What follows belongs to an exercise in optimizing a design on an open flow for small area; a production flow would make more cautious choices. RTL that was checked went through simulation tests only; none was proved equivalent to the original. Not every run is shown, and edits may drop behaviour that the tests do not exercise. Function not checked in runs 8 to 12: the RTL went through the layout flow alone. Power and IR drop assume default switching activity.

==> design.v <==
    `timescale 1ns / 1ps
    module Baud_Generator 
    (
        input  clock,
        input  reset,
        input  i_clr,
        input [23:0] i_div_num ,
        output o_u_clk,
        output o_u_tick
    );
    wire [23:0] div_num_half = i_div_num >>> 1;
    reg               ro_u_clk;
    reg [23:0] div_cnt;
    assign o_u_clk = ro_u_clk;
    reg               r_u_clk_d;
    assign o_u_tick = ro_u_clk & ~r_u_clk_d;
    always@(posedge clock or posedge reset) begin
        if(reset) begin
            r_u_clk_d <= 1'b0;
        end
        else begin
            r_u_clk_d <= ro_u_clk;
        end
    end
    always@(posedge clock or posedge reset) begin
        if(reset) begin
            div_cnt <= {24{1'b0}};
        end
        else if(i_clr) begin
            div_cnt <= {24{1'b0}};
        end
        else if(div_cnt >= i_div_num - 1'b1) begin
            div_cnt <= {24{1'b0}}; 
        end
        else begin
            div_cnt <= div_cnt + 1'b1;
        end
    end
    always@(posedge clock or posedge reset) begin
        if(reset) begin
            ro_u_clk <= 1'b0;
        end
        else if(i_clr) begin
            ro_u_clk <= 1'b0;
        end
        else if(div_cnt <= div_num_half) begin
            ro_u_clk <= 1'b1;
        end
        else begin
            ro_u_clk <= 1'b0;
        end
    end
    endmodule
    `timescale 1ns / 1ps
    module Uart_Receiver 
    (
        input clock,
        input i_u_en,
        input i_u_rst,
        input i_uart_rx,
        input [3:0] i_data_bit, 
		input [1:0] i_stop_bit ,
		input [1:0] i_check_bit,
        output [7:0] o_uart_rx_data,
        output o_uart_rx_valid
    );
    reg [7:0] ro_uart_rx_data;
    reg                         ro_uart_rx_valid;
    assign o_uart_rx_data = ro_uart_rx_data; 
    assign o_uart_rx_valid = ro_uart_rx_valid;
    reg     [3:0]                       r_cnt;
    reg                                 r_rx_check;
    always @(posedge clock or posedge i_u_rst) begin
        if(i_u_rst) begin
            r_cnt <= 4'd0;
        end
        else if(!i_u_en) begin
        end
        else if(r_cnt == i_data_bit + i_stop_bit && i_check_bit==0) begin
            r_cnt <= 4'd0;
        end
        else if(r_cnt == i_data_bit + 1 + i_stop_bit && i_check_bit >0) begin
            r_cnt <= 4'd0;
        end
        else if(i_uart_rx == 0 || r_cnt>0) begin
            r_cnt <= r_cnt +1'b1;
        end
        else begin
            r_cnt <= r_cnt;
        end
    end
    always @(posedge clock or posedge i_u_rst) begin
        if(i_u_rst) begin
            ro_uart_rx_data <= 'd0;
        end
        else if(!i_u_en) begin
        end
        else if(r_cnt >= 1 && r_cnt <= i_data_bit) begin
            ro_uart_rx_data <= {i_uart_rx,ro_uart_rx_data[7:1]};
        end
        else begin
            ro_uart_rx_data <= ro_uart_rx_data;
        end
    end
    always @(posedge clock or posedge i_u_rst) begin
        if(i_u_rst) begin
            ro_uart_rx_valid <= 1'b0;
        end
        else if(!i_u_en) begin
        end
        else if(r_cnt ==i_data_bit && i_check_bit == 0) begin
            ro_uart_rx_valid <= 1'b1;
        end
        else if(r_cnt == i_data_bit+1 && i_check_bit == 1 && i_uart_rx == ~r_rx_check)begin
            ro_uart_rx_valid <= 1'b1;
        end
        else if(r_cnt == i_data_bit+1 && i_check_bit == 2 && i_uart_rx == r_rx_check) begin
            ro_uart_rx_valid <= 1'b1;
        end
        else begin
            ro_uart_rx_valid <= 1'b0;
        end
    end
    always @(posedge clock or posedge i_u_rst) begin
        if(i_u_rst) begin
            r_rx_check <= 1'b0;
        end
        else if(!i_u_en) begin
        end
        else if(r_cnt >= 1 && r_cnt <= i_data_bit)begin
            r_rx_check <= r_rx_check ^ i_uart_rx;
        end
        else begin
            r_rx_check <= 1'b0;
        end
    end
    endmodule
    `timescale 1ns / 1ps
    module Uart_Transmitter
    (
        input                                     clock           ,
        input                                     i_u_en          ,
        input                                     i_u_rst           ,
        input [3:0]                               i_data_bit, 
        input [1:0]                               i_stop_bit ,
        input [1:0]                               i_check_bit,
        input                                     i_uart_cts,
        output                                    o_uart_tx,
        input         [7:0]                       i_uart_tx_data  ,
        input                                     i_uart_tx_valid ,
        output                                    o_uart_tx_ready 
    );
    reg                             ro_uart_tx;
    reg                             ro_uart_tx_ready;
    assign  o_uart_tx = ro_uart_tx;
    assign  o_uart_tx_ready = ro_uart_tx_ready;
    reg   [3:0]                       r_cnt;
    reg   [7:0]                       r_uart_tx_data;
    reg                               r_tx_check;
    reg                               r_uart_cts;
    assign cts_valid = !r_uart_cts & (!i_uart_cts);
    assign w_tx_active = i_uart_tx_valid & o_uart_tx_ready & cts_valid;
    always @(posedge clock or posedge i_u_rst) begin
        if(i_u_rst) begin
            r_uart_cts <= 1'b1;
        end
        else if(!i_u_en) begin
        end
        else begin
            r_uart_cts <= i_uart_cts;
        end
    end
    always @(posedge clock or posedge i_u_rst) begin
        if(i_u_rst) begin
            ro_uart_tx_ready <= 1'b1;
        end
        else if(!i_u_en) begin
        end
        else if(w_tx_active) begin
            ro_uart_tx_ready <= 1'b0;
        end
        else if(r_cnt==i_data_bit + i_stop_bit - 1&& i_check_bit ==0) begin
            ro_uart_tx_ready <= 1'b1;
        end
        else if(r_cnt==i_data_bit + i_stop_bit && i_check_bit > 0) begin
            ro_uart_tx_ready <= 1'b1;
        end
        else begin
            ro_uart_tx_ready <= ro_uart_tx_ready;
        end
    end
    always @(posedge clock or posedge i_u_rst) begin
        if(i_u_rst) begin
            r_cnt <= 4'd0;
        end
        else if(!i_u_en) begin
        end
        else if(r_cnt == i_data_bit + i_stop_bit && i_check_bit == 0) begin
            r_cnt <= 4'd0;
        end
        else if(r_cnt == i_data_bit + i_stop_bit + 1 && i_check_bit > 0) begin
            r_cnt <= 4'd0;
        end
        else if(!ro_uart_tx_ready) begin
            r_cnt <= r_cnt +1'b1;
        end
        else begin
            r_cnt <= r_cnt;
        end
    end
    always @(posedge clock or posedge i_u_rst) begin
        if(i_u_rst) begin
            r_uart_tx_data <= 'd0;
        end
        else if(!i_u_en) begin
        end
        else if(w_tx_active) begin
            r_uart_tx_data <= i_uart_tx_data;
        end
        else if(!ro_uart_tx_ready) begin
            r_uart_tx_data <= r_uart_tx_data >> 1;
        end
        else begin
            r_uart_tx_data <= r_uart_tx_data;
        end
    end
    always @(posedge clock or posedge i_u_rst) begin
        if(i_u_rst) begin
            ro_uart_tx <= 1'b1;
        end
        else if(!i_u_en) begin
        end
        else if(w_tx_active) begin
            ro_uart_tx <= 1'b0;
        end
        else if(r_cnt == i_data_bit && i_check_bit > 0) begin
            ro_uart_tx <= i_check_bit == 1? ~r_tx_check : r_tx_check;
        end
        else if(r_cnt >= i_data_bit && i_check_bit == 0) begin
            ro_uart_tx <= 1'b1;
        end
        else if(r_cnt >= i_data_bit +1 && i_check_bit >0) begin
            ro_uart_tx <= 1'b1;
        end
        else if(!ro_uart_tx_ready) begin
            ro_uart_tx <= r_uart_tx_data[0];
        end
        else begin
            ro_uart_tx <= 1'b1;
        end
    end
    always @(posedge clock or posedge i_u_rst) begin
        if(i_u_rst) begin
            r_tx_check <= 1'b0;
        end
        else if(!i_u_en) begin
        end
        else if(r_cnt == i_data_bit) begin
            r_tx_check <= 1'b0;
        end
        else begin
            r_tx_check <= r_tx_check ^ r_uart_tx_data[0];
        end
    end
    endmodule
	`timescale 1ns / 1ps
	module Uart_Driver 
	(
	    input                                  clock           ,
	    input                                  reset           ,
	    input                                  i_uart_rx           ,
	    output                                 o_uart_tx           ,
		input                                  i_uart_cts      			,
	    input      [7:0]     i_user_tx_data      ,
	    input                                  i_user_tx_valid     ,
	    output                                 o_user_tx_ready     ,
	    output     [7:0]     o_user_rx_data      ,
	    output                                 o_user_rx_valid     ,
		input		[23:0]						i_div_num,
		input		[3:0]						i_data_bit,
		input 		[1:0]						i_stop_bit,
		input	 	[1:0]						i_check_bit
	);
	wire                            w_uart_baudclk       ; 
	wire                            w_uart_baudclk_rst   ;
	wire							w_uart_rx_clk		 ;
	wire							w_uart_baudtick		 ;
	wire							w_uart_rx_tick		 ;
	wire							w_rx_clk_rst_next	 ;
	reg								r_uart_rx_clk_rst	 ;							
	wire [7:0]    w_user_rx_data;
	wire                            w_user_rx_valid;      
	reg								r_rx_overlock;
	reg  [2:0]                      r_rx_overvaule;
	reg  [2:0]                      r_rx_overvaule_1;
	reg	[7:0]		r_user_rx_data_1;
	reg	[7:0]		r_user_rx_data_2;
	reg								r_user_rx_valid ;
	reg								r_user_rx_valid_1;
	reg								r_user_rx_valid_2;
	assign		o_user_rx_data = r_user_rx_data_2;
	assign		o_user_rx_valid = r_user_rx_valid_2;
	Baud_Generator  u0_Baud_Generator
	(
		.clock 	    ( clock          ),
		.reset     	( reset          ),
		.i_clr      ( 1'b0           ),
		.i_div_num  ( i_div_num       ),
		.o_u_clk   	( w_uart_baudclk     ),
		.o_u_tick   ( w_uart_baudtick    )
	);
	Baud_Generator u1_Baud_Generator
	(
		.clock   	( clock          ) ,
		.reset     	( reset          ),
		.i_clr      ( r_uart_rx_clk_rst | w_rx_clk_rst_next ),
		.i_div_num  ( i_div_num       ),
		.o_u_clk   	( w_uart_rx_clk      ),
		.o_u_tick   ( w_uart_rx_tick     )
	);
	Uart_Receiver u0_Uart_Receiver
	(
		.clock           	( clock              ),
		.i_u_en           	( w_uart_rx_tick     ),
		.i_u_rst           	( reset  ),
		.i_uart_rx       	( i_uart_rx        ),
		.o_uart_rx_data  	( w_user_rx_data   ),
		.o_uart_rx_valid 	( w_user_rx_valid  ),
		.i_data_bit			( i_data_bit ),
		.i_stop_bit			( i_stop_bit ),
		.i_check_bit		( i_check_bit )
	);
	Uart_Transmitter u0_Uart_Transmitter
	(
		.clock           	( clock                     ),
		.i_u_en           	( w_uart_baudtick           ),
		.i_u_rst           	( reset            ),
		.o_uart_tx       	( o_uart_tx        ),
		.i_uart_tx_data  	( i_user_tx_data   ),
		.i_uart_tx_valid 	( i_user_tx_valid  ),
		.o_uart_tx_ready 	( o_user_tx_ready  ),
		.i_data_bit			( i_data_bit ),
		.i_stop_bit			( i_stop_bit ),
		.i_check_bit		( i_check_bit ),
		.i_uart_cts			( i_uart_cts )
	);
	always @(posedge clock or posedge reset) begin
	    if(reset) begin
	        r_rx_overvaule <= 3'd0;
	    end
	    else if (!r_rx_overlock) begin
			r_rx_overvaule <= {r_rx_overvaule[1:0], i_uart_rx};
		end
		else begin
			r_rx_overvaule <= 3'b111;
		end
	end
	always @(posedge clock or posedge reset) begin
		if(reset) begin
			r_rx_overvaule_1 <= 3'd0;
		end
		else begin
			r_rx_overvaule_1 <= r_rx_overvaule;
		end
	end
	always @(posedge clock or posedge reset) begin
		if(reset) begin
			r_rx_overlock <= 1'b0;
		end
		else if(!w_user_rx_valid && r_user_rx_valid) begin
			r_rx_overlock <= 1'b0;
		end
		else if(r_rx_overvaule == 3'b000 && r_rx_overvaule_1 != 3'b000) begin
			r_rx_overlock <= 1'b1;
		end
		else begin
			r_rx_overlock <= r_rx_overlock;
		end
	end
	always @(posedge clock or posedge reset) begin
		if(reset) begin
			r_user_rx_valid <= 1'b0;
		end
		else begin
			r_user_rx_valid <= w_user_rx_valid;
		end
	end
	assign w_rx_clk_rst_next = (!w_user_rx_valid && r_user_rx_valid) ? 1'b1 :
	                           (r_rx_overvaule == 3'b000 && r_rx_overvaule_1 != 3'b000) ? 1'b0 :
	                           r_uart_rx_clk_rst;
	always @(posedge clock or posedge reset) begin
		if(reset) begin
			r_uart_rx_clk_rst <= 1'b1;
		end
		else begin
			r_uart_rx_clk_rst <= w_rx_clk_rst_next;
		end
	end
	always @(posedge clock or posedge reset) begin
		if(reset) begin
			r_user_rx_data_1 <= 'd0;
			r_user_rx_data_2 <= 'd0;
			r_user_rx_valid_1 <= 1'b0;
			r_user_rx_valid_2 <= 1'b0;
		end
		else if(w_uart_baudtick) begin
			r_user_rx_data_1 <= w_user_rx_data;
			r_user_rx_data_2 <= r_user_rx_data_1;
			r_user_rx_valid_1 <= w_user_rx_valid;
			r_user_rx_valid_2 <= r_user_rx_valid_1;
		end
	end
	endmodule   
`timescale 1 ns / 1 ns
module DPRAM #(
        parameter WIDTH = 16,
        parameter DEPTH = 1024
    ) (
        input                       rst_n,
        input                       clka,
        input                       ena,
        input                       wea,
        input [$clog2(DEPTH)-1:0]   addra,
        input [WIDTH-1:0]           dina,
        output reg [WIDTH-1:0]      douta,
        input                       clkb,
        input                       enb,
        input                       web,
        input [$clog2(DEPTH)-1:0]   addrb,
        input [WIDTH-1:0]           dinb,
        output reg [WIDTH-1:0]      doutb
    );
    reg [WIDTH - 1 : 0] ram [DEPTH - 1 : 0];
    always @(posedge clka) begin
        if (ena) begin
            if (wea) begin
                ram[addra] <= dina;
            end
        end
    end
    always @(posedge clka or negedge rst_n) begin
        if (!rst_n) begin
            douta <= 0;
        end
        else if (ena) begin
            douta <= ram[addra];
        end
    end
    always @(posedge clkb or negedge rst_n) begin
        if (!rst_n) begin
            doutb <= 0;
        end
        else if (enb) begin
            doutb <= ram[addrb];
        end
    end
endmodule
`timescale 1 ns / 1 ns
module sync_fifo #(
    parameter        INPUT_WIDTH       = 128,
    parameter        OUTPUT_WIDTH      = 16,
    parameter        WR_DEPTH          = 1024,
    parameter        RD_DEPTH          = 8192,
    parameter        MODE              = "FWFT",
    parameter        DIRECTION         = "MSB",
    parameter        ECC_MODE          = "no_ecc",
    parameter        PROG_EMPTY_THRESH = 10,
    parameter        PROG_FULL_THRESH  = 10,
    parameter [15:0] USE_ADV_FEATURES  = 16'h1F1F
) (
    input                              clock,
    input                              reset,
    input                              wr_en,
    output                             wr_ready,
    input   [INPUT_WIDTH - 1 : 0]      din,
    input                              rd_en,
    output  reg                        valid,
    output  reg [OUTPUT_WIDTH - 1 : 0] dout,
    output                             full,
    output                             empty,
    output  reg [$clog2(WR_DEPTH) : 0] wr_data_count,
    output      [$clog2(WR_DEPTH) : 0] wr_data_space,
    output  reg [$clog2(RD_DEPTH) : 0] rd_data_count,
    output      [$clog2(RD_DEPTH) : 0] rd_data_space,
    output                             almost_full,
    output                             almost_empty,
    output                             prog_full,
    output                             prog_empty,
    output  reg                        overflow,
    output  reg                        underflow,
    output                             wr_ack,
    output                             sbiterr,
    output                             dbiterr
);
localparam DW = INPUT_WIDTH;
localparam PW = $clog2(1+DW+$clog2(1+DW));
localparam RAM_NUM      = (INPUT_WIDTH >= OUTPUT_WIDTH) ? (INPUT_WIDTH/OUTPUT_WIDTH) : (OUTPUT_WIDTH/INPUT_WIDTH);
localparam RAM_WIDTH    = (ECC_MODE == "en_ecc") ? (DW+PW+1) : (INPUT_WIDTH >= OUTPUT_WIDTH) ? OUTPUT_WIDTH : INPUT_WIDTH;
localparam RAM_DEPTH    = (INPUT_WIDTH >= OUTPUT_WIDTH) ? WR_DEPTH : (WR_DEPTH/RAM_NUM);
localparam RAM_WR_WIDTH = (ECC_MODE == "en_ecc") ? (DW+PW+1) : INPUT_WIDTH;
localparam RAM_RD_WIDTH = (ECC_MODE == "en_ecc") ? (DW+PW+1) : (INPUT_WIDTH >= OUTPUT_WIDTH) ? INPUT_WIDTH : OUTPUT_WIDTH;
reg                              rst_d1;          
reg                              rst_d2;          
wire                             sys_rst;
reg  [$clog2(WR_DEPTH) : 0]      wr_ptr;          
reg  [$clog2(WR_DEPTH) - 2 : 0]  wr_ptr_d1;       
reg  [$clog2(RD_DEPTH) : 0]      rd_ptr;          
reg  [$clog2(RD_DEPTH) - 2 : 0]  rd_ptr_d1;       
reg  [$clog2(RD_DEPTH) : 0]      rd_ptr_next;     
reg  [$clog2(RD_DEPTH) : 0]      rd_ptr_next_d1;  
reg  [$clog2(RD_DEPTH) : 0]      rd_ptr_pre;     
reg  [$clog2(RD_DEPTH) : 0]      rd_ptr_fwft;    
wire [RAM_NUM - 1 : 0]           ram_wr_en;      
wire [RAM_NUM - 1 : 0]           ram_rd_en;      
wire [$clog2(RAM_DEPTH)     : 0] ram_wr_addr;    
wire [$clog2(RAM_DEPTH)     : 0] ram_rd_addr;    
wire [RAM_WR_WIDTH      - 1 : 0] ram_wr_data;    
wire [RAM_RD_WIDTH      - 1 : 0] ram_rd_data;    
reg  [$clog2(WR_DEPTH)      : 0] wr_ptr_b;     
reg  [$clog2(RD_DEPTH)      : 0] rd_ptr_b;     
wire [$clog2(RAM_DEPTH)     : 0] ram_wr_addr_b;     
wire [$clog2(RAM_DEPTH)     : 0] ram_rd_addr_b;     
reg                              empty_d1;          
reg                              pre_valid;         
wire                             pre_read;          
assign wr_ready = ~full;
assign wr_data_space = WR_DEPTH - wr_data_count;
assign rd_data_space = RD_DEPTH - rd_data_count;
assign sys_rst = rst_d2;
always @(posedge clock or negedge reset) begin
    if(reset==1'b0)begin
        rst_d1 <= 1'b0;
        rst_d2 <= 1'b0;
    end
    else begin
        rst_d1 <= 1'b1;
        rst_d2 <= rst_d1;
    end
end
always @(posedge clock or negedge sys_rst) begin
    if(sys_rst == 1'b0)begin
        wr_ptr_d1 <= 1'b0;
    end
    else if(wr_en & (~full))begin
        wr_ptr_d1 <= wr_ptr[$clog2(WR_DEPTH) - 2 : 0];
    end
    else begin
        wr_ptr_d1 <= wr_ptr_d1;
    end
end
always @(posedge clock or negedge sys_rst) begin
    if(sys_rst == 1'b0)begin
        wr_ptr <= 1'b0;
    end
    else if(wr_en & (~full))begin
        wr_ptr[0]                  <= (~(wr_ptr_d1[0] ^ wr_ptr[0]))? ~wr_ptr[0] : wr_ptr[0];
        wr_ptr[1]                  <= (~(wr_ptr_d1[1] ^ wr_ptr[1]) & wr_ptr[0]) ? ~wr_ptr[1] : wr_ptr[1];
        wr_ptr[$clog2(WR_DEPTH)-1] <= (wr_ptr[$clog2(WR_DEPTH)-1] ^ wr_ptr[$clog2(WR_DEPTH)-2]) & ~(|wr_ptr[$clog2(WR_DEPTH)-3:0])? ~wr_ptr[$clog2(WR_DEPTH)-1] : wr_ptr[$clog2(WR_DEPTH)-1];
        wr_ptr[$clog2(WR_DEPTH)]   <= (wr_ptr[$clog2(WR_DEPTH)-1] & ~(|wr_ptr[$clog2(WR_DEPTH)-2:0]))? ~wr_ptr[$clog2(WR_DEPTH)] : wr_ptr[$clog2(WR_DEPTH)];
    end
    else begin
        wr_ptr <= wr_ptr;
    end
end
genvar m;
generate for(m=2;m<$clog2(WR_DEPTH)-1;m=m+1)begin : WR_GRAY_COUNTER
    always @(posedge clock or negedge sys_rst)begin
        if(sys_rst == 1'b0)begin
            wr_ptr[m] <= 1'b0;
        end
        else if(wr_en & (~full))begin
            if(~(wr_ptr_d1[m]^wr_ptr[m]) & wr_ptr[m-1] & ~(|wr_ptr[m-2:0]))
                wr_ptr[m] <= ~wr_ptr[m];
            else 
                wr_ptr[m] <= wr_ptr[m];
        end
        else begin
            wr_ptr[m] <= wr_ptr[m];
        end
    end
end
endgenerate
always @(posedge clock or negedge sys_rst) begin
    if(sys_rst == 1'b0)begin
        rd_ptr_d1 <= 1'b0;
    end
    else if(rd_en & (~empty))begin
        rd_ptr_d1 <= rd_ptr[$clog2(RD_DEPTH) - 2 : 0];
    end
    else begin
        rd_ptr_d1 <= rd_ptr_d1;
    end
end
always @(posedge clock or negedge sys_rst) begin
    if(sys_rst == 1'b0)begin
        rd_ptr <= 1'b0;
    end
    else if(rd_en & (~empty))begin
        rd_ptr[0]                  <= (~(rd_ptr_d1[0] ^ rd_ptr[0]))? ~rd_ptr[0] : rd_ptr[0];
        rd_ptr[1]                  <= (~(rd_ptr_d1[1] ^ rd_ptr[1]) & rd_ptr[0]) ? ~rd_ptr[1] : rd_ptr[1];
        rd_ptr[$clog2(RD_DEPTH)-1] <= ((rd_ptr[$clog2(RD_DEPTH)-1] ^ rd_ptr[$clog2(RD_DEPTH)-2]) & (~(|rd_ptr[$clog2(RD_DEPTH)-3:0]))) ? ~rd_ptr[$clog2(RD_DEPTH)-1] : rd_ptr[$clog2(RD_DEPTH)-1];
        rd_ptr[$clog2(RD_DEPTH)]   <= (rd_ptr[$clog2(RD_DEPTH)-1] & ~(|rd_ptr[$clog2(RD_DEPTH)-2:0]))? ~rd_ptr[$clog2(RD_DEPTH)] : rd_ptr[$clog2(RD_DEPTH)];
    end
    else begin
        rd_ptr <= rd_ptr;
    end
end
always @(posedge clock or negedge sys_rst) begin
    if(sys_rst == 1'b0)begin
        rd_ptr_next_d1 <= 1'b0;
    end
    else if((rd_en | pre_read) & (~empty))begin
        rd_ptr_next_d1 <= rd_ptr_next[$clog2(RD_DEPTH) - 2 : 0];
    end
    else begin
        rd_ptr_next_d1 <= rd_ptr_next_d1;
    end
end
always @(posedge clock or negedge sys_rst) begin
    if(sys_rst == 1'b0)begin
        rd_ptr_next                     <= 1'b0;
    end
    else if((rd_en | pre_read) & (~empty))begin
        rd_ptr_next[0]                  <= (~(rd_ptr_next_d1[0] ^ rd_ptr_next[0]))? ~rd_ptr_next[0] : rd_ptr_next[0];
        rd_ptr_next[1]                  <= (~(rd_ptr_next_d1[1] ^ rd_ptr_next[1]) & rd_ptr_next[0]) ? ~rd_ptr_next[1] : rd_ptr_next[1];
        rd_ptr_next[$clog2(RD_DEPTH)-1] <= ((rd_ptr_next[$clog2(RD_DEPTH)-1] ^ rd_ptr_next[$clog2(RD_DEPTH)-2]) & (~(|rd_ptr_next[$clog2(RD_DEPTH)-3:0]))) ? ~rd_ptr_next[$clog2(RD_DEPTH)-1] : rd_ptr_next[$clog2(RD_DEPTH)-1];
        rd_ptr_next[$clog2(RD_DEPTH)]   <= (rd_ptr_next[$clog2(RD_DEPTH)-1] & ~(|rd_ptr_next[$clog2(RD_DEPTH)-2:0]))? ~rd_ptr_next[$clog2(RD_DEPTH)] : rd_ptr_next[$clog2(RD_DEPTH)];
    end
end
genvar j;
generate for(j=2;j<$clog2(RD_DEPTH)-1;j=j+1) begin : RD_GRAY_COUNTER
    always @(posedge clock or negedge sys_rst)begin
        if(sys_rst == 1'b0)begin
            rd_ptr[j] <= 1'b0;
        end
        else if(rd_en & (~empty))begin
            if(~(rd_ptr_d1[j] ^ rd_ptr[j]) & rd_ptr[j-1] & ~(|rd_ptr[j-2:0]))
                rd_ptr[j] <= ~rd_ptr[j];
        end
    end
    always @(posedge clock or negedge sys_rst)begin
        if(sys_rst == 1'b0)begin
            rd_ptr_next[j] <= 1'b0;
        end
        else if((rd_en | pre_read) & (~empty))begin
            if(~(rd_ptr_next_d1[j] ^ rd_ptr_next[j]) & rd_ptr_next[j-1] & ~(|rd_ptr_next[j-2:0]))
                rd_ptr_next[j] <= ~rd_ptr_next[j];
        end
    end
end
endgenerate
always @(posedge clock or negedge sys_rst) begin
    if(sys_rst == 1'b0)begin
        pre_valid <= 1'b0;
    end
    else if(rd_en)begin
        pre_valid <= 1'b0;
    end
    else if(pre_read)begin
        pre_valid <= 1'b1;
    end
    else begin
        pre_valid <= pre_valid;
    end
end
always @(posedge clock or negedge sys_rst) begin
    if(sys_rst == 1'b0)begin
        rd_ptr_pre <= 1'b0;
    end
    else if(pre_read)begin
        rd_ptr_pre <= rd_ptr_next;
    end
    else begin
        rd_ptr_pre <= rd_ptr_pre;
    end
end
always @(*) begin
    if(sys_rst == 1'b0)begin
        rd_ptr_fwft <= 1'b0;
    end
    else if(rd_en)begin
        rd_ptr_fwft <= rd_ptr_next;
    end
    else begin
        if(pre_valid)begin
            rd_ptr_fwft <= rd_ptr_pre;
        end
        else begin
            rd_ptr_fwft <= rd_ptr_next;
        end
    end
end
assign pre_read = (~empty) & empty_d1;
always @(posedge clock or negedge sys_rst) begin
    if(sys_rst == 1'b0)begin
        empty_d1 <= 1'b1;
    end
    else begin
        empty_d1 <= empty;
    end
end
genvar i;
generate if(MODE == "Standard") begin : standard_mode_read
    always @(posedge clock or negedge sys_rst) begin
        if(sys_rst == 1'b0)begin
            valid <= 1'b0;
        end
        else begin
            valid <= rd_en & (~empty);
        end
    end
end
endgenerate
generate if(MODE == "FWFT") begin : fwft_mode_read
    always @(*) begin
        if(sys_rst == 1'b0)begin
            valid <= 1'b0;
        end
        else begin
            valid <= ~empty_d1;
        end
    end
end
endgenerate
generate if(INPUT_WIDTH >= OUTPUT_WIDTH) begin : BIG_TO_SMALL_RAM
    reg  [RAM_NUM - 1 : 0]  ram_sel;     
    wire [DW - 1 : 0]       decode_data; 
    if(RAM_NUM >= 2)begin
        if(MODE == "Standard")begin
            always @(posedge clock or negedge sys_rst) begin
                if(sys_rst == 1'b0)begin
                    ram_sel[RAM_NUM - 1]     <= 1'b1;
                    ram_sel[RAM_NUM - 2 : 0] <= 1'b0;
                end
                else if(rd_en & (~empty))begin
                    ram_sel <= {ram_sel[RAM_NUM - 2 : 0],ram_sel[RAM_NUM - 1]};
                end
                else begin
                    ram_sel <= ram_sel;
                end
            end
        end
        else if(MODE == "FWFT")begin
            always @(posedge clock or negedge sys_rst) begin
                if(sys_rst == 1'b0)begin
                    ram_sel <= 1'b1;
                end
                else if(rd_en & (~empty))begin
                    ram_sel <= {ram_sel[RAM_NUM - 2 : 0],ram_sel[RAM_NUM - 1]};
                end
                else begin
                    ram_sel <= ram_sel;
                end
            end
        end
    end
    assign ram_wr_addr = wr_ptr;
    for(i=0;i<RAM_NUM;i=i+1)begin : B2S_DUAL_PORT_RAM
        assign ram_wr_en[i] = wr_en & (~full);
        if(ECC_MODE == "no_ecc")begin
            assign ram_wr_data = din;
            assign sbiterr     = 1'b0;
            assign dbiterr     = 1'b0;
        end
        else if(ECC_MODE == "en_ecc")begin
            ecc_encode #(
                .DW     (DW),
                .PW     (PW)) 
            u_ecc_encode(
                .data_i (din),
                .data_o (ram_wr_data));
                ecc_decode #(
                    .DW (DW),
                    .PW (PW)) 
                u_ecc_decode(
                    .data_i  (ram_rd_data),
                    .data_o  (decode_data),
                    .sbiterr (sbiterr),
                    .dbiterr (dbiterr));
        end
        if(MODE == "Standard")begin
            assign ram_rd_en[i] = rd_en & (~empty);
        end
        else if(MODE == "FWFT")begin
            assign ram_rd_en[i] = (rd_en | pre_read) & (~empty);  
        end
        if(DIRECTION == "LSB")begin
            DPRAM #(
	            .WIDTH 	( RAM_WIDTH  ),
	            .DEPTH 	( RAM_DEPTH  ))
            u_DPRAM(
	            .rst_n 	( sys_rst     ),
	            .clka  	( clock       ),
	            .ena   	( 1'b1        ),
	            .wea   	( ram_wr_en[i]),
	            .addra 	( ram_wr_addr[$clog2(RAM_DEPTH) - 1 : 0]),
	            .dina  	( ram_wr_data[(i+1) * RAM_WIDTH - 1 : i * RAM_WIDTH]),
	            .douta 	(             ),
	            .clkb  	( clock       ),
	            .enb   	( ram_rd_en[i]),
	            .web   	( 1'b0        ),
	            .addrb 	( ram_rd_addr[$clog2(RAM_DEPTH) - 1 : 0]),
	            .dinb  	( {RAM_WIDTH{1'b1}}),
	            .doutb 	( ram_rd_data[(i+1) * RAM_WIDTH - 1 : i * RAM_WIDTH]));
        end
        else if(DIRECTION == "MSB")begin
            DPRAM #(
	            .WIDTH 	( RAM_WIDTH  ),
	            .DEPTH 	( RAM_DEPTH  ))
            u_DPRAM(
	            .rst_n 	( sys_rst     ),
	            .clka  	( clock       ),
	            .ena   	( 1'b1        ),
	            .wea   	( ram_wr_en[i]),
	            .addra 	( ram_wr_addr[$clog2(RAM_DEPTH) - 1 : 0]),
	            .dina  	( din[(i+1) * RAM_WIDTH - 1 : i * RAM_WIDTH]),
	            .douta 	(             ),
	            .clkb  	( clock       ),
	            .enb   	( ram_rd_en[i]),
	            .web   	( 1'b0        ),
	            .addrb 	( ram_rd_addr[$clog2(RAM_DEPTH) - 1 : 0]),
	            .dinb  	( {RAM_WIDTH{1'b1}}),
	            .doutb 	( ram_rd_data[RAM_RD_WIDTH - i * RAM_WIDTH - 1 : RAM_RD_WIDTH - (i+1) * RAM_WIDTH]));
        end
    end
    if(MODE == "Standard")begin
        assign ram_rd_addr = rd_ptr >> $clog2(RAM_NUM);
    end
    else if(MODE == "FWFT")begin
        assign ram_rd_addr = rd_ptr_fwft >> $clog2(RAM_NUM);
    end
    case(RAM_NUM)
        4'd1:begin
            if(ECC_MODE == "no_ecc")begin
                always @(*) begin
                    if(sys_rst == 1'b0)begin
                        dout <= 1'b0;
                    end
                    else begin
                        dout <= ram_rd_data;
                    end
                end
            end
            else if(ECC_MODE == "en_ecc")begin
                always @(*) begin
                    if(sys_rst == 1'b0)begin
                        dout <= 1'b0;
                    end
                    else begin
                        dout <= decode_data;
                    end
                end
            end
        end
        4'd2:begin
            always @(*) begin
                if(sys_rst == 1'b0)begin
                    dout <= 1'b0;
                end
                else begin
                    case(ram_sel)
                        2'b01 : dout <= ram_rd_data[OUTPUT_WIDTH - 1 : 0];
                        2'b10 : dout <= ram_rd_data[OUTPUT_WIDTH * 2 - 1 : OUTPUT_WIDTH];
                        default:begin
                            dout     <= ram_rd_data[OUTPUT_WIDTH - 1 : 0];
                        end
                    endcase
                end
            end
        end
        4'd4:begin
            always @(*) begin
                if(sys_rst == 1'b0)begin
                    dout <= 1'b0;
                end
                else begin
                    case(ram_sel)
                        4'b0001 : dout <= ram_rd_data[OUTPUT_WIDTH - 1 : 0];
                        4'b0010 : dout <= ram_rd_data[OUTPUT_WIDTH * 2 - 1 : OUTPUT_WIDTH];
                        4'b0100 : dout <= ram_rd_data[OUTPUT_WIDTH * 3 - 1 : OUTPUT_WIDTH * 2];
                        4'b1000 : dout <= ram_rd_data[OUTPUT_WIDTH * 4 - 1 : OUTPUT_WIDTH * 3];
                        default : begin
                            dout       <= ram_rd_data[OUTPUT_WIDTH - 1 : 0];
                        end
                    endcase
                end
            end
        end
        4'd8:begin
            always @(*) begin
                if(sys_rst == 1'b0)begin
                    dout <= 1'b0;
                end
                else begin
                    case(ram_sel)
                        8'b0000_0001 : dout <= ram_rd_data[OUTPUT_WIDTH - 1 : 0];
                        8'b0000_0010 : dout <= ram_rd_data[OUTPUT_WIDTH * 2 - 1 : OUTPUT_WIDTH];
                        8'b0000_0100 : dout <= ram_rd_data[OUTPUT_WIDTH * 3 - 1 : OUTPUT_WIDTH * 2];
                        8'b0000_1000 : dout <= ram_rd_data[OUTPUT_WIDTH * 4 - 1 : OUTPUT_WIDTH * 3];
                        8'b0001_0000 : dout <= ram_rd_data[OUTPUT_WIDTH * 5 - 1 : OUTPUT_WIDTH * 4];
                        8'b0010_0000 : dout <= ram_rd_data[OUTPUT_WIDTH * 6 - 1 : OUTPUT_WIDTH * 5];
                        8'b0100_0000 : dout <= ram_rd_data[OUTPUT_WIDTH * 7 - 1 : OUTPUT_WIDTH * 6];
                        8'b1000_0000 : dout <= ram_rd_data[OUTPUT_WIDTH * 8 - 1 : OUTPUT_WIDTH * 7];
                        default:begin
                            dout            <= ram_rd_data[OUTPUT_WIDTH - 1 : 0];
                        end
                    endcase
                end
            end
        end
    endcase
    always @(*) begin
        if(sys_rst == 1'b0)begin
            wr_data_count <= 1'b0;
        end
        else if(ram_wr_addr[$clog2(RAM_DEPTH)] ^ ram_rd_addr[$clog2(RAM_DEPTH)])begin
            wr_data_count <= {1'b1,ram_wr_addr_b[$clog2(RAM_DEPTH) - 1 : 0]} - {1'b0,ram_rd_addr_b[$clog2(RAM_DEPTH) - 1 : 0]};
        end
        else begin
            wr_data_count <= ram_wr_addr_b - ram_rd_addr_b;
        end
    end
    always @(*) begin
        if(sys_rst == 1'b0)begin
            rd_data_count <= 1'b0;
        end
        else if(ram_wr_addr[$clog2(RAM_DEPTH)] ^ ram_rd_addr[$clog2(RAM_DEPTH)])begin
            rd_data_count <= RAM_NUM * {1'b1,ram_wr_addr_b[$clog2(RAM_DEPTH) - 1 : 0]} - {1'b0,rd_ptr_b[$clog2(RD_DEPTH) - 1 : 0]};
        end
        else begin
            rd_data_count <= RAM_NUM * ram_wr_addr_b - rd_ptr_b;
        end
    end
end
endgenerate
generate if(INPUT_WIDTH < OUTPUT_WIDTH) begin : SMALL_TO_BIG_RAM
    reg  [RAM_NUM - 1 : 0]           wr_en_d1;       
    always @(posedge clock or negedge sys_rst) begin
        if(sys_rst == 1'b0)begin
            wr_en_d1 <= 1'b1;
        end
        else if(wr_en)begin
            wr_en_d1 <= {wr_en_d1[RAM_NUM - 2 : 0],wr_en_d1[RAM_NUM - 1]};
        end
        else begin
            wr_en_d1 <= wr_en_d1;
        end
    end
    assign ram_wr_addr = wr_ptr >> $clog2(RAM_NUM);
    for(i=0;i<RAM_NUM;i=i+1)begin : S2B_DUAL_PORT_RAM
        assign ram_wr_en[i] = wr_en & wr_en_d1[i] & (~full);
        if(MODE == "Standard")begin
            assign ram_rd_en[i] = rd_en & (~empty);
        end
        else if(MODE == "FWFT")begin
            assign ram_rd_en[i] = (rd_en | pre_read) & (~empty);  
        end
        if(DIRECTION == "LSB")begin
            DPRAM #(
	            .WIDTH 	( RAM_WIDTH  ),
	            .DEPTH 	( RAM_DEPTH  ))
            u_DPRAM(
	            .rst_n 	( sys_rst     ),
	            .clka  	( clock       ),
	            .ena   	( 1'b1        ),
	            .wea   	( ram_wr_en[i]),
	            .addra 	( ram_wr_addr[$clog2(RAM_DEPTH) - 1 : 0]),
	            .dina  	( din         ),
	            .douta 	(             ),
	            .clkb  	( clock       ),
	            .enb   	( ram_rd_en[i]),
	            .web   	( 1'b0        ),
	            .addrb 	( ram_rd_addr[$clog2(RAM_DEPTH) - 1 : 0]),
	            .dinb  	( {RAM_WIDTH{1'b1}}),
	            .doutb 	( ram_rd_data[(i+1) * RAM_WIDTH - 1 : i * RAM_WIDTH]));
        end
        else if(DIRECTION == "MSB")begin
            DPRAM #(
	            .WIDTH 	( RAM_WIDTH  ),
	            .DEPTH 	( RAM_DEPTH  ))
            u_DPRAM(
	            .rst_n 	( sys_rst     ),
	            .clka  	( clock       ),
	            .ena   	( 1'b1        ),
	            .wea   	( ram_wr_en[i]),
	            .addra 	( ram_wr_addr[$clog2(RAM_DEPTH) - 1 : 0]),
	            .dina  	( din         ),
	            .douta 	(             ),
	            .clkb  	( clock       ),
	            .enb   	( ram_rd_en[i]),
	            .web   	( 1'b0        ),
	            .addrb 	( ram_rd_addr[$clog2(RAM_DEPTH) - 1 : 0]),
	            .dinb  	( {RAM_WIDTH{1'b1}}),
	            .doutb 	( ram_rd_data[RAM_RD_WIDTH - i * RAM_WIDTH - 1 : RAM_RD_WIDTH - (i+1) * RAM_WIDTH]));
        end
    end
    if(MODE == "Standard")begin
        assign ram_rd_addr = rd_ptr;
    end
    else if(MODE == "FWFT")begin
        assign ram_rd_addr = rd_ptr_fwft;
    end
    always @(*) begin
        if(sys_rst == 1'b0)begin
            dout <= 1'b0;
        end
        else begin
            dout <= ram_rd_data;
        end
    end
    always @(*) begin
        if(sys_rst == 1'b0)begin
            wr_data_count <= 1'b0;
        end
        else if(ram_wr_addr[$clog2(RAM_DEPTH)] ^ ram_rd_addr[$clog2(RAM_DEPTH)])begin
            wr_data_count <= {1'b1,wr_ptr_b[$clog2(WR_DEPTH) - 1 : 0]} - RAM_NUM * {1'b0,ram_rd_addr_b[$clog2(RAM_DEPTH) - 1 : 0]};
        end
        else begin
            wr_data_count <= wr_ptr_b - RAM_NUM * ram_rd_addr_b;
        end
    end
    always @(*) begin
        if(sys_rst == 1'b0)begin
            rd_data_count <= 1'b0;
        end
        else if(ram_wr_addr[$clog2(RAM_DEPTH)] ^ ram_rd_addr[$clog2(RAM_DEPTH)])begin
            rd_data_count <= {1'b1,ram_wr_addr_b[$clog2(RAM_DEPTH) - 1 : 0]} - {1'b0,rd_ptr_b[$clog2(RD_DEPTH) - 1 : 0]};
        end
        else begin
            rd_data_count <= ram_wr_addr_b - rd_ptr_b;
        end
    end
end
endgenerate
integer k;
always @(*) begin
    if(sys_rst == 1'b0)begin
        wr_ptr_b <= 1'b0;
    end
    else begin
        wr_ptr_b[$clog2(WR_DEPTH)]   <= wr_ptr[$clog2(WR_DEPTH)];
        wr_ptr_b[$clog2(WR_DEPTH)-1] <= wr_ptr[$clog2(WR_DEPTH)-1];
        for(k=1;k<=$clog2(WR_DEPTH)-1;k=k+1)begin
            wr_ptr_b[k-1]           <= wr_ptr[k-1] ^ wr_ptr_b[k];
        end
    end
end
generate if(MODE == "Standard") begin : standard_g2b
    always @(*) begin
        if(sys_rst == 1'b0)begin
            rd_ptr_b <= 1'b0;
        end
        else begin
            rd_ptr_b[$clog2(RD_DEPTH)]   <= rd_ptr[$clog2(RD_DEPTH)];
            rd_ptr_b[$clog2(RD_DEPTH)-1] <= rd_ptr[$clog2(RD_DEPTH)-1];
            for(k=1;k<=$clog2(RD_DEPTH)-1;k=k+1)begin
                rd_ptr_b[k-1]           <= rd_ptr[k-1] ^ rd_ptr_b[k];
        end
        end
    end
end
endgenerate
generate if(MODE == "FWFT") begin : fwft_g2b
    always @(*) begin
        if(sys_rst == 1'b0)begin
            rd_ptr_b <= 1'b0;
        end
        else begin
            rd_ptr_b[$clog2(RD_DEPTH)]   <= rd_ptr_fwft[$clog2(RD_DEPTH)];
            rd_ptr_b[$clog2(RD_DEPTH)-1] <= rd_ptr_fwft[$clog2(RD_DEPTH)-1];
            for(k=1;k<=$clog2(RD_DEPTH)-1;k=k+1)begin
                rd_ptr_b[k-1]            <= rd_ptr_fwft[k-1] ^ rd_ptr_b[k];
            end
        end
    end
end
endgenerate
assign ram_wr_addr_b = (INPUT_WIDTH >= OUTPUT_WIDTH) ? wr_ptr_b : wr_ptr_b >> $clog2(RAM_NUM);
assign ram_rd_addr_b = (INPUT_WIDTH >= OUTPUT_WIDTH) ? rd_ptr_b >> $clog2(RAM_NUM) : rd_ptr_b;
assign full  = (ram_wr_addr[$clog2(RAM_DEPTH)]         != ram_rd_addr[$clog2(RAM_DEPTH)]) && 
               (ram_wr_addr[$clog2(RAM_DEPTH) - 1 : 0] == ram_rd_addr[$clog2(RAM_DEPTH) - 1 : 0]) ? 1'b1 : 1'b0;
assign empty = (ram_wr_addr == ram_rd_addr) ? 1'b1 : 1'b0;
generate if(USE_ADV_FEATURES[3] == 1'b1) begin : ALMOST_FULL_ENABLE
    reg almost_full_d1;
    assign almost_full = almost_full_d1;
    if(INPUT_WIDTH >= OUTPUT_WIDTH)begin
        always @(posedge clock or negedge sys_rst) begin
            if(sys_rst == 1'b0)begin
                almost_full_d1 <= 1'b0;
            end
            else if(rd_data_count == RD_DEPTH - 1)begin
                almost_full_d1 <= 1'b1;
            end
            else begin
                almost_full_d1 <= 1'b0;
            end
        end
    end
    else if(INPUT_WIDTH < OUTPUT_WIDTH)begin
        always @(posedge clock or negedge sys_rst) begin
            if(sys_rst == 1'b0)begin
                almost_full_d1 <= 1'b0;
            end
            else if(wr_data_count == WR_DEPTH - 1)begin
                almost_full_d1 <= 1'b1;
            end
            else begin
                almost_full_d1 <= 1'b0;
            end
        end
    end
end
endgenerate
generate if(USE_ADV_FEATURES[3] == 1'b0) begin : ALMOST_FULL_DISABLE
    assign almost_full = 1'b0;
end
endgenerate
generate if(USE_ADV_FEATURES[11] == 1'b1) begin : ALMOST_EMPTY_ENABLE
    if(INPUT_WIDTH >= OUTPUT_WIDTH)begin
        assign almost_empty = (rd_data_count == 1) ? 1'b1 : 1'b0;
    end
    else if(INPUT_WIDTH < OUTPUT_WIDTH)begin
        assign almost_empty = (wr_data_count == 1) ? 1'b1 : 1'b0;
    end
end
endgenerate
generate if(USE_ADV_FEATURES[11] == 1'b0) begin : ALMOST_EMPTY_DISABLE
    assign almost_empty = 1'b0;
end
endgenerate
generate if(USE_ADV_FEATURES[1] == 1'b1) begin : PROG_FULL_ENABLE
    if(INPUT_WIDTH >= OUTPUT_WIDTH)begin
        assign prog_full = (rd_data_count >= PROG_FULL_THRESH) ? 1'b1 : 1'b0;
    end
    else if(INPUT_WIDTH < OUTPUT_WIDTH)begin
        assign prog_full = (wr_data_count >= PROG_FULL_THRESH) ? 1'b1 : 1'b0;
    end
end
endgenerate
generate if(USE_ADV_FEATURES[1] == 1'b0) begin : PROG_FULL_DISABLE
    assign prog_full = 1'b0;
end
endgenerate
generate if(USE_ADV_FEATURES[9] == 1'b1) begin : PROG_EMPTY_ENABLE
    if(INPUT_WIDTH >= OUTPUT_WIDTH)begin
        assign prog_empty = (rd_data_count <= PROG_EMPTY_THRESH) ? 1'b1 : 1'b0;
    end
    else if(INPUT_WIDTH < OUTPUT_WIDTH)begin
        assign prog_empty = (wr_data_count <= PROG_EMPTY_THRESH) ? 1'b1 : 1'b0;
    end
end
endgenerate
generate if(USE_ADV_FEATURES[9] == 1'b0) begin : PROG_EMPTY_DISABLE
    assign prog_empty = 1'b0;
end
endgenerate
generate if(USE_ADV_FEATURES[0] == 1'b1) begin : OVERFLOW_ENABLE
    always @(posedge clock or negedge sys_rst) begin
        if(sys_rst == 1'b0)begin
            overflow <= 1'b0;
        end
        else if(full)begin
            if(wr_en)begin
                overflow <= 1'b1;
            end
            else begin
                overflow <= overflow;
            end
        end
        else begin
            overflow <= 1'b0;
        end
    end
end
endgenerate
generate if(USE_ADV_FEATURES[0] == 1'b0) begin : OVERFLOW_DISABLE
    always @(*) begin
        overflow <= 1'b0;
    end
end
endgenerate
generate if(USE_ADV_FEATURES[8] == 1'b1) begin : UNDERFLOW_ENABLE
    always @(posedge clock or negedge sys_rst) begin
        if(sys_rst == 1'b0)begin
            underflow <= 1'b0;
        end
        else if(empty)begin
            if(rd_en)begin
                underflow <= 1'b1;
            end
            else begin
                underflow <= underflow;
            end
        end
        else begin
            underflow <= 1'b0;
        end
    end
end
endgenerate
generate if(USE_ADV_FEATURES[8] == 1'b0) begin : UNDERFLOW_DISABLE
    always @(*) begin
        underflow <= 1'b0;
    end
end
endgenerate
generate if(USE_ADV_FEATURES[4] == 1'b1) begin : WR_ACK_ENABLE
    assign wr_ack = wr_en & (~full);
end
endgenerate
generate if(USE_ADV_FEATURES[4] == 1'b0) begin : WR_ACK_DISABLE
    assign wr_ack = 1'b0;
end
endgenerate
endmodule   
	`timescale 1ns / 1ps
	module Axi_Lite_Uart #(
	    parameter  P_S_AXI_DATA_WIDTH	= 32,
	    parameter  P_S_AXI_ADDR_WIDTH	= 16,
		parameter  P_FIFO_DEPTH	= 8
	)
	(   
		input   clock,
		input   reset,
		input  [P_S_AXI_ADDR_WIDTH-1:0] s_axi_awaddr,
		input   s_axi_awvalid,
		output   s_axi_awready,
		input  [P_S_AXI_DATA_WIDTH-1:0] s_axi_wdata,
		input   s_axi_wvalid,
		output   s_axi_wready,
		output  [1:0] s_axi_bresp,
		output   s_axi_bvalid,
		input   s_axi_bready,
		input  [P_S_AXI_ADDR_WIDTH-1:0] s_axi_araddr,
		input   s_axi_arvalid,
		output   s_axi_arready,
		output  [P_S_AXI_DATA_WIDTH-1:0] s_axi_rdata,
		output  [1:0] s_axi_rresp,
		output   s_axi_rvalid,
		input   s_axi_rready,
		input		RxD,
		output  	TxD,
		input		CTS,
		output  	RTS
	);
	reg [P_S_AXI_DATA_WIDTH-1:0] r_axi_awaddr;
	reg                          r_axi_wready;
	reg [1:0]                    r_axi_bresp;
	reg                          r_axi_bvalid;
	reg [P_S_AXI_ADDR_WIDTH-1:0] r_axi_araddr;
	reg                          r_axi_arready;
	reg [P_S_AXI_DATA_WIDTH-1:0] r_axi_rdata;
	reg [1:0]                    r_axi_rresp;
	reg                          r_axi_rvalid;
	reg                          r_axi_awready;
	assign s_axi_wready = r_axi_wready;
	assign s_axi_bresp = r_axi_bresp;
	assign s_axi_bvalid = r_axi_bvalid;
	assign s_axi_arready = r_axi_arready;
	assign s_axi_rdata = r_axi_rdata;
	assign s_axi_rresp = r_axi_rresp;
	assign s_axi_rvalid = r_axi_rvalid;
	assign s_axi_awready = r_axi_awready;
	wire 						i_user_rx_valid;
	wire						i_user_tx_ready;
	wire                        user_rx_valid_posedge;
	wire                        user_tx_ready_posedge;
	wire [7:0]					w_user_tx_data;
	wire [7:0]					w_user_rx_data;
	wire [23:0]					w_div_num;
	wire [3:0]					w_data_bit;
	wire [1:0]					w_stop_bit;
	wire [1:0]					w_check_bit;
	wire						tx_fifo_rvalid;
	wire						tx_fifo_wen;
	wire                        tx_fifo_empty;
	wire						tx_fifo_full;
	wire 						rx_fifo_wen;
	wire						rx_fifo_ren;
	wire 						rx_fifo_empty;
	wire 						rx_fifo_full;
	wire [7:0]					rx_fifo_rdata;
	wire 						axi_reg_wren;
	wire 						axi_reg_rden;
	reg                         r_user_rx_valid;
	reg                         r_user_tx_ready;
	reg                         r_user_tx_valid;
	reg						    tx_fifo_ren;
	reg                         tx_fifo_ren_lock;
	reg  					    tx_fifo_empty_1d;
	wire [P_S_AXI_DATA_WIDTH-1:0] w_axi_reg0;
	reg [P_S_AXI_DATA_WIDTH-1:0]  r_axi_reg1;
	reg [P_S_AXI_DATA_WIDTH-1:0]  r_axi_reg2;
	reg [P_S_AXI_DATA_WIDTH-1:0]  r_axi_reg3;
	assign w_div_num = r_axi_reg2[23:0];
	assign w_data_bit = r_axi_reg2[31:28];
	assign w_stop_bit = r_axi_reg2[27:26];
	assign w_check_bit = r_axi_reg2[25:24];
	assign w_axi_reg0 = {{24{1'b0}},rx_fifo_rdata}; 
	assign axi_reg_wren = r_axi_wready & s_axi_wvalid;
	assign axi_reg_rden = r_axi_rvalid & s_axi_rready;
	assign user_rx_valid_posedge = i_user_rx_valid & (~r_user_rx_valid);
	assign user_tx_ready_posedge = i_user_tx_ready & (~r_user_tx_ready);
	assign tx_fifo_wen = r_axi_bvalid & s_axi_bready & (~tx_fifo_full) & (s_axi_awaddr[3:0]==4'h04);
	assign rx_fifo_wen = user_rx_valid_posedge & (~rx_fifo_full);
	assign rx_fifo_ren = r_axi_arready & s_axi_arvalid;
	assign RTS = rx_fifo_full;
	always @(posedge clock) begin
	    if(~reset)
	        r_axi_awready <= 1'b0;   
	    else begin
	        if(~r_axi_awready && s_axi_awvalid )
	            r_axi_awready <= 1'b1;
	        else if(s_axi_bready && r_axi_bvalid) 
	            r_axi_awready <= 1'b0;
	        else
	            r_axi_awready <= 1'b0; 
	    end
	end
	always @(posedge clock) begin
	    if(~reset)
	        r_axi_awaddr <= {P_S_AXI_ADDR_WIDTH{1'b0}};
	    else begin
	        if(r_axi_awready && s_axi_awvalid )
	            r_axi_awaddr <= s_axi_awaddr;
	        else
	            r_axi_awaddr <= r_axi_awaddr;
	    end
	end
	always @(posedge clock) begin
	    if(~reset)
	        r_axi_wready <= 1'b0;
	    else begin
	       if(~r_axi_wready  && s_axi_wvalid )
	            r_axi_wready <= 1'b1;
	        else
	            r_axi_wready <= 1'b0;
	    end
	end
	always @(posedge clock) begin
	    if(~reset)
	        r_axi_bvalid <= 1'b0;
	    else begin
	        if( ~r_axi_bvalid && r_axi_wready && s_axi_wvalid)
	            r_axi_bvalid <= 1'b1;
	        else if (r_axi_bvalid && s_axi_bready)
	            r_axi_bvalid <= 1'b0;
	        else
	            r_axi_bvalid <= r_axi_bvalid;
	    end
	end
	always @(posedge clock) begin
		if(~reset)
			r_axi_bresp <= 2'b00;
		else begin
			if(~r_axi_bvalid && r_axi_wready && s_axi_wvalid && tx_fifo_full)
				r_axi_bresp <= 2'b10;
			else if(r_axi_awready && ~r_axi_bvalid && r_axi_wready && s_axi_wvalid)
				r_axi_bresp <= 2'b00;
			else if(i_user_tx_ready)
				r_axi_bresp <= 2'b00;
			else
				r_axi_bresp <= r_axi_bresp;
		end
	end
	always @(posedge clock) begin
		if(~reset)
		 	r_axi_arready <= 1'b0;
		else begin
			if(~r_axi_arready && s_axi_arvalid)
				r_axi_arready <= 1'b1;
			else
				r_axi_arready <= 1'b0;
		end
	end
	always @(posedge clock) begin
		if(~reset)
			r_axi_araddr <= {P_S_AXI_ADDR_WIDTH{1'b0}};
		else begin
			if(~r_axi_arready && s_axi_arvalid)
				r_axi_araddr <= s_axi_araddr;
			else
				r_axi_araddr <= r_axi_araddr;
		end
	end
	always @(posedge clock) begin
		if(~reset)
			r_axi_rvalid <= 1'b0;
		else begin
			if(~r_axi_rvalid &&  s_axi_arvalid)
				r_axi_rvalid <= 1'b1;
			else if(r_axi_rvalid && s_axi_rready)
				r_axi_rvalid <= 1'b0;
			else
				r_axi_rvalid <= r_axi_rvalid;
		end
	end
	always @(posedge clock) begin
		if(~reset)
			r_axi_rresp <= 2'b00;
		else begin
			if(~r_axi_rvalid && r_axi_arready )
				r_axi_rresp <= 2'b00;
			else
				r_axi_rresp <= 2'b00;
		end
	end
	always @(posedge clock) begin
		if(~reset) begin
			r_axi_reg1 <= {P_S_AXI_DATA_WIDTH{1'b0}};
			r_axi_reg2 <= {P_S_AXI_DATA_WIDTH{1'b0}};
			r_axi_reg3 <= {P_S_AXI_DATA_WIDTH{1'b0}};
		end
		else begin
			if(axi_reg_wren && r_axi_awaddr[P_S_AXI_ADDR_WIDTH-1:4]==0) begin
				case(r_axi_awaddr[3:0]) 
					4'h04: r_axi_reg1 <= s_axi_wdata;
					4'h08: r_axi_reg2 <= s_axi_wdata;
					4'h0c: r_axi_reg3 <= s_axi_wdata;
					default: begin
						r_axi_reg1 <= r_axi_reg1;
						r_axi_reg2 <= r_axi_reg2;
						r_axi_reg3 <= r_axi_reg3;
					end
				endcase
			end
			else begin
				r_axi_reg1 <= r_axi_reg1;
				r_axi_reg2 <= r_axi_reg2;
				r_axi_reg3 <= r_axi_reg3;
			end
		end
	end
	always @(posedge clock) begin
		if(~reset)
			r_axi_rdata <= {P_S_AXI_DATA_WIDTH{1'b0}};
		else begin
			if(axi_reg_rden && r_axi_awaddr[P_S_AXI_ADDR_WIDTH-1:4]==0)
				case(r_axi_araddr[3:0])
				4'h00: r_axi_rdata <= w_axi_reg0;
				4'h04: r_axi_rdata <= r_axi_reg1;
				4'h08: r_axi_rdata <= r_axi_reg2;
				4'h0c: r_axi_rdata <= r_axi_reg3;
				default: r_axi_rdata <= {P_S_AXI_DATA_WIDTH{1'b0}};
				endcase
			else
				r_axi_rdata <= r_axi_rdata;
		end
	end
	always @(posedge clock) begin
	    if(~reset)
	        r_user_rx_valid <= 1'b0;
	    else
	        r_user_rx_valid <= i_user_rx_valid;
	end
	always @(posedge clock) begin
	    if(~reset)
	        r_user_tx_ready <= 1'b1;
	    else
	        r_user_tx_ready <= i_user_tx_ready;
	end
	always @(posedge clock) begin
	    if(~reset)
	        r_user_tx_valid <= 1'b0;
	    else begin
	        if(~tx_fifo_empty_1d && tx_fifo_rvalid)
	            r_user_tx_valid <= 1'b1;
	        else if(user_tx_ready_posedge)
	            r_user_tx_valid <= 1'b0;
	        else
	            r_user_tx_valid <= r_user_tx_valid;
	    end
	end
	always @(posedge clock) begin
		if(~reset)
			tx_fifo_empty_1d <= 1'b1;
		else
			tx_fifo_empty_1d <= tx_fifo_empty;
	end
	always @(posedge clock) begin
		if(~reset)
			tx_fifo_ren <=  1'b0;
		else if(tx_fifo_ren)
			tx_fifo_ren <= 1'b0;
		else if(i_user_tx_ready && (~tx_fifo_empty) && (~tx_fifo_ren_lock))
			tx_fifo_ren <= 1'b1;
		else
			tx_fifo_ren <= tx_fifo_ren;
	end
	always @(posedge clock) begin
		if(~reset)
			tx_fifo_ren_lock <= 1'b0;
		else if(tx_fifo_ren)
			tx_fifo_ren_lock <= 1'b1;
		else if(user_tx_ready_posedge)
			tx_fifo_ren_lock <= 1'b0;
		else
			tx_fifo_ren_lock <= tx_fifo_ren_lock;
	end
	Uart_Driver u_Uart_Driver(
		.clock           	( clock       ),
		.reset           	( ~reset   ),         
		.i_uart_rx       	( RxD        ),
		.o_uart_tx       	( TxD        ),
		.i_uart_cts      	( CTS       ),
		.i_user_tx_data  	( w_user_tx_data   ),
		.i_user_tx_valid 	( r_user_tx_valid  ),
		.o_user_tx_ready 	( i_user_tx_ready  ),
		.o_user_rx_data  	( w_user_rx_data   ),
		.o_user_rx_valid 	( i_user_rx_valid  ),
		.i_div_num       	( w_div_num        ),
		.i_data_bit      	( w_data_bit       ),
		.i_stop_bit      	( w_stop_bit       ),
		.i_check_bit     	( w_check_bit      )
	);
	sync_fifo #(
		.INPUT_WIDTH       	( 8       ),
		.OUTPUT_WIDTH      	( 8        ),
		.WR_DEPTH          	( P_FIFO_DEPTH ),
		.RD_DEPTH          	( P_FIFO_DEPTH ),
		.MODE              	( "Standard"),
		.DIRECTION         	( "MSB"     ),
		.ECC_MODE          	( "no_ecc"  ),
		.PROG_EMPTY_THRESH 	( 0        ),
		.PROG_FULL_THRESH  	( 0        ),
		.USE_ADV_FEATURES  	( 16'h0000  ))
	u0_sync_fifo(
		.clock         	( clock                ),
		.reset         	( reset                ),
		.wr_en         	( tx_fifo_wen ),
		.wr_ready      	(         ),
		.din           	( r_axi_reg1[7:0]      ),
		.rd_en         	( tx_fifo_ren),
		.valid         	( tx_fifo_rvalid       ),
		.dout          	( w_user_tx_data       ),
		.full          	( tx_fifo_full         ),
		.empty         	( tx_fifo_empty        ),
		.almost_full   	(     ),
		.almost_empty  	(    ),
		.prog_full     	(       ),
		.prog_empty    	(      ),
		.overflow      	(        ),
		.underflow     	(       ),
		.wr_ack        	(          ),
		.sbiterr       	(         ),
		.dbiterr       	(         )
	);
	sync_fifo #(
		.INPUT_WIDTH       	( 8       ),
		.OUTPUT_WIDTH      	( 8        ),
		.WR_DEPTH          	( P_FIFO_DEPTH ),
		.RD_DEPTH          	( P_FIFO_DEPTH ),
		.MODE              	( "Standard"),
		.DIRECTION         	( "MSB"     ),
		.ECC_MODE          	( "no_ecc"  ),
		.PROG_EMPTY_THRESH 	( 0        ),
		.PROG_FULL_THRESH  	( 0        ),
		.USE_ADV_FEATURES  	( 16'h0000  ))
	u1_sync_fifo(
		.clock         	( clock          ),
		.reset         	( reset          ),
		.wr_en         	( rx_fifo_wen    ),
		.wr_ready      	(   ),
		.din           	( w_user_rx_data ),
		.rd_en         	( rx_fifo_ren    ),
		.valid         	(                ),
		.dout          	( rx_fifo_rdata),
		.full          	( rx_fifo_full   ),
		.empty         	( rx_fifo_empty  ),
		.almost_full   	(     ),
		.almost_empty  	(    ),
		.prog_full     	(       ),
		.prog_empty    	(      ),
		.overflow      	(        ),
		.underflow     	(       ),
		.wr_ack        	(          ),
		.sbiterr       	(         ),
		.dbiterr       	(         )
	);
	endmodule
==> run.sh <==
#!/bin/bash
# synth_recipe.tcl (not shown) runs the flow's synth.tcl, then flattens the netlist and writes it again
# the make line also repeats each setting of config.mk as NAME=value (left out here)
make -C /OpenROAD-flow-scripts/flow DESIGN_CONFIG=/design/flow/config.mk WORK_HOME=/design/flow/orfs CLKGATE_MAP_FILE= SYNTH_SCRIPT=/design/flow/synth_recipe.tcl finish
==> config.mk <==
export PLATFORM = sky130hd
export DESIGN_NAME = Axi_Lite_Uart
export DESIGN_NICKNAME = Axi_Lite_Uart
export VERILOG_FILES = /design/flow/design.v
export SDC_FILE = /design/flow/constraint.sdc
export NUM_CORES = 4
export LEC_CHECK = 0
export CAP_MARGIN = 20
export CORE_MARGIN = 2
export CORE_UTILIZATION = 40
export SLEW_MARGIN = 20
==> constraint.sdc <==
create_clock -name core_clock -period 6.0 [get_ports {clock}]
set_input_delay 1.2000 -clock core_clock [delete_from_list [all_inputs] [get_ports {clock}]]
set_output_delay 1.2000 -clock core_clock [all_outputs]
set_load 0.01 [all_outputs]
run_1/density.png
The die is cut into 23 by 23 equal tiles; dark purple is low, yellow is high, 0 to 100% covered.
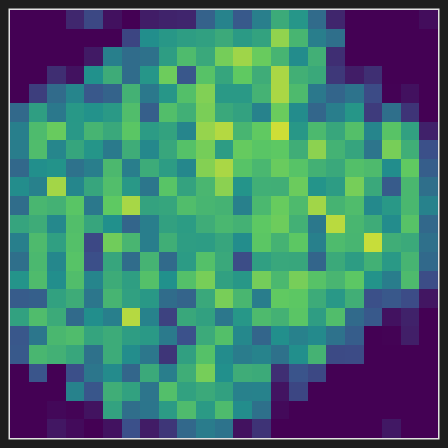
- emptiest ninth of the die: lower right
- fullest tile: 93%
- mean over tiles: 43%
- nearly empty tiles: 16%

run_1/hierarchy.png
Other sequential cells in the stronger gray, the rest of the logic in the fainter gray.
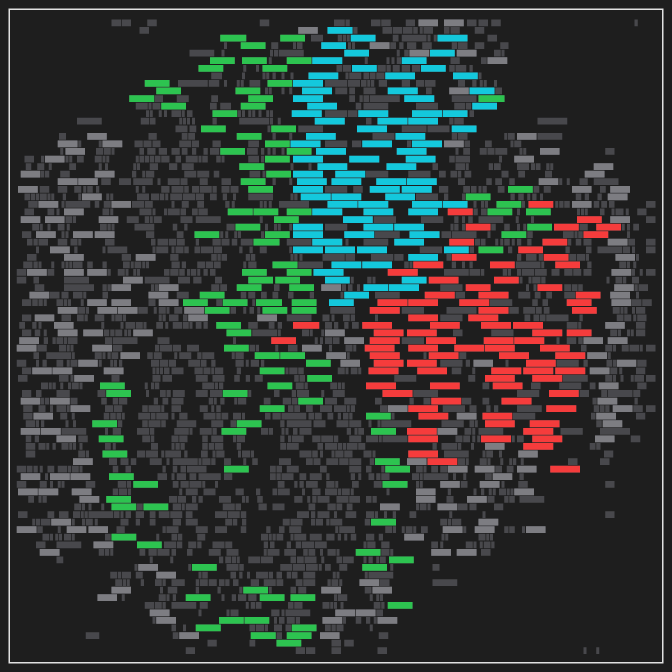
- u_Uart_Driver: green (flops 109)
- u1_sync_fifo: cyan (flops 84; where top center)
- u0_sync_fifo: red (flops 87; where middle right)
- not colored: 160

run_1/registers.png
Other sequential cells in the stronger gray, the rest of the logic in the fainter gray.
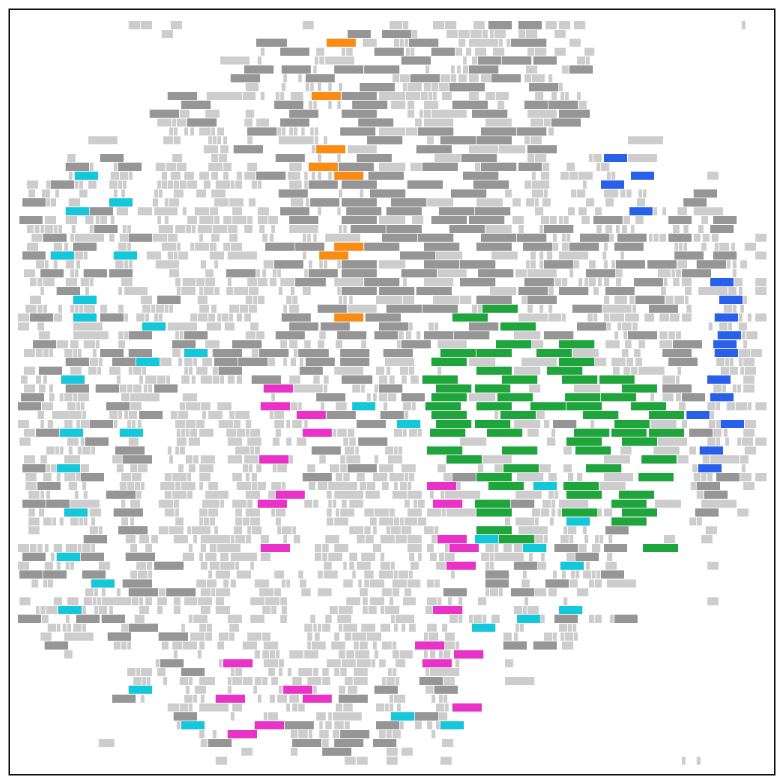
- r_axi_reg3: cyan (flops 32)
- u_Uart_Driver.u1_Baud_Generator.div_cnt: magenta (flops 24)
- u_Uart_Driver.r_user_rx_data_2: orange (flops 8; where top center)
- u0_sync_fifo.BIG_TO_SMALL_RAM.B2S_DUAL_PORT_RAM.genblk3.genblk1.u_DPRAM.ram: green (flops 64)
- r_axi_awaddr: blue (flops 16; where middle right)

-- run 1: critical path, stage by stage (launching register included) --
cell and delay, ns:
dfxtp_1 0.38, or4_4 0.58, nor4_2 0.64, nand2_1 0.24
nor4_1 0.28, xnor2_1 0.15, ha_1 0.31, and3_1 0.19
and3_1 0.21, nand2_1 0.06, nor3_1 0.27, nor2_1 0.12
a211oi_4 0.43, buf_4 0.41, nor2_1 0.09
-- run 1: cell type report --
cell class / count / area (sq um) / area share
sequential: 440 / 10900 / 0.442
tap: 688 / 861 / 0.0350
timing repair buffer: 122 / 1180 / 0.0481
clock inverter: 30 / 410 / 0.0167
multi-input combinational: 1419 / 9770 / 0.398
clock buffer: 60 / 1290 / 0.0524
inverter: 56 / 210 / 0.00855
-- run 1: placed cells by master (no fill, tap or decap), types with 7 or more instances in the layout --
| master | instances |
|---|---|
| nor2_1 | 102 |
| clkinv_1 | 7 |
| nand2_1 | 374 |
| o21ai_0 | 63 |
| a21boi_1 | 16 |
| a222oi_1 | 24 |
| edfxtp_1 | 128 |
| bufinv_16 | 9 |
| clkbuf_1 | 9 |
| mux2_2 | 18 |
| dfrtp_1 | 147 |
| mux4_2 | 32 |
| clkbuf_16 | 49 |
| a31oi_1 | 16 |
| mux2i_1 | 23 |
| o21a_1 | 18 |
| nor2_2 | 22 |
| nor4_1 | 11 |
| a21oi_1 | 61 |
| a21o_1 | 11 |
| ha_1 | 126 |
| nand4_1 | 29 |
| nand3_1 | 40 |
| dfxtp_1 | 160 |
| inv_1 | 56 |
| clkdlybuf4s50_1 | 99 |
| a22oi_1 | 17 |
| and3_1 | 32 |
| buf_4 | 21 |
| and2_1 | 39 |
| nor2b_1 | 32 |
| a21boi_0 | 96 |
| xor2_1 | 55 |
| nor3_1 | 16 |
| xnor2_1 | 51 |
-- run 1: metal layers --
metal | global-route usage | vias up
li1 | - | 7258
met1 | 0.278 | 7518
met2 | 0.340 | 370
met3 | 0.0397 | 88
met4 | 0.0607 | 2
met5 | 0 | -
-- run 1: stage by stage --
stage | instance area (sq um) | utilization | cells | power [mW]
6_report | 24600 | 0.468 | 2815 | 7.67
5_1_grt | 24600 | 0.468 | 2815 | 8.02
4_1_cts | 24600 | 0.468 | 2815 | 7.76
3_5_place_dp | 22900 | 0.435 | 2725 | 4.58
3_3_place_gp | 22900 | 0.435 | 2725 | 4.55
2_1_floorplan | 21300 | - | 2019 | 4.24
-- run 1: power breakdown --
part | switching [mW] | internal [mW]
logic | 0.495 | 0.446
registers | 0.236 | 3.33
clock network | 1.24 | 1.92
-- run 1: logic make-up after synthesis --
group,after synthesis
XOR/XNOR,107
AO/OA/AOI/OAI,357
flip-flops,440
multiplexers,73
other,2
AND/OR/NAND/NOR,750
buffers and inverters,160
adder cells (fa/ha/maj),128
-- run 1: how the worst max path moves through the flow --
stage,cells after the start,startpoint,endpoint
3_3_place_gp,14,r_axi_reg2[1]$_SDFFE_PN0P_,u_Uart_Driver.u0_Baud_Generator.div_cnt[23]$_DFF_PN0_
3_5_place_dp,14,r_axi_reg2[1]$_SDFFE_PN0P_,u_Uart_Driver.u0_Baud_Generator.div_cnt[23]$_DFF_PN0_
6_report,14,r_axi_reg2[1]$_SDFFE_PN0P_,u_Uart_Driver.u0_Baud_Generator.div_cnt[23]$_DFF_PN0_
2_1_floorplan,16,r_axi_reg2[5]$_SDFFE_PN0P_,u_Uart_Driver.u0_Baud_Generator.div_cnt[6]$_DFF_PN0_
5_1_grt,14,r_axi_reg2[1]$_SDFFE_PN0P_,u_Uart_Driver.u0_Baud_Generator.div_cnt[23]$_DFF_PN0_
4_1_cts,14,r_axi_reg2[1]$_SDFFE_PN0P_,u_Uart_Driver.u0_Baud_Generator.div_cnt[23]$_DFF_PN0_
==> reports/metrics.yaml, run 1 <==
syn_inst: 2017
rrSetupSlack_ns: 1.49
netlist.area_leader.share: 0.181
cts_buffers: 48
outcome: "complete, no violations"
fin_crit_sh: 0.752
rows: 84
cellPowerDensity_nw_per_um2: 312
r2r-end: "u_Uart_Driver.u0_Baud_Generator.div_cnt[23]$_DFF_PN0_"
fillers: 4855
whs_ns: 0.353
tns_ns: 0
overflow: 0
power_leakage_nw: 9.41
worstMarginPinSlew_ns: 1.06
synth.distinct_cells: 72
io-pin-count: 116
hold_violations: 0
hold_depth: 0
fmax_mhz: 222
htree_levels: 2
cp.required_ns: 6.47
min_period_ns: 4.51
cts_tree: "built"
die_h_microns: 234
min_path_type: "reg -> reg"
port_buffers: 100
worstPathArrival_ns: 4.98
ant_nets: 0
cts_root_buf: "clkbuf_16"
synth_mux_area_frac: 0.0543
synth.area.top_cells: "edfxtp_1 18%, dfrtp_1 17%, dfxtp_1 15%"
initial_utilization: 0.404
setup_viol: 0
ys_seq_area_frac: 0.511
avgViaCountPerCell: 5.41
async_flop_share: 0.345
wirelength_microns: 55900
antenna_found_initial: 1
dp_hpwl_microns: 37400
grt_start_max_net_pins: 106
num_antenna_cells: 0
yosysMostFrequentCell: "nand2_1"
dr.max_layer_used: "met5"
min_from: "u0_sync_fifo.rst_d1$_DFF_PN0_"
vias: 15200
die_area_sq_um: 55000
nets: 2288
rr_startpoint: "r_axi_reg2[1]$_SDFFE_PN0P_"
synth-simple-area-share: 0.167
synthAdderAreaFrac: 0.0761
irDropWorstVdd_v: 0.000185
synthesis.area_sq_um: 21200
path_clk_slew_ns: 0.06
slew_violations: 0
clock-sinks: 440
cts_resized: 0
design.core.area_sq_um: 52600
relSlewSlack: 0.286
maxCapViolations: 0
routed-wl-met2_microns: 26100
avgSynthCellArea_sq_um: 10.5
grt_pass1_wl_microns: 87200
grtUsageTotal: 0.207
finalClockSkew_ns: 0.0282
hold_end: "u0_sync_fifo.rst_d2$_DFF_PN0_"
synth_common_cells: "374 x nand2_1, 160 x dfxtp_1, 148 x dfrtp_1"
route.detailed.drc: 0
cts_hold_buf: 0
setup.worst_path.start_class: "flip-flop"
syn_to_final_growth_pct: 15.7
wl_per_cell_microns: 19.9
critPathKind: "reg -> reg"
grt_pass1_vias: 15000
first_iter_violations: 1008
synth-compound-area-share: 0.115
yosys_warnings: 9
dominantRegCellSynth: "dfxtp_1"
drt-met1-wl_microns: 25100
synth.largest_area_cell: "edfxtp_1"
gp_routability_congestion: 0.859
post_cts_buffers: 0
synth-seq-cells: 440
drive_above_1_share: 0.0940
drt_first_pass_iters: 5
cp_max_fo: 18
clk_latency_ns: 0.59
r2r_cells: 14
wl_met3_microns: 3290
rsz0062_at_grt: "no"
setup_slack_ns: 1.49
pre_cts_slack_ns: 1.51
end_kind: "flip-flop"
synth-xor-area-share: 0.0448
synth_top_family_by_area: "simple AND/OR/NAND/NOR gates"
ctsLongestPathBuffers: 3
die_w_microns: 234
synth_edf_count: 128
run_1/final_congestion.png
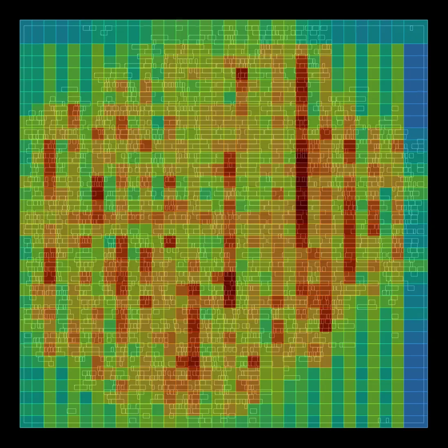

==> run 2: a larger rewrite; changed files in full <==
==> design.v <==
`timescale 1ns / 1ps
module Baud_Generator (
    input         clock,
    input         reset,
    input         i_clr,
    input  [23:0] i_div_num,
    output        o_u_tick
);
    reg [23:0] div_cnt;
    reg        u_clk, u_clk_d;
    assign o_u_tick = u_clk & ~u_clk_d;
    wire [24:0] c;
    assign c[0] = 1'b1;
    wire [24:0] inc;
    genvar k;
    generate for (k = 0; k < 24; k = k + 1) begin : incr
        assign inc[k] = div_cnt[k] ^ c[k];
        assign c[k+1] = div_cnt[k] & c[k];
    end endgenerate
    assign inc[24] = c[24];
    wire [24:0] lim = {(i_div_num == 24'd0), i_div_num};
    wire [25:0] b;
    wire [24:0] g;
    assign b[0] = 1'b0;
    assign g[0] = 1'b0;
    generate for (k = 0; k < 25; k = k + 1) begin : cmp
        assign b[k+1] = (~inc[k] & lim[k]) | (~inc[k] & b[k]) | (lim[k] & b[k]);
    end
    for (k = 0; k < 24; k = k + 1) begin : cmp2
        wire h = (k < 23) ? i_div_num[k+1] : 1'b0;
        assign g[k+1] = (div_cnt[k] & ~h) | (div_cnt[k] & g[k]) | (~h & g[k]);
    end
    endgenerate
    wire wrap = ~b[25];
    always @(posedge clock or posedge reset) begin
        if (reset) begin
            div_cnt <= 24'd0;
            u_clk   <= 1'b0;
            u_clk_d <= 1'b0;
        end else begin
            u_clk_d <= u_clk;
            if (i_clr | wrap)
                div_cnt <= 24'd0;
            else
                div_cnt <= inc[23:0];
            u_clk <= ~i_clr & ~g[24];
        end
    end
endmodule
`timescale 1ns / 1ps
module fifo8 (
    input            clock,
    input            reset,       
    input            wr_en,
    input      [7:0] din,
    input            rd_en,
    output           full,
    output           empty,
    output reg [7:0] dout,
    output reg       valid
);
    reg rst_d1, rst_d2;
    always @(posedge clock or negedge reset) begin
        if (~reset) begin
            rst_d1 <= 1'b0;
            rst_d2 <= 1'b0;
        end else begin
            rst_d1 <= 1'b1;
            rst_d2 <= rst_d1;
        end
    end
    reg [7:0] mem [0:7];
    reg [3:0] cnt;
    assign full  = cnt[3];
    assign empty = (cnt == 4'd0);
    wire push = wr_en & ~full;
    wire pop  = rd_en & ~empty;
    wire [2:0] rd = cnt[2:0] - 3'd1;
    integer i;
    always @(posedge clock) begin
        if (push) begin
            mem[0] <= din;
            for (i = 1; i < 8; i = i + 1) mem[i] <= mem[i-1];
        end
    end
    always @(posedge clock or negedge rst_d2) begin
        if (~rst_d2) begin
            cnt   <= 4'd0;
            dout  <= 8'h0;
            valid <= 1'b0;
        end else begin
            cnt <= cnt + {3'd0, push} - {3'd0, pop};
            if (pop) dout <= mem[rd];
            valid <= pop;
        end
    end
endmodule
`timescale 1ns / 1ps
module Axi_Lite_Uart (
    input         clock,
    input         reset,           
    input  [15:0] s_axi_awaddr,
    input         s_axi_awvalid,
    output        s_axi_awready,
    input  [31:0] s_axi_wdata,
    input         s_axi_wvalid,
    output        s_axi_wready,
    output [1:0]  s_axi_bresp,
    output        s_axi_bvalid,
    input         s_axi_bready,
    input  [15:0] s_axi_araddr,
    input         s_axi_arvalid,
    output        s_axi_arready,
    output [31:0] s_axi_rdata,
    output [1:0]  s_axi_rresp,
    output        s_axi_rvalid,
    input         s_axi_rready,
    input         RxD,
    output        TxD,
    input         CTS,
    output        RTS
);
    reg        r_awready, r_wready, r_bvalid, r_bresp, r_arready, r_rvalid;
    reg [3:0]  r_awaddr;
    reg        r_awaddr_hz;       
    reg [3:0]  r_araddr;
    reg [31:0] r_reg1, r_reg2, r_reg3, r_rdata;
    reg        r_rx_valid_d, r_tx_ready_d, r_tx_valid, tx_empty_1d, tx_ren, tx_ren_lock;
    wire        tx_ready;         
    wire        rx_valid2;        
    wire [7:0]  rx_hold;          
    wire        tx_full, tx_empty, rx_full, rx_empty;
    wire [7:0]  tx_dout, rx_dout;
    wire        tx_rvalid_w;
    wire        tx_rvalid = tx_rvalid_w;
    assign s_axi_awready = r_awready;
    assign s_axi_wready  = r_wready;
    assign s_axi_bvalid  = r_bvalid;
    assign s_axi_bresp   = {r_bresp, 1'b0};
    assign s_axi_arready = r_arready;
    assign s_axi_rvalid  = r_rvalid;
    assign s_axi_rresp   = 2'b00;
    assign s_axi_rdata   = r_rdata;
    assign RTS           = rx_full;
    wire wen     = r_wready & s_axi_wvalid;
    wire rden    = r_rvalid & s_axi_rready;
    wire tx_wen  = r_bvalid & s_axi_bready & (s_axi_awaddr[3:0] == 4'h4);
    wire rx_wen  = rx_valid2 & ~r_rx_valid_d;
    wire rx_ren  = r_arready & s_axi_arvalid;
    wire tx_ready_pe = tx_ready & ~r_tx_ready_d;
    always @(posedge clock) begin
        if (~reset) begin
            r_awready   <= 1'b0;
            r_awaddr    <= 4'h0;
            r_awaddr_hz <= 1'b1;
            r_wready    <= 1'b0;
            r_bvalid    <= 1'b0;
            r_bresp     <= 1'b0;
            r_arready   <= 1'b0;
            r_araddr    <= 4'h0;
            r_rvalid    <= 1'b0;
            r_reg1      <= 32'h0;
            r_reg2      <= 32'h0;
            r_reg3      <= 32'h0;
            r_rdata     <= 32'h0;
            r_rx_valid_d <= 1'b0;
            r_tx_ready_d <= 1'b1;
            r_tx_valid  <= 1'b0;
            tx_empty_1d <= 1'b1;
            tx_ren      <= 1'b0;
            tx_ren_lock <= 1'b0;
        end else begin
            r_awready <= ~r_awready & s_axi_awvalid;
            if (r_awready & s_axi_awvalid) begin
                r_awaddr    <= s_axi_awaddr[3:0];
                r_awaddr_hz <= (s_axi_awaddr[15:4] == 12'h0);
            end
            r_wready <= ~r_wready & s_axi_wvalid;
            r_bvalid <= r_bvalid ? ~s_axi_bready : wen;
            if (~r_bvalid & wen & tx_full)
                r_bresp <= 1'b1;
            else if ((r_awready & ~r_bvalid & wen) | tx_ready)
                r_bresp <= 1'b0;
            r_arready <= ~r_arready & s_axi_arvalid;
            if (~r_arready & s_axi_arvalid)
                r_araddr <= s_axi_araddr[3:0];
            r_rvalid <= r_rvalid ? ~s_axi_rready : s_axi_arvalid;
            if (wen & r_awaddr_hz) begin
                if (r_awaddr == 4'h4) r_reg1 <= s_axi_wdata;
                if (r_awaddr == 4'h8) r_reg2 <= s_axi_wdata;
                if (r_awaddr == 4'hc) r_reg3 <= s_axi_wdata;
            end
            if (rden & r_awaddr_hz)
                case (r_araddr)
                    4'h0: r_rdata <= {24'h0, rx_dout};
                    4'h4: r_rdata <= r_reg1;
                    4'h8: r_rdata <= r_reg2;
                    4'hc: r_rdata <= r_reg3;
                    default: r_rdata <= 32'h0;
                endcase
            r_rx_valid_d <= rx_valid2;
            r_tx_ready_d <= tx_ready;
            if (~tx_empty_1d & tx_rvalid)
                r_tx_valid <= 1'b1;
            else if (tx_ready_pe)
                r_tx_valid <= 1'b0;
            tx_empty_1d <= tx_empty;
            if (tx_ren)
                tx_ren <= 1'b0;
            else if (tx_ready & ~tx_empty & ~tx_ren_lock)
                tx_ren <= 1'b1;
            if (tx_ren)
                tx_ren_lock <= 1'b1;
            else if (tx_ready_pe)
                tx_ren_lock <= 1'b0;
        end
    end
    fifo8 u_tx_fifo (
        .clock(clock), .reset(reset), .wr_en(tx_wen), .din(r_reg1[7:0]), .rd_en(tx_ren),
        .full(tx_full), .empty(tx_empty), .dout(tx_dout), .valid(tx_rvalid_w)
    );
    fifo8 u_rx_fifo (
        .clock(clock), .reset(reset), .wr_en(rx_wen), .din(rx_hold), .rd_en(rx_ren),
        .full(rx_full), .empty(rx_empty), .dout(rx_dout), .valid()
    );
    wire [23:0] div_num   = r_reg2[23:0];
    wire [3:0]  data_bit  = r_reg2[31:28];
    wire [1:0]  stop_bit  = r_reg2[27:26];
    wire [1:0]  check_bit = r_reg2[25:24];
    wire tx_tick, rx_tick;
    wire rx_valid;                
    wire [7:0] rx_data;           
    reg [2:0] ov;                 
    reg       ov_a;               
    reg       ov_lock;            
    reg       rx_valid_d;
    reg       rx_valid1, rx_valid2_r;
    reg [7:0] rx_hold_r;
    assign rx_valid2 = rx_valid2_r;
    assign rx_hold   = rx_hold_r;
    wire start_edge = (ov == 3'b000) & ov_a;
    wire rx_end     = ~rx_valid & rx_valid_d;
    wire lock_nxt   = rx_end ? 1'b0 : start_edge ? 1'b1 : ov_lock;
    always @(posedge clock or negedge reset) begin
        if (~reset) begin
            ov          <= 3'd0;
            ov_a        <= 1'b0;
            ov_lock     <= 1'b0;
            rx_valid_d  <= 1'b0;
            rx_valid1   <= 1'b0;
            rx_valid2_r <= 1'b0;
            rx_hold_r   <= 8'h0;
        end else begin
            ov          <= ov_lock ? 3'b111 : {ov[1:0], RxD};
            ov_a        <= ov[2];
            ov_lock     <= lock_nxt;
            rx_valid_d  <= rx_valid;
            if (tx_tick) begin
                rx_valid1   <= rx_valid;
                rx_valid2_r <= rx_valid1;
                if (rx_valid & ~rx_valid1) rx_hold_r <= rx_data;
            end
        end
    end
    Baud_Generator u_tx_baud (
        .clock(clock), .reset(~reset), .i_clr(1'b0), .i_div_num(div_num), .o_u_tick(tx_tick)
    );
    Baud_Generator u_rx_baud (
        .clock(clock), .reset(~reset), .i_clr(~ov_lock | ~lock_nxt), .i_div_num(div_num), .o_u_tick(rx_tick)
    );
    reg [3:0] rx_cnt_u;
    reg [7:0] rx_sr;
    reg       rx_vld, rx_chk;
    assign rx_valid = rx_vld;
    assign rx_data  = rx_sr;
    always @(posedge clock or negedge reset) begin
        if (~reset) begin
            rx_cnt_u <= 4'd0;
            rx_sr    <= 8'h0;
            rx_vld   <= 1'b0;
            rx_chk   <= 1'b0;
        end else if (rx_tick) begin
            if (rx_cnt_u == data_bit + stop_bit && check_bit == 0)
                rx_cnt_u <= 4'd0;
            else if (rx_cnt_u == data_bit + 1 + stop_bit && check_bit > 0)
                rx_cnt_u <= 4'd0;
            else if (RxD == 0 || rx_cnt_u > 0)
                rx_cnt_u <= rx_cnt_u + 1'b1;
            if (rx_cnt_u >= 1 && rx_cnt_u <= data_bit)
                rx_sr <= {RxD, rx_sr[7:1]};
            if (rx_cnt_u == data_bit && check_bit == 0)
                rx_vld <= 1'b1;
            else if (rx_cnt_u == data_bit + 1 && check_bit == 1 && RxD == ~rx_chk)
                rx_vld <= 1'b1;
            else if (rx_cnt_u == data_bit + 1 && check_bit == 2 && RxD == rx_chk)
                rx_vld <= 1'b1;
            else
                rx_vld <= 1'b0;
            if (rx_cnt_u >= 1 && rx_cnt_u <= data_bit)
                rx_chk <= rx_chk ^ RxD;
            else
                rx_chk <= 1'b0;
        end
    end
    reg       tx_out, tx_rdy, tx_chk, tx_cts;
    reg [3:0] tx_cnt_u;
    reg [7:0] tx_sr;
    assign TxD      = tx_out;
    assign tx_ready = tx_rdy;
    wire tx_active = r_tx_valid & tx_rdy & ~tx_cts & ~CTS;
    always @(posedge clock or negedge reset) begin
        if (~reset) begin
            tx_cts   <= 1'b1;
            tx_rdy   <= 1'b1;
            tx_cnt_u <= 4'd0;
            tx_sr    <= 8'h0;
            tx_out   <= 1'b1;
            tx_chk   <= 1'b0;
        end else if (tx_tick) begin
            tx_cts <= CTS;
            if (tx_active)
                tx_rdy <= 1'b0;
            else if (tx_cnt_u == data_bit + stop_bit - 1 && check_bit == 0)
                tx_rdy <= 1'b1;
            else if (tx_cnt_u == data_bit + stop_bit && check_bit > 0)
                tx_rdy <= 1'b1;
            if (tx_cnt_u == data_bit + stop_bit && check_bit == 0)
                tx_cnt_u <= 4'd0;
            else if (tx_cnt_u == data_bit + stop_bit + 1 && check_bit > 0)
                tx_cnt_u <= 4'd0;
            else if (!tx_rdy)
                tx_cnt_u <= tx_cnt_u + 1'b1;
            if (tx_active)
                tx_sr <= tx_dout;
            else if (!tx_rdy)
                tx_sr <= tx_sr >> 1;
            if (tx_active)
                tx_out <= 1'b0;
            else if (tx_cnt_u == data_bit && check_bit > 0)
                tx_out <= check_bit == 1 ? ~tx_chk : tx_chk;
            else if (tx_cnt_u >= data_bit && check_bit == 0)
                tx_out <= 1'b1;
            else if (tx_cnt_u >= data_bit + 1 && check_bit > 0)
                tx_out <= 1'b1;
            else if (!tx_rdy)
                tx_out <= tx_sr[0];
            else
                tx_out <= 1'b1;
            if (tx_cnt_u == data_bit)
                tx_chk <= 1'b0;
            else
                tx_chk <= tx_chk ^ tx_sr[0];
        end
    end
endmodule
==> config.mk <==
export PLATFORM = sky130hd
export DESIGN_NAME = Axi_Lite_Uart
export DESIGN_NICKNAME = Axi_Lite_Uart
export VERILOG_FILES = /design/flow/design.v
export SDC_FILE = /design/flow/constraint.sdc
export NUM_CORES = 4
export LEC_CHECK = 0
export CAP_MARGIN = 20
export CORE_MARGIN = 2
export CORE_UTILIZATION = 60
export CTS_CLUSTER_DIAMETER = 200
export CTS_CLUSTER_SIZE = 30
export SLEW_MARGIN = 20
run_2/final_congestion.png
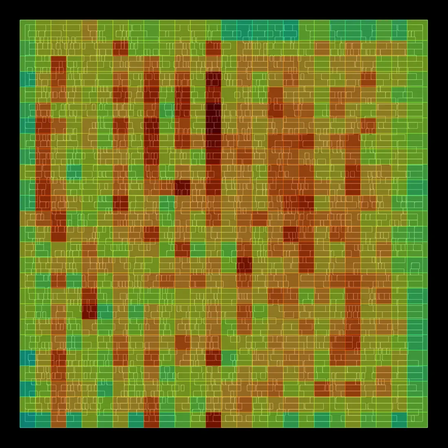
GRT Total Usage: 0.279
M3 GR Usage: 0.0359
met2 usage: 0.473
wire length per cell: 19.7 microns
Final Util: 0.678

run_2/density.png
The die is cut into 18 by 18 equal tiles; dark purple is low, yellow is high, 0 to 100% covered.
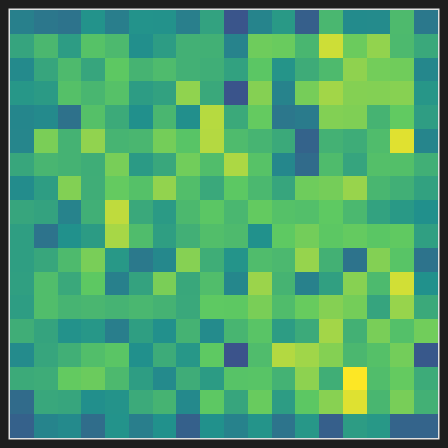
core area: 31300 sq um
initial core utilization: 0.605

run_2/registers.png
Other sequential cells in the stronger gray, the rest of the logic in the fainter gray.
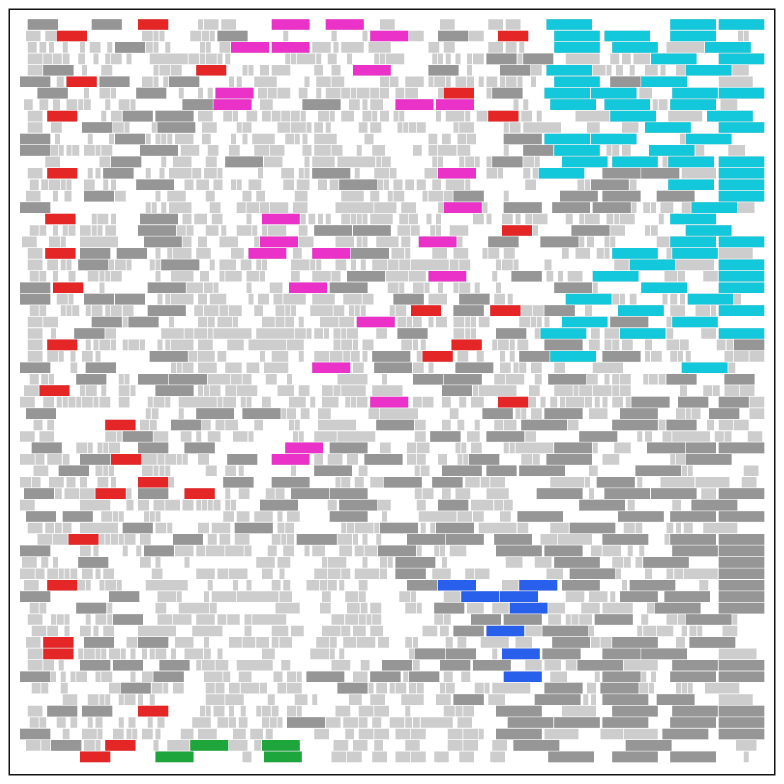
- rx_sr: blue (flops 8)
- u_tx_fifo.mem: cyan (flops 64; where upper right)
- u_tx_baud.div_cnt: magenta (flops 24)
- r_reg3: red (flops 32)
- rx_cnt_u: green (flops 4)

run_2/hierarchy.png
Other sequential cells in the stronger gray, the rest of the logic in the fainter gray.
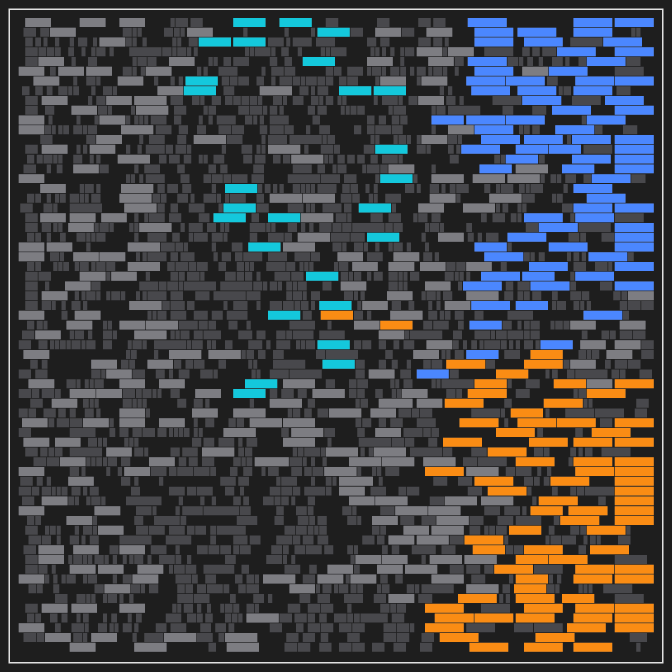
- u_tx_baud: cyan (flops 26)
- u_tx_fifo: blue (flops 77; where upper right)
- u_rx_fifo: orange (flops 78)
- not colored: 221

==> run 2 against run 1 <==
Net effect: final area shrank 14%; highest routed layer is now met4; worst setup slack lost 1.2 ns; critical endpoint is now u_tx_baud.div_cnt[18]$_DFF_PN0_; sequential share of layout area grew 2.8 points; routed wire length shrank 19%; clock power shrank 56%; register-to-register slack lost 1.2 ns; non-clock buffer count grew 29.
==> reports/metrics.yaml, run 2 <==
ant_nets: 0
ys_seq_area_frac: 0.526
synthesis.area_sq_um: 18900
most-common-layout-cells: "337 x nand2_1, 149 x dfxtp_1, 128 x edfxtp_1"
setup_viol: 0
rows: 65
vias: 13500
route.detailed.drc: 0
cts_root_buf: "clkbuf_16"
gp_routability_congestion: 0.900
layout_commonest_cell: "nand2_1"
drt_first_pass_iters: 5
dpl.cell_count: 2258
cts_tree: "built"
hold_violations: 0
clock-sinks: 402
grt_start_max_net_pins: 125
maxCapViolations: 0
min_period_ns: 5.75
dominantRegCellSynth: "dfxtp_1"
synth-seq-cells: 402
avgViaCountPerCell: 5.89
slew_violations: 0
irDropWorstVdd_v: 0.000242
num_antenna_cells: 0
max_stage_delay_ns: 0.40
ctsLongestPathBuffers: 3
port_buffers: 100
antenna_found_initial: 0
drive_above_1_share: 0.100
setup.worst_path.start_class: "flip-flop"
largest_registers: "u_rx_fifo.mem x64, u_tx_fifo.mem x64"
fillers: 2436
finalClockSkew_ns: 0.0408
crit_top_cell: "ha_1"
io-pin-count: 116
outcome: "complete, no violations"
overflow: 0
dp_hpwl_microns: 31400
die_w_microns: 182
min_path_type: "reg -> async"
htree_levels: 1
synth.area.top_cells: "edfxtp_1 20%, dfrtp_1 16%, dfxtp_1 16%"
placed_area_sq_um: 20400
grt_pass1_wl_microns: 73400
die_h_microns: 182
worstMarginPinSlew_ns: 0.960
synth.distinct_cells: 95
fmax_mhz: 174
crit_slowest_cell: "dfrtp_1"
die_area_sq_um: 33000
path_clk_slew_ns: 0.12
synth_common_cells: "337 x nand2_1, 149 x dfxtp_1, 128 x edfxtp_1"
end_kind: "flip-flop"
yosys_warnings: 4
synth_edf_count: 128
cts_buffers: 17
post_layout_nonfiller_instances: 2299
cp_max_fo: 5
tns_ns: 0
fin_area_sq_um: 21200
async_flop_share: 0.311
wirelength_microns: 45300
cts_hold_buf: 0
worstPathArrival_ns: 6.22
relSlewSlack: 0.360
cellPowerDensity_nw_per_um2: 294
avgSynthCellArea_sq_um: 10.4
cp.required_ns: 6.47
critPathKind: "reg -> reg"
clk_latency_ns: 0.55
netlist.area_leader.share: 0.203
synth.largest_area_cell: "edfxtp_1"
syn_to_final_growth_pct: 12.1
syn_inst: 1812
yosysMostFrequentCell: "nand2_1"
fin_crit_sh: 0.959
power_leakage_nw: 7.88
first_iter_violations: 1058
nets: 2044
grt_pass1_vias: 13500
-- run 2: changes by cell type in the layout (fill, tap and decap cells not counted), moves of 32 or more --
cell and change:
nand2b_1 +32, o21ai_0 -35, ha_1 -70, and2_1 -37
xor2_1 -45, xnor2_1 -35, nand2_1 -37, nor2b_1 +56
-- run 2: timing repair --
action / CTS / global route
cloned: 3 / 3
gates resized for setup: 20 / 24
buffers inserted: 1 / 3
pin swaps: 4 / 9
endpoints found under the setup margin: 24 / 48
-- run 2: report_power, final --
group          internal, mW  switching, mW  leakage (nW)  total (mW)
combinational         0.658          0.729          3.68        1.39
clock                 0.556          0.843         0.237        1.40
sequential             3.16          0.289          3.97        3.45
total                  4.37           1.86          7.88        6.24
-- run 2: path summary, 6_finish.rpt --
kind	startpoint	endpoint	slack [ns]	depth (start not counted)
max in group asynchronous	reset	u_rx_baud.div_cnt[13]$_DFF_PN0_	4.16	2
hold reg to reg	u_rx_fifo.rst_d2$_DFF_PN0_	u_tx_fifo.cnt[3]$_DFF_PN0_	0.26	1
hold / removal	u_rx_fifo.rst_d2$_DFF_PN0_	u_tx_fifo.cnt[3]$_DFF_PN0_	0.26	1
setup / recovery	u_tx_baud.div_cnt[0]$_DFF_PN0_	u_tx_baud.div_cnt[18]$_DFF_PN0_	0.25	29
setup reg to reg	u_tx_baud.div_cnt[0]$_DFF_PN0_	u_tx_baud.div_cnt[18]$_DFF_PN0_	0.25	29
min in group core_clock	u_rx_fifo.rst_d1$_DFF_PN0_	u_rx_fifo.rst_d2$_DFF_PN0_	0.36	0
-- run 2: cells by family (layout without fill, tap and decap cells) --
logic type,count (synthesis),after routing,share of synthesized area
other,2,4,0.000397
buffers and inverters,169,252,0.0358
xor gates and xnor gates,31,31,0.0171
DFF,402,402,0.526
muxes,60,60,0.0455
and+or+nand+nor,639,639,0.158
adders and majority gates,107,107,0.0695
AOI/OAI and AO/OA,402,402,0.148
-- run 2: per-layer routing --
layer | share of wire | vias to the layer above | GRT usage | wire length, microns
li1 | - | 6530 | - | -
met1 | 0.44 | 6617 | 0.380 | 20000
met2 | 0.48 | 327 | 0.473 | 21900
met3 | 0.046 | 70 | 0.0359 | 2070
met4 | 0.027 | 0 | 0.0751 | 1250
met5 | 0 | - | 0 | 0
-- run 2: critical path, delay by kind of cell (launching register included) --
family	cells	cell delay [ns]
adders and majority gates	23	4.57
DFF	1	0.40
and+or+nand+nor	3	0.29
buffers and inverters	2	0.29
AOI/OAI and AO/OA	1	0.17
-- run 2: final cells by class --
cell class	count	area [sq um]	area share
Sequential cell	402	9960	0.469
Multi-Input combinational cell	1243	8510	0.401
Timing Repair Buffer	151	1490	0.0700
Tap cell	402	503	0.0237
Clock buffer	28	467	0.0220
Inverter	71	267	0.0126
Clock inverter	2	28.8	0.00136
-- run 2: through the flow --
stage | hold WS [ns] | worst slack, ns | utilization | power (mW)
finish | 0.256 | 0.248 | 0.678 | 6.24
global route | 0.292 | -0.00515 | 0.678 | 6.55
CTS | 0.269 | 0.00313 | 0.671 | 6.27
detailed placement | 0.257 | -0.171 | 0.652 | 4.82
global placement | 0.256 | -0.133 | 0.652 | 4.76
floorplan | 0.321 | 0.0951 | - | 4.35
==> run 2 -> run 3 <==
--- a/config.mk
+++ b/config.mk
@@ -8,6 +8,4 @@
 export CAP_MARGIN = 20
 export CORE_MARGIN = 2
-export CORE_UTILIZATION = 60
-export CTS_CLUSTER_DIAMETER = 200
-export CTS_CLUSTER_SIZE = 30
+export CORE_UTILIZATION = 40
 export SLEW_MARGIN = 20
run_3/hierarchy.png
Other sequential cells in the stronger gray, the rest of the logic in the fainter gray.
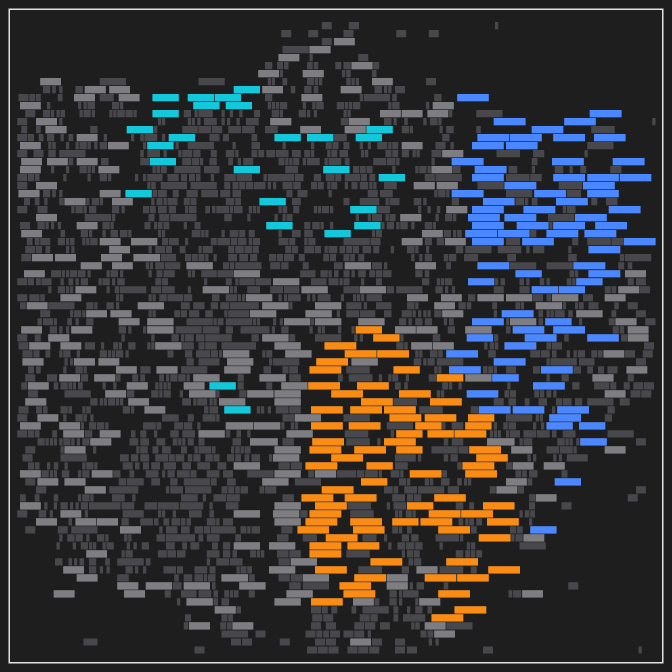
- u_rx_fifo: orange (flops 78)
- u_tx_baud: cyan (flops 26)
- u_tx_fifo: blue (flops 77)

run_3/port_nets.png
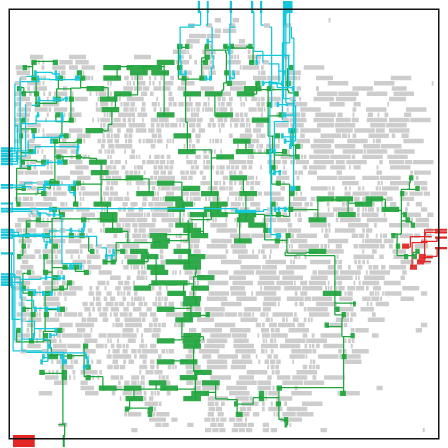
- s_axi_wdata: cyan (direction input; edge 22 left, 10 top; end cells 96; buffers 32; wire 1980 microns)
- reset: green (direction input; edge bottom; end cells 248; buffers 4; wire 2310 microns)
- s_axi_araddr: red (direction input; edge 12 bottom, 4 right; end cells 4; buffers 4; wire 104 microns)

==> run 3 against run 2 <==
Net effect: still clean on timing, DRC and antenna; hold slack better by 0.0067 ns; synthesized cell count unchanged; final area up 5.9%; register-to-register slack about the same.
==> reports/metrics.yaml, run 3 <==
power_leakage_nw: 8.36
first_iter_violations: 898
die_h_microns: 222
synth.distinct_cells: 95
pre_cts_slack_ns: -0.168
grtUsageMet3: 0.0351
synth.area.top_cells: "edfxtp_1 20%, dfrtp_1 16%, dfxtp_1 16%"
worstPathArrival_ns: 6.26
cts_root_buf: "clkbuf_16"
finalClockSkew_ns: 0.0134
endpoint: "u_rx_baud.div_cnt[23]$_DFF_PN0_"
placed_area_sq_um: 20600
fin_area_sq_um: 22500
die_w_microns: 222
r2r_cells: 30
ctsLongestPathBuffers: 3
die_area_sq_um: 49100
port_buffers: 100
cts_buffers: 45
grt_pass1_vias: 13900
htree_levels: 2
synth_common_cells: "337 x nand2_1, 149 x dfxtp_1, 128 x edfxtp_1"
ys_seq_area_frac: 0.526
yosys_warnings: 4
path_clk_slew_ns: 0.06
route.detailed.drc: 0
io-pin-count: 116
avgViaCountPerCell: 5.39
netlist.area_leader.share: 0.203
end_kind: "flip-flop"
wirelength_microns: 48200
fin_crit_sh: 0.960
rows: 79
synth-xor-area-share: 0.0171
synthesis.area_sq_um: 18900
min_path_type: "reg -> async"
cp.required_ns: 6.50
min_period_ns: 5.76
gp_routability_congestion: 0.857
dominantRegCellSynth: "dfxtp_1"
synth_mux_area_frac: 0.0455
hold_violations: 0
finalPower_mw: 7.65
seq_area_sq_um: 9960
num_antenna_cells: 0
yosysMostFrequentCell: "nand2_1"
vias: 13800
most-common-layout-cells: "337 x nand2_1, 149 x dfxtp_1, 128 x edfxtp_1"
nets: 2068
r2r-end: "u_rx_baud.div_cnt[23]$_DFF_PN0_"
max_stage_delay_ns: 0.38
rrSetupSlack_ns: 0.24
drt_first_pass_iters: 16
rr_startpoint: "u_rx_baud.div_cnt[0]$_DFF_PN0_"
gr-max-usage-layer: "met2"
wl_per_cell_microns: 18.9
multi_input_area_sq_um: 8530
worstMarginPinSlew_ns: 1.04
design.core.area_sq_um: 46700
synth_edf_count: 128
whs_ns: 0.262
cts_tree: "built"
initial_utilization: 0.406
grtUsageTotal: 0.197
layout_commonest_cell: "nand2_1"
synth-seq-cells: 402
crit_slowest_cell: "dfrtp_1"
slew_violations: 0
crit_top_cell: "ha_2"
async_flop_share: 0.311
irDropWorstVdd_v: 0.000207
fillers: 4326
maxCapViolations: 0
syn_inst: 1812
crit_start: "u_rx_baud.div_cnt[0]$_DFF_PN0_"
cts_hold_buf: 0
cp_max_fo: 6
synth-compound-area-share: 0.148
drive_above_1_share: 0.121
grt_util_met1: 0.257
grt_pass1_wl_microns: 77100
critPathKind: "reg -> reg"
tns_ns: 0
clock-sinks: 402
synthAdderAreaFrac: 0.0695
relSlewSlack: 0.304
synth-simple-area-share: 0.158
dp_hpwl_microns: 32000
overflow: 0
outcome: "complete, no violations"
antenna_found_initial: 1
fmax_mhz: 174
setup.worst_path.start_class: "flip-flop"
synth_top_family_by_area: "simple AND/OR/NAND/NOR gates"
avgSynthCellArea_sq_um: 10.4
setup_slack_ns: 0.239
cellPowerDensity_nw_per_um2: 341
setup_viol: 0
syn_to_final_growth_pct: 18.7
clk_latency_ns: 0.57
synth.largest_area_cell: "edfxtp_1"
largest_registers: "u_rx_fifo.mem x64, u_tx_fifo.mem x64"
ant_nets: 0
grt_start_max_net_pins: 141
run_3/registers.png
Other sequential cells in the stronger gray, the rest of the logic in the fainter gray.
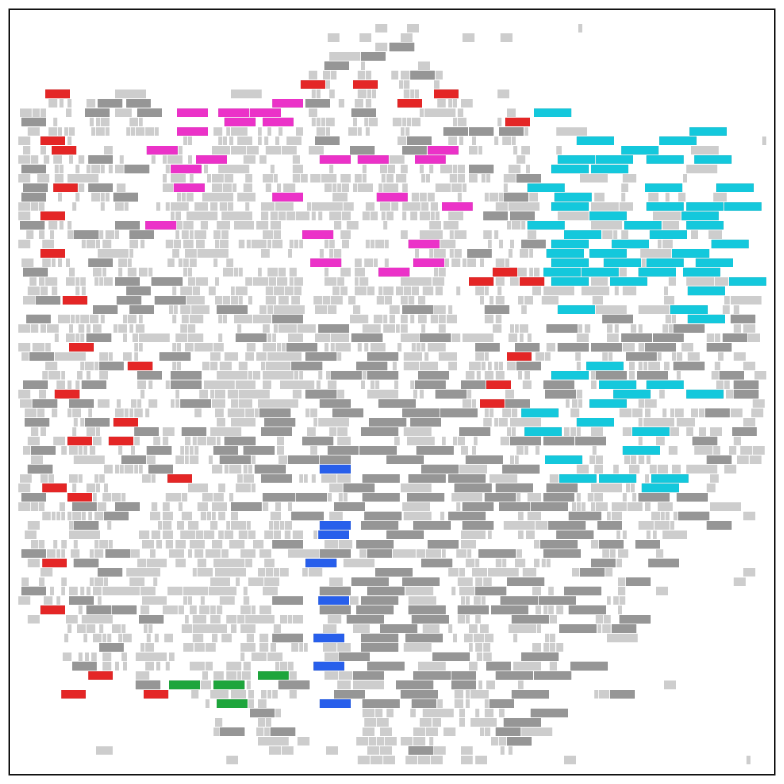
- u_tx_fifo.mem: cyan (flops 64)
- r_reg3: red (flops 32)
- rx_sr: blue (flops 8; where bottom center)
- rx_cnt_u: green (flops 4)
- u_tx_baud.div_cnt: magenta (flops 24)

run_3/final_congestion.png
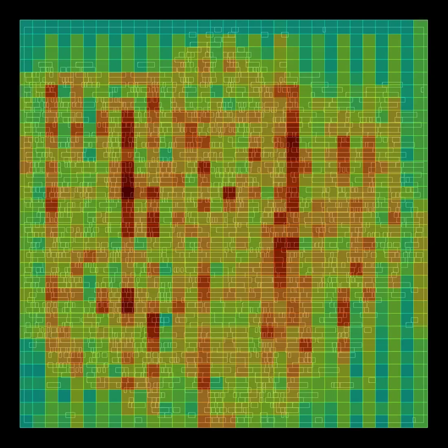
met2 usage: 0.335
Final Util: 0.482

run 3: kinds of logic after synthesis:
kind of cell,Yosys count
buffers and inverters,169
other,2
AND/OR/NAND/NOR,639
flip-flops,402
multiplexers,60
AO/OA/AOI/OAI,402
XOR/XNOR,31
adder cells (fa/ha/maj),107
run 3: worst max-delay path: cells and delay by family (launching register included):
| family | cells | cell delay, ns |
|---|---|---|
| buffers and inverters | 2 | 0.38 |
| adders and majority gates | 23 | 4.18 |
| DFF | 1 | 0.38 |
| and+or+nand+nor | 3 | 0.28 |
| AOI/OAI and AO/OA | 2 | 0.47 |
run 3: how the worst min path moves through the flow:
stage	from	endpoint	cells past startpoint
finish	u_rx_fifo.rst_d2$_DFF_PN0_	u_tx_fifo.dout[7]$_DFFE_PN0P_	1
global route	u_rx_fifo.rst_d2$_DFF_PN0_	u_tx_fifo.dout[7]$_DFFE_PN0P_	1
CTS	u_rx_fifo.rst_d2$_DFF_PN0_	u_rx_fifo.dout[5]$_DFFE_PN0P_	1
detailed placement	u_rx_fifo.rst_d2$_DFF_PN0_	u_tx_fifo.dout[7]$_DFFE_PN0P_	1
global placement	u_rx_fifo.rst_d2$_DFF_PN0_	u_rx_fifo.dout[5]$_DFFE_PN0P_	1
floorplan	u_rx_fifo.rst_d2$_DFF_PN0_	u_rx_fifo.cnt[0]$_DFF_PN0_	0
run 3: power breakdown:
part / internal [mW] / switching (mW) / total [mW]
registers: 3.17 / 0.298 / 3.47
logic: 0.743 / 0.721 / 1.46
clock network: 1.59 / 1.13 / 2.72
total: 5.50 / 2.15 / 7.65
run 3: routing by layer:
metal / part of all wire / up-vias
li1: - / 6604
met1: 0.45 / 6748
met2: 0.48 / 335
met3: 0.051 / 75
met4: 0.020 / 2
met5: 0.00019 / -
run 3: cell type report:
cell class / instances / share of cell area
inverter: 71 / 0.0119
multi-input combinational: 1243 / 0.380
sequential: 402 / 0.443
clock buffer: 65 / 0.0594
timing repair buffer: 147 / 0.0664
tap: 607 / 0.0338
clock inverter: 19 / 0.00585
run 3: per-stage QoR:
stage	cells	utilization
global placement	2457	0.442
finish	2554	0.482
global route	2554	0.482
detailed placement	2457	0.442
CTS	2548	0.477
floorplan	1814	-
run 3: repair_timing:
action                     CTS  global route
pin swaps                    4             7
gates resized for setup     16            28
setup endpoints to repair   24            48
setup buffers                4             2
gates cloned                 3             3
==> run 3 -> run 4 <==
==> flow/run.sh (new file) <==
#!/bin/bash
# Standard ORFS layout (standard.sh) with two changes:
#  - port buffers use the smallest buffer cell instead of the resizer's pick;
#  - CTS clusters up to 30 sinks within 200 um and inserts no dummy loads.
# make's full output goes to standard.log; ORFS keeps per-step logs in orfs/logs.
set -euo pipefail
bash standard.sh \
  "BUFFER_PORTS_ARGS=-buffer_cell sky130_fd_sc_hd__buf_1" \
  "CTS_ARGS=-sink_clustering_enable -repair_clock_nets -dont_use_dummy_load -sink_clustering_size 30 -sink_clustering_max_diameter 200" \
  finish > standard.log 2>&1
==> standard.sh (new file) <==
#!/bin/bash
# synth_recipe.tcl (not shown) runs the flow's synth.tcl, then flattens the netlist and writes it again
# the make line also repeats each setting of config.mk as NAME=value (left out here)
make -C /OpenROAD-flow-scripts/flow DESIGN_CONFIG=/design/flow/config.mk WORK_HOME=/design/flow/orfs CLKGATE_MAP_FILE= SYNTH_SCRIPT=/design/flow/synth_recipe.tcl "${@:-finish}"
--- a/config.mk
+++ b/config.mk
@@ -8,4 +8,4 @@
 export CAP_MARGIN = 20
 export CORE_MARGIN = 2
-export CORE_UTILIZATION = 40
+export CORE_UTILIZATION = 60
 export SLEW_MARGIN = 20
removed: run.sh
run_4/registers.png
Other sequential cells in the stronger gray, the rest of the logic in the fainter gray.
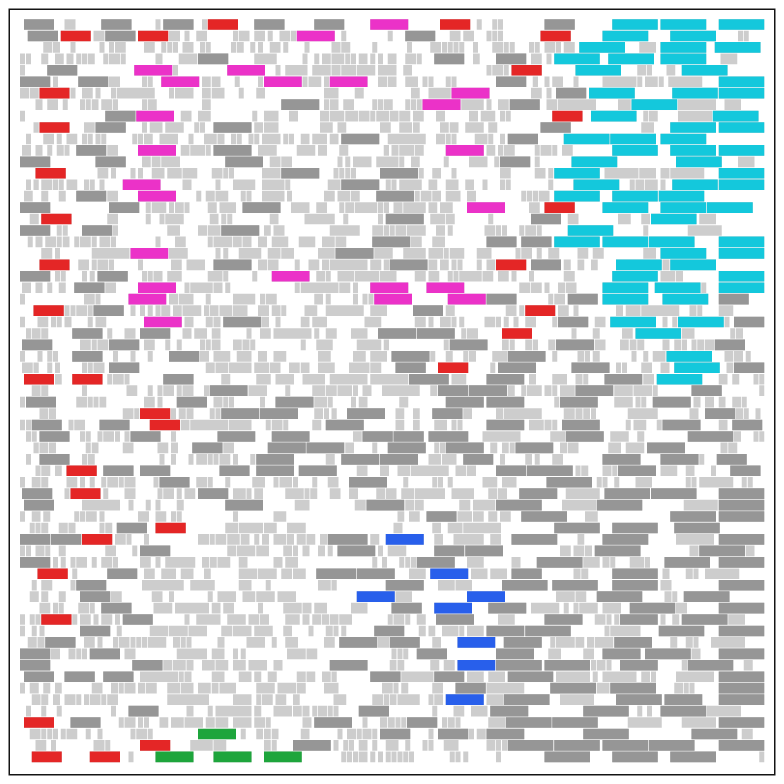
- u_tx_baud.div_cnt: magenta (flops 24)
- u_tx_fifo.mem: cyan (flops 64; where upper right)
- rx_sr: blue (flops 8; where bottom center)
- r_reg3: red (flops 32; where all over the die)
- rx_cnt_u: green (flops 4; where lower left)
- not colored: 270

run_4/port_nets.png
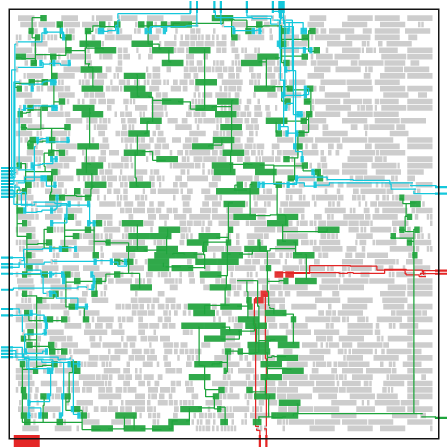
- reset: green (direction input; edge right; end cells 248; buffers 3; wire 2140 microns)
- s_axi_wdata: cyan (direction input; edge 21 left, 9 top, 2 right; end cells 96; buffers 32; wire 1600 microns)
- s_axi_araddr: red (direction input; edge 14 bottom, 2 right; end cells 4; buffers 4; wire 271 microns)

==> run 4 against run 3 <==
Net effect: die area decreased by 33%; maximum frequency decreased by 0.41%; cell count fell by 11%; synthesized cell count unchanged; register-to-register slack worse by 0.02 ns; core utilization increased by 17 points; sequential cell count stayed put; routed wire length decreased by 7.4%; final area shrank 9.0%; global-route usage grew 7.3 points; critical endpoint is now u_rx_baud.div_cnt[18]$_DFF_PN0_.
==> reports/metrics.yaml, run 4 <==
drive_above_1_share: 0.0958
die_w_microns: 182
critPathKind: "reg -> reg"
ctsLongestPathBuffers: 3
ys_seq_area_frac: 0.526
fin_crit_sh: 0.964
clock-sinks: 402
dpl.cell_count: 2253
synth-xor-area-share: 0.0171
synth_edf_count: 128
end_kind: "flip-flop"
grt_pass1_vias: 12800
rr_startpoint: "u_rx_baud.div_cnt[0]$_DFF_PN0_"
gp_routability_congestion: 0.875
relSlewSlack: 0.429
synth_common_cells: "337 x nand2_1, 149 x dfxtp_1, 128 x edfxtp_1"
vias: 13400
cts_hold_buf: 0
synth-compound-area-share: 0.148
path_buf_inv: 1
syn_to_final_growth_pct: 8.09
synth_top_family_by_area: "simple AND/OR/NAND/NOR gates"
avgViaCountPerCell: 5.90
nets: 2038
crit_top_cell: "ha_2"
synth-seq-cells: 402
synth_mux_area_frac: 0.0455
grtUsageTotal: 0.270
hold_violations: 0
worstMarginPinSlew_ns: 0.857
most-common-layout-cells: "337 x nand2_1, 149 x dfxtp_1, 128 x edfxtp_1"
async_flop_share: 0.311
cellPowerDensity_nw_per_um2: 298
dominantRegCellSynth: "dfxtp_1"
cts_buffers: 17
synth-simple-area-share: 0.158
crit_family: "adder cells"
first_iter_violations: 1000
design.core.area_sq_um: 31300
synthesis.area_sq_um: 18900
outcome: "complete, no violations"
routed-wl-met2_microns: 21500
antenna_found_initial: 1
synth.distinct_cells: 95
rows: 65
dr.max_layer_used: "met5"
initial_utilization: 0.605
grt_pass1_wl_microns: 70700
clk_latency_ns: 0.54
worstPathArrival_ns: 6.23
cp.required_ns: 6.45
avgSynthCellArea_sq_um: 10.4
synth.largest_area_cell: "edfxtp_1"
yosysMostFrequentCell: "nand2_1"
crit_slowest_cell: "dfrtp_1"
cts_root_buf: "clkbuf_16"
drt_first_pass_iters: 5
htree_levels: 1
r2r-end: "u_rx_baud.div_cnt[18]$_DFF_PN0_"
finalPower_mw: 6.11
overflow: 0
wl_met3_microns: 1980
netlist.area_leader.share: 0.203
layout_commonest_cell: "nand2_1"
post_layout_nonfiller_instances: 2280
cp_max_fo: 7
die_area_sq_um: 33000
wirelength_microns: 44700
wl_per_cell_microns: 19.6
finalClockSkew_ns: 0.0620
synth.area.top_cells: "edfxtp_1 20%, dfrtp_1 16%, dfxtp_1 16%"
whs_ns: 0.277
drt-met1-wl_microns: 20300
yosys_warnings: 4
path_clk_slew_ns: 0.12
io-pin-count: 116
setup.worst_path.start_class: "flip-flop"
min_path_type: "reg -> async"
slew_violations: 0
dp_hpwl_microns: 31300
largest_registers: "u_rx_fifo.mem x64, u_tx_fifo.mem x64"
tns_ns: 0
grt_start_max_net_pins: 108
die_h_microns: 182
cts_tree: "built"
maxCapViolations: 0
setup_viol: 0
fmax_mhz: 173
port_buffers: 100
route.detailed.drc: 0
num_antenna_cells: 0
power_leakage_nw: 7.56
ant_nets: 0
rrSetupSlack_ns: 0.22
syn_inst: 1812
r2r_cells: 29
irDropWorstVdd_v: 0.000189
min_period_ns: 5.78
max_stage_delay_ns: 0.40
synthAdderAreaFrac: 0.0695
run_4/hierarchy.png
Other sequential cells in the stronger gray, the rest of the logic in the fainter gray.
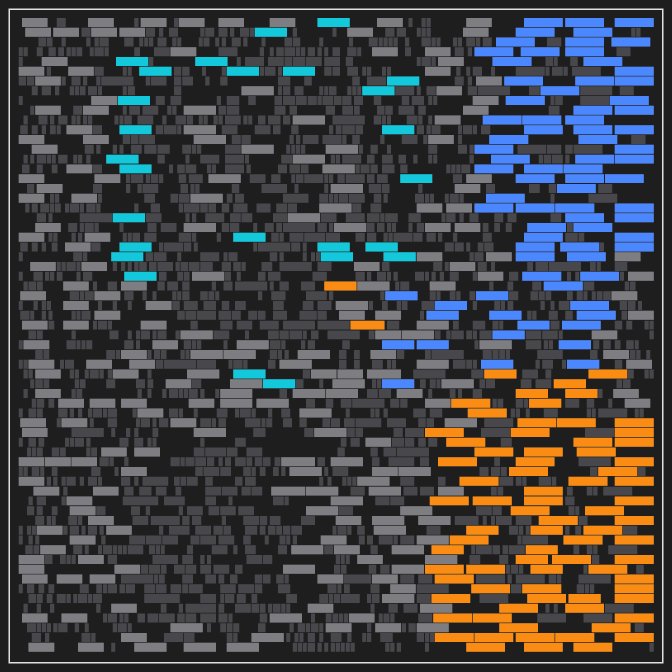
- u_rx_fifo: orange (flops 78; where lower right)
- u_tx_baud: cyan (flops 26)
- u_tx_fifo: blue (flops 77)

run_4/density.png
The die is cut into 18 by 18 equal tiles; dark purple is low, yellow is high, 0 to 100% covered.
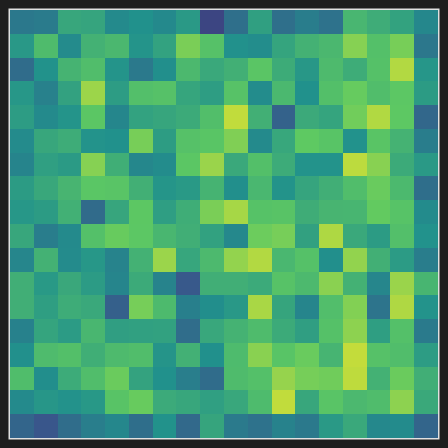
- fullest tile: 91%
- mean over tiles: 61%
- tiles over 75% full: 14%

## run 4: cell counts after synthesis
Identical to the previous run, type by type.
## run 4: per-stage QoR
step	setup slack (ns)	util	cell area (sq um)
4_1_cts	0.00237	0.648	20300
3_3_place_gp	-0.0982	0.632	19800
2_1_floorplan	0.0951	-	19000
3_5_place_dp	-0.142	0.632	19800
6_report	0.216	0.653	20500
5_1_grt	-0.0228	0.653	20500
## run 4: worst max-delay path by stage
| stage | startpoint | endpoint | slack [ns] | cells past startpoint |
|---|---|---|---|---|
| floorplan | u_rx_baud.div_cnt[0]$_DFF_PN0_ | u_rx_baud.div_cnt[10]$_DFF_PN0_ | 0.1 | 29 |
| global placement | u_rx_baud.div_cnt[0]$_DFF_PN0_ | u_rx_baud.div_cnt[0]$_DFF_PN0_ | -0.1 | 28 |
| detailed placement | u_rx_baud.div_cnt[0]$_DFF_PN0_ | u_rx_baud.div_cnt[0]$_DFF_PN0_ | -0.14 | 28 |
| CTS | u_rx_baud.div_cnt[0]$_DFF_PN0_ | u_rx_baud.div_cnt[18]$_DFF_PN0_ | 0.002 | 28 |
| global route | u_tx_baud.div_cnt[0]$_DFF_PN0_ | u_tx_baud.div_cnt[0]$_DFF_PN0_ | -0.02 | 29 |
| finish | u_rx_baud.div_cnt[0]$_DFF_PN0_ | u_rx_baud.div_cnt[18]$_DFF_PN0_ | 0.22 | 29 |
## run 4: worst reg2reg max path: cells and delay by family, from the launching register on
family | cells | cell delay (ns)
flops | 1 | 0.40
simple gates | 3 | 0.31
buf+inv | 1 | 0.17
compound gates | 2 | 0.55
fa+ha+maj | 23 | 4.29
## run 4: what timing repair did
action	in CTS	in global routing
setup endpoints to repair	24	48
pin swaps	4	11
cloned	2	2
buffers inserted	2	3
gates resized for setup	14	29
## run 4: cells by family (layout without fill, tap and decap cells)
group | after synthesis | count (layout)
AOI/OAI and AO/OA | 402 | 402
xor gates and xnor gates | 31 | 31
adders and majority gates | 107 | 107
buffers and inverters | 169 | 233
DFF | 402 | 402
muxes | 60 | 60
other | 2 | 4
and+or+nand+nor | 639 | 639
## run 4: report_power, final
group          internal (mW)  total [mW]  switching, mW
logic                  0.617        1.35          0.730
clock network          0.515        1.32          0.800
registers               3.16        3.44          0.281
## run 4: final cells by class
type | count | area, sq um
well taps | 402 | 503
inverters | 71 | 267
clock buffers | 17 | 425
fillers | 2591 | 10900
multi-input cells | 1243 | 8510
repair buffers | 145 | 797
flip-flops and latches | 402 | 9960
## run 4: layer usage
layer	track usage	vias to the layer above
li1	-	6502
met5	0	-
met4	0.0595	2
met1	0.382	6595
met3	0.0295	45
met2	0.453	304
==> run 4 -> run 5 <==
--- a/flow/run.sh
+++ b/flow/run.sh
@@ -8,3 +8,4 @@
   "BUFFER_PORTS_ARGS=-buffer_cell sky130_fd_sc_hd__buf_1" \
   "CTS_ARGS=-sink_clustering_enable -repair_clock_nets -dont_use_dummy_load -sink_clustering_size 30 -sink_clustering_max_diameter 200" \
+  "RECOVER_POWER=100" \
   finish > standard.log 2>&1
run_5/port_nets.png
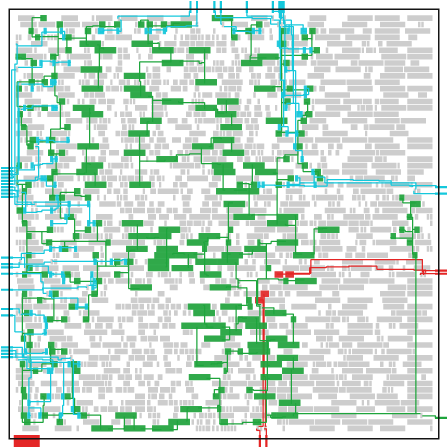
- s_axi_wdata: cyan (direction input; edge 21 left, 9 top, 2 right; end cells 96; buffers 32; wire 1600 microns)
- s_axi_araddr: red (direction input; edge 14 bottom, 2 right; end cells 4; buffers 4; wire 277 microns)
- reset: green (direction input; edge right; end cells 248; buffers 3; wire 2130 microns)

run_5/registers.png
Other sequential cells in the stronger gray, the rest of the logic in the fainter gray.
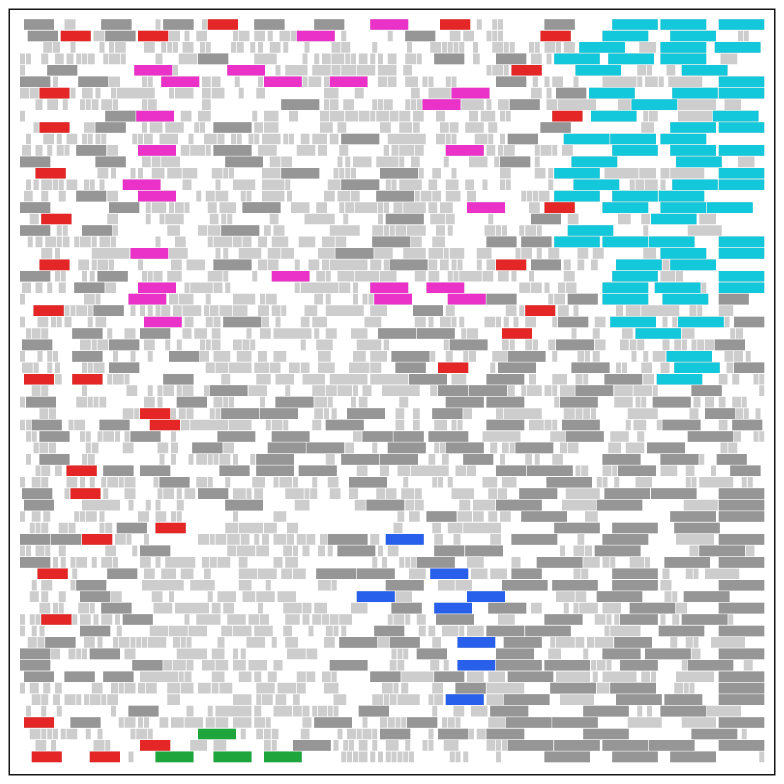
- u_tx_fifo.mem: cyan (flops 64; where upper right)
- u_tx_baud.div_cnt: magenta (flops 24)
- rx_sr: blue (flops 8; where bottom center)
- rx_cnt_u: green (flops 4; where lower left)
- r_reg3: red (flops 32; where all over the die)
- not colored: 270

run_5/hierarchy.png
Other sequential cells in the stronger gray, the rest of the logic in the fainter gray.
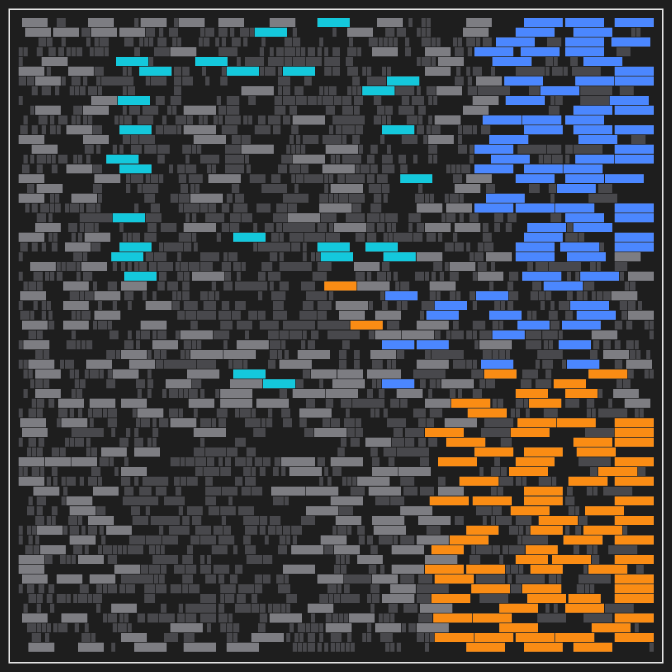
- u_tx_fifo: blue (flops 77)
- u_tx_baud: cyan (flops 26)
- u_rx_fifo: orange (flops 78; where lower right)
- not colored: 221

run_5/density.png
The die is cut into 18 by 18 equal tiles; dark purple is low, yellow is high, 0 to 100% covered.
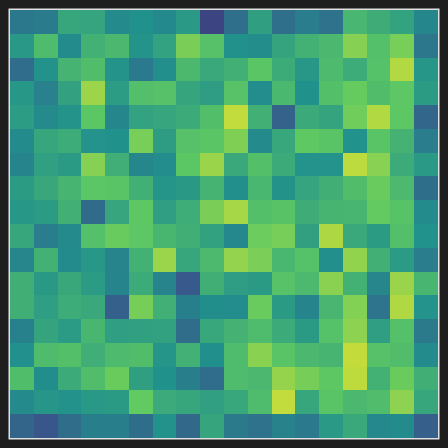
- fullest tile: 91%
- tiles over 75% full: 14%
- mean over tiles: 60%

==> run 5 against run 4 <==
Net effect: now fails the layout checks on max-capacitance violations, max-slew violations; cell count is the same; first-iteration DRC count decreased by 4.4%; worst setup slack got worse by 0.0025 ns; clock power about the same; clock skew is essentially flat; maximum frequency barely moved; count of clock-buffer cells in the layout unchanged; synthesized area did not move; die area did not move; sequential cell count stayed put; largest cell class unchanged.
==> reports/metrics.yaml, run 5 <==
gp_routability_congestion: 0.875
dominantRegCellSynth: "dfxtp_1"
overflow: 0
min_path_type: "reg -> reg"
crit_start: "u_rx_baud.div_cnt[0]$_DFF_PN0_"
grt_start_max_net_pins: 108
yosys_warnings: 4
port_buffers: 100
endpoint: "u_rx_baud.div_cnt[18]$_DFF_PN0_"
path_depth: 29
synth_common_cells: "337 x nand2_1, 149 x dfxtp_1, 128 x edfxtp_1"
setup.worst_path.start_class: "flip-flop"
syn_inst: 1812
wirelength_microns: 44700
setup_slack_ns: 0.213
placed_area_sq_um: 19800
p_clk_frac: 0.216
grt_pass1_wl_microns: 70700
ant_nets: 0
gr-max-usage-layer: "met2"
htree_levels: 1
nets: 2038
vias: 13500
hold_violations: 0
io-pin-count: 116
synth_edf_count: 128
grtUsageTotal: 0.270
grt_util_met1: 0.382
max_stage_delay_ns: 0.40
dp_hpwl_microns: 31300
avgSynthCellArea_sq_um: 10.4
cp.required_ns: 6.45
so.violations: "max-capacitance violations, max-slew violations"
power_frac_seq: 0.565
rr_startpoint: "u_rx_baud.div_cnt[0]$_DFF_PN0_"
min_period_ns: 5.79
wl_per_cell_microns: 19.6
slew_violations: 362
async_flop_share: 0.311
fin_crit_sh: 0.964
antenna_found_initial: 1
avgViaCountPerCell: 5.91
drive_above_1_share: 0.0884
ctsLongestPathBuffers: 3
rows: 65
finalCoreUtilization: 0.650
cp_max_fo: 7
r2r_cells: 29
comb_power_share: 0.218
ys_seq_area_frac: 0.526
setup_viol: 0
route.detailed.drc: 0
die_h_microns: 182
fin_area_sq_um: 20400
cts_buffers: 17
crit_slowest_cell: "dfrtp_1"
irDropWorstVdd_v: 0.000189
path_buf_inv: 1
outcome: "complete, but fails checks"
netlist.area_leader.share: 0.203
r2r-end: "u_rx_baud.div_cnt[18]$_DFF_PN0_"
relSlewSlack: -1.30
grt_pass1_vias: 12800
layout_commonest_cell: "nand2_1"
crit_top_cell: "ha_2"
drt_first_pass_iters: 5
worstPathArrival_ns: 6.24
fmax_mhz: 173
synthesis.area_sq_um: 18900
swShare: 0.297
die_w_microns: 182
syn_to_final_growth_pct: 7.52
clk_latency_ns: 0.53
design.core.area_sq_um: 31300
finalClockSkew_ns: 0.0622
path_clk_slew_ns: 0.12
cts_hold_buf: 0
largest_registers: "u_rx_fifo.mem x64, u_tx_fifo.mem x64"
synth.largest_area_cell: "edfxtp_1"
internal-power_mw: 4.29
synth.area.top_cells: "edfxtp_1 20%, dfrtp_1 16%, dfxtp_1 16%"
first_iter_violations: 956
yosysMostFrequentCell: "nand2_1"
crit_family: "adder cells"
initial_utilization: 0.605
cts_tree: "built"
rrSetupSlack_ns: 0.21
p_sw_mw: 1.81
tns_ns: 0
use_met2: 0.453
maxCapViolations: 5
die_area_sq_um: 33000
power_leakage_nw: 7.50
synth-seq-cells: 402
cellPowerDensity_nw_per_um2: 299
critPathKind: "reg -> reg"
grtUsageMet3: 0.0295
clock-sinks: 402
end_kind: "flip-flop"
worstMarginPinSlew_ns: 3.45
pre_cts_slack_ns: -0.142
num_antenna_cells: 0
cts_root_buf: "clkbuf_16"
most-common-layout-cells: "337 x nand2_1, 149 x dfxtp_1, 128 x edfxtp_1"
synth.distinct_cells: 95
==> run 5: cell types whose count changed in the layout (fill, tap and decap cells not counted), sizes merged <==
| cell | change |
|---|---|
| clkbuf | +7 |
| buf | -7 |
==> run 5: per-stage QoR <==
step	cells	hold slack (ns)	power, mW
6_report	2280	0.376	6.09
3_3_place_gp	2253	0.334	4.75
4_1_cts	2274	0.371	6.14
2_1_floorplan	1814	0.321	4.35
3_5_place_dp	2253	0.350	4.79
5_1_grt	2280	0.380	6.39
==> run 5: area by class of cell <==
| cell class | instances | area [sq um] |
|---|---|---|
| well taps | 402 | 503 |
| inverters | 71 | 267 |
| multi-input cells | 1243 | 8450 |
| clock buffers | 17 | 425 |
| fillers | 2607 | 11000 |
| flip-flops and latches | 402 | 9960 |
| repair buffers | 145 | 744 |
==> run 5: cell families (layout without fill, tap and decap cells) <==
kind of cell               count (synthesis)  in the layout  synth area share
and+or+nand+nor                          639            639             0.158
AOI/OAI and AO/OA                        402            402             0.148
DFF                                      402            402             0.526
buffers and inverters                    169            233            0.0358
adders and majority gates                107            107            0.0695
muxes                                     60             60            0.0455
xor gates and xnor gates                  31             31            0.0171
other                                      2              4          0.000397
==> run 5: worst min path at each step <==
stage                                          start                         end  slack, ns  depth (start not counted)
after floorplan           u_rx_fifo.rst_d2$_DFF_PN0_  u_rx_fifo.cnt[0]$_DFF_PN0_       0.32                          0
after global placement    u_rx_fifo.rst_d1$_DFF_PN0_  u_rx_fifo.rst_d2$_DFF_PN0_       0.33                          0
after detailed placement  u_rx_fifo.rst_d1$_DFF_PN0_  u_rx_fifo.rst_d2$_DFF_PN0_       0.35                          0
after CTS                 u_rx_fifo.rst_d1$_DFF_PN0_  u_rx_fifo.rst_d2$_DFF_PN0_       0.37                          0
after global routing      u_rx_fifo.rst_d1$_DFF_PN0_  u_rx_fifo.rst_d2$_DFF_PN0_       0.38                          0
final                     u_rx_fifo.rst_d1$_DFF_PN0_  u_rx_fifo.rst_d2$_DFF_PN0_       0.38                          0
==> run 5: worst register-to-register path: cells and delay by family (launching register included) <==
family,cells,cell delay (ns)
flops,1,0.40
simple gates,3,0.31
compound gates,2,0.56
fa+ha+maj,23,4.28
buf+inv,1,0.17
==> run 5: timing repair <==
action,in CTS,in global routing
pin swaps,4,11
setup buffers,2,3
gates cloned,2,2
gates resized for setup,14,29
endpoints found under the setup margin,24,48
==> run 5: power groups by stage <==
stage | sequential (mW) | combinational (mW) | clock [mW]
floorplan | 3.36 | 0.989 | 0
global placement | 3.49 | 1.26 | 0
detailed placement | 3.50 | 1.29 | 0
CTS | 3.44 | 1.34 | 1.36
global route | 3.48 | 1.47 | 1.43
finish | 3.44 | 1.33 | 1.32
==> run 5: routing by layer <==
metal  up-vias  part of all wire
met5         -           0.00029
met1      6604              0.45
met3        51             0.042
met2       319              0.48
met4         2             0.021
li1       6495                 -
run_5/final_congestion.png
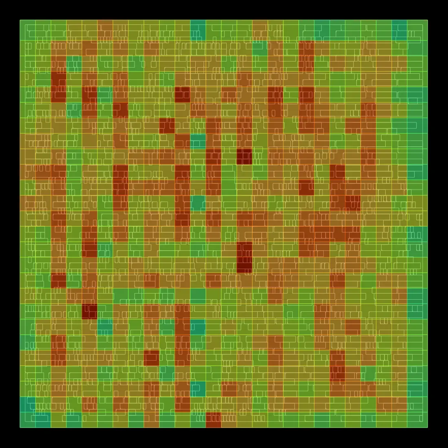

## Run 6: files that changed since run 5, shown whole
removed: flow/run.sh
removed: standard.sh
==> design.v <==
`timescale 1ns / 1ps
module baud_slice (
    input  q,
    input  ci,
    input  z,
    input  nl,
    input  bi,
    input  nh,
    input  gi,
    output d,
    output co,
    output bo,
    output go
);
    wire s = q ^ ci;
    assign co = q & ci;
    assign d  = s & ~z;
    assign bo = (s & nl) | (s & bi) | (nl & bi);
    assign go = (q & nh) | (q & gi) | (nh & gi);
endmodule
module baud_slice0 (
    input  q,
    input  z,
    input  nl,
    input  nh,
    output d,
    output co,
    output bo,
    output go
);
    assign co = q;
    assign d  = ~q & ~z;
    assign bo = ~q | nl;
    assign go = q & nh;
endmodule
`timescale 1ns / 1ps
module Axi_Lite_Uart (
    input         clock,
    input         reset,           
    input  [15:0] s_axi_awaddr,
    input         s_axi_awvalid,
    output        s_axi_awready,
    input  [31:0] s_axi_wdata,
    input         s_axi_wvalid,
    output        s_axi_wready,
    output [1:0]  s_axi_bresp,
    output        s_axi_bvalid,
    input         s_axi_bready,
    input  [15:0] s_axi_araddr,
    input         s_axi_arvalid,
    output        s_axi_arready,
    output [31:0] s_axi_rdata,
    output [1:0]  s_axi_rresp,
    output        s_axi_rvalid,
    input         s_axi_rready,
    input         RxD,
    output        TxD,
    input         CTS,
    output        RTS
);
    genvar k;
    integer i;
    reg        r_awready, r_wready, r_bvalid, r_bresp, r_arready, r_rvalid;
    reg [3:0]  r_awaddr;
    reg        r_awaddr_hz;       
    reg [3:0]  r_araddr;
    reg [31:0] r_reg1, r_reg2, r_reg3, r_rdata;
    reg        r_rx_valid_d, r_tx_ready_d, r_tx_valid, tx_empty_1d, tx_ren, tx_ren_lock;
    wire       tx_ready;          
    reg        rx_valid2;         
    wire       tx_full, tx_empty, rx_full, rx_empty;
    reg        tx_rvalid;
    reg  [7:0] rx_q;              
    assign s_axi_awready = r_awready;
    assign s_axi_wready  = r_wready;
    assign s_axi_bvalid  = r_bvalid;
    assign s_axi_bresp   = {r_bresp, 1'b0};
    assign s_axi_arready = r_arready;
    assign s_axi_rvalid  = r_rvalid;
    assign s_axi_rresp   = 2'b00;
    assign s_axi_rdata   = r_rdata;
    assign RTS           = rx_full;
    wire wen     = r_wready & s_axi_wvalid;
    wire rden    = r_rvalid & s_axi_rready;
    wire tx_wen  = r_bvalid & s_axi_bready & (s_axi_awaddr[3:0] == 4'h4);
    wire rx_wen  = rx_valid2 & ~r_rx_valid_d;
    wire rx_ren  = r_arready & s_axi_arvalid;
    wire tx_ready_pe = tx_ready & ~r_tx_ready_d;
    wire [31:0] wd  = s_axi_wdata & {32{reset}};
    wire        wra = wen & r_awaddr_hz;
    wire        we1 = ~reset | (wra & (r_awaddr == 4'h4));
    wire        we2 = ~reset | (wra & (r_awaddr == 4'h8));
    wire        we3 = ~reset | (wra & (r_awaddr == 4'hc));
    always @(posedge clock) begin
        if (we1) r_reg1 <= wd;
        if (we2) r_reg2 <= wd;
        if (we3) r_reg3 <= wd;
    end
    wire        rde = rden & r_awaddr_hz;
    wire        rs0 = reset & (r_araddr == 4'h0);
    wire        rs1 = reset & (r_araddr == 4'h4);
    wire        rs2 = reset & (r_araddr == 4'h8);
    wire        rs3 = reset & (r_araddr == 4'hc);
    wire [31:0] rd_mux = ({32{rs1}} & r_reg1) | ({32{rs2}} & r_reg2) |
                         ({32{rs3}} & r_reg3) | {24'h0, {8{rs0}} & rx_q};
    always @(posedge clock) begin
        if (~reset | rde) r_rdata <= rd_mux;
    end
    always @(posedge clock) begin
        if (~reset) begin
            r_awready   <= 1'b0;
            r_awaddr    <= 4'h0;
            r_awaddr_hz <= 1'b1;
            r_wready    <= 1'b0;
            r_bvalid    <= 1'b0;
            r_bresp     <= 1'b0;
            r_arready   <= 1'b0;
            r_araddr    <= 4'h0;
            r_rvalid    <= 1'b0;
            r_rx_valid_d <= 1'b0;
            r_tx_ready_d <= 1'b1;
            r_tx_valid  <= 1'b0;
            tx_empty_1d <= 1'b1;
            tx_ren      <= 1'b0;
            tx_ren_lock <= 1'b0;
        end else begin
            r_awready <= ~r_awready & s_axi_awvalid;
            if (r_awready & s_axi_awvalid) begin
                r_awaddr    <= s_axi_awaddr[3:0];
                r_awaddr_hz <= (s_axi_awaddr[15:4] == 12'h0);
            end
            r_wready <= ~r_wready & s_axi_wvalid;
            r_bvalid <= r_bvalid ? ~s_axi_bready : wen;
            if (~r_bvalid & wen & tx_full)
                r_bresp <= 1'b1;
            else if ((r_awready & ~r_bvalid & wen) | tx_ready)
                r_bresp <= 1'b0;
            r_arready <= ~r_arready & s_axi_arvalid;
            if (~r_arready & s_axi_arvalid)
                r_araddr <= s_axi_araddr[3:0];
            r_rvalid <= r_rvalid ? ~s_axi_rready : s_axi_arvalid;
            r_rx_valid_d <= rx_valid2;
            r_tx_ready_d <= tx_ready;
            if (~tx_empty_1d & tx_rvalid)
                r_tx_valid <= 1'b1;
            else if (tx_ready_pe)
                r_tx_valid <= 1'b0;
            tx_empty_1d <= tx_empty;
            if (tx_ren)
                tx_ren <= 1'b0;
            else if (tx_ready & ~tx_empty & ~tx_ren_lock)
                tx_ren <= 1'b1;
            if (tx_ren)
                tx_ren_lock <= 1'b1;
            else if (tx_ready_pe)
                tx_ren_lock <= 1'b0;
        end
    end
    reg rst_d1, rst_d2;
    always @(posedge clock or negedge reset) begin
        if (~reset) begin
            rst_d1 <= 1'b0;
            rst_d2 <= 1'b0;
        end else begin
            rst_d1 <= 1'b1;
            rst_d2 <= rst_d1;
        end
    end
    reg [7:0] tx_mem [0:7];
    reg [7:0] rx_mem [0:7];
    reg [3:0] tx_cnt, rx_cnt;
    reg [7:0] tx_q;               
    reg [7:0] rx_hold;            
    assign tx_full  = tx_cnt[3];
    assign tx_empty = (tx_cnt == 4'd0);
    assign rx_full  = rx_cnt[3];
    assign rx_empty = (rx_cnt == 4'd0);
    wire tx_push = tx_wen & ~tx_full;
    wire tx_pop  = tx_ren & ~tx_empty;
    wire rx_push = rx_wen & ~rx_full;
    wire rx_pop  = rx_ren & ~rx_empty;
    wire [2:0] tx_rd = tx_cnt[2:0] - 3'd1;
    wire [2:0] rx_rd = rx_cnt[2:0] - 3'd1;
    always @(posedge clock) begin
        if (tx_push) begin
            tx_mem[0] <= r_reg1[7:0];
            for (i = 1; i < 8; i = i + 1) tx_mem[i] <= tx_mem[i-1];
        end
        if (rx_push) begin
            rx_mem[0] <= rx_hold;
            for (i = 1; i < 8; i = i + 1) rx_mem[i] <= rx_mem[i-1];
        end
        if (tx_pop) tx_q <= tx_mem[tx_rd];
    end
    always @(posedge clock or negedge rst_d2) begin
        if (~rst_d2) begin
            tx_cnt    <= 4'd0;
            rx_cnt    <= 4'd0;
            rx_q      <= 8'h0;
            tx_rvalid <= 1'b0;
        end else begin
            tx_cnt    <= tx_cnt + {3'd0, tx_push} - {3'd0, tx_pop};
            rx_cnt    <= rx_cnt + {3'd0, rx_push} - {3'd0, rx_pop};
            if (rx_pop) rx_q <= rx_mem[rx_rd];
            tx_rvalid <= tx_pop;
        end
    end
    wire [23:0] div_num   = r_reg2[23:0];
    wire [3:0]  data_bit  = r_reg2[31:28];
    wire [1:0]  stop_bit  = r_reg2[27:26];
    wire [1:0]  check_bit = r_reg2[25:24];
    wire [23:0] nl = ~div_num;
    wire        nl24 = |div_num;
    reg  [23:0] tx_div_cnt, rx_div_cnt;
    reg         tx_u_clk, tx_u_clk_d, rx_u_clk, rx_u_clk_d;
    wire        tx_tick = tx_u_clk & ~tx_u_clk_d;
    wire        rx_tick = rx_u_clk & ~rx_u_clk_d;
    wire        rx_clr;
    wire [23:0] tx_nxt, rx_nxt;
    wire [24:0] tx_c, rx_c, tx_b, rx_b, tx_g, rx_g;
    wire        tx_z, rx_z;
    baud_slice0 u_tx_s0 (.q(tx_div_cnt[0]), .z(tx_z), .nl(nl[0]), .nh(nl[1]),
        .d(tx_nxt[0]), .co(tx_c[1]), .bo(tx_b[1]), .go(tx_g[1]));
    baud_slice0 u_rx_s0 (.q(rx_div_cnt[0]), .z(rx_z), .nl(nl[0]), .nh(nl[1]),
        .d(rx_nxt[0]), .co(rx_c[1]), .bo(rx_b[1]), .go(rx_g[1]));
    generate for (k = 1; k < 24; k = k + 1) begin : slice
        wire nh = (k < 23) ? nl[k+1] : 1'b1;
        baud_slice u_tx (.q(tx_div_cnt[k]), .ci(tx_c[k]), .z(tx_z), .nl(nl[k]), .bi(tx_b[k]),
            .nh(nh), .gi(tx_g[k]), .d(tx_nxt[k]), .co(tx_c[k+1]), .bo(tx_b[k+1]), .go(tx_g[k+1]));
        baud_slice u_rx (.q(rx_div_cnt[k]), .ci(rx_c[k]), .z(rx_z), .nl(nl[k]), .bi(rx_b[k]),
            .nh(nh), .gi(rx_g[k]), .d(rx_nxt[k]), .co(rx_c[k+1]), .bo(rx_b[k+1]), .go(rx_g[k+1]));
    end endgenerate
    wire tx_wrap = (tx_c[24] & nl24) | (tx_c[24] & tx_b[24]) | (nl24 & tx_b[24]);
    wire rx_wrap = (rx_c[24] & nl24) | (rx_c[24] & rx_b[24]) | (nl24 & rx_b[24]);
    assign tx_z = tx_wrap;
    assign rx_z = rx_clr | rx_wrap;
    always @(posedge clock or negedge reset) begin
        if (~reset) begin
            tx_div_cnt <= 24'd0;
            tx_u_clk   <= 1'b0;
            tx_u_clk_d <= 1'b0;
            rx_div_cnt <= 24'd0;
            rx_u_clk   <= 1'b0;
            rx_u_clk_d <= 1'b0;
        end else begin
            tx_div_cnt <= tx_nxt;
            tx_u_clk   <= ~tx_g[24];
            tx_u_clk_d <= tx_u_clk;
            rx_div_cnt <= rx_nxt;
            rx_u_clk   <= ~rx_clr & ~rx_g[24];
            rx_u_clk_d <= rx_u_clk;
        end
    end
    wire       rx_valid;          
    wire [7:0] rx_data;           
    reg [2:0] ov;                 
    reg       ov_a;               
    reg       ov_lock;            
    reg       rx_valid_d;
    reg       rx_valid1;
    wire start_edge = (ov == 3'b000) & ov_a;
    wire rx_end     = ~rx_valid & rx_valid_d;
    wire lock_nxt   = rx_end ? 1'b0 : start_edge ? 1'b1 : ov_lock;
    assign rx_clr   = ~ov_lock | ~lock_nxt;
    always @(posedge clock or negedge reset) begin
        if (~reset) begin
            ov          <= 3'd0;
            ov_a        <= 1'b0;
            ov_lock     <= 1'b0;
            rx_valid_d  <= 1'b0;
            rx_valid1   <= 1'b0;
            rx_valid2   <= 1'b0;
        end else begin
            ov          <= ov_lock ? 3'b111 : {ov[1:0], RxD};
            ov_a        <= ov[2];
            ov_lock     <= lock_nxt;
            rx_valid_d  <= rx_valid;
            if (tx_tick) begin
                rx_valid1 <= rx_valid;
                rx_valid2 <= rx_valid1;
            end
        end
    end
    always @(posedge clock) begin
        if (tx_tick & rx_valid & ~rx_valid1) rx_hold <= rx_data;
    end
    reg [3:0] rx_cnt_u;
    reg [7:0] rx_sr;
    reg       rx_vld, rx_chk;
    assign rx_valid = rx_vld;
    assign rx_data  = rx_sr;
    always @(posedge clock or negedge reset) begin
        if (~reset) begin
            rx_cnt_u <= 4'd0;
            rx_sr    <= 8'h0;
            rx_vld   <= 1'b0;
            rx_chk   <= 1'b0;
        end else if (rx_tick) begin
            if (rx_cnt_u == data_bit + stop_bit && check_bit == 0)
                rx_cnt_u <= 4'd0;
            else if (rx_cnt_u == data_bit + 1 + stop_bit && check_bit > 0)
                rx_cnt_u <= 4'd0;
            else if (RxD == 0 || rx_cnt_u > 0)
                rx_cnt_u <= rx_cnt_u + 1'b1;
            if (rx_cnt_u >= 1 && rx_cnt_u <= data_bit)
                rx_sr <= {RxD, rx_sr[7:1]};
            if (rx_cnt_u == data_bit && check_bit == 0)
                rx_vld <= 1'b1;
            else if (rx_cnt_u == data_bit + 1 && check_bit == 1 && RxD == ~rx_chk)
                rx_vld <= 1'b1;
            else if (rx_cnt_u == data_bit + 1 && check_bit == 2 && RxD == rx_chk)
                rx_vld <= 1'b1;
            else
                rx_vld <= 1'b0;
            if (rx_cnt_u >= 1 && rx_cnt_u <= data_bit)
                rx_chk <= rx_chk ^ RxD;
            else
                rx_chk <= 1'b0;
        end
    end
    reg       tx_out, tx_rdy, tx_chk, tx_cts;
    reg [3:0] tx_cnt_u;
    reg       tx_sr0;             
    reg [7:1] tx_sr_hi;           
    wire [7:0] tx_sr = {tx_sr_hi, tx_sr0};
    assign TxD      = tx_out;
    assign tx_ready = tx_rdy;
    wire tx_active = r_tx_valid & tx_rdy & ~tx_cts & ~CTS;
    always @(posedge clock) begin
        if (tx_tick) begin
            if (tx_active)
                tx_sr_hi <= tx_q[7:1];
            else if (!tx_rdy)
                tx_sr_hi <= {1'b0, tx_sr_hi[7:2]};
        end
    end
    always @(posedge clock or negedge reset) begin
        if (~reset) begin
            tx_cts   <= 1'b1;
            tx_rdy   <= 1'b1;
            tx_cnt_u <= 4'd0;
            tx_sr0   <= 1'b0;
            tx_out   <= 1'b1;
            tx_chk   <= 1'b0;
        end else if (tx_tick) begin
            tx_cts <= CTS;
            if (tx_active)
                tx_rdy <= 1'b0;
            else if (tx_cnt_u == data_bit + stop_bit - 1 && check_bit == 0)
                tx_rdy <= 1'b1;
            else if (tx_cnt_u == data_bit + stop_bit && check_bit > 0)
                tx_rdy <= 1'b1;
            if (tx_cnt_u == data_bit + stop_bit && check_bit == 0)
                tx_cnt_u <= 4'd0;
            else if (tx_cnt_u == data_bit + stop_bit + 1 && check_bit > 0)
                tx_cnt_u <= 4'd0;
            else if (!tx_rdy)
                tx_cnt_u <= tx_cnt_u + 1'b1;
            if (tx_active)
                tx_sr0 <= tx_q[0];
            else if (!tx_rdy)
                tx_sr0 <= tx_sr[1];
            if (tx_active)
                tx_out <= 1'b0;
            else if (tx_cnt_u == data_bit && check_bit > 0)
                tx_out <= check_bit == 1 ? ~tx_chk : tx_chk;
            else if (tx_cnt_u >= data_bit && check_bit == 0)
                tx_out <= 1'b1;
            else if (tx_cnt_u >= data_bit + 1 && check_bit > 0)
                tx_out <= 1'b1;
            else if (!tx_rdy)
                tx_out <= tx_sr0;
            else
                tx_out <= 1'b1;
            if (tx_cnt_u == data_bit)
                tx_chk <= 1'b0;
            else
                tx_chk <= tx_chk ^ tx_sr0;
        end
    end
endmodule
==> run.sh <==
#!/bin/bash
# synth_recipe.tcl (not shown) runs the flow's synth.tcl, then flattens the netlist and writes it again
# the make line also repeats each setting of config.mk as NAME=value (left out here)
make -C /OpenROAD-flow-scripts/flow DESIGN_CONFIG=/design/flow/config.mk WORK_HOME=/design/flow/orfs CLKGATE_MAP_FILE= SYNTH_SCRIPT=/design/flow/synth_recipe.tcl finish
==> config.mk <==
export PLATFORM = sky130hd
export DESIGN_NAME = Axi_Lite_Uart
export DESIGN_NICKNAME = Axi_Lite_Uart
export VERILOG_FILES = /design/flow/design.v
export SDC_FILE = /design/flow/constraint.sdc
export NUM_CORES = 4
export LEC_CHECK = 0
export CAP_MARGIN = 20
export CORE_MARGIN = 2
export CORE_UTILIZATION = 60
export CTS_BUF_LIST = sky130_fd_sc_hd__clkbuf_4
export CTS_CLUSTER_SIZE = 20
export SLEW_MARGIN = 20
export SYNTH_HIERARCHICAL = 1
export SYNTH_MINIMUM_KEEP_SIZE = 0
run_6/final_congestion.png
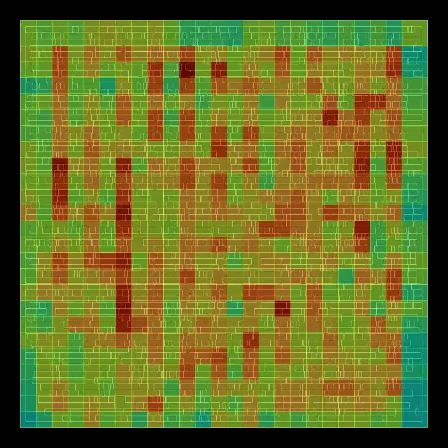
Final Util: 0.718
GRT Total Usage: 0.249

run_6/gate_families.png
The bar under the picture is 50 microns long.
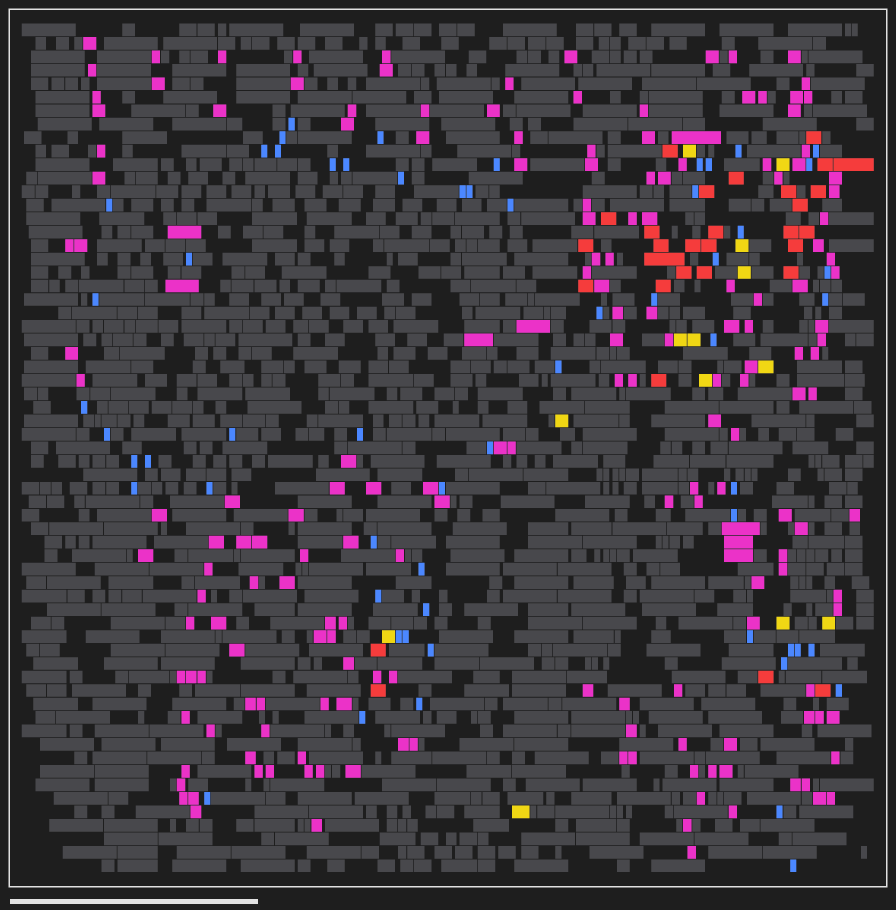
- AND-OR and OR-AND gates: yellow (cells 13)
- XOR/XNOR gates: red (cells 30)
- inverting AOI/OAI gates: magenta (cells 185; where all over the die)
- inverters: blue (cells 59)

==> run 6 against run 5 <==
Net effect: critical path type unchanged; non-clock buffer count is 6 higher; cell count shrank 14%; clock skew increased by 0.032 ns; largest power group unchanged; register-to-register slack lost 2.6 ns; hold slack worse by 0.056 ns; the layout fails its checks (negative setup slack); global-route usage shrank 2.1 points; synthesized cell count decreased by 29%; total power rose by 17%; core utilization up 6.8 points.
==> reports/metrics.yaml, run 6 <==
htree_levels: 3
largest_registers: "rx_mem x64, tx_mem x64"
r2r-end: "rx_div_cnt[22]$_DFF_PN0_"
yosysMostFrequentCell: "edfxtp_1"
die_area_sq_um: 31200
avgViaCountPerCell: 5.71
netlist.area_leader.share: 0.468
synth-seq-cells: 402
hold_violations: 0
fin_crit_sh: 1.40
grt_start_max_net_pins: 80
ant_nets: 0
gp_routability_congestion: 0.792
power_leakage_nw: 8.48
first_iter_violations: 713
synth_common_cells: "279 x edfxtp_1, 99 x dfrtp_1, 92 x maj3_2"
synth.largest_area_cell: "edfxtp_1"
antenna_found_initial: 1
gr-max-usage-layer: "met2"
outcome: "complete, but fails checks"
grtUsageMet3: 0.0455
min_path_type: "reg -> async"
internal-power_mw: 5.15
rrSetupSlack_ns: -2.43
cts_root_buf: "clkbuf_4"
nets: 1649
dominantRegCellSynth: "edfxtp_1"
finalPower_mw: 7.13
synth.distinct_cells: 62
crit_top_cell: "maj3_2"
relSlewSlack: 0.312
setup.worst_path.start_class: "flip-flop"
grt_pass1_wl_microns: 60000
maxCapViolations: 0
setup_viol: 50
yosys_warnings: 9
synth_edf_count: 279
grt_pass1_vias: 11400
path_clk_slew_ns: 0.07
post_layout_nonfiller_instances: 1971
syn_inst: 1289
cp.required_ns: 6.62
vias: 11200
wl_per_cell_microns: 19.3
r2r_cells: 27
clock-sinks: 402
cellPowerDensity_nw_per_um2: 337
cts_tree: "built"
p_sw_mw: 1.98
setup_slack_ns: -2.43
synthesis.area_sq_um: 17900
cp_max_fo: 12
async_flop_share: 0.254
most-common-layout-cells: "279 x edfxtp_1, 162 x clkbuf_4, 99 x clkdlybuf4s50_1, 99 x dfrtp_1, 93 x maj3_2"
comb_power_share: 0.177
drive_above_1_share: 0.247
dp_hpwl_microns: 24400
finalClockSkew_ns: 0.0938
synth.area.top_cells: "edfxtp_1 47%, dfrtp_1 14%, maj3_2 5.8%"
drt_first_pass_iters: 5
io-pin-count: 116
whs_ns: 0.320
rows: 63
end_kind: "flip-flop"
swShare: 0.278
cts_buffers: 101
critPathKind: "reg -> reg"
tns_ns: -118.12
port_buffers: 100
wirelength_microns: 38100
crit_slowest_cell: "dfrtp_1"
layout_commonest_cell: "edfxtp_1"
route.detailed.drc: 0
so.violations: "negative setup slack"
clk_latency_ns: 0.77
rsz0062_at_grt: "yes"
worstPathArrival_ns: 9.04
slew_violations: 0
irDropWorstVdd_v: 0.000263
overflow: 0
max_stage_delay_ns: 0.41
die_h_microns: 177
avgSynthCellArea_sq_um: 13.9
grt_util_met1: 0.340
p_clk_frac: 0.341
power_frac_seq: 0.482
use_met2: 0.400
fmax_mhz: 119
worstMarginPinSlew_ns: 1.03
rr_startpoint: "rx_div_cnt[1]$_DFF_PN0_"
syn_to_final_growth_pct: 18.3
cts_hold_buf: 0
ys_seq_area_frac: 0.634
ctsLongestPathBuffers: 3
dpl.cell_count: 1770
die_w_microns: 177
min_period_ns: 8.43
run_6/density.png
The die is cut into 18 by 18 equal tiles; dark purple is low, yellow is high, 0 to 100% covered.
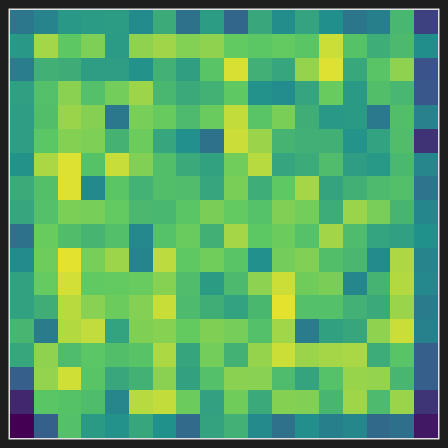
core area: 29500 sq um
initial core utilization: 0.607

run_6/registers.png
Other sequential cells in the stronger gray, the rest of the logic in the fainter gray.
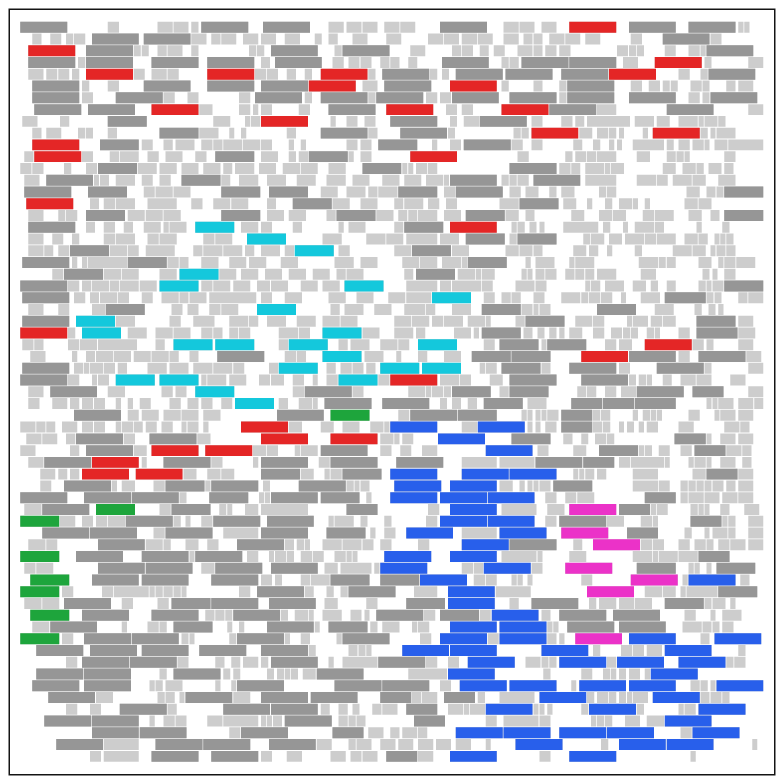
- r_reg3: red (flops 32)
- rx_sr: green (flops 8; where lower left)
- tx_div_cnt: cyan (flops 24)
- tx_mem: blue (flops 64)
- tx_sr_hi: magenta (flops 7; where lower right)
- not colored: 267

[run 6: area by class of cell]
| type | count | area (sq um) |
|---|---|---|
| inverter | 59 | 221 |
| fill | 2096 | 8310 |
| sequential | 402 | 11400 |
| timing repair buffer | 151 | 1410 |
| clock buffer | 162 | 1220 |
| tap | 390 | 488 |
| antenna | 1 | 2.50 |
| multi-input combinational | 777 | 6280 |
| clock inverter | 29 | 188 |
[run 6: worst max path at each step]
stage	from	endpoint	slack [ns]	cells past startpoint
final	rx_div_cnt[1]$_DFF_PN0_	rx_div_cnt[22]$_DFF_PN0_	-2.43	27
after global placement	tx_div_cnt[1]$_DFF_PN0_	tx_div_cnt[1]$_DFF_PN0_	-2.29	26
after CTS	rx_div_cnt[1]$_DFF_PN0_	rx_div_cnt[20]$_DFF_PN0_	-2.47	27
after global routing	tx_div_cnt[1]$_DFF_PN0_	tx_div_cnt[9]$_DFF_PN0_	-2.66	26
after floorplan	tx_div_cnt[0]$_DFF_PN0_	tx_div_cnt[10]$_DFF_PN0_	-2.24	27
after detailed placement	tx_div_cnt[1]$_DFF_PN0_	tx_div_cnt[6]$_DFF_PN0_	-2.45	26
[run 6: through the flow]
stage	area, sq um	worst slack [ns]	utilization
5_1_grt	21200	-2.66	0.718
2_1_floorplan	18000	-2.24	-
4_1_cts	21200	-2.47	0.718
3_5_place_dp	19600	-2.45	0.665
6_report	21200	-2.43	0.718
3_3_place_gp	19600	-2.29	0.665
[run 6: logic make-up (layout without fill, tap and decap cells)]
family / after synthesis / count (layout) / synth area share
other cells: 2 / 7 / 0.000420
simple gates: 315 / 315 / 0.0953
flops: 402 / 402 / 0.634
xor+xnor: 30 / 30 / 0.0162
mux: 49 / 49 / 0.0388
compound gates: 196 / 198 / 0.0699
fa+ha+maj: 177 / 179 / 0.119
buf+inv: 118 / 401 / 0.0262
[run 6: power by group through the flow]
| stage | registers, mW | clock network, mW | logic, mW |
|---|---|---|---|
| finish | 3.44 | 2.43 | 1.26 |
| global route | 3.46 | 2.62 | 1.41 |
| CTS | 3.44 | 2.50 | 1.27 |
| detailed placement | 3.49 | 0 | 1.24 |
| global placement | 3.48 | 0 | 1.21 |
| floorplan | 3.37 | 0 | 0.930 |
[run 6: what timing repair did]
item / 4_1_cts / 5_1_grt
gates resized for setup: 6 / 3
gates cloned: 4 / 0
setup endpoints to repair: 50 / 50
setup buffers: 4 / 1
pin swaps: 12 / 21
[run 6: modules after synthesis (local to each module, per instance)]
module,times used,cells,flops+latches
baud_slice0,2,4,0
baud_slice,46,4,0
Axi_Lite_Uart,1,1097,402
[run 6: per-layer routing]
metal	up-vias	routed length, microns	share of wire
met1	5556	16700	0.44
met4	0	928	0.024
met5	-	0	0
met3	71	2230	0.059
met2	350	18200	0.48
li1	5268	-	-
[run 6: critical path, delay by kind of cell, from the launching register on]
kind,cells,cell delay (ns)
DFF,1,0.41
AOI/OAI and AO/OA,2,0.38
and+or+nand+nor,1,0.15
adders and majority gates,24,7.36
==> run 6 -> run 7 <==
--- a/config.mk
+++ b/config.mk
@@ -8,7 +8,5 @@
 export CAP_MARGIN = 20
 export CORE_MARGIN = 2
-export CORE_UTILIZATION = 60
-export CTS_BUF_LIST = sky130_fd_sc_hd__clkbuf_4
-export CTS_CLUSTER_SIZE = 20
+export CORE_UTILIZATION = 40
 export SLEW_MARGIN = 20
 export SYNTH_HIERARCHICAL = 1
==> run 7 against run 6 <==
Net effect: die area rose by 49%; largest cell class unchanged; critical path type unchanged; register-to-register slack got worse by 0.04 ns; final area increased by 0.40%; still fails the layout checks on negative setup slack; synthesized cell count unchanged; synthesized area is the same; sequential power about the same; count of clock-buffer cells in the layout decreased by 103; cell count rose by 4.0%; non-clock buffer count is 9 lower; global-route usage decreased by 8.1 points; combinational power hardly changed.
==> reports/metrics.yaml, run 7 <==
dominantRegCellSynth: "edfxtp_1"
yosysMostFrequentCell: "edfxtp_1"
grt_start_max_net_pins: 80
avgViaCountPerCell: 5.14
design.core.area_sq_um: 44200
so.violations: "negative setup slack"
netlist.area_leader.share: 0.468
wirelength_microns: 38500
irDropWorstVdd_v: 0.000188
crit_family: "adder cells"
max_stage_delay_ns: 0.41
first_iter_violations: 713
synth.area.top_cells: "edfxtp_1 47%, dfrtp_1 14%, maj3_2 5.8%"
route.detailed.drc: 0
dp_hpwl_microns: 25200
clock-sinks: 402
path_clk_slew_ns: 0.06
outcome: "complete, but fails checks"
slew_violations: 0
tns_ns: -119.92
cts_tree: "built"
ctsLongestPathBuffers: 3
vias: 10500
drive_above_1_share: 0.185
min_period_ns: 8.47
setup_slack_ns: -2.47
path_buf_inv: 0
syn_to_final_growth_pct: 18.7
cts_buffers: 43
cp_max_fo: 12
ys_seq_area_frac: 0.634
setup_viol: 50
die_area_sq_um: 46500
io-pin-count: 116
grt_pass1_vias: 11000
die_h_microns: 216
port_buffers: 100
die_w_microns: 216
avgSynthCellArea_sq_um: 13.9
cellPowerDensity_nw_per_um2: 343
yosys_warnings: 9
async_flop_share: 0.254
grt_pass1_wl_microns: 61500
cp.required_ns: 6.48
ant_nets: 0
most-common-layout-cells: "279 x edfxtp_1, 99 x clkdlybuf4s50_1, 99 x dfrtp_1"
synth-seq-cells: 402
hold_violations: 0
synth.largest_area_cell: "edfxtp_1"
power_leakage_nw: 8.25
crit_top_cell: "maj3_2"
fillers: 3817
synth.distinct_cells: 62
clk_latency_ns: 0.56
fin_crit_sh: 1.41
worstMarginPinSlew_ns: 1.13
rows: 77
relSlewSlack: 0.246
min_path_type: "reg -> async"
crit_slowest_cell: "dfrtp_1"
antenna_found_initial: 0
end_kind: "flip-flop"
whs_ns: 0.332
gp_routability_congestion: 0.781
initial_utilization: 0.405
fmax_mhz: 118
maxCapViolations: 0
num_antenna_cells: 0
critPathKind: "reg -> reg"
finalClockSkew_ns: 0.0130
cts_root_buf: "clkbuf_16"
overflow: 0
synth_edf_count: 279
drt_first_pass_iters: 5
synthesis.area_sq_um: 17900
synth_common_cells: "279 x edfxtp_1, 99 x dfrtp_1, 92 x maj3_2"
worstPathArrival_ns: 8.95
setup.worst_path.start_class: "flip-flop"
htree_levels: 2
largest_registers: "rx_mem x64, tx_mem x64"
rsz0062_at_grt: "yes"
finalPower_mw: 7.28
syn_inst: 1289
nets: 1580
[run 7: cell counts after synthesis]
No cell type changed its count.
[run 7: worst register-to-register path, cell delays in order, from the launching register on]
cell and delay, ns:
dfrtp_1 0.41, ha_4 0.25, maj3_2 0.30, maj3_2 0.31, maj3_2 0.31, maj3_2 0.32, maj3_2 0.32, maj3_2 0.32
maj3_2 0.31, maj3_2 0.31, maj3_2 0.31, maj3_2 0.31, maj3_2 0.31, maj3_2 0.31, maj3_2 0.31, maj3_2 0.31
maj3_2 0.31, maj3_2 0.31, maj3_2 0.31, maj3_2 0.30, maj3_2 0.30, maj3_2 0.30, maj3_2 0.30, maj3_2 0.30
maj3_2 0.36, a21oi_4 0.23, o21bai_4 0.18, nor2b_1 0.17
[run 7: final timing paths]
kind / endpoint / slack [ns] / from / depth (start not counted)
max reg2reg: rx_div_cnt[12]$_DFF_PN0_ / -2.47 / rx_div_cnt[1]$_DFF_PN0_ / 27
min: tx_cnt[0]$_DFF_PN0_ / 0.33 / rst_d2$_DFF_PN0_ / 0
max in group asynchronous: rx_sr[1]$_DFFE_PN0P_ / 4.02 / reset / 2
min reg2reg: tx_cnt[0]$_DFF_PN0_ / 0.33 / rst_d2$_DFF_PN0_ / 0
min in group core_clock: rst_d2$_DFF_PN0_ / 0.35 / rst_d1$_DFF_PN0_ / 0
max: rx_div_cnt[12]$_DFF_PN0_ / -2.47 / rx_div_cnt[1]$_DFF_PN0_ / 27
[run 7: metrics by stage]
| step | cells | instance area [sq um] | util | setup slack [ns] |
|---|---|---|---|---|
| floorplan | 1293 | 18000 | - | -2.24 |
| global placement | 1967 | 19800 | 0.448 | -2.38 |
| detailed placement | 1967 | 19800 | 0.448 | -2.46 |
| CTS | 2049 | 21200 | 0.480 | -2.48 |
| global route | 2050 | 21300 | 0.481 | -2.71 |
| finish | 2050 | 21300 | 0.481 | -2.47 |
[run 7: cell type report]
type / count / area (sq um) / area share
Sequential cell: 402 / 11400 / 0.534
Multi-Input combinational cell: 775 / 6250 / 0.294
Timing Repair Buffer: 142 / 1330 / 0.0625
Clock buffer: 59 / 1190 / 0.0558
Tap cell: 592 / 741 / 0.0349
Inverter: 59 / 221 / 0.0104
Clock inverter: 21 / 166 / 0.00783
[run 7: kinds of logic (layout without fill, tap and decap cells)]
logic type / after synthesis / after routing / share of synthesized area
AOI/OAI and AO/OA: 196 / 197 / 0.0699
xor gates and xnor gates: 30 / 30 / 0.0162
adders and majority gates: 177 / 178 / 0.119
buffers and inverters: 118 / 281 / 0.0262
DFF: 402 / 402 / 0.634
muxes: 49 / 49 / 0.0388
other: 2 / 6 / 0.000420
and+or+nand+nor: 315 / 315 / 0.0953
[run 7: Yosys stat by module, one instance, submodules excluded]
module / copies in the design / cells / flip-flops and latches / cell area [sq um]
baud_slice: 46 / 4 / 0 / 41.3
Axi_Lite_Uart: 1 / 1097 / 402 / 16000
baud_slice0: 2 / 4 / 0 / 23.8
[run 7: power breakdown]
part / leakage (nW) / internal (mW) / total [mW] / switching (mW)
Sequential: 4.13 / 3.20 / 3.44 / 0.242
Combinational: 3.44 / 0.632 / 1.27 / 0.643
Clock: 0.670 / 1.48 / 2.57 / 1.09
[run 7: what timing repair did]
action	in CTS	in global routing
hold buffers	0	0
setup buffers	1	0
endpoints found under the setup margin	50	50
resized for setup	4	6
pin swaps	25	22
cloned	1	1
[run 7: routing by layer]
metal  global-route usage  up-vias  part of all wire
met5                    0        -                 0
met4               0.0395        0             0.016
met2                0.267      230              0.46
met1                0.238     5212              0.47
met3               0.0327       48             0.046
li1                     -     5049                 -
run_7/gate_families.png
The bar under the picture is 50 microns long.
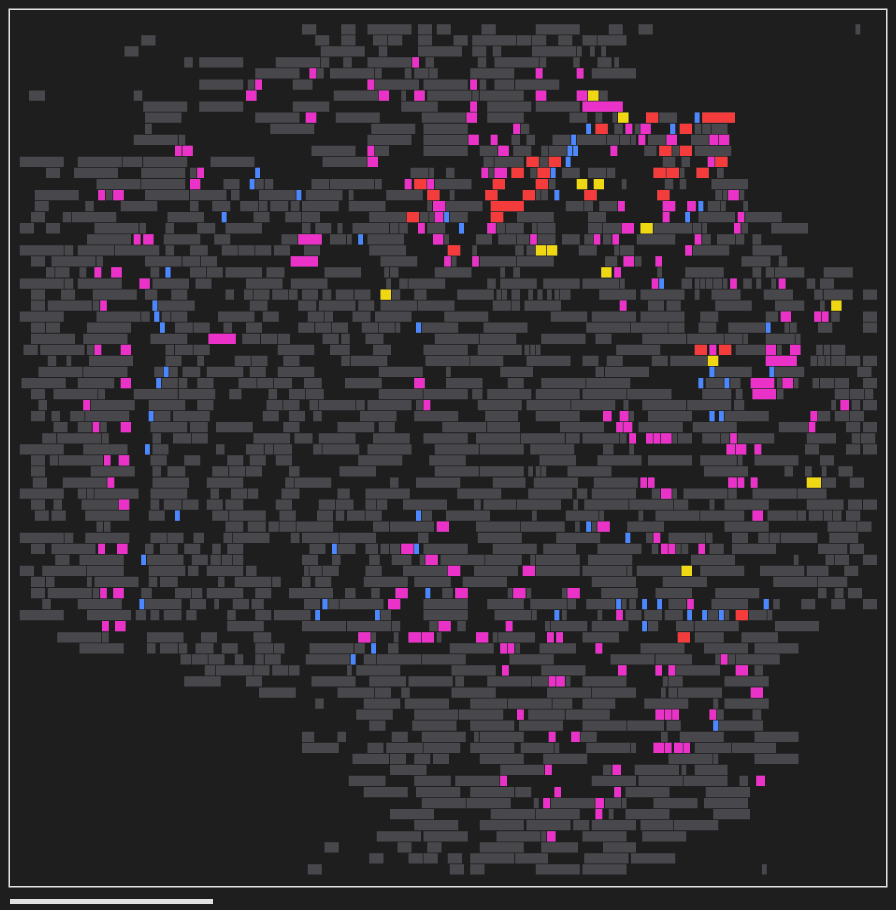
commonest non-fill, non-tap cell in the layout: edfxtp_1
Post-Layout Cell Count: 2050
multi-input combinational area share: 0.294

run_7/port_nets.png
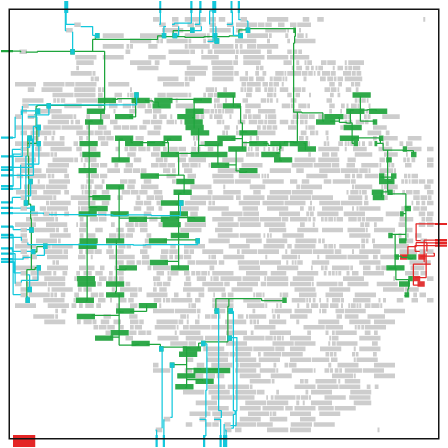
- reset: green (direction input; edge left; end cells 143; buffers 2; wire 1470 microns)
- s_axi_araddr: red (direction input; edge 12 bottom, 4 right; end cells 4; buffers 4; wire 132 microns)
- s_axi_wdata: cyan (direction input; edge 17 left, 9 top, 6 bottom; end cells 32; buffers 32; wire 1130 microns)

run_7/final_congestion.png
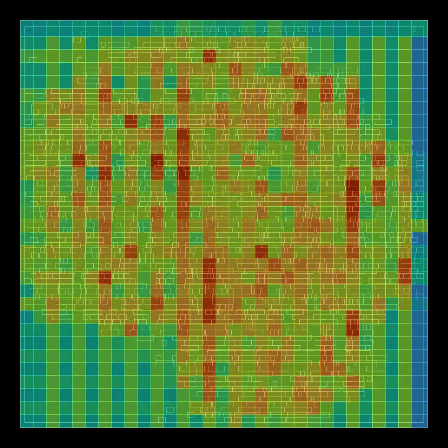
met2 usage: 0.267
GR met1 Demand/Resource: 0.238
GRT Total Usage: 0.168
layer with the highest usage: met2
wire length per cell: 18.8 microns

run_7/registers.png
Other sequential cells in the stronger gray, the rest of the logic in the fainter gray.
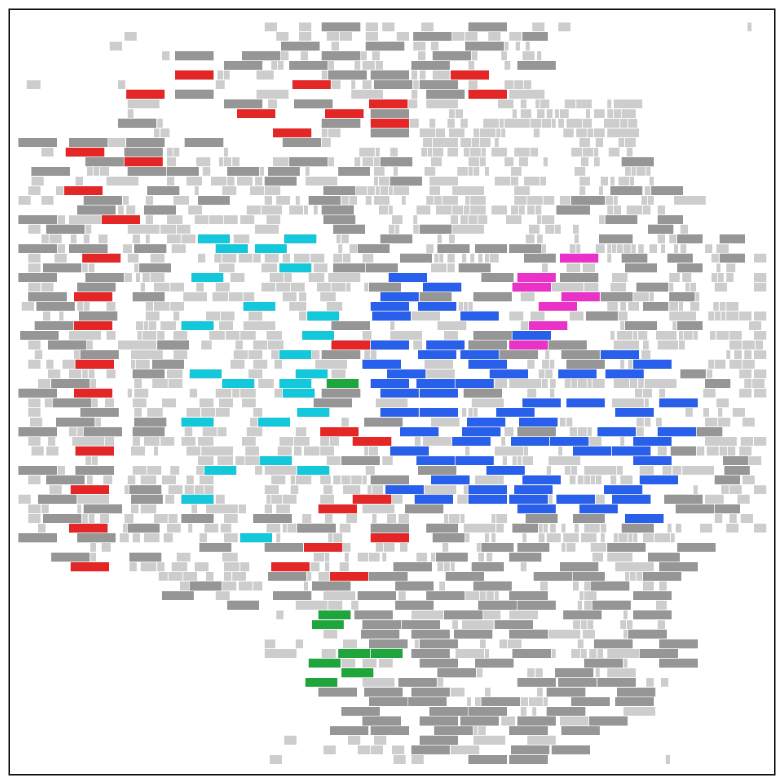
Seq/total area: 0.534
Sequential cell area: 11400 sq um

==> run 7 -> run 8 <==
--- a/design.v
+++ b/design.v
@@ -1,36 +1,72 @@
 `timescale 1ns / 1ps
-module baud_slice (
+module g_nand2 (input a, input b, output y); assign y = ~(a & b); endmodule
+module g_nor2  (input a, input b, output y); assign y = ~(a | b); endmodule
+module g_xnor2 (input a, input b, output y); assign y = ~(a ^ b); endmodule
+module g_nor2b (input a, input bn, output y); assign y = ~a & bn; endmodule    
+module g_nand2b(input an, input b, output y); assign y = an | ~b; endmodule    
+module g_a21oi  (input a1, input a2, input b1, output y); assign y = ~((a1 & a2) | b1); endmodule
+module g_o21ai  (input a1, input a2, input b1, output y); assign y = ~((a1 | a2) & b1); endmodule
+module slice_p (
+    input  q,       
+    input  c,       
+    input  b,       
+    input  g,       
+    input  z,       
+    input  dv,      
+    input  dh,      
+    output d,       
+    output cn,      
+    output bn,      
+    output gn       
+);
+    wire ns, bg, bp, gg, gp;
+    g_xnor2 u_s  (.a(q), .b(c), .y(ns));               
+    g_nand2 u_c  (.a(q), .b(c), .y(cn));
+    g_nor2  u_d  (.a(ns), .b(z), .y(d));
+    g_nor2  u_bg (.a(ns), .b(dv), .y(bg));             
+    g_nand2 u_bp (.a(ns), .b(dv), .y(bp));             
+    g_a21oi u_b  (.a1(bp), .a2(b), .b1(bg), .y(bn));
+    g_nor2b  u_gg (.a(dh), .bn(q), .y(gg));            
+    g_nand2b u_gp (.an(q), .b(dh), .y(gp));            
+    g_a21oi  u_g  (.a1(gp), .a2(g), .b1(gg), .y(gn));
+endmodule
+module slice_n (
     input  q,
-    input  ci,
+    input  cn,
+    input  bn,
+    input  gn,
     input  z,
-    input  nl,
-    input  bi,
-    input  nh,
-    input  gi,
+    input  nv,      
+    input  nh,      
     output d,
-    output co,
-    output bo,
-    output go
+    output c,
+    output b,
+    output g
 );
-    wire s = q ^ ci;
-    assign co = q & ci;
-    assign d  = s & ~z;
-    assign bo = (s & nl) | (s & bi) | (nl & bi);
-    assign go = (q & nh) | (q & gi) | (nh & gi);
+    wire s, bgn, bpn, ggn, gpn;
+    g_xnor2 u_s  (.a(q), .b(cn), .y(s));               
+    g_nor2b u_c  (.a(cn), .bn(q), .y(c));
+    g_nor2b u_d  (.a(z), .bn(s), .y(d));
+    g_nand2 u_bg (.a(s), .b(nv), .y(bgn));
+    g_nor2  u_bp (.a(s), .b(nv), .y(bpn));
+    g_o21ai u_b  (.a1(bpn), .a2(bn), .b1(bgn), .y(b));
+    g_nand2 u_gg (.a(q), .b(nh), .y(ggn));
+    g_nor2  u_gp (.a(q), .b(nh), .y(gpn));
+    g_o21ai u_g  (.a1(gpn), .a2(gn), .b1(ggn), .y(g));
 endmodule
-module baud_slice0 (
+module slice_0 (
     input  q,
     input  z,
-    input  nl,
+    input  nv,
     input  nh,
     output d,
-    output co,
-    output bo,
-    output go
+    output c,
+    output b,
+    output g
 );
-    assign co = q;
-    assign d  = ~q & ~z;
-    assign bo = ~q | nl;
-    assign go = q & nh;
+    assign c = q;
+    assign d = ~(q | z);
+    assign b = ~q | nv;
+    assign g = q & nh;
 endmodule
 `timescale 1ns / 1ps
@@ -180,6 +216,13 @@
     wire rx_push = rx_wen & ~rx_full;
     wire rx_pop  = rx_ren & ~rx_empty;
-    wire [2:0] tx_rd = tx_cnt[2:0] - 3'd1;
-    wire [2:0] rx_rd = rx_cnt[2:0] - 3'd1;
+    reg  [7:0] tx_rdata, rx_rdata;
+    always @(*) begin
+        tx_rdata = 8'h0;
+        rx_rdata = 8'h0;
+        for (i = 0; i < 8; i = i + 1) begin
+            tx_rdata = tx_rdata | ({8{tx_cnt == i + 1}} & tx_mem[i]);
+            rx_rdata = rx_rdata | ({8{rx_cnt == i + 1}} & rx_mem[i]);
+        end
+    end
     always @(posedge clock) begin
         if (tx_push) begin
@@ -191,5 +234,5 @@
             for (i = 1; i < 8; i = i + 1) rx_mem[i] <= rx_mem[i-1];
         end
-        if (tx_pop) tx_q <= tx_mem[tx_rd];
+        if (tx_pop) tx_q <= tx_rdata;
     end
     always @(posedge clock or negedge rst_d2) begin
@@ -202,5 +245,5 @@
             tx_cnt    <= tx_cnt + {3'd0, tx_push} - {3'd0, tx_pop};
             rx_cnt    <= rx_cnt + {3'd0, rx_push} - {3'd0, rx_pop};
-            if (rx_pop) rx_q <= rx_mem[rx_rd];
+            if (rx_pop) rx_q <= rx_rdata;
             tx_rvalid <= tx_pop;
         end
@@ -211,5 +254,5 @@
     wire [1:0]  check_bit = r_reg2[25:24];
     wire [23:0] nl = ~div_num;
-    wire        nl24 = |div_num;
+    wire        div_zero = ~|div_num;
     reg  [23:0] tx_div_cnt, rx_div_cnt;
     reg         tx_u_clk, tx_u_clk_d, rx_u_clk, rx_u_clk_d;
@@ -220,17 +263,25 @@
     wire [24:0] tx_c, rx_c, tx_b, rx_b, tx_g, rx_g;
     wire        tx_z, rx_z;
-    baud_slice0 u_tx_s0 (.q(tx_div_cnt[0]), .z(tx_z), .nl(nl[0]), .nh(nl[1]),
-        .d(tx_nxt[0]), .co(tx_c[1]), .bo(tx_b[1]), .go(tx_g[1]));
-    baud_slice0 u_rx_s0 (.q(rx_div_cnt[0]), .z(rx_z), .nl(nl[0]), .nh(nl[1]),
-        .d(rx_nxt[0]), .co(rx_c[1]), .bo(rx_b[1]), .go(rx_g[1]));
+    slice_0 u_tx_s0 (.q(tx_div_cnt[0]), .z(tx_z), .nv(nl[0]), .nh(nl[1]),
+        .d(tx_nxt[0]), .c(tx_c[1]), .b(tx_b[1]), .g(tx_g[1]));
+    slice_0 u_rx_s0 (.q(rx_div_cnt[0]), .z(rx_z), .nv(nl[0]), .nh(nl[1]),
+        .d(rx_nxt[0]), .c(rx_c[1]), .b(rx_b[1]), .g(rx_g[1]));
     generate for (k = 1; k < 24; k = k + 1) begin : slice
+        wire dh = (k < 23) ? div_num[k+1] : 1'b0;
         wire nh = (k < 23) ? nl[k+1] : 1'b1;
-        baud_slice u_tx (.q(tx_div_cnt[k]), .ci(tx_c[k]), .z(tx_z), .nl(nl[k]), .bi(tx_b[k]),
-            .nh(nh), .gi(tx_g[k]), .d(tx_nxt[k]), .co(tx_c[k+1]), .bo(tx_b[k+1]), .go(tx_g[k+1]));
-        baud_slice u_rx (.q(rx_div_cnt[k]), .ci(rx_c[k]), .z(rx_z), .nl(nl[k]), .bi(rx_b[k]),
-            .nh(nh), .gi(rx_g[k]), .d(rx_nxt[k]), .co(rx_c[k+1]), .bo(rx_b[k+1]), .go(rx_g[k+1]));
+        if (k % 2 == 1) begin : p
+            slice_p u_tx (.q(tx_div_cnt[k]), .c(tx_c[k]), .b(tx_b[k]), .g(tx_g[k]), .z(tx_z),
+                .dv(div_num[k]), .dh(dh), .d(tx_nxt[k]), .cn(tx_c[k+1]), .bn(tx_b[k+1]), .gn(tx_g[k+1]));
+            slice_p u_rx (.q(rx_div_cnt[k]), .c(rx_c[k]), .b(rx_b[k]), .g(rx_g[k]), .z(rx_z),
+                .dv(div_num[k]), .dh(dh), .d(rx_nxt[k]), .cn(rx_c[k+1]), .bn(rx_b[k+1]), .gn(rx_g[k+1]));
+        end else begin : n
+            slice_n u_tx (.q(tx_div_cnt[k]), .cn(tx_c[k]), .bn(tx_b[k]), .gn(tx_g[k]), .z(tx_z),
+                .nv(nl[k]), .nh(nh), .d(tx_nxt[k]), .c(tx_c[k+1]), .b(tx_b[k+1]), .g(tx_g[k+1]));
+            slice_n u_rx (.q(rx_div_cnt[k]), .cn(rx_c[k]), .bn(rx_b[k]), .gn(rx_g[k]), .z(rx_z),
+                .nv(nl[k]), .nh(nh), .d(rx_nxt[k]), .c(rx_c[k+1]), .b(rx_b[k+1]), .g(rx_g[k+1]));
+        end
     end endgenerate
-    wire tx_wrap = (tx_c[24] & nl24) | (tx_c[24] & tx_b[24]) | (nl24 & tx_b[24]);
-    wire rx_wrap = (rx_c[24] & nl24) | (rx_c[24] & rx_b[24]) | (nl24 & rx_b[24]);
+    wire tx_wrap = ~((tx_c[24] & div_zero) | (tx_c[24] & tx_b[24]) | (div_zero & tx_b[24]));
+    wire rx_wrap = ~((rx_c[24] & div_zero) | (rx_c[24] & rx_b[24]) | (div_zero & rx_b[24]));
     assign tx_z = tx_wrap;
     assign rx_z = rx_clr | rx_wrap;
@@ -245,8 +296,8 @@
         end else begin
             tx_div_cnt <= tx_nxt;
-            tx_u_clk   <= ~tx_g[24];
+            tx_u_clk   <= tx_g[24];
             tx_u_clk_d <= tx_u_clk;
             rx_div_cnt <= rx_nxt;
-            rx_u_clk   <= ~rx_clr & ~rx_g[24];
+            rx_u_clk   <= ~rx_clr & rx_g[24];
             rx_u_clk_d <= rx_u_clk;
         end
==> flow/run.sh (new file) <==
#!/bin/bash
# Standard ORFS layout (standard.sh) with two changes:
#  - port buffers use the smallest buffer cell instead of the resizer's pick;
#  - CTS clusters up to 30 sinks within 200 um and inserts no dummy loads.
# make's full output goes to standard.log; ORFS keeps per-step logs in orfs/logs.
set -euo pipefail
bash standard.sh \
  "BUFFER_PORTS_ARGS=-buffer_cell sky130_fd_sc_hd__buf_1" \
  "CTS_ARGS=-sink_clustering_enable -repair_clock_nets -dont_use_dummy_load -sink_clustering_size 30 -sink_clustering_max_diameter 200" \
  "RECOVER_POWER=100" \
  finish > standard.log 2>&1
==> standard.sh (new file) <==
#!/bin/bash
# synth_recipe.tcl (not shown) runs the flow's synth.tcl, then flattens the netlist and writes it again
# the make line also repeats each setting of config.mk as NAME=value (left out here)
make -C /OpenROAD-flow-scripts/flow DESIGN_CONFIG=/design/flow/config.mk WORK_HOME=/design/flow/orfs CLKGATE_MAP_FILE= SYNTH_SCRIPT=/design/flow/synth_recipe.tcl "${@:-finish}"
--- a/config.mk
+++ b/config.mk
@@ -8,5 +8,5 @@
 export CAP_MARGIN = 20
 export CORE_MARGIN = 2
-export CORE_UTILIZATION = 40
+export CORE_UTILIZATION = 60
 export SLEW_MARGIN = 20
 export SYNTH_HIERARCHICAL = 1
removed: run.sh
run_8/port_nets.png
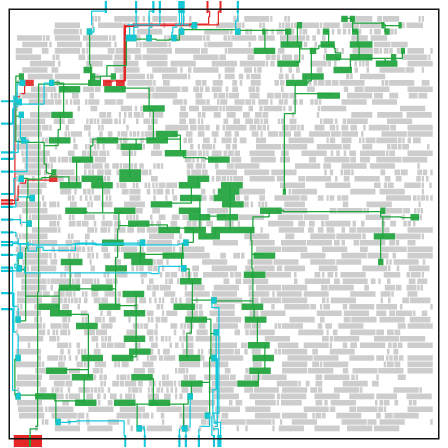
- s_axi_wdata: cyan (direction input; edge 16 left, 8 bottom, 8 top; end cells 32; buffers 32; wire 839 microns)
- reset: green (direction input; edge bottom; end cells 143; buffers 2; wire 1670 microns)
- s_axi_araddr: red (direction input; edge 12 bottom, 2 top, 2 left; end cells 4; buffers 4; wire 230 microns)

run_8/final_congestion.png
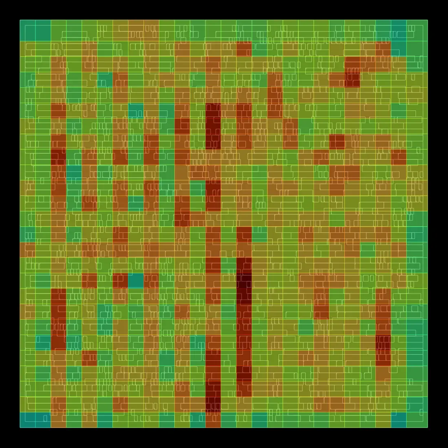
wire length per cell: 18.8 microns
GR met1 Demand/Resource: 0.336

==> run 8 against run 7 <==
Net effect: the layout fails its checks (max-capacitance violations, max-slew violations); worst setup slack better by 3.1 ns; non-clock buffer count is 23 lower; critical path depth is 2 higher; via count is 12% higher; first-iteration DRC count is 33% higher; clock power is 49% lower; core utilization is 16 points higher; sequential share of layout area is 2.9 points higher; final area is 5.2% lower; sequential cell count stayed put; largest power group unchanged; cell count hardly changed; synthesized area is 6.1% higher.
==> reports/metrics.yaml, run 8 <==
syn_inst: 1569
wirelength_microns: 38500
finalClockSkew_ns: 0.0540
synth-seq-cells: 402
grt_start_max_net_pins: 106
async_flop_share: 0.254
initial_utilization: 0.605
die_h_microns: 182
irDropWorstVdd_v: 0.000293
antenna_found_initial: 2
endpoint: "tx_div_cnt[15]$_DFF_PN0_"
die_w_microns: 182
path_clk_slew_ns: 0.11
setup_viol: 0
so.violations: "max-capacitance violations, max-slew violations"
p_clk_frac: 0.215
critPathKind: "reg -> reg"
cts_tree: "built"
worstPathArrival_ns: 5.74
clock-sinks: 402
post_cts_buffers: 0
drive_above_1_share: 0.105
fmax_mhz: 188
r2r-end: "tx_div_cnt[15]$_DFF_PN0_"
crit_slowest_cell: "inv_1"
crit_start: "tx_div_cnt[0]$_DFF_PN0_"
syn_to_final_growth_pct: 6.14
min_path_type: "reg -> reg"
min_period_ns: 5.33
synth.area.top_cells: "edfxtp_1 44%, dfrtp_1 13%, nor2b_4 4.9%"
port_buffers: 100
ys_seq_area_frac: 0.598
fillers: 2466
cp.required_ns: 6.41
synth_common_cells: "279 x edfxtp_1, 195 x nand2_1, 125 x nor2_1"
r2r_cells: 29
p_sw_mw: 1.80
synth.distinct_cells: 69
grt_pass1_vias: 11500
most-common-layout-cells: "279 x edfxtp_1, 195 x nand2_1, 125 x nor2_1"
cellPowerDensity_nw_per_um2: 300
htree_levels: 1
yosysMostFrequentCell: "edfxtp_1"
synth.largest_area_cell: "edfxtp_1"
maxCapViolations: 8
rsz0062_at_grt: "no"
power_frac_seq: 0.560
rows: 65
avgSynthCellArea_sq_um: 12.1
finalCoreUtilization: 0.642
yosys_warnings: 9
synth_edf_count: 279
hold_violations: 0
die_area_sq_um: 33100
vias: 11800
fin_crit_sh: 0.889
layout_commonest_cell: "edfxtp_1"
cp_max_fo: 14
design.core.area_sq_um: 31400
cts_buffers: 17
setup.worst_path.start_class: "flip-flop"
synthesis.area_sq_um: 19000
avgViaCountPerCell: 5.73
route.detailed.drc: 0
first_iter_violations: 950
relSlewSlack: -1.28
overflow: 0
gp_routability_congestion: 0.837
largest_registers: "rx_mem x64, tx_mem x64"
crit_top_cell: "nand2_1"
rr_startpoint: "tx_div_cnt[0]$_DFF_PN0_"
power_leakage_nw: 7.12
max_stage_delay_ns: 0.47
comb_power_share: 0.225
io-pin-count: 116
cts_resized: 0
rrSetupSlack_ns: 0.67
cts_root_buf: "clkbuf_16"
grt_pass1_wl_microns: 61500
slew_violations: 408
nets: 1764
clk_latency_ns: 0.53
swShare: 0.296
internal-power_mw: 4.26
drt_first_pass_iters: 5
dp_hpwl_microns: 25800
ant_nets: 0
outcome: "complete, but fails checks"
ctsLongestPathBuffers: 3
netlist.area_leader.share: 0.441
worstMarginPinSlew_ns: 3.42
grtUsageTotal: 0.236
end_kind: "flip-flop"
cts_hold_buf: 0
dominantRegCellSynth: "edfxtp_1"
tns_ns: 0
run_8/registers.png
Other sequential cells in the stronger gray, the rest of the logic in the fainter gray.
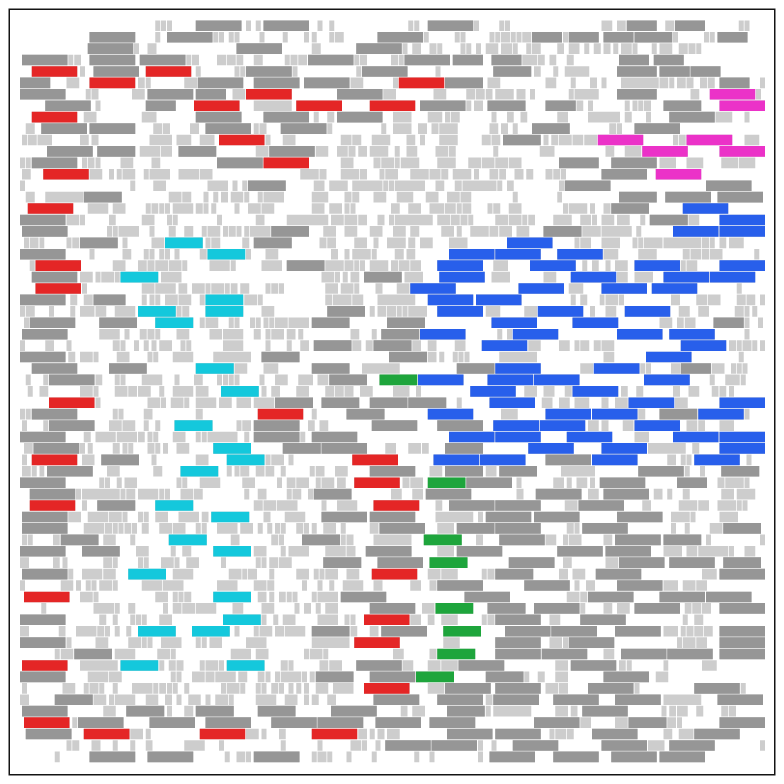
- rx_sr: green (flops 8; where bottom center)
- tx_div_cnt: cyan (flops 24)
- tx_sr_hi: magenta (flops 7; where upper right)
- r_reg3: red (flops 32)
- tx_mem: blue (flops 64)
- not colored: 267

run_8/density.png
The die is cut into 18 by 18 equal tiles; dark purple is low, yellow is high, 0 to 100% covered.
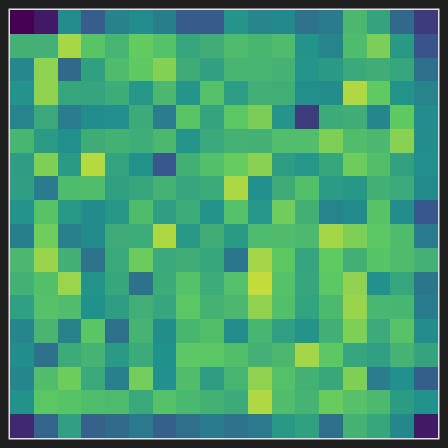
- mean over tiles: 59%
- fullest tile: 91%
- tiles over 75% full: 13%
- nearly empty tiles: 0.30%

-- run 8: Yosys stat by module (local to each module, per instance), excerpt --
module	cells	flops+latches	cell area (sq um)	copies in the design
g_o21ai	1	0	5.00	44
slice_0	4	0	23.8	2
Axi_Lite_Uart	1147	402	16100	1
g_nand2b	1	0	6.26	24
g_nand2	1	0	3.75	92
g_nor2	1	0	3.75	92
g_xnor2	1	0	8.76	46
g_nor2b	1	0	13.8	68
g_a21oi	1	0	8.76	48
-- run 8: worst min-delay path by stage --
stage,start,endpoint,depth (start not counted)
after global routing,rst_d1$_DFF_PN0_,rst_d2$_DFF_PN0_,0
after CTS,rst_d1$_DFF_PN0_,rst_d2$_DFF_PN0_,0
final,ov[2]$_DFF_PN0_,ov_a$_DFF_PN0_,0
after global placement,rst_d1$_DFF_PN0_,rst_d2$_DFF_PN0_,0
after floorplan,rst_d2$_DFF_PN0_,rx_cnt[0]$_DFF_PN0_,0
after detailed placement,rst_d1$_DFF_PN0_,rst_d2$_DFF_PN0_,0
-- run 8: layout make-up --
class                      instances  area (sq um)  share of cell area
timing repair buffer             119           492              0.0244
multi-input combinational       1051          7160               0.355
antenna                            2          5.00            0.000248
sequential                       402         11400               0.563
clock buffer                      17           425              0.0211
tap                              402           503              0.0250
inverter                          58           218              0.0108
-- run 8: power by group through the flow --
stage               Combinational, mW  Clock, mW  Sequential [mW]
finish                           1.36       1.30             3.39
global placement                 1.35          0             3.44
CTS                              1.38       1.35             3.39
global route                     1.52       1.43             3.42
floorplan                        1.04          0             3.39
detailed placement               1.38          0             3.45
-- run 8: cells by family (layout without fill, tap and decap cells) --
logic type	after synthesis	in the layout	synth area share
flops	402	402	0.598
fa+ha+maj	44	44	0.0303
simple gates	559	559	0.169
other cells	2	10	0.000395
buf+inv	122	194	0.0262
compound gates	325	325	0.118
mux	37	37	0.0213
xor+xnor	78	78	0.0367
-- run 8: worst max-delay path, delay by kind of cell, from the launching register on --
| kind | cells | cell delay [ns] |
|---|---|---|
| AOI/OAI and AO/OA | 8 | 1.26 |
| and+or+nand+nor | 17 | 2.19 |
| adders and majority gates | 1 | 0.33 |
| xor gates and xnor gates | 1 | 0.27 |
| DFF | 1 | 0.43 |
| buffers and inverters | 2 | 0.70 |
-- run 8: routing by layer --
metal / global-route usage / vias to the layer above / wire length [microns]
li1: - / 5704 / -
met1: 0.336 / 5783 / 17600
met2: 0.397 / 225 / 18800
met3: 0.0215 / 41 / 1400
met4: 0.0548 / 0 / 736
met5: 0 / - / 0
-- run 8: through the flow --
step                hold slack [ns]  power, mW  setup slack, ns  area (sq um)  cells
detailed placement            0.351       4.83            0.766         19900   2032
floorplan                     0.213       4.43             1.10         19000   1575
global route                  0.388       6.38            0.175         20200   2050
global placement              0.332       4.79            0.889         19900   2032
CTS                           0.384       6.12            0.665         20300   2049
finish                        0.383       6.06            0.668         20200   2051
==> run 8 -> run 9 <==
--- a/flow/run.sh
+++ b/flow/run.sh
@@ -8,4 +8,3 @@
   "BUFFER_PORTS_ARGS=-buffer_cell sky130_fd_sc_hd__buf_1" \
   "CTS_ARGS=-sink_clustering_enable -repair_clock_nets -dont_use_dummy_load -sink_clustering_size 30 -sink_clustering_max_diameter 200" \
-  "RECOVER_POWER=100" \
   finish > standard.log 2>&1
run_9/port_nets.png
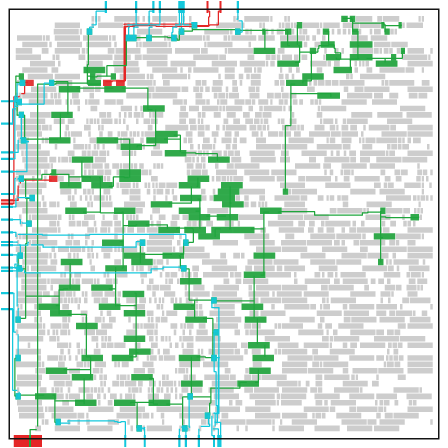
- reset: green (direction input; edge bottom; end cells 143; buffers 2; wire 1660 microns)
- s_axi_wdata: cyan (direction input; edge 16 left, 8 bottom, 8 top; end cells 32; buffers 32; wire 835 microns)
- s_axi_araddr: red (direction input; edge 12 bottom, 2 top, 2 left; end cells 4; buffers 4; wire 232 microns)

run_9/final_congestion.png
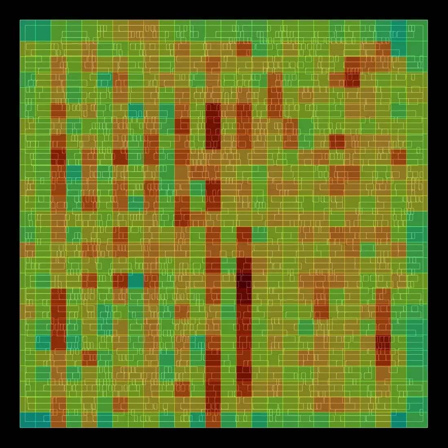
M3 GR Usage: 0.0215
GRT Total Usage: 0.236
wire length per cell: 18.8 microns

run_9/registers.png
Other sequential cells in the stronger gray, the rest of the logic in the fainter gray.
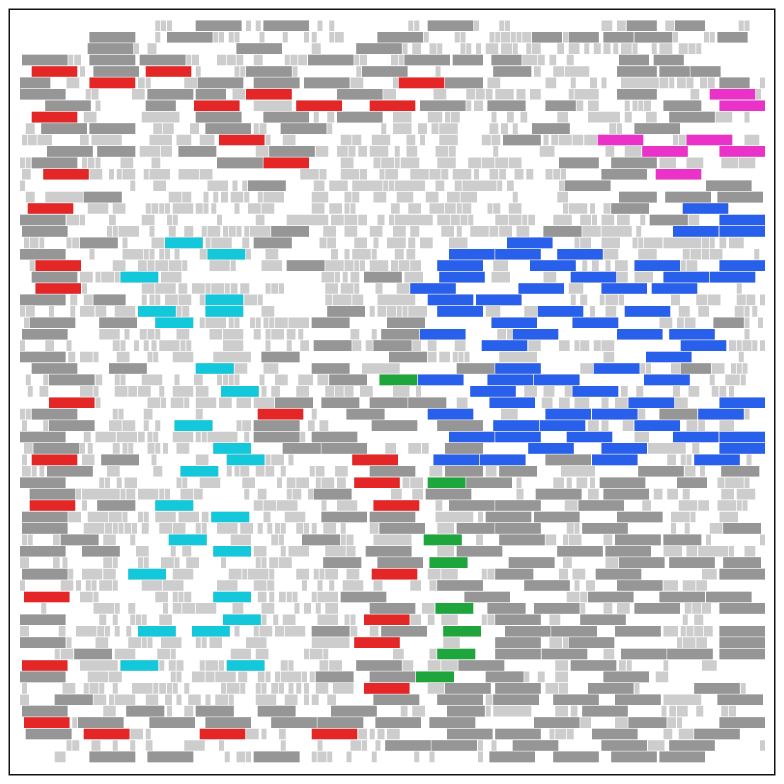
- tx_sr_hi: magenta (flops 7; where upper right)
- rx_sr: green (flops 8; where bottom center)
- tx_mem: blue (flops 64)
- tx_div_cnt: cyan (flops 24)
- r_reg3: red (flops 32)

run_9/gate_families.png
The bar under the picture is 50 microns long.
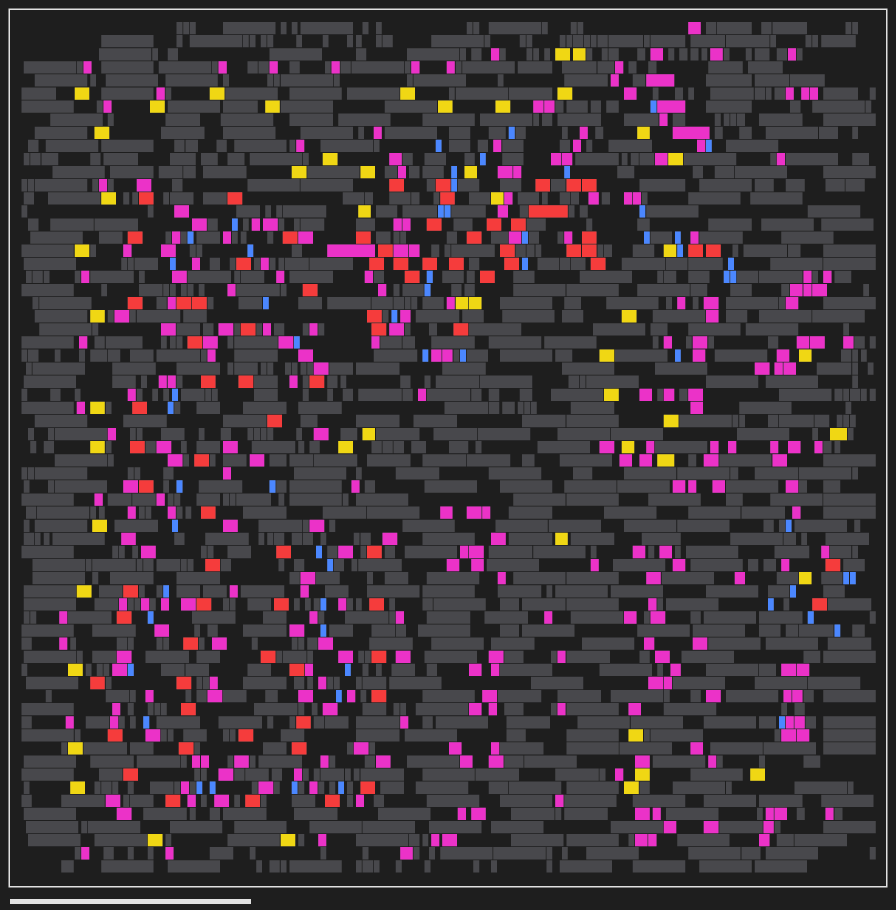
multi-input combinational area share: 0.357

==> run 9 against run 8 <==
Net effect: synthesized cell count stayed put; routed wire length hardly changed; core utilization is 0.39 points higher; count of clock-buffer cells in the layout stayed put; largest cell class unchanged; now clean on timing, DRC and antenna; via count hardly changed.
==> reports/metrics.yaml, run 9 <==
netlist.area_leader.share: 0.441
crit_start: "rx_div_cnt[0]$_DFF_PN0_"
rows: 65
cts_buffers: 17
avgSynthCellArea_sq_um: 12.1
synth_common_cells: "279 x edfxtp_1, 195 x nand2_1, 125 x nor2_1"
route.detailed.drc: 0
die_area_sq_um: 33100
dp_hpwl_microns: 25800
clk_latency_ns: 0.53
relSlewSlack: 0.303
die_w_microns: 182
maxCapViolations: 0
min_period_ns: 5.23
cp_max_fo: 16
largest_registers: "rx_mem x64, tx_mem x64"
drt_first_pass_iters: 5
rsz0062_at_grt: "no"
irDropWorstVdd_v: 0.000290
port_buffers: 100
avgViaCountPerCell: 5.73
path_clk_slew_ns: 0.11
ys_seq_area_frac: 0.598
synth-seq-cells: 402
cellPowerDensity_nw_per_um2: 299
clock-sinks: 402
slew_violations: 0
post_cts_buffers: 0
cts_tree: "built"
worstPathArrival_ns: 5.58
drive_above_1_share: 0.118
cts_hold_buf: 0
synth.area.top_cells: "edfxtp_1 44%, dfrtp_1 13%, nor2b_4 4.9%"
overflow: 0
fin_crit_sh: 0.872
cts_resized: 0
dominantRegCellSynth: "edfxtp_1"
antenna_found_initial: 1
power_leakage_nw: 7.22
grt_pass1_vias: 11500
rr_startpoint: "rx_div_cnt[0]$_DFF_PN0_"
yosys_warnings: 9
end_kind: "flip-flop"
crit_top_cell: "nand2_1"
design.core.area_sq_um: 31400
initial_utilization: 0.605
fmax_mhz: 191
critPathKind: "reg -> reg"
setup_slack_ns: 0.770
min_path_type: "reg -> reg"
crit_slowest_cell: "dfrtp_1"
async_flop_share: 0.254
pre_cts_slack_ns: 0.766
tns_ns: 0
grt_start_max_net_pins: 106
hold_violations: 0
setup.worst_path.start_class: "flip-flop"
setup_viol: 0
synthesis.area_sq_um: 19000
ant_nets: 0
yosysMostFrequentCell: "edfxtp_1"
max_stage_delay_ns: 0.44
syn_to_final_growth_pct: 6.79
finalClockSkew_ns: 0.0547
layout_commonest_cell: "edfxtp_1"
min_from: "ov[2]$_DFF_PN0_"
grt_pass1_wl_microns: 61500
cp.required_ns: 6.35
htree_levels: 1
synth_edf_count: 279
gp_routability_congestion: 0.837
worstMarginPinSlew_ns: 1.04
cts_root_buf: "clkbuf_16"
fillers: 2438
first_iter_violations: 889
wirelength_microns: 38500
vias: 11800
die_h_microns: 182
ctsLongestPathBuffers: 3
syn_inst: 1569
synth.distinct_cells: 69
synth.largest_area_cell: "edfxtp_1"
io-pin-count: 116
outcome: "complete, no violations"
nets: 1764
most-common-layout-cells: "279 x edfxtp_1, 194 x nand2_1, 125 x nor2_1"
## run 9: per-layer routing
| layer | routed length, microns | global-route usage |
|---|---|---|
| met1 | 17600 | 0.336 |
| met2 | 18700 | 0.397 |
| met3 | 1390 | 0.0215 |
| met4 | 784 | 0.0548 |
| met5 | 0 | 0 |
## run 9: final timing paths
kind | to | slack [ns] | depth (start not counted)
hold / removal | ov_a$_DFF_PN0_ | 0.39 | 0
setup / recovery | rx_div_cnt[9]$_DFF_PN0_ | 0.77 | 29
hold reg to reg | ov_a$_DFF_PN0_ | 0.39 | 0
min in group asynchronous | tx_cnt[0]$_DFF_PN0_ | 0.40 | 0
setup reg to reg | rx_div_cnt[9]$_DFF_PN0_ | 0.77 | 29
max in group asynchronous | rx_div_cnt[8]$_DFF_PN0_ | 4.33 | 2
## run 9: cell type report
type                    count  area (sq um)  area share
well taps                 402           503      0.0248
repair buffers            119           547      0.0270
flip-flops and latches    402         11400       0.560
multi-input cells        1051          7230       0.357
inverters                  58           218      0.0107
diodes                      1          2.50    0.000123
clock buffers              17           425      0.0210
## run 9: cell families (layout without fill, tap and decap cells)
family,after synthesis,count (layout),share of synthesized area
AND/OR/NAND/NOR,559,559,0.169
flip-flops,402,402,0.598
AO/OA/AOI/OAI,325,325,0.118
buffers and inverters,122,194,0.0262
XOR/XNOR,78,78,0.0367
adder cells (fa/ha/maj),44,44,0.0303
multiplexers,37,37,0.0213
other,2,9,0.000395
## run 9: critical path: cells and delay by family (launching register included)
| kind | cells | cell delay (ns) |
|---|---|---|
| adder cells (fa/ha/maj) | 1 | 0.35 |
| XOR/XNOR | 1 | 0.30 |
| AO/OA/AOI/OAI | 2 | 0.26 |
| buffers and inverters | 1 | 0.40 |
| flip-flops | 1 | 0.44 |
| AND/OR/NAND/NOR | 24 | 3.26 |
## run 9: power breakdown
part           switching (mW)  internal, mW  leakage, nW
logic                   0.813         0.557         2.87
registers               0.197          3.19         4.14
clock network           0.794         0.515        0.209
total                    1.80          4.27         7.22
## run 9: metrics by stage
stage / instance area [sq um] / utilization / instances / hold slack [ns] / total power [mW]
final: 20300 / 0.646 / 2050 / 0.387 / 6.07
after global routing: 20300 / 0.646 / 2050 / 0.388 / 6.38
after CTS: 20300 / 0.646 / 2049 / 0.384 / 6.12
after detailed placement: 19900 / 0.632 / 2032 / 0.351 / 4.83
after global placement: 19900 / 0.632 / 2032 / 0.332 / 4.79
after floorplan: 19000 / - / 1575 / 0.213 / 4.43
## run 9: Yosys stat by module (local to each module, per instance), a selection
module | flip-flops and latches | area, sq um | cells | times used
g_nor2 | 0 | 3.75 | 1 | 92
g_nor2b | 0 | 13.8 | 1 | 68
g_xnor2 | 0 | 8.76 | 1 | 46
g_nand2 | 0 | 3.75 | 1 | 92
slice_0 | 0 | 23.8 | 4 | 2
Axi_Lite_Uart | 402 | 16100 | 1147 | 1
g_nand2b | 0 | 6.26 | 1 | 24
g_a21oi | 0 | 8.76 | 1 | 48
g_o21ai | 0 | 5.00 | 1 | 44
==> run 9 -> run 10 <==
--- a/flow/run.sh
+++ b/flow/run.sh
@@ -8,3 +8,4 @@
   "BUFFER_PORTS_ARGS=-buffer_cell sky130_fd_sc_hd__buf_1" \
   "CTS_ARGS=-sink_clustering_enable -repair_clock_nets -dont_use_dummy_load -sink_clustering_size 30 -sink_clustering_max_diameter 200" \
+  "ABC_LOAD_IN_FF=1" \
   finish > standard.log 2>&1
==> run 10 against run 9 <==
Net effect: combinational power decreased by about 10%; synthesized area decreased by 3.6%; via count decreased by 1.5%; sequential cell count unchanged; non-clock buffer count decreased by 2; clock skew increased by 0.024 ns; routed wire length decreased by 4.2%; die area decreased by 3.6%; count of clock-buffer cells in the layout unchanged; still clean on timing, DRC and antenna.
==> reports/metrics.yaml, run 10 <==
synth.distinct_cells: 68
min_period_ns: 5.30
rows: 63
path_clk_slew_ns: 0.11
cp.required_ns: 6.40
drive_above_1_share: 0.0456
end_kind: "flip-flop"
yosysMostFrequentCell: "edfxtp_1"
rrSetupSlack_ns: 0.70
yosys_warnings: 9
ctsLongestPathBuffers: 3
die_w_microns: 179
first_iter_violations: 850
dominantRegCellSynth: "edfxtp_1"
ant_nets: 0
netlist.area_leader.share: 0.458
cts_root_buf: "clkbuf_16"
vias: 11600
worstPathArrival_ns: 5.70
setup_viol: 0
finalClockSkew_ns: 0.0790
die_area_sq_um: 31900
synth.area.top_cells: "edfxtp_1 46%, dfrtp_1 14%, nand2_1 4.0%"
crit_slowest_cell: "dfrtp_1"
grtUsageTotal: 0.234
whs_ns: 0.361
tns_ns: 0
port_buffers: 100
grt_start_max_net_pins: 96
setup.worst_path.start_class: "flip-flop"
synth-seq-cells: 402
gp_routability_congestion: 0.802
slew_violations: 0
dp_hpwl_microns: 24600
ys_seq_area_frac: 0.620
pre_cts_slack_ns: 0.546
most-common-layout-cells: "279 x edfxtp_1, 194 x nand2_1, 125 x nor2_1"
clk_latency_ns: 0.54
htree_levels: 1
cts_tree: "built"
hold_violations: 0
antenna_found_initial: 1
avgSynthCellArea_sq_um: 11.7
overflow: 0
synth_edf_count: 279
relSlewSlack: 0.339
layout_commonest_cell: "edfxtp_1"
design.core.area_sq_um: 29900
cts_buffers: 17
post_cts_buffers: 0
cp_max_fo: 9
syn_to_final_growth_pct: 6.83
nets: 1762
synth_common_cells: "279 x edfxtp_1, 195 x nand2_1, 125 x nor2_1"
maxCapViolations: 0
min_path_type: "reg -> async"
cellPowerDensity_nw_per_um2: 305
wirelength_microns: 36900
grt_pass1_wl_microns: 58400
synth.largest_area_cell: "edfxtp_1"
initial_utilization: 0.613
syn_inst: 1569
fmax_mhz: 189
rsz0062_at_grt: "no"
grt_pass1_vias: 11200
largest_registers: "rx_mem x64, tx_mem x64"
dpl.cell_count: 2018
async_flop_share: 0.254
drt_first_pass_iters: 5
route.detailed.drc: 0
critPathKind: "reg -> reg"
io-pin-count: 116
setup_slack_ns: 0.698
power_leakage_nw: 7.10
fin_crit_sh: 0.884
synthesis.area_sq_um: 18300
clock-sinks: 402
finalCoreUtilization: 0.654
outcome: "complete, no violations"
avgViaCountPerCell: 5.68
worstMarginPinSlew_ns: 0.988
crit_top_cell: "nand2_1"
die_h_microns: 179
max_stage_delay_ns: 0.45
irDropWorstVdd_v: 0.000222
[run 10: per-module statistics from Yosys (local to each module, per instance), excerpt]
module         cells  flops+latches  cell area, sq um  copies in the design
g_nand2            1              0              3.75                    92
slice_0            4              0              23.8                     2
g_nor2             1              0              3.75                    92
g_o21ai            1              0              5.00                    44
g_nand2b           1              0              6.26                    24
g_nor2b            1              0              6.26                    68
g_xnor2            1              0              8.76                    46
g_a21oi            1              0              5.00                    48
Axi_Lite_Uart   1147            402             16100                     1
[run 10: logic make-up after synthesis]
group	share of synthesized area
adder cells (fa/ha/maj)	0.0314
flip-flops	0.620
other	0.000410
AND/OR/NAND/NOR	0.147
AO/OA/AOI/OAI	0.113
buffers and inverters	0.0271
XOR/XNOR	0.0381
multiplexers	0.0221
[run 10: per-layer routing]
metal,vias up,global-route usage,routed length [microns]
li1,5697,-,-
met1,5654,0.330,17100
met2,181,0.392,17700
met3,42,0.0237,1110
met4,0,0.0576,877
met5,-,0,0
[run 10: where the power goes]
group | total, mW | internal (mW) | leakage, nW | switching (mW)
registers | 3.44 | 3.19 | 4.14 | 0.243
clock network | 1.30 | 0.515 | 0.209 | 0.785
logic | 1.23 | 0.521 | 2.75 | 0.713
[run 10: layout make-up]
type | instances | area [sq um]
sequential | 402 | 11400
fill | 2333 | 10300
multi-input combinational | 1051 | 6540
timing repair buffer | 117 | 519
tap | 390 | 488
clock buffer | 17 | 425
inverter | 58 | 218
antenna | 1 | 2.50
[run 10: timing repair]
| item | 4_1_cts | 5_1_grt |
|---|---|---|
| hold buffers | 0 | 0 |
| resized for setup | 0 | 1 |
| endpoints found under the hold margin | 0 | 0 |
| setup endpoints to repair | 0 | 17 |
[run 10: worst paths after layout]
check / start / end / cells past startpoint
hold / removal: rst_d2$_DFF_PN0_ / rx_q[6]$_DFFE_PN0P_ / 0
setup / recovery: rx_div_cnt[0]$_DFF_PN0_ / rx_div_cnt[9]$_DFF_PN0_ / 29
max in group asynchronous: reset / rx_div_cnt[9]$_DFF_PN0_ / 2
hold reg to reg: rst_d2$_DFF_PN0_ / rx_q[6]$_DFFE_PN0P_ / 0
min in group core_clock: rst_d1$_DFF_PN0_ / rst_d2$_DFF_PN0_ / 0
setup reg to reg: rx_div_cnt[0]$_DFF_PN0_ / rx_div_cnt[9]$_DFF_PN0_ / 29
[run 10: per-stage QoR]
step	cell area [sq um]	total power [mW]
floorplan	18300	4.36
global placement	19100	4.69
detailed placement	19100	4.72
CTS	19500	6.02
global route	19600	6.28
finish	19600	5.97
[run 10: worst max-delay path, delay by kind of cell (launching register included)]
kind                     cells  cell delay [ns]
XOR/XNOR                     1             0.18
adder cells (fa/ha/maj)      1             0.21
AND/OR/NAND/NOR             25             3.93
buffers and inverters        1             0.27
AO/OA/AOI/OAI                1             0.15
flip-flops                   1             0.45
run_10/gate_families.png
The bar under the picture is 50 microns long.
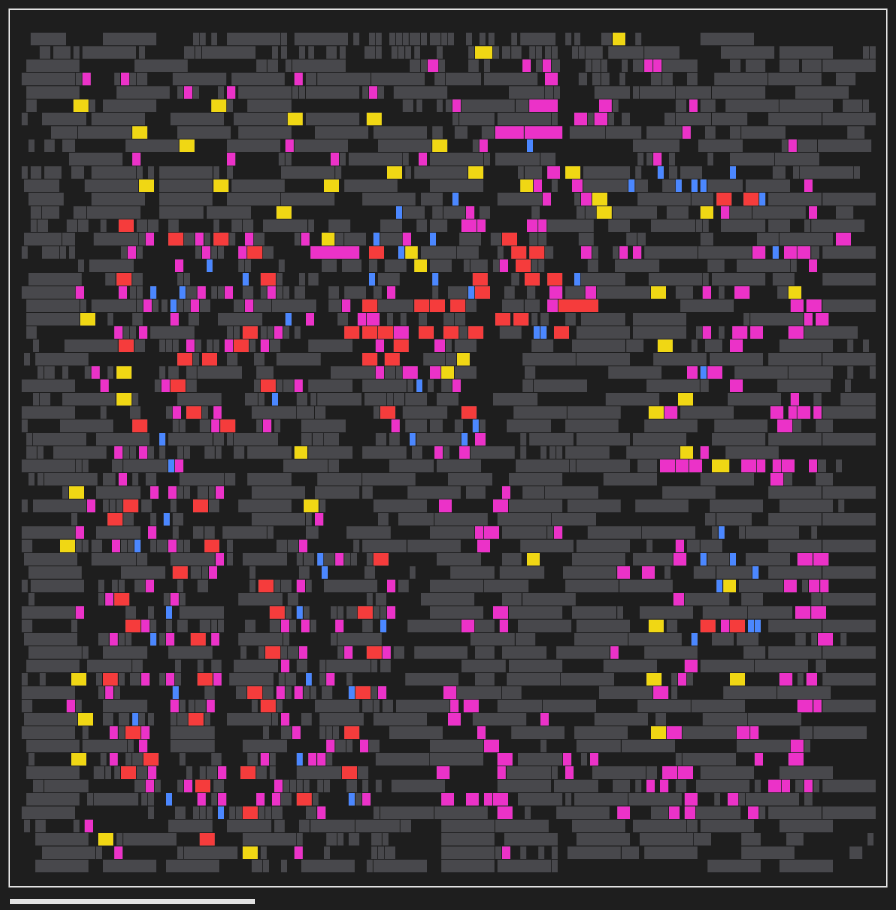
multi-input combinational area share: 0.335
Post-Layout Cell Count: 2036

run_10/port_nets.png
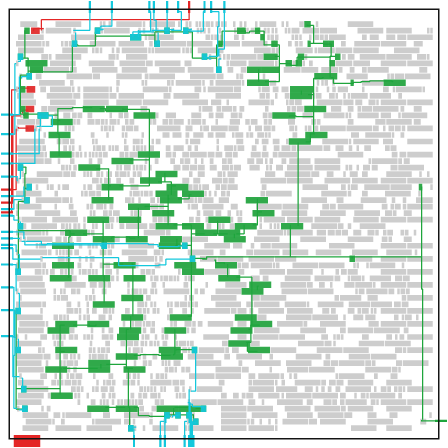
- s_axi_wdata: cyan (direction input; edge 16 left, 9 top, 7 bottom; end cells 32; buffers 32; wire 798 microns)
- s_axi_araddr: red (direction input; edge 12 bottom, 3 left, 1 top; end cells 4; buffers 4; wire 210 microns)
- reset: green (direction input; edge right; end cells 143; buffers 2; wire 1440 microns)

run_10/density.png
The die is cut into 18 by 18 equal tiles; dark purple is low, yellow is high, 0 to 100% covered.
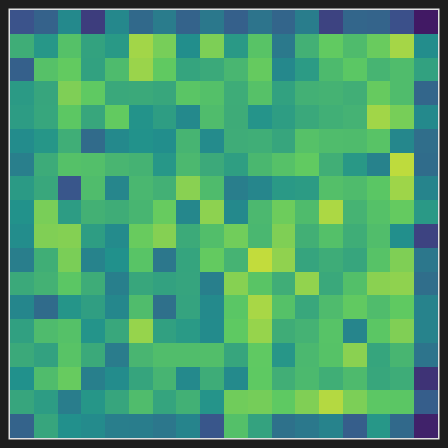
- fullest tile: 91%
- mean over tiles: 60%
- tiles over 75% full: 17%

run_10/final_congestion.png
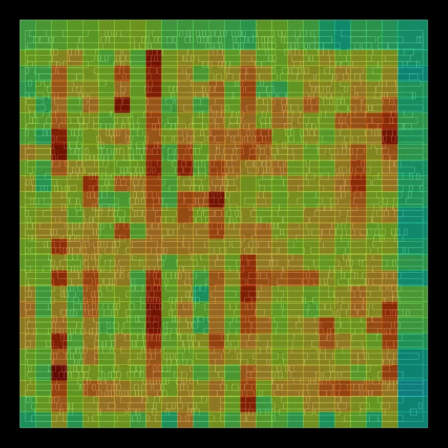
met2 usage: 0.392
GR met1 Demand/Resource: 0.330
wire length per cell: 18.1 microns
M3 GR Usage: 0.0237

run_10/registers.png
Other sequential cells in the stronger gray, the rest of the logic in the fainter gray.
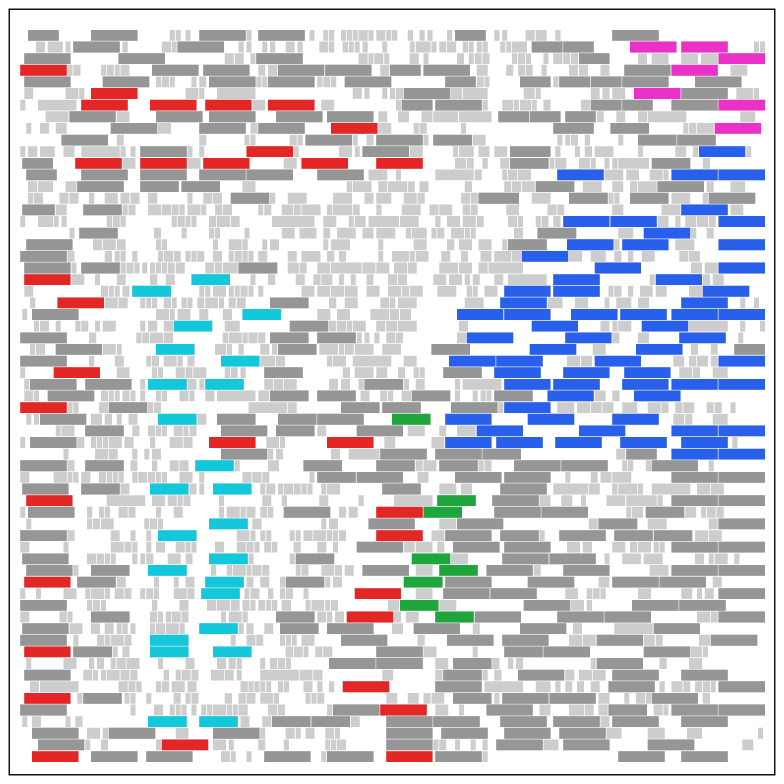

==> run 10 -> run 11 <==
--- a/config.mk
+++ b/config.mk
@@ -8,5 +8,5 @@
 export CAP_MARGIN = 20
 export CORE_MARGIN = 2
-export CORE_UTILIZATION = 60
+export CORE_UTILIZATION = 72
 export SLEW_MARGIN = 20
 export SYNTH_HIERARCHICAL = 1
run_11/registers.png
Other sequential cells in the stronger gray, the rest of the logic in the fainter gray.
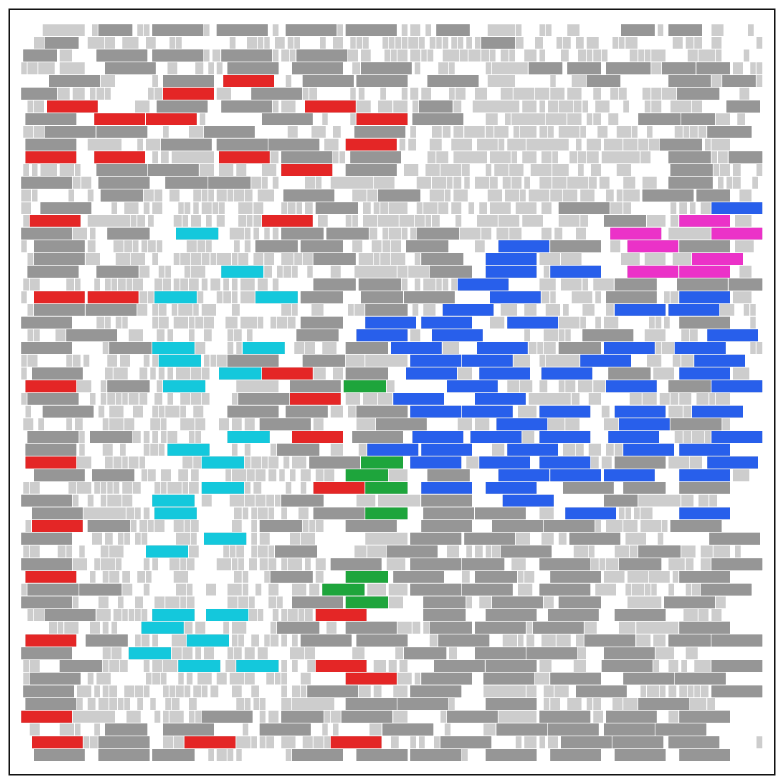
Seq/total area: 0.584
Final Util: 0.777
total sequential power: 3.45 mW
Sequential cell area: 11400 sq um

run_11/final_congestion.png
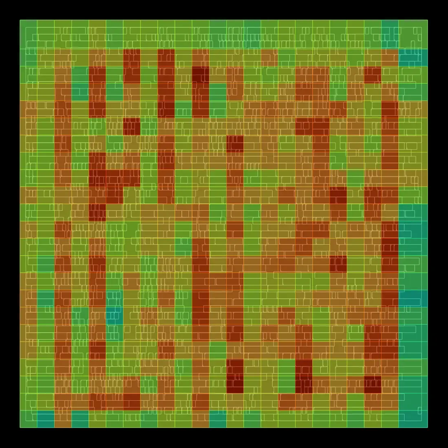
GRT Total Usage: 0.285
GR met1 Demand/Resource: 0.391

==> run 11 against run 10 <==
Net effect: global-route usage up 5.2 points; critical path type unchanged; still clean on timing, DRC and antenna; clock skew shrank 0.028 ns; routed wire length rose by 2.0%; register-to-register slack worse by 0.06 ns.
==> reports/metrics.yaml, run 11 <==
outcome: "complete, no violations"
synth_edf_count: 279
clk_latency_ns: 0.52
post_cts_buffers: 0
most-common-layout-cells: "279 x edfxtp_1, 194 x nand2_1, 125 x nor2_1"
avgViaCountPerCell: 6.09
grtUsageMet3: 0.0277
fillers: 1632
netlist.area_leader.share: 0.458
syn_inst: 1569
slew_violations: 0
rows: 58
yosysMostFrequentCell: "edfxtp_1"
grt_start_max_net_pins: 105
port_buffers: 100
worstPathArrival_ns: 5.72
crit_slowest_cell: "dfrtp_1"
layout_commonest_cell: "edfxtp_1"
synth.area.top_cells: "edfxtp_1 46%, dfrtp_1 14%, nand2_1 4.0%"
first_iter_violations: 1246
gr-max-usage-layer: "met2"
num_antenna_cells: 0
use_met2: 0.501
avgSynthCellArea_sq_um: 11.7
synth-seq-cells: 402
power_leakage_nw: 7.09
placed_area_sq_um: 19000
yosys_warnings: 9
io-pin-count: 116
syn_to_final_growth_pct: 6.27
die_h_microns: 163
cellPowerDensity_nw_per_um2: 308
hold_violations: 0
largest_registers: "rx_mem x64, tx_mem x64"
htree_levels: 1
fin_area_sq_um: 19400
gp_routability_congestion: 0.853
maxCapViolations: 0
irDropWorstVdd_v: 0.000245
design.core.area_sq_um: 25000
tns_ns: 0
synth_common_cells: "279 x edfxtp_1, 195 x nand2_1, 125 x nor2_1"
drt_first_pass_iters: 6
fin_crit_sh: 0.894
fmax_mhz: 186
antenna_found_initial: 0
cp.required_ns: 6.35
die_area_sq_um: 26700
cts_root_buf: "clkbuf_16"
route.detailed.drc: 0
cts_buffers: 17
finalClockSkew_ns: 0.0506
cts_tree: "built"
worstMarginPinSlew_ns: 0.995
grt_pass1_vias: 11700
end_kind: "flip-flop"
min_path_type: "reg -> async"
async_flop_share: 0.254
cts_resized: 0
clock-sinks: 402
finalPower_mw: 5.99
dp_hpwl_microns: 24900
path_clk_slew_ns: 0.11
whs_ns: 0.366
critPathKind: "reg -> reg"
setup_viol: 0
cts_hold_buf: 0
ys_seq_area_frac: 0.620
drive_above_1_share: 0.0432
ctsLongestPathBuffers: 3
synthesis.area_sq_um: 18300
nets: 1760
synth.largest_area_cell: "edfxtp_1"
wirelength_microns: 37600
setup.worst_path.start_class: "flip-flop"
initial_utilization: 0.731
max_stage_delay_ns: 0.43
relSlewSlack: 0.337
die_w_microns: 163
wl_per_cell_microns: 19.1
overflow: 0
vias: 12000
dominantRegCellSynth: "edfxtp_1"
crit_top_cell: "nand2_1"
synth.distinct_cells: 68
min_period_ns: 5.37
grt_pass1_wl_microns: 59400
ant_nets: 0
rsz0062_at_grt: "no"
cp_max_fo: 24
run_11/port_nets.png
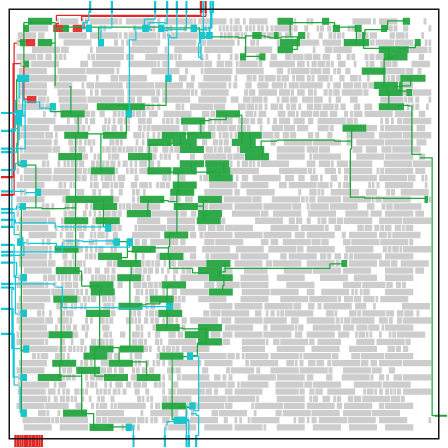
- s_axi_wdata: cyan (direction input; edge 18 left, 9 top, 5 bottom; end cells 32; buffers 32; wire 801 microns)
- reset: green (direction input; edge right; end cells 143; buffers 2; wire 1450 microns)
- s_axi_araddr: red (direction input; edge 12 bottom, 2 top, 2 left; end cells 4; buffers 4; wire 243 microns)

run_11/gate_families.png
The bar under the picture is 50 microns long.
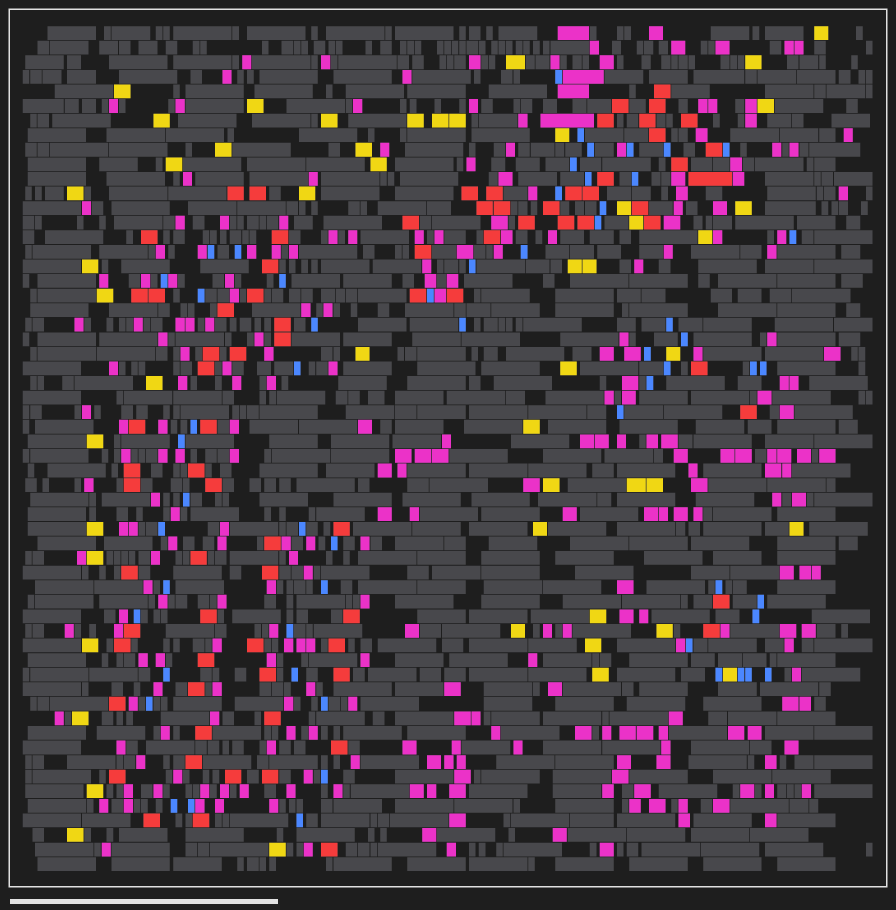
Post-Layout Cell Count: 1973
multi-input combinational area share: 0.336

## run 11: cell counts after synthesis
Identical to the previous run, type by type.
## run 11: logic make-up after synthesis
| group | Yosys count | synth area share |
|---|---|---|
| flip-flops | 402 | 0.620 |
| multiplexers | 37 | 0.0221 |
| AND/OR/NAND/NOR | 559 | 0.147 |
| AO/OA/AOI/OAI | 325 | 0.113 |
| adder cells (fa/ha/maj) | 44 | 0.0314 |
| buffers and inverters | 122 | 0.0271 |
| XOR/XNOR | 78 | 0.0381 |
| other | 2 | 0.000410 |
## run 11: power breakdown
group / internal (mW) / switching (mW)
Combinational: 0.519 / 0.735
Sequential: 3.19 / 0.257
Clock: 0.515 / 0.774
Total: 4.23 / 1.77
## run 11: modules after synthesis, one instance, submodules excluded, a selection
module | cell area (sq um) | flip-flops and latches | copies in the design
g_a21oi | 5.00 | 0 | 48
g_nand2 | 3.75 | 0 | 92
g_nand2b | 6.26 | 0 | 24
g_nor2b | 6.26 | 0 | 68
g_o21ai | 5.00 | 0 | 44
g_xnor2 | 8.76 | 0 | 46
slice_0 | 23.8 | 0 | 2
## run 11: critical path: cells and delay by family, from the launching register on
kind | cells | cell delay [ns]
AND/OR/NAND/NOR | 25 | 3.92
flip-flops | 1 | 0.43
adder cells (fa/ha/maj) | 1 | 0.34
buffers and inverters | 1 | 0.30
XOR/XNOR | 1 | 0.13
AO/OA/AOI/OAI | 1 | 0.07
## run 11: final timing paths
check | start | to | slack [ns] | depth (start not counted)
hold / removal | rst_d2$_DFF_PN0_ | rx_cnt[2]$_DFF_PN0_ | 0.37 | 0
setup reg to reg | rx_div_cnt[0]$_DFF_PN0_ | rx_div_cnt[9]$_DFF_PN0_ | 0.63 | 29
hold reg to reg | rst_d2$_DFF_PN0_ | rx_cnt[2]$_DFF_PN0_ | 0.37 | 0
min in group core_clock | rst_d1$_DFF_PN0_ | rst_d2$_DFF_PN0_ | 0.37 | 0
setup / recovery | rx_div_cnt[0]$_DFF_PN0_ | rx_div_cnt[9]$_DFF_PN0_ | 0.63 | 29
max in group asynchronous | reset | rx_div_cnt[8]$_DFF_PN0_ | 4.37 | 2
## run 11: final cells by class
cell class,instances,area (sq um),area share
multi-input combinational,1051,6530,0.336
inverter,58,218,0.0112
clock buffer,17,425,0.0219
timing repair buffer,115,504,0.0259
tap,330,413,0.0212
sequential,402,11400,0.584
## run 11: per-layer routing
metal / routed length, microns / part of all wire / up-vias
met5: 0 / 0 / -
met4: 639 / 0.017 / 0
met3: 2080 / 0.055 / 41
met2: 19000 / 0.51 / 397
met1: 15900 / 0.42 / 5873
li1: - / - / 5696
## run 11: metrics by stage
stage	cells	setup slack (ns)
final	1973	0.634
after global routing	1973	0.125
after CTS	1973	0.634
after detailed placement	1956	0.762
after global placement	1956	0.870
after floorplan	1575	1.38
==> run 11 -> run 12 <==
--- a/design.v
+++ b/design.v
@@ -71,4 +71,31 @@
 endmodule
 `timescale 1ns / 1ps
+module g_a222oi (input a1, input a2, input b1, input b2, input c1, input c2, output y);
+    assign y = ~((a1 & a2) | (b1 & b2) | (c1 & c2));
+endmodule
+module g_a22oi (input a1, input a2, input b1, input b2, output y);
+    assign y = ~((a1 & a2) | (b1 & b2));
+endmodule
+module g_nand3 (input a, input b, input c, output y); assign y = ~(a & b & c); endmodule
+module sel9 (input [8:0] s, input [8:0] d, output y);
+    wire n0, n1, n2;
+    g_a222oi u0 (.a1(s[0]), .a2(d[0]), .b1(s[1]), .b2(d[1]), .c1(s[2]), .c2(d[2]), .y(n0));
+    g_a222oi u1 (.a1(s[3]), .a2(d[3]), .b1(s[4]), .b2(d[4]), .c1(s[5]), .c2(d[5]), .y(n1));
+    g_a222oi u2 (.a1(s[6]), .a2(d[6]), .b1(s[7]), .b2(d[7]), .c1(s[8]), .c2(d[8]), .y(n2));
+    g_nand3  u3 (.a(n0), .b(n1), .c(n2), .y(y));
+endmodule
+module sel4 (input [3:0] s, input [3:0] d, output y);
+    wire n0, n1;
+    g_a222oi u0 (.a1(s[0]), .a2(d[0]), .b1(s[1]), .b2(d[1]), .c1(s[2]), .c2(d[2]), .y(n0));
+    g_nand2  u1 (.a(s[3]), .b(d[3]), .y(n1));
+    g_nand2  u2 (.a(n0), .b(n1), .y(y));
+endmodule
+module sel5 (input [4:0] s, input [4:0] d, output y);
+    wire n0, n1;
+    g_a222oi u0 (.a1(s[0]), .a2(d[0]), .b1(s[1]), .b2(d[1]), .c1(s[2]), .c2(d[2]), .y(n0));
+    g_a22oi  u1 (.a1(s[3]), .a2(d[3]), .b1(s[4]), .b2(d[4]), .y(n1));
+    g_nand2  u2 (.a(n0), .b(n1), .y(y));
+endmodule
+`timescale 1ns / 1ps
 module Axi_Lite_Uart (
     input         clock,
@@ -134,13 +161,21 @@
     end
     wire        rde = rden & r_awaddr_hz;
-    wire        rs0 = reset & (r_araddr == 4'h0);
-    wire        rs1 = reset & (r_araddr == 4'h4);
-    wire        rs2 = reset & (r_araddr == 4'h8);
-    wire        rs3 = reset & (r_araddr == 4'hc);
-    wire [31:0] rd_mux = ({32{rs1}} & r_reg1) | ({32{rs2}} & r_reg2) |
-                         ({32{rs3}} & r_reg3) | {24'h0, {8{rs0}} & rx_q};
-    always @(posedge clock) begin
-        if (~reset | rde) r_rdata <= rd_mux;
-    end
+    wire        rse = reset & rde;
+    wire        rs0 = rse & (r_araddr == 4'h0);
+    wire        rs1 = rse & (r_araddr == 4'h4);
+    wire        rs2 = rse & (r_araddr == 4'h8);
+    wire        rs3 = rse & (r_araddr == 4'hc);
+    wire        rsh = reset & ~rde;
+    wire [31:0] rd_nxt;
+    generate for (k = 0; k < 32; k = k + 1) begin : rdmux
+        if (k < 8) begin : lo
+            sel5 u (.s({rsh, rs0, rs3, rs2, rs1}),
+                    .d({r_rdata[k], rx_q[k], r_reg3[k], r_reg2[k], r_reg1[k]}), .y(rd_nxt[k]));
+        end else begin : hi
+            sel4 u (.s({rsh, rs3, rs2, rs1}),
+                    .d({r_rdata[k], r_reg3[k], r_reg2[k], r_reg1[k]}), .y(rd_nxt[k]));
+        end
+    end endgenerate
+    always @(posedge clock) r_rdata <= rd_nxt;
     always @(posedge clock) begin
         if (~reset) begin
@@ -216,13 +251,20 @@
     wire rx_push = rx_wen & ~rx_full;
     wire rx_pop  = rx_ren & ~rx_empty;
-    reg  [7:0] tx_rdata, rx_rdata;
-    always @(*) begin
-        tx_rdata = 8'h0;
-        rx_rdata = 8'h0;
-        for (i = 0; i < 8; i = i + 1) begin
-            tx_rdata = tx_rdata | ({8{tx_cnt == i + 1}} & tx_mem[i]);
-            rx_rdata = rx_rdata | ({8{rx_cnt == i + 1}} & rx_mem[i]);
-        end
-    end
+    wire [8:0] tx_sel, rx_sel;
+    generate for (k = 0; k < 7; k = k + 1) begin : rsel
+        assign tx_sel[k] = tx_pop & (tx_cnt[2:0] == k + 1);
+        assign rx_sel[k] = rx_pop & (rx_cnt[2:0] == k + 1);
+    end endgenerate
+    assign tx_sel[7] = tx_pop & tx_cnt[3];
+    assign rx_sel[7] = rx_pop & rx_cnt[3];
+    assign tx_sel[8] = ~tx_pop;
+    assign rx_sel[8] = ~rx_pop;
+    wire [7:0] tx_q_nxt, rx_q_nxt;
+    generate for (k = 0; k < 8; k = k + 1) begin : rmux
+        sel9 u_tx (.s(tx_sel), .d({tx_q[k], tx_mem[7][k], tx_mem[6][k], tx_mem[5][k], tx_mem[4][k],
+                   tx_mem[3][k], tx_mem[2][k], tx_mem[1][k], tx_mem[0][k]}), .y(tx_q_nxt[k]));
+        sel9 u_rx (.s(rx_sel), .d({rx_q[k], rx_mem[7][k], rx_mem[6][k], rx_mem[5][k], rx_mem[4][k],
+                   rx_mem[3][k], rx_mem[2][k], rx_mem[1][k], rx_mem[0][k]}), .y(rx_q_nxt[k]));
+    end endgenerate
     always @(posedge clock) begin
         if (tx_push) begin
@@ -234,5 +276,5 @@
             for (i = 1; i < 8; i = i + 1) rx_mem[i] <= rx_mem[i-1];
         end
-        if (tx_pop) tx_q <= tx_rdata;
+        tx_q <= tx_q_nxt;
     end
     always @(posedge clock or negedge rst_d2) begin
@@ -245,5 +287,5 @@
             tx_cnt    <= tx_cnt + {3'd0, tx_push} - {3'd0, tx_pop};
             rx_cnt    <= rx_cnt + {3'd0, rx_push} - {3'd0, rx_pop};
-            if (rx_pop) rx_q <= rx_rdata;
+            rx_q      <= rx_q_nxt;
             tx_rvalid <= tx_pop;
         end
--- a/config.mk
+++ b/config.mk
@@ -8,5 +8,5 @@
 export CAP_MARGIN = 20
 export CORE_MARGIN = 2
-export CORE_UTILIZATION = 72
+export CORE_UTILIZATION = 60
 export SLEW_MARGIN = 20
 export SYNTH_HIERARCHICAL = 1
run_12/density.png
The die is cut into 17 by 17 equal tiles; dark purple is low, yellow is high, 0 to 100% covered.
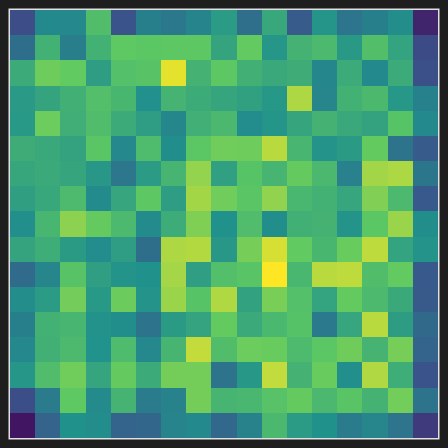
- fullest tile: 100%
- tiles over 75% full: 20%
- densest ninth of the die: center
- mean over tiles: 60%

run_12/gate_families.png
The bar under the picture is 50 microns long.
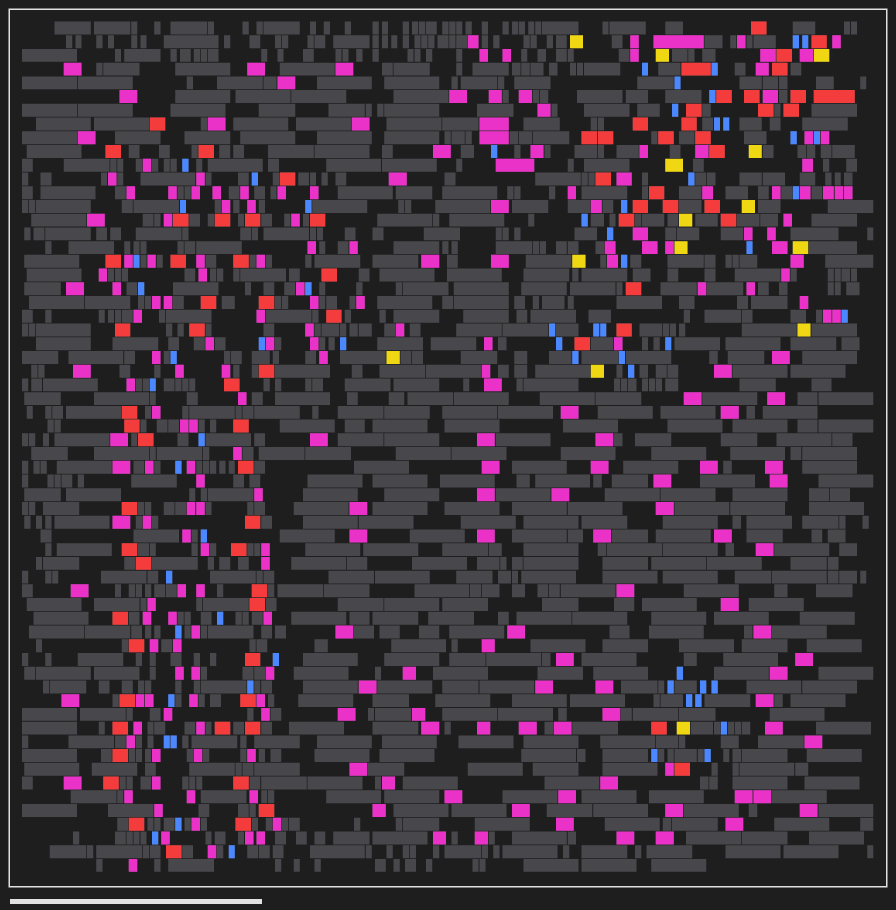
- inverting AOI/OAI gates: magenta (cells 233; where all over the die)
- inverters: blue (cells 62; where all over the die)
- XOR/XNOR gates: red (cells 77; where all over the die)
- AND-OR and OR-AND gates: yellow (cells 14)

run_12/registers.png
Other sequential cells in the stronger gray, the rest of the logic in the fainter gray.
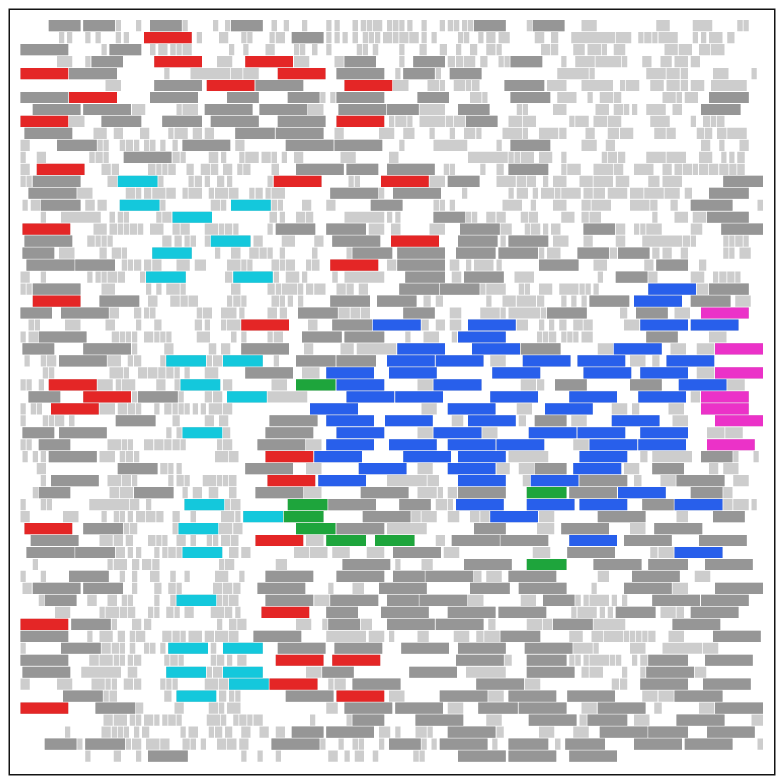
- rx_sr: green (flops 8)
- tx_div_cnt: cyan (flops 24)
- tx_sr_hi: magenta (flops 7; where middle right)
- tx_mem: blue (flops 64)
- r_reg3: red (flops 32)

run_12/port_nets.png
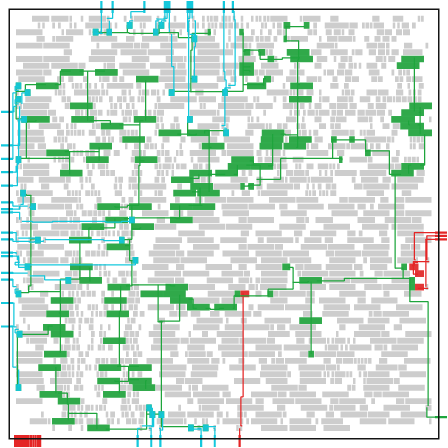
- reset: green (direction input; edge right; end cells 142; buffers 3; wire 1520 microns)
- s_axi_wdata: cyan (direction input; edge 16 left, 11 top, 5 bottom; end cells 32; buffers 32; wire 704 microns)
- s_axi_araddr: red (direction input; edge 13 bottom, 3 right; end cells 4; buffers 4; wire 138 microns)

==> run 12 against run 11 <==
Net effect: still clean; synthesized cell count down 8.4%; global-route usage down 3.9 points; critical path depth unchanged; total power down 11%; clock skew down 0.0037 ns; via count down 6.9%; core utilization down 12 points; largest power group unchanged; highest routed layer unchanged.
==> reports/metrics.yaml, run 12 <==
wl_per_cell_microns: 18.8
ant_nets: 0
grt_start_max_net_pins: 63
avgSynthCellArea_sq_um: 12.0
crit_top_cell: "nand2_1"
seq_area_sq_um: 11000
crit_family: "simple AND/OR/NAND/NOR gates"
setup_slack_ns: 0.741
p_sw_mw: 1.39
die_h_microns: 174
fmax_mhz: 190
setup_viol: 0
power_frac_seq: 0.622
max_stage_delay_ns: 0.42
grtUsageTotal: 0.246
cts_tree: "built"
yosys_warnings: 9
drive_above_1_share: 0.0483
synth.area.top_cells: "edfxtp_1 42%, dfrtp_1 14%, dfxtp_1 7.1%"
rows: 62
async_flop_share: 0.254
ys_seq_area_frac: 0.635
path_clk_slew_ns: 0.11
drt_first_pass_iters: 7
worstMarginPinSlew_ns: 1.10
grt_pass1_wl_microns: 58500
p_clk_frac: 0.241
synth-seq-cells: 402
tns_ns: 0
cts_buffers: 17
netlist.area_leader.share: 0.416
initial_utilization: 0.606
avgViaCountPerCell: 5.77
fillers: 2242
io-pin-count: 116
swShare: 0.258
synth.largest_area_cell: "edfxtp_1"
rsz0062_at_grt: "no"
relSlewSlack: 0.259
route.detailed.drc: 0
nets: 1666
cts_hold_buf: 0
post_cts_buffers: 0
wirelength_microns: 36500
cp.required_ns: 6.37
die_w_microns: 174
cp_max_fo: 24
setup.worst_path.start_class: "flip-flop"
die_area_sq_um: 30100
dp_hpwl_microns: 25100
fin_crit_sh: 0.877
syn_to_final_growth_pct: 7.96
min_period_ns: 5.26
num_antenna_cells: 0
synth_common_cells: "239 x edfxtp_1, 190 x nand2_1, 127 x nor2_1"
synth.distinct_cells: 61
slew_violations: 0
synth_edf_count: 239
hold_violations: 0
vias: 11200
cellPowerDensity_nw_per_um2: 288
end_kind: "flip-flop"
yosysMostFrequentCell: "edfxtp_1"
syn_inst: 1437
dominantRegCellSynth: "edfxtp_1"
power_leakage_nw: 6.95
clock-sinks: 402
cts_resized: 0
irDropWorstVdd_v: 0.000285
gp_routability_congestion: 0.800
comb_power_share: 0.137
maxCapViolations: 0
crit_slowest_cell: "dfrtp_1"
critPathKind: "reg -> reg"
clk_latency_ns: 0.53
internal-power_mw: 3.97
multi_input_area_sq_um: 6020
outcome: "complete, no violations"
htree_levels: 1
antenna_found_initial: 0
min_path_type: "reg -> async"
synthesis.area_sq_um: 17200
most-common-layout-cells: "239 x edfxtp_1, 190 x nand2_1, 125 x nor2_1"
overflow: 0
grt_pass1_vias: 10900
ctsLongestPathBuffers: 3
pre_cts_slack_ns: 0.822
first_iter_violations: 1264
port_buffers: 100
path_buf_inv: 1
worstPathArrival_ns: 5.62
layout_commonest_cell: "edfxtp_1"
largest_registers: "rx_mem x64, tx_mem x64"
finalClockSkew_ns: 0.0468
design.core.area_sq_um: 28500
cts_root_buf: "clkbuf_16"
[run 12: cell types whose count changed in the layout (fill, tap and decap cells not counted), sizes merged, moves of 6 or more]
cell    before  now
a31oi       15    6
xnor2       60   67
a311oi       6    0
mux2i       19    8
a22o        34    1
a222oi       0   80
o21ai       93   55
xor2        17    9
dfxtp       21   61
nand2      196  190
a22oi       28    8
edfxtp     279  239
a221oi      15    0
a21oi       89   67
[run 12: per-module statistics from Yosys (local to each module, per instance), excerpt]
module | times used | area (sq um) | cells
g_a222oi | 80 | 10.0 | 1
g_nand2 | 148 | 3.75 | 1
g_nor2 | 92 | 3.75 | 1
g_o21ai | 44 | 5.00 | 1
g_nand3 | 16 | 5.00 | 1
g_xnor2 | 46 | 8.76 | 1
[run 12: layout make-up]
class | count | area share
flip-flops and latches | 402 | 0.588
repair buffers | 118 | 0.0275
well taps | 384 | 0.0258
multi-input cells | 954 | 0.323
clock buffers | 17 | 0.0228
inverters | 62 | 0.0125
[run 12: logic make-up (layout without fill, tap and decap cells)]
| family | count (synthesis) | after routing | synth area share |
|---|---|---|---|
| buffers and inverters | 87 | 197 | 0.0207 |
| muxes | 22 | 22 | 0.0138 |
| other | 2 | 8 | 0.000435 |
| and+or+nand+nor | 560 | 560 | 0.156 |
| adders and majority gates | 40 | 40 | 0.0305 |
| xor gates and xnor gates | 77 | 77 | 0.0403 |
| AOI/OAI and AO/OA | 247 | 247 | 0.103 |
| DFF | 402 | 402 | 0.635 |
[run 12: routing by layer]
layer / GRT usage / up-vias / share of wire
met4: 0.0360 / 0 / 0.011
met5: 0 / - / 0
met2: 0.422 / 250 / 0.49
met3: 0.0217 / 24 / 0.041
li1: - / 5421 / -
met1: 0.354 / 5481 / 0.45
[run 12: final timing paths]
kind | start | to | slack (ns) | depth (start not counted)
max in group asynchronous | reset | rx_div_cnt[5]$_DFF_PN0_ | 4.11 | 2
max reg2reg | rx_div_cnt[0]$_DFF_PN0_ | rx_div_cnt[3]$_DFF_PN0_ | 0.74 | 29
min | rst_d2$_DFF_PN0_ | tx_cnt[1]$_DFF_PN0_ | 0.34 | 0
min reg2reg | rst_d2$_DFF_PN0_ | tx_cnt[1]$_DFF_PN0_ | 0.34 | 0
max | rx_div_cnt[0]$_DFF_PN0_ | rx_div_cnt[3]$_DFF_PN0_ | 0.74 | 29
min in group core_clock | rst_d1$_DFF_PN0_ | rst_d2$_DFF_PN0_ | 0.36 | 0
[run 12: power by group through the flow]
stage	Sequential (mW)	Clock (mW)	Combinational, mW
4_1_cts	3.33	1.33	0.741
3_5_place_dp	3.39	0	0.735
6_report	3.33	1.29	0.736
5_1_grt	3.36	1.42	0.837
3_3_place_gp	3.38	0	0.712
2_1_floorplan	3.31	0	0.577
[run 12: through the flow]
stage / area [sq um] / util / hold slack, ns / instances / total power, mW
5_1_grt: 18600 / 0.654 / 0.377 / 1937 / 5.62
2_1_floorplan: 17300 / - / 0.213 / 1443 / 3.88
3_3_place_gp: 18200 / 0.639 / 0.334 / 1919 / 4.09
6_report: 18600 / 0.654 / 0.343 / 1937 / 5.36
3_5_place_dp: 18200 / 0.639 / 0.335 / 1920 / 4.12
4_1_cts: 18600 / 0.654 / 0.362 / 1937 / 5.40
==> run 12 -> run 13 <==
--- a/design.v
+++ b/design.v
@@ -295,4 +295,8 @@
     wire [1:0]  stop_bit  = r_reg2[27:26];
     wire [1:0]  check_bit = r_reg2[25:24];
+    wire [4:0]  sum_ds   = {1'b0, data_bit} + {3'b0, stop_bit};    
+    wire [4:0]  sum_ds1  = sum_ds + 5'd1;                          
+    wire [4:0]  db1      = {1'b0, data_bit} + 5'd1;                
+    wire        par_none = (check_bit == 2'd0);
     wire [23:0] nl = ~div_num;
     wire        div_zero = ~|div_num;
@@ -381,4 +385,9 @@
     reg [7:0] rx_sr;
     reg       rx_vld, rx_chk;
+    wire [4:0] rx_cnt_inc  = {1'b0, rx_cnt_u} + 5'd1;
+    wire       rx_end_frame = par_none ? (rx_cnt_u == sum_ds[3:0]) : ({1'b0, rx_cnt_u} == sum_ds1);
+    wire       rx_in_data   = (rx_cnt_u != 4'd0) & (rx_cnt_u <= data_bit);
+    wire       rx_at_db     = (rx_cnt_u == data_bit);
+    wire       rx_at_db1    = ({1'b0, rx_cnt_u} == db1);
     assign rx_valid = rx_vld;
     assign rx_data  = rx_sr;
@@ -390,24 +399,14 @@
             rx_chk   <= 1'b0;
         end else if (rx_tick) begin
-            if (rx_cnt_u == data_bit + stop_bit && check_bit == 0)
+            if (rx_end_frame)
                 rx_cnt_u <= 4'd0;
-            else if (rx_cnt_u == data_bit + 1 + stop_bit && check_bit > 0)
-                rx_cnt_u <= 4'd0;
-            else if (RxD == 0 || rx_cnt_u > 0)
-                rx_cnt_u <= rx_cnt_u + 1'b1;
-            if (rx_cnt_u >= 1 && rx_cnt_u <= data_bit)
+            else if (RxD == 0 || rx_cnt_u != 4'd0)
+                rx_cnt_u <= rx_cnt_inc[3:0];
+            if (rx_in_data)
                 rx_sr <= {RxD, rx_sr[7:1]};
-            if (rx_cnt_u == data_bit && check_bit == 0)
-                rx_vld <= 1'b1;
-            else if (rx_cnt_u == data_bit + 1 && check_bit == 1 && RxD == ~rx_chk)
-                rx_vld <= 1'b1;
-            else if (rx_cnt_u == data_bit + 1 && check_bit == 2 && RxD == rx_chk)
-                rx_vld <= 1'b1;
-            else
-                rx_vld <= 1'b0;
-            if (rx_cnt_u >= 1 && rx_cnt_u <= data_bit)
-                rx_chk <= rx_chk ^ RxD;
-            else
-                rx_chk <= 1'b0;
+            rx_vld <= (rx_at_db & par_none) |
+                      (rx_at_db1 & (check_bit == 2'd1) & (RxD != rx_chk)) |
+                      (rx_at_db1 & (check_bit == 2'd2) & (RxD == rx_chk));
+            rx_chk <= rx_in_data & (rx_chk ^ RxD);
         end
     end
@@ -420,4 +419,7 @@
     assign tx_ready = tx_rdy;
     wire tx_active = r_tx_valid & tx_rdy & ~tx_cts & ~CTS;
+    wire [4:0] tx_cnt_inc = {1'b0, tx_cnt_u} + 5'd1;
+    wire       tx_at_db   = (tx_cnt_u == data_bit);
+    wire       tx_ge_db   = (tx_cnt_u >= data_bit);
     always @(posedge clock) begin
         if (tx_tick) begin
@@ -440,14 +442,10 @@
             if (tx_active)
                 tx_rdy <= 1'b0;
-            else if (tx_cnt_u == data_bit + stop_bit - 1 && check_bit == 0)
+            else if (par_none ? (tx_cnt_inc == sum_ds) : (tx_cnt_u == sum_ds[3:0]))
                 tx_rdy <= 1'b1;
-            else if (tx_cnt_u == data_bit + stop_bit && check_bit > 0)
-                tx_rdy <= 1'b1;
-            if (tx_cnt_u == data_bit + stop_bit && check_bit == 0)
-                tx_cnt_u <= 4'd0;
-            else if (tx_cnt_u == data_bit + stop_bit + 1 && check_bit > 0)
+            if (par_none ? (tx_cnt_u == sum_ds[3:0]) : ({1'b0, tx_cnt_u} == sum_ds1))
                 tx_cnt_u <= 4'd0;
             else if (!tx_rdy)
-                tx_cnt_u <= tx_cnt_u + 1'b1;
+                tx_cnt_u <= tx_cnt_inc[3:0];
             if (tx_active)
                 tx_sr0 <= tx_q[0];
@@ -456,18 +454,11 @@
             if (tx_active)
                 tx_out <= 1'b0;
-            else if (tx_cnt_u == data_bit && check_bit > 0)
-                tx_out <= check_bit == 1 ? ~tx_chk : tx_chk;
-            else if (tx_cnt_u >= data_bit && check_bit == 0)
-                tx_out <= 1'b1;
-            else if (tx_cnt_u >= data_bit + 1 && check_bit > 0)
-                tx_out <= 1'b1;
-            else if (!tx_rdy)
-                tx_out <= tx_sr0;
+            else if (tx_at_db & ~par_none)
+                tx_out <= (check_bit == 2'd1) ? ~tx_chk : tx_chk;
+            else if (tx_ge_db | ~tx_rdy)
+                tx_out <= tx_ge_db | tx_sr0;
             else
                 tx_out <= 1'b1;
-            if (tx_cnt_u == data_bit)
-                tx_chk <= 1'b0;
-            else
-                tx_chk <= tx_chk ^ tx_sr0;
+            tx_chk <= ~tx_at_db & (tx_chk ^ tx_sr0);
         end
     end
--- a/config.mk
+++ b/config.mk
@@ -8,5 +8,5 @@
 export CAP_MARGIN = 20
 export CORE_MARGIN = 2
-export CORE_UTILIZATION = 60
+export CORE_UTILIZATION = 65
 export SLEW_MARGIN = 20
 export SYNTH_HIERARCHICAL = 1
run_13/gate_families.png
The bar under the picture is 50 microns long.
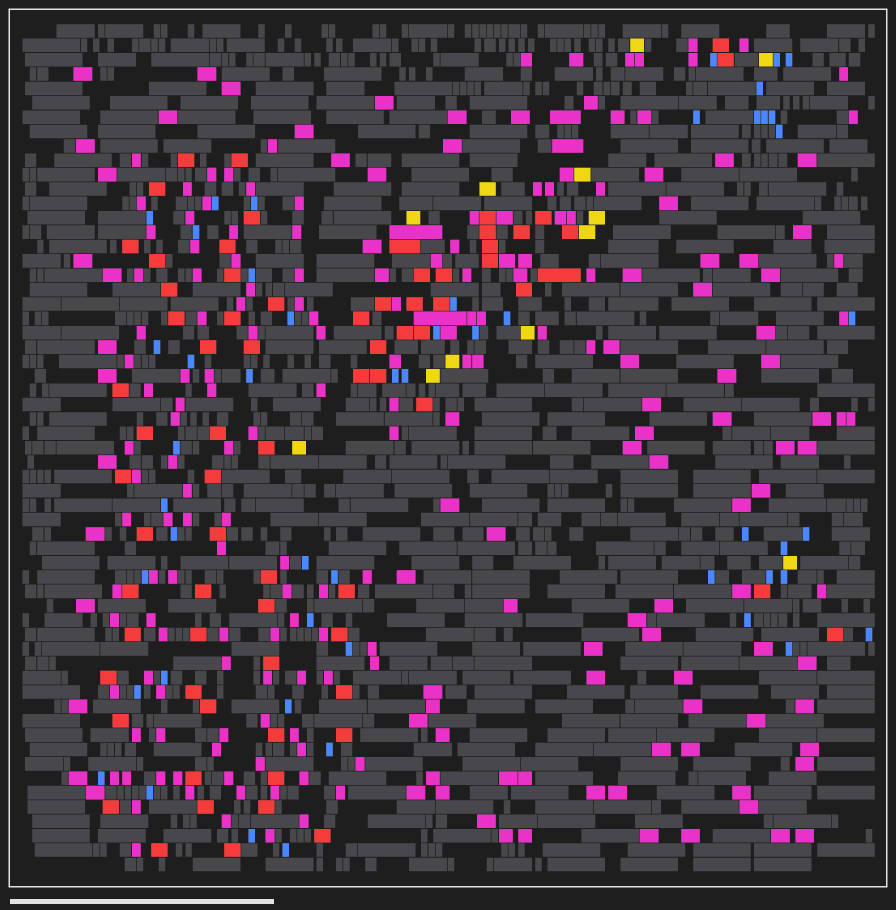
- XOR/XNOR gates: red (cells 72)
- inverting AOI/OAI gates: magenta (cells 230; where all over the die)
- AND-OR and OR-AND gates: yellow (cells 12)
- inverters: blue (cells 50; where all over the die)

run_13/final_congestion.png
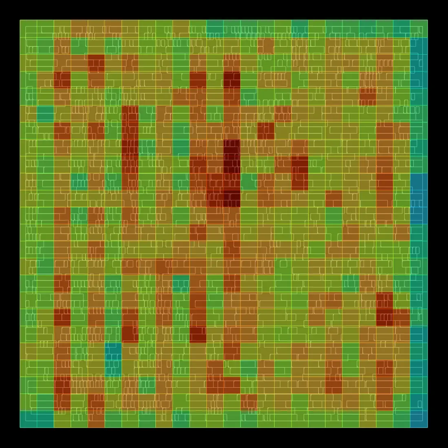
wire length per cell: 18.9 microns
GRT Total Usage: 0.252
M3 GR Usage: 0.0291
Final Util: 0.707

run_13/density.png
The die is cut into 17 by 17 equal tiles; dark purple is low, yellow is high, 0 to 100% covered.
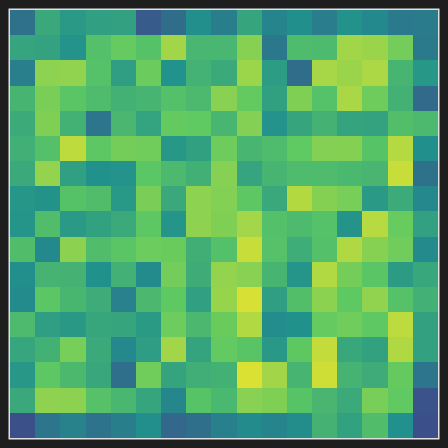
initial core utilization: 0.657
core area: 25900 sq um

run_13/port_nets.png
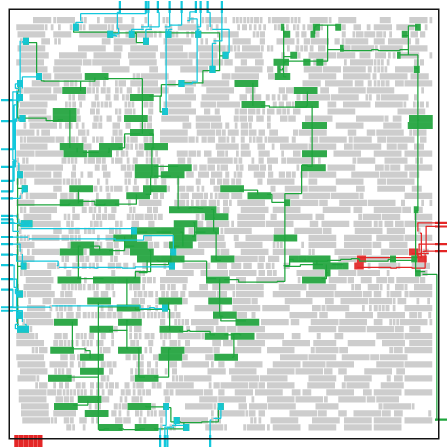
- reset: green (direction input; edge right; end cells 143; buffers 3; wire 1480 microns)
- s_axi_wdata: cyan (direction input; edge 18 left, 10 top, 4 bottom; end cells 32; buffers 32; wire 790 microns)
- s_axi_araddr: red (direction input; edge 12 bottom, 4 right; end cells 4; buffers 4; wire 114 microns)

==> run 13 against run 12 <==
Net effect: non-clock buffer count fell by 2; routed wire length fell by 3.7%; first-iteration DRC count down 4.3%; count of clock-buffer cells in the layout unchanged; total power up 0.60%; clock power barely moved; cell count is 4.0% lower; critical path type unchanged.
==> reports/metrics.yaml, run 13 <==
outcome: "complete, no violations"
maxCapViolations: 0
min_period_ns: 5.45
syn_inst: 1407
synth_edf_count: 239
ctsLongestPathBuffers: 3
grt_pass1_wl_microns: 55900
rsz0062_at_grt: "no"
fmax_mhz: 184
ys_seq_area_frac: 0.644
min_path_type: "reg -> async"
dp_hpwl_microns: 23900
antenna_found_initial: 1
drt_first_pass_iters: 8
synth_common_cells: "239 x edfxtp_1, 193 x nand2_1, 128 x nor2_1"
relSlewSlack: 0.217
rr_startpoint: "rx_div_cnt[0]$_DFF_PN0_"
synth.area.top_cells: "edfxtp_1 42%, dfrtp_1 15%, dfxtp_1 7.2%"
yosys_warnings: 9
first_iter_violations: 1210
dominantRegCellSynth: "edfxtp_1"
finalClockSkew_ns: 0.0566
vias: 11100
multi_input_area_sq_um: 5840
cp.required_ns: 6.35
end_kind: "flip-flop"
critPathKind: "reg -> reg"
async_flop_share: 0.254
synth-seq-cells: 402
cp_max_fo: 10
grt_start_max_net_pins: 67
ant_nets: 0
most-common-layout-cells: "239 x edfxtp_1, 193 x nand2_1, 127 x nor2_1"
cts_buffers: 17
route.detailed.drc: 0
die_w_microns: 166
r2r_cells: 29
setup_viol: 0
crit_slowest_cell: "dfrtp_1"
drive_above_1_share: 0.0486
max_stage_delay_ns: 0.44
avgSynthCellArea_sq_um: 12.1
overflow: 0
r2r-end: "rx_div_cnt[9]$_DFF_PN0_"
synth.largest_area_cell: "edfxtp_1"
gp_routability_congestion: 0.822
grt_pass1_vias: 11000
htree_levels: 1
rrSetupSlack_ns: 0.55
cellPowerDensity_nw_per_um2: 294
wirelength_microns: 35200
rows: 59
die_h_microns: 166
worstPathArrival_ns: 5.80
largest_registers: "rx_mem x64, tx_mem x64"
power_leakage_nw: 6.79
crit_start: "rx_div_cnt[0]$_DFF_PN0_"
synthesis.area_sq_um: 17000
layout_commonest_cell: "edfxtp_1"
worstMarginPinSlew_ns: 1.17
netlist.area_leader.share: 0.422
clk_latency_ns: 0.52
irDropWorstVdd_v: 0.000332
fin_crit_sh: 0.908
nets: 1626
slew_violations: 0
crit_top_cell: "nand2_1"
seq_area_sq_um: 11000
yosysMostFrequentCell: "edfxtp_1"
hold_violations: 0
setup.worst_path.start_class: "flip-flop"
cts_root_buf: "clkbuf_16"
tns_ns: 0
cts_tree: "built"
io-pin-count: 116
fillers: 1923
path_clk_slew_ns: 0.11
port_buffers: 100
clock-sinks: 402
synth.distinct_cells: 63
-- run 13: changes by cell type in the layout (fill, tap and decap cells not counted), moves of 3 or more --
cell,previous run,this run
a21o_1,6,3
a31oi_1,6,3
ha_1,34,25
inv_1,60,48
nand2_1,190,193
nand2b_1,37,34
nand4_1,8,5
nor2b_1,82,85
nor3_1,11,14
xnor2_1,66,60
-- run 13: worst max-delay path by stage --
stage                                    end  slack [ns]  cells past startpoint
finish               rx_div_cnt[9]$_DFF_PN0_        0.55                     29
global route         rx_div_cnt[9]$_DFF_PN0_        0.04                     29
CTS                  rx_div_cnt[7]$_DFF_PN0_        0.31                     29
detailed placement   rx_div_cnt[7]$_DFF_PN0_        0.45                     29
global placement     rx_div_cnt[9]$_DFF_PN0_        0.57                     29
floorplan           rx_div_cnt[10]$_DFF_PN0_        1.38                     29
-- run 13: per-module statistics from Yosys (local to each module, per instance), excerpt --
module	flip-flops and latches	cells inside	cell area [sq um]	copies in the design
g_a22oi	0	1	7.51	8
g_nor2b	0	1	6.26	68
g_o21ai	0	1	5.00	44
g_a21oi	0	1	5.00	48
g_nand3	0	1	5.00	16
g_xnor2	0	1	8.76	46
g_a222oi	0	1	10.0	80
g_nor2	0	1	3.75	92
slice_0	0	4	23.8	2
g_nand2	0	1	3.75	148
Axi_Lite_Uart	402	825	13700	1
g_nand2b	0	1	6.26	24
-- run 13: critical path, delay by kind of cell (launching register included) --
family / cells / cell delay (ns)
simple gates: 24 / 3.75
flops: 1 / 0.44
fa+ha+maj: 1 / 0.34
compound gates: 2 / 0.26
xor+xnor: 1 / 0.24
buf+inv: 1 / 0.23
-- run 13: per-stage QoR --
step,util,cells,setup slack (ns),area [sq um],hold slack (ns)
floorplan,-,1413,1.38,17000,0.213
global placement,0.689,1840,0.569,17900,0.333
detailed placement,0.689,1840,0.453,17900,0.345
CTS,0.706,1857,0.312,18300,0.369
global route,0.707,1859,0.0410,18300,0.379
finish,0.707,1859,0.552,18300,0.361
-- run 13: cells by family after synthesis --
| kind of cell | count (synthesis) | share of synthesized area |
|---|---|---|
| buf+inv | 73 | 0.0179 |
| xor+xnor | 72 | 0.0383 |
| simple gates | 564 | 0.159 |
| compound gates | 242 | 0.103 |
| flops | 402 | 0.644 |
| fa+ha+maj | 30 | 0.0231 |
| other cells | 2 | 0.000441 |
| mux | 22 | 0.0140 |
-- run 13: power by group --
group / switching (mW) / internal [mW]
clock network: 0.768 / 0.514
registers: 0.214 / 3.13
logic: 0.422 / 0.341
total: 1.40 / 3.99
-- run 13: final cells by class --
| class | count | share of cell area |
|---|---|---|
| tap | 335 | 0.0229 |
| clock buffer | 17 | 0.0232 |
| antenna | 1 | 0.000137 |
| sequential | 402 | 0.598 |
| inverter | 50 | 0.0102 |
| timing repair buffer | 116 | 0.0271 |
| multi-input combinational | 938 | 0.319 |
-- run 13: per-layer routing --
metal,GRT usage,part of all wire,wire length [microns]
met5,0,0,0
met2,0.441,0.50,17700
met1,0.344,0.42,14900
met3,0.0291,0.054,1900
met4,0.0548,0.019,667
-- run 13: what timing repair did --
| item | in CTS | in global routing |
|---|---|---|
| setup endpoints to repair | 0 | 18 |
| hold buffers | 0 | 0 |
| resized for setup | 0 | 3 |
| setup buffers | 0 | 0 |

==> afterwards: timing with drivers on the ports <==
Ports are ideal in the flow. The routed layouts listed here were re-timed in OpenROAD.
Step 1 (the two cells are an assumption about what drives the block):
set clk [get_ports {clock}]
set_driving_cell -lib_cell sky130_fd_sc_hd__clkbuf_16 $clk
set_driving_cell -lib_cell sky130_fd_sc_hd__buf_2 [delete_from_list [all_inputs] $clk]
Step 2 times the ports against the registers' clock, not the clock port: input delays grow and output delays shrink by t, the midpoint of the rising clock arrivals with the driver on.
a / b / c = ideal ports / drivers / drivers and shift; a / b = the first two.
| run | t, ns | setup WS [ns] | clock arrival spread, ns | worst data-port slew with drivers (ns) | pins driven straight from the clock port |
|---|---|---|---|---|---|
| run 1 | 0.637 | 1.491 / 1.491 / 1.491 | 0.028 / 0.029 | 0.11 | 1 |
| run 2 | 0.584 | 0.248 / 0.248 / 0.248 | 0.044 / 0.043 | 0.06 | 1 |
| run 3 | 0.618 | 0.239 / 0.239 / 0.239 | 0.016 / 0.016 | 0.11 | 1 |
| run 4 | 0.560 | 0.216 / 0.216 / 0.216 | 0.063 / 0.063 | 0.06 | 1 |
| run 5 | 0.558 | 0.213 / 0.213 / 0.213 | 0.064 / 0.063 | 0.06 | 1 |
| run 6 | 0.776 | -2.428 / -2.428 / -2.428 | 0.094 / 0.094 | 0.05 | 1 |
| run 7 | 0.612 | -2.470 / -2.470 / -2.470 | 0.014 / 0.014 | 0.05 | 1 |
| run 8 | 0.551 | 0.668 / 0.668 / 0.587 | 0.054 / 0.055 | 0.07 | 1 |
| run 9 | 0.552 | 0.770 / 0.770 / 0.770 | 0.055 / 0.055 | 0.08 | 1 |
| run 10 | 0.554 | 0.698 / 0.698 / 0.698 | 0.079 / 0.079 | 0.09 | 1 |
| run 11 | 0.547 | 0.634 / 0.634 / 0.634 | 0.051 / 0.050 | 0.08 | 1 |
| run 12 | 0.559 | 0.741 / 0.741 / 0.741 | 0.047 / 0.046 | 0.06 | 1 |
| run 13 | 0.544 | 0.552 / 0.552 / 0.552 | 0.058 / 0.057 | 0.09 | 1 |
For run 8, which loses most, drivers alone change the setup slack by 0.000 ns; drivers and shift together by -0.081 ns.
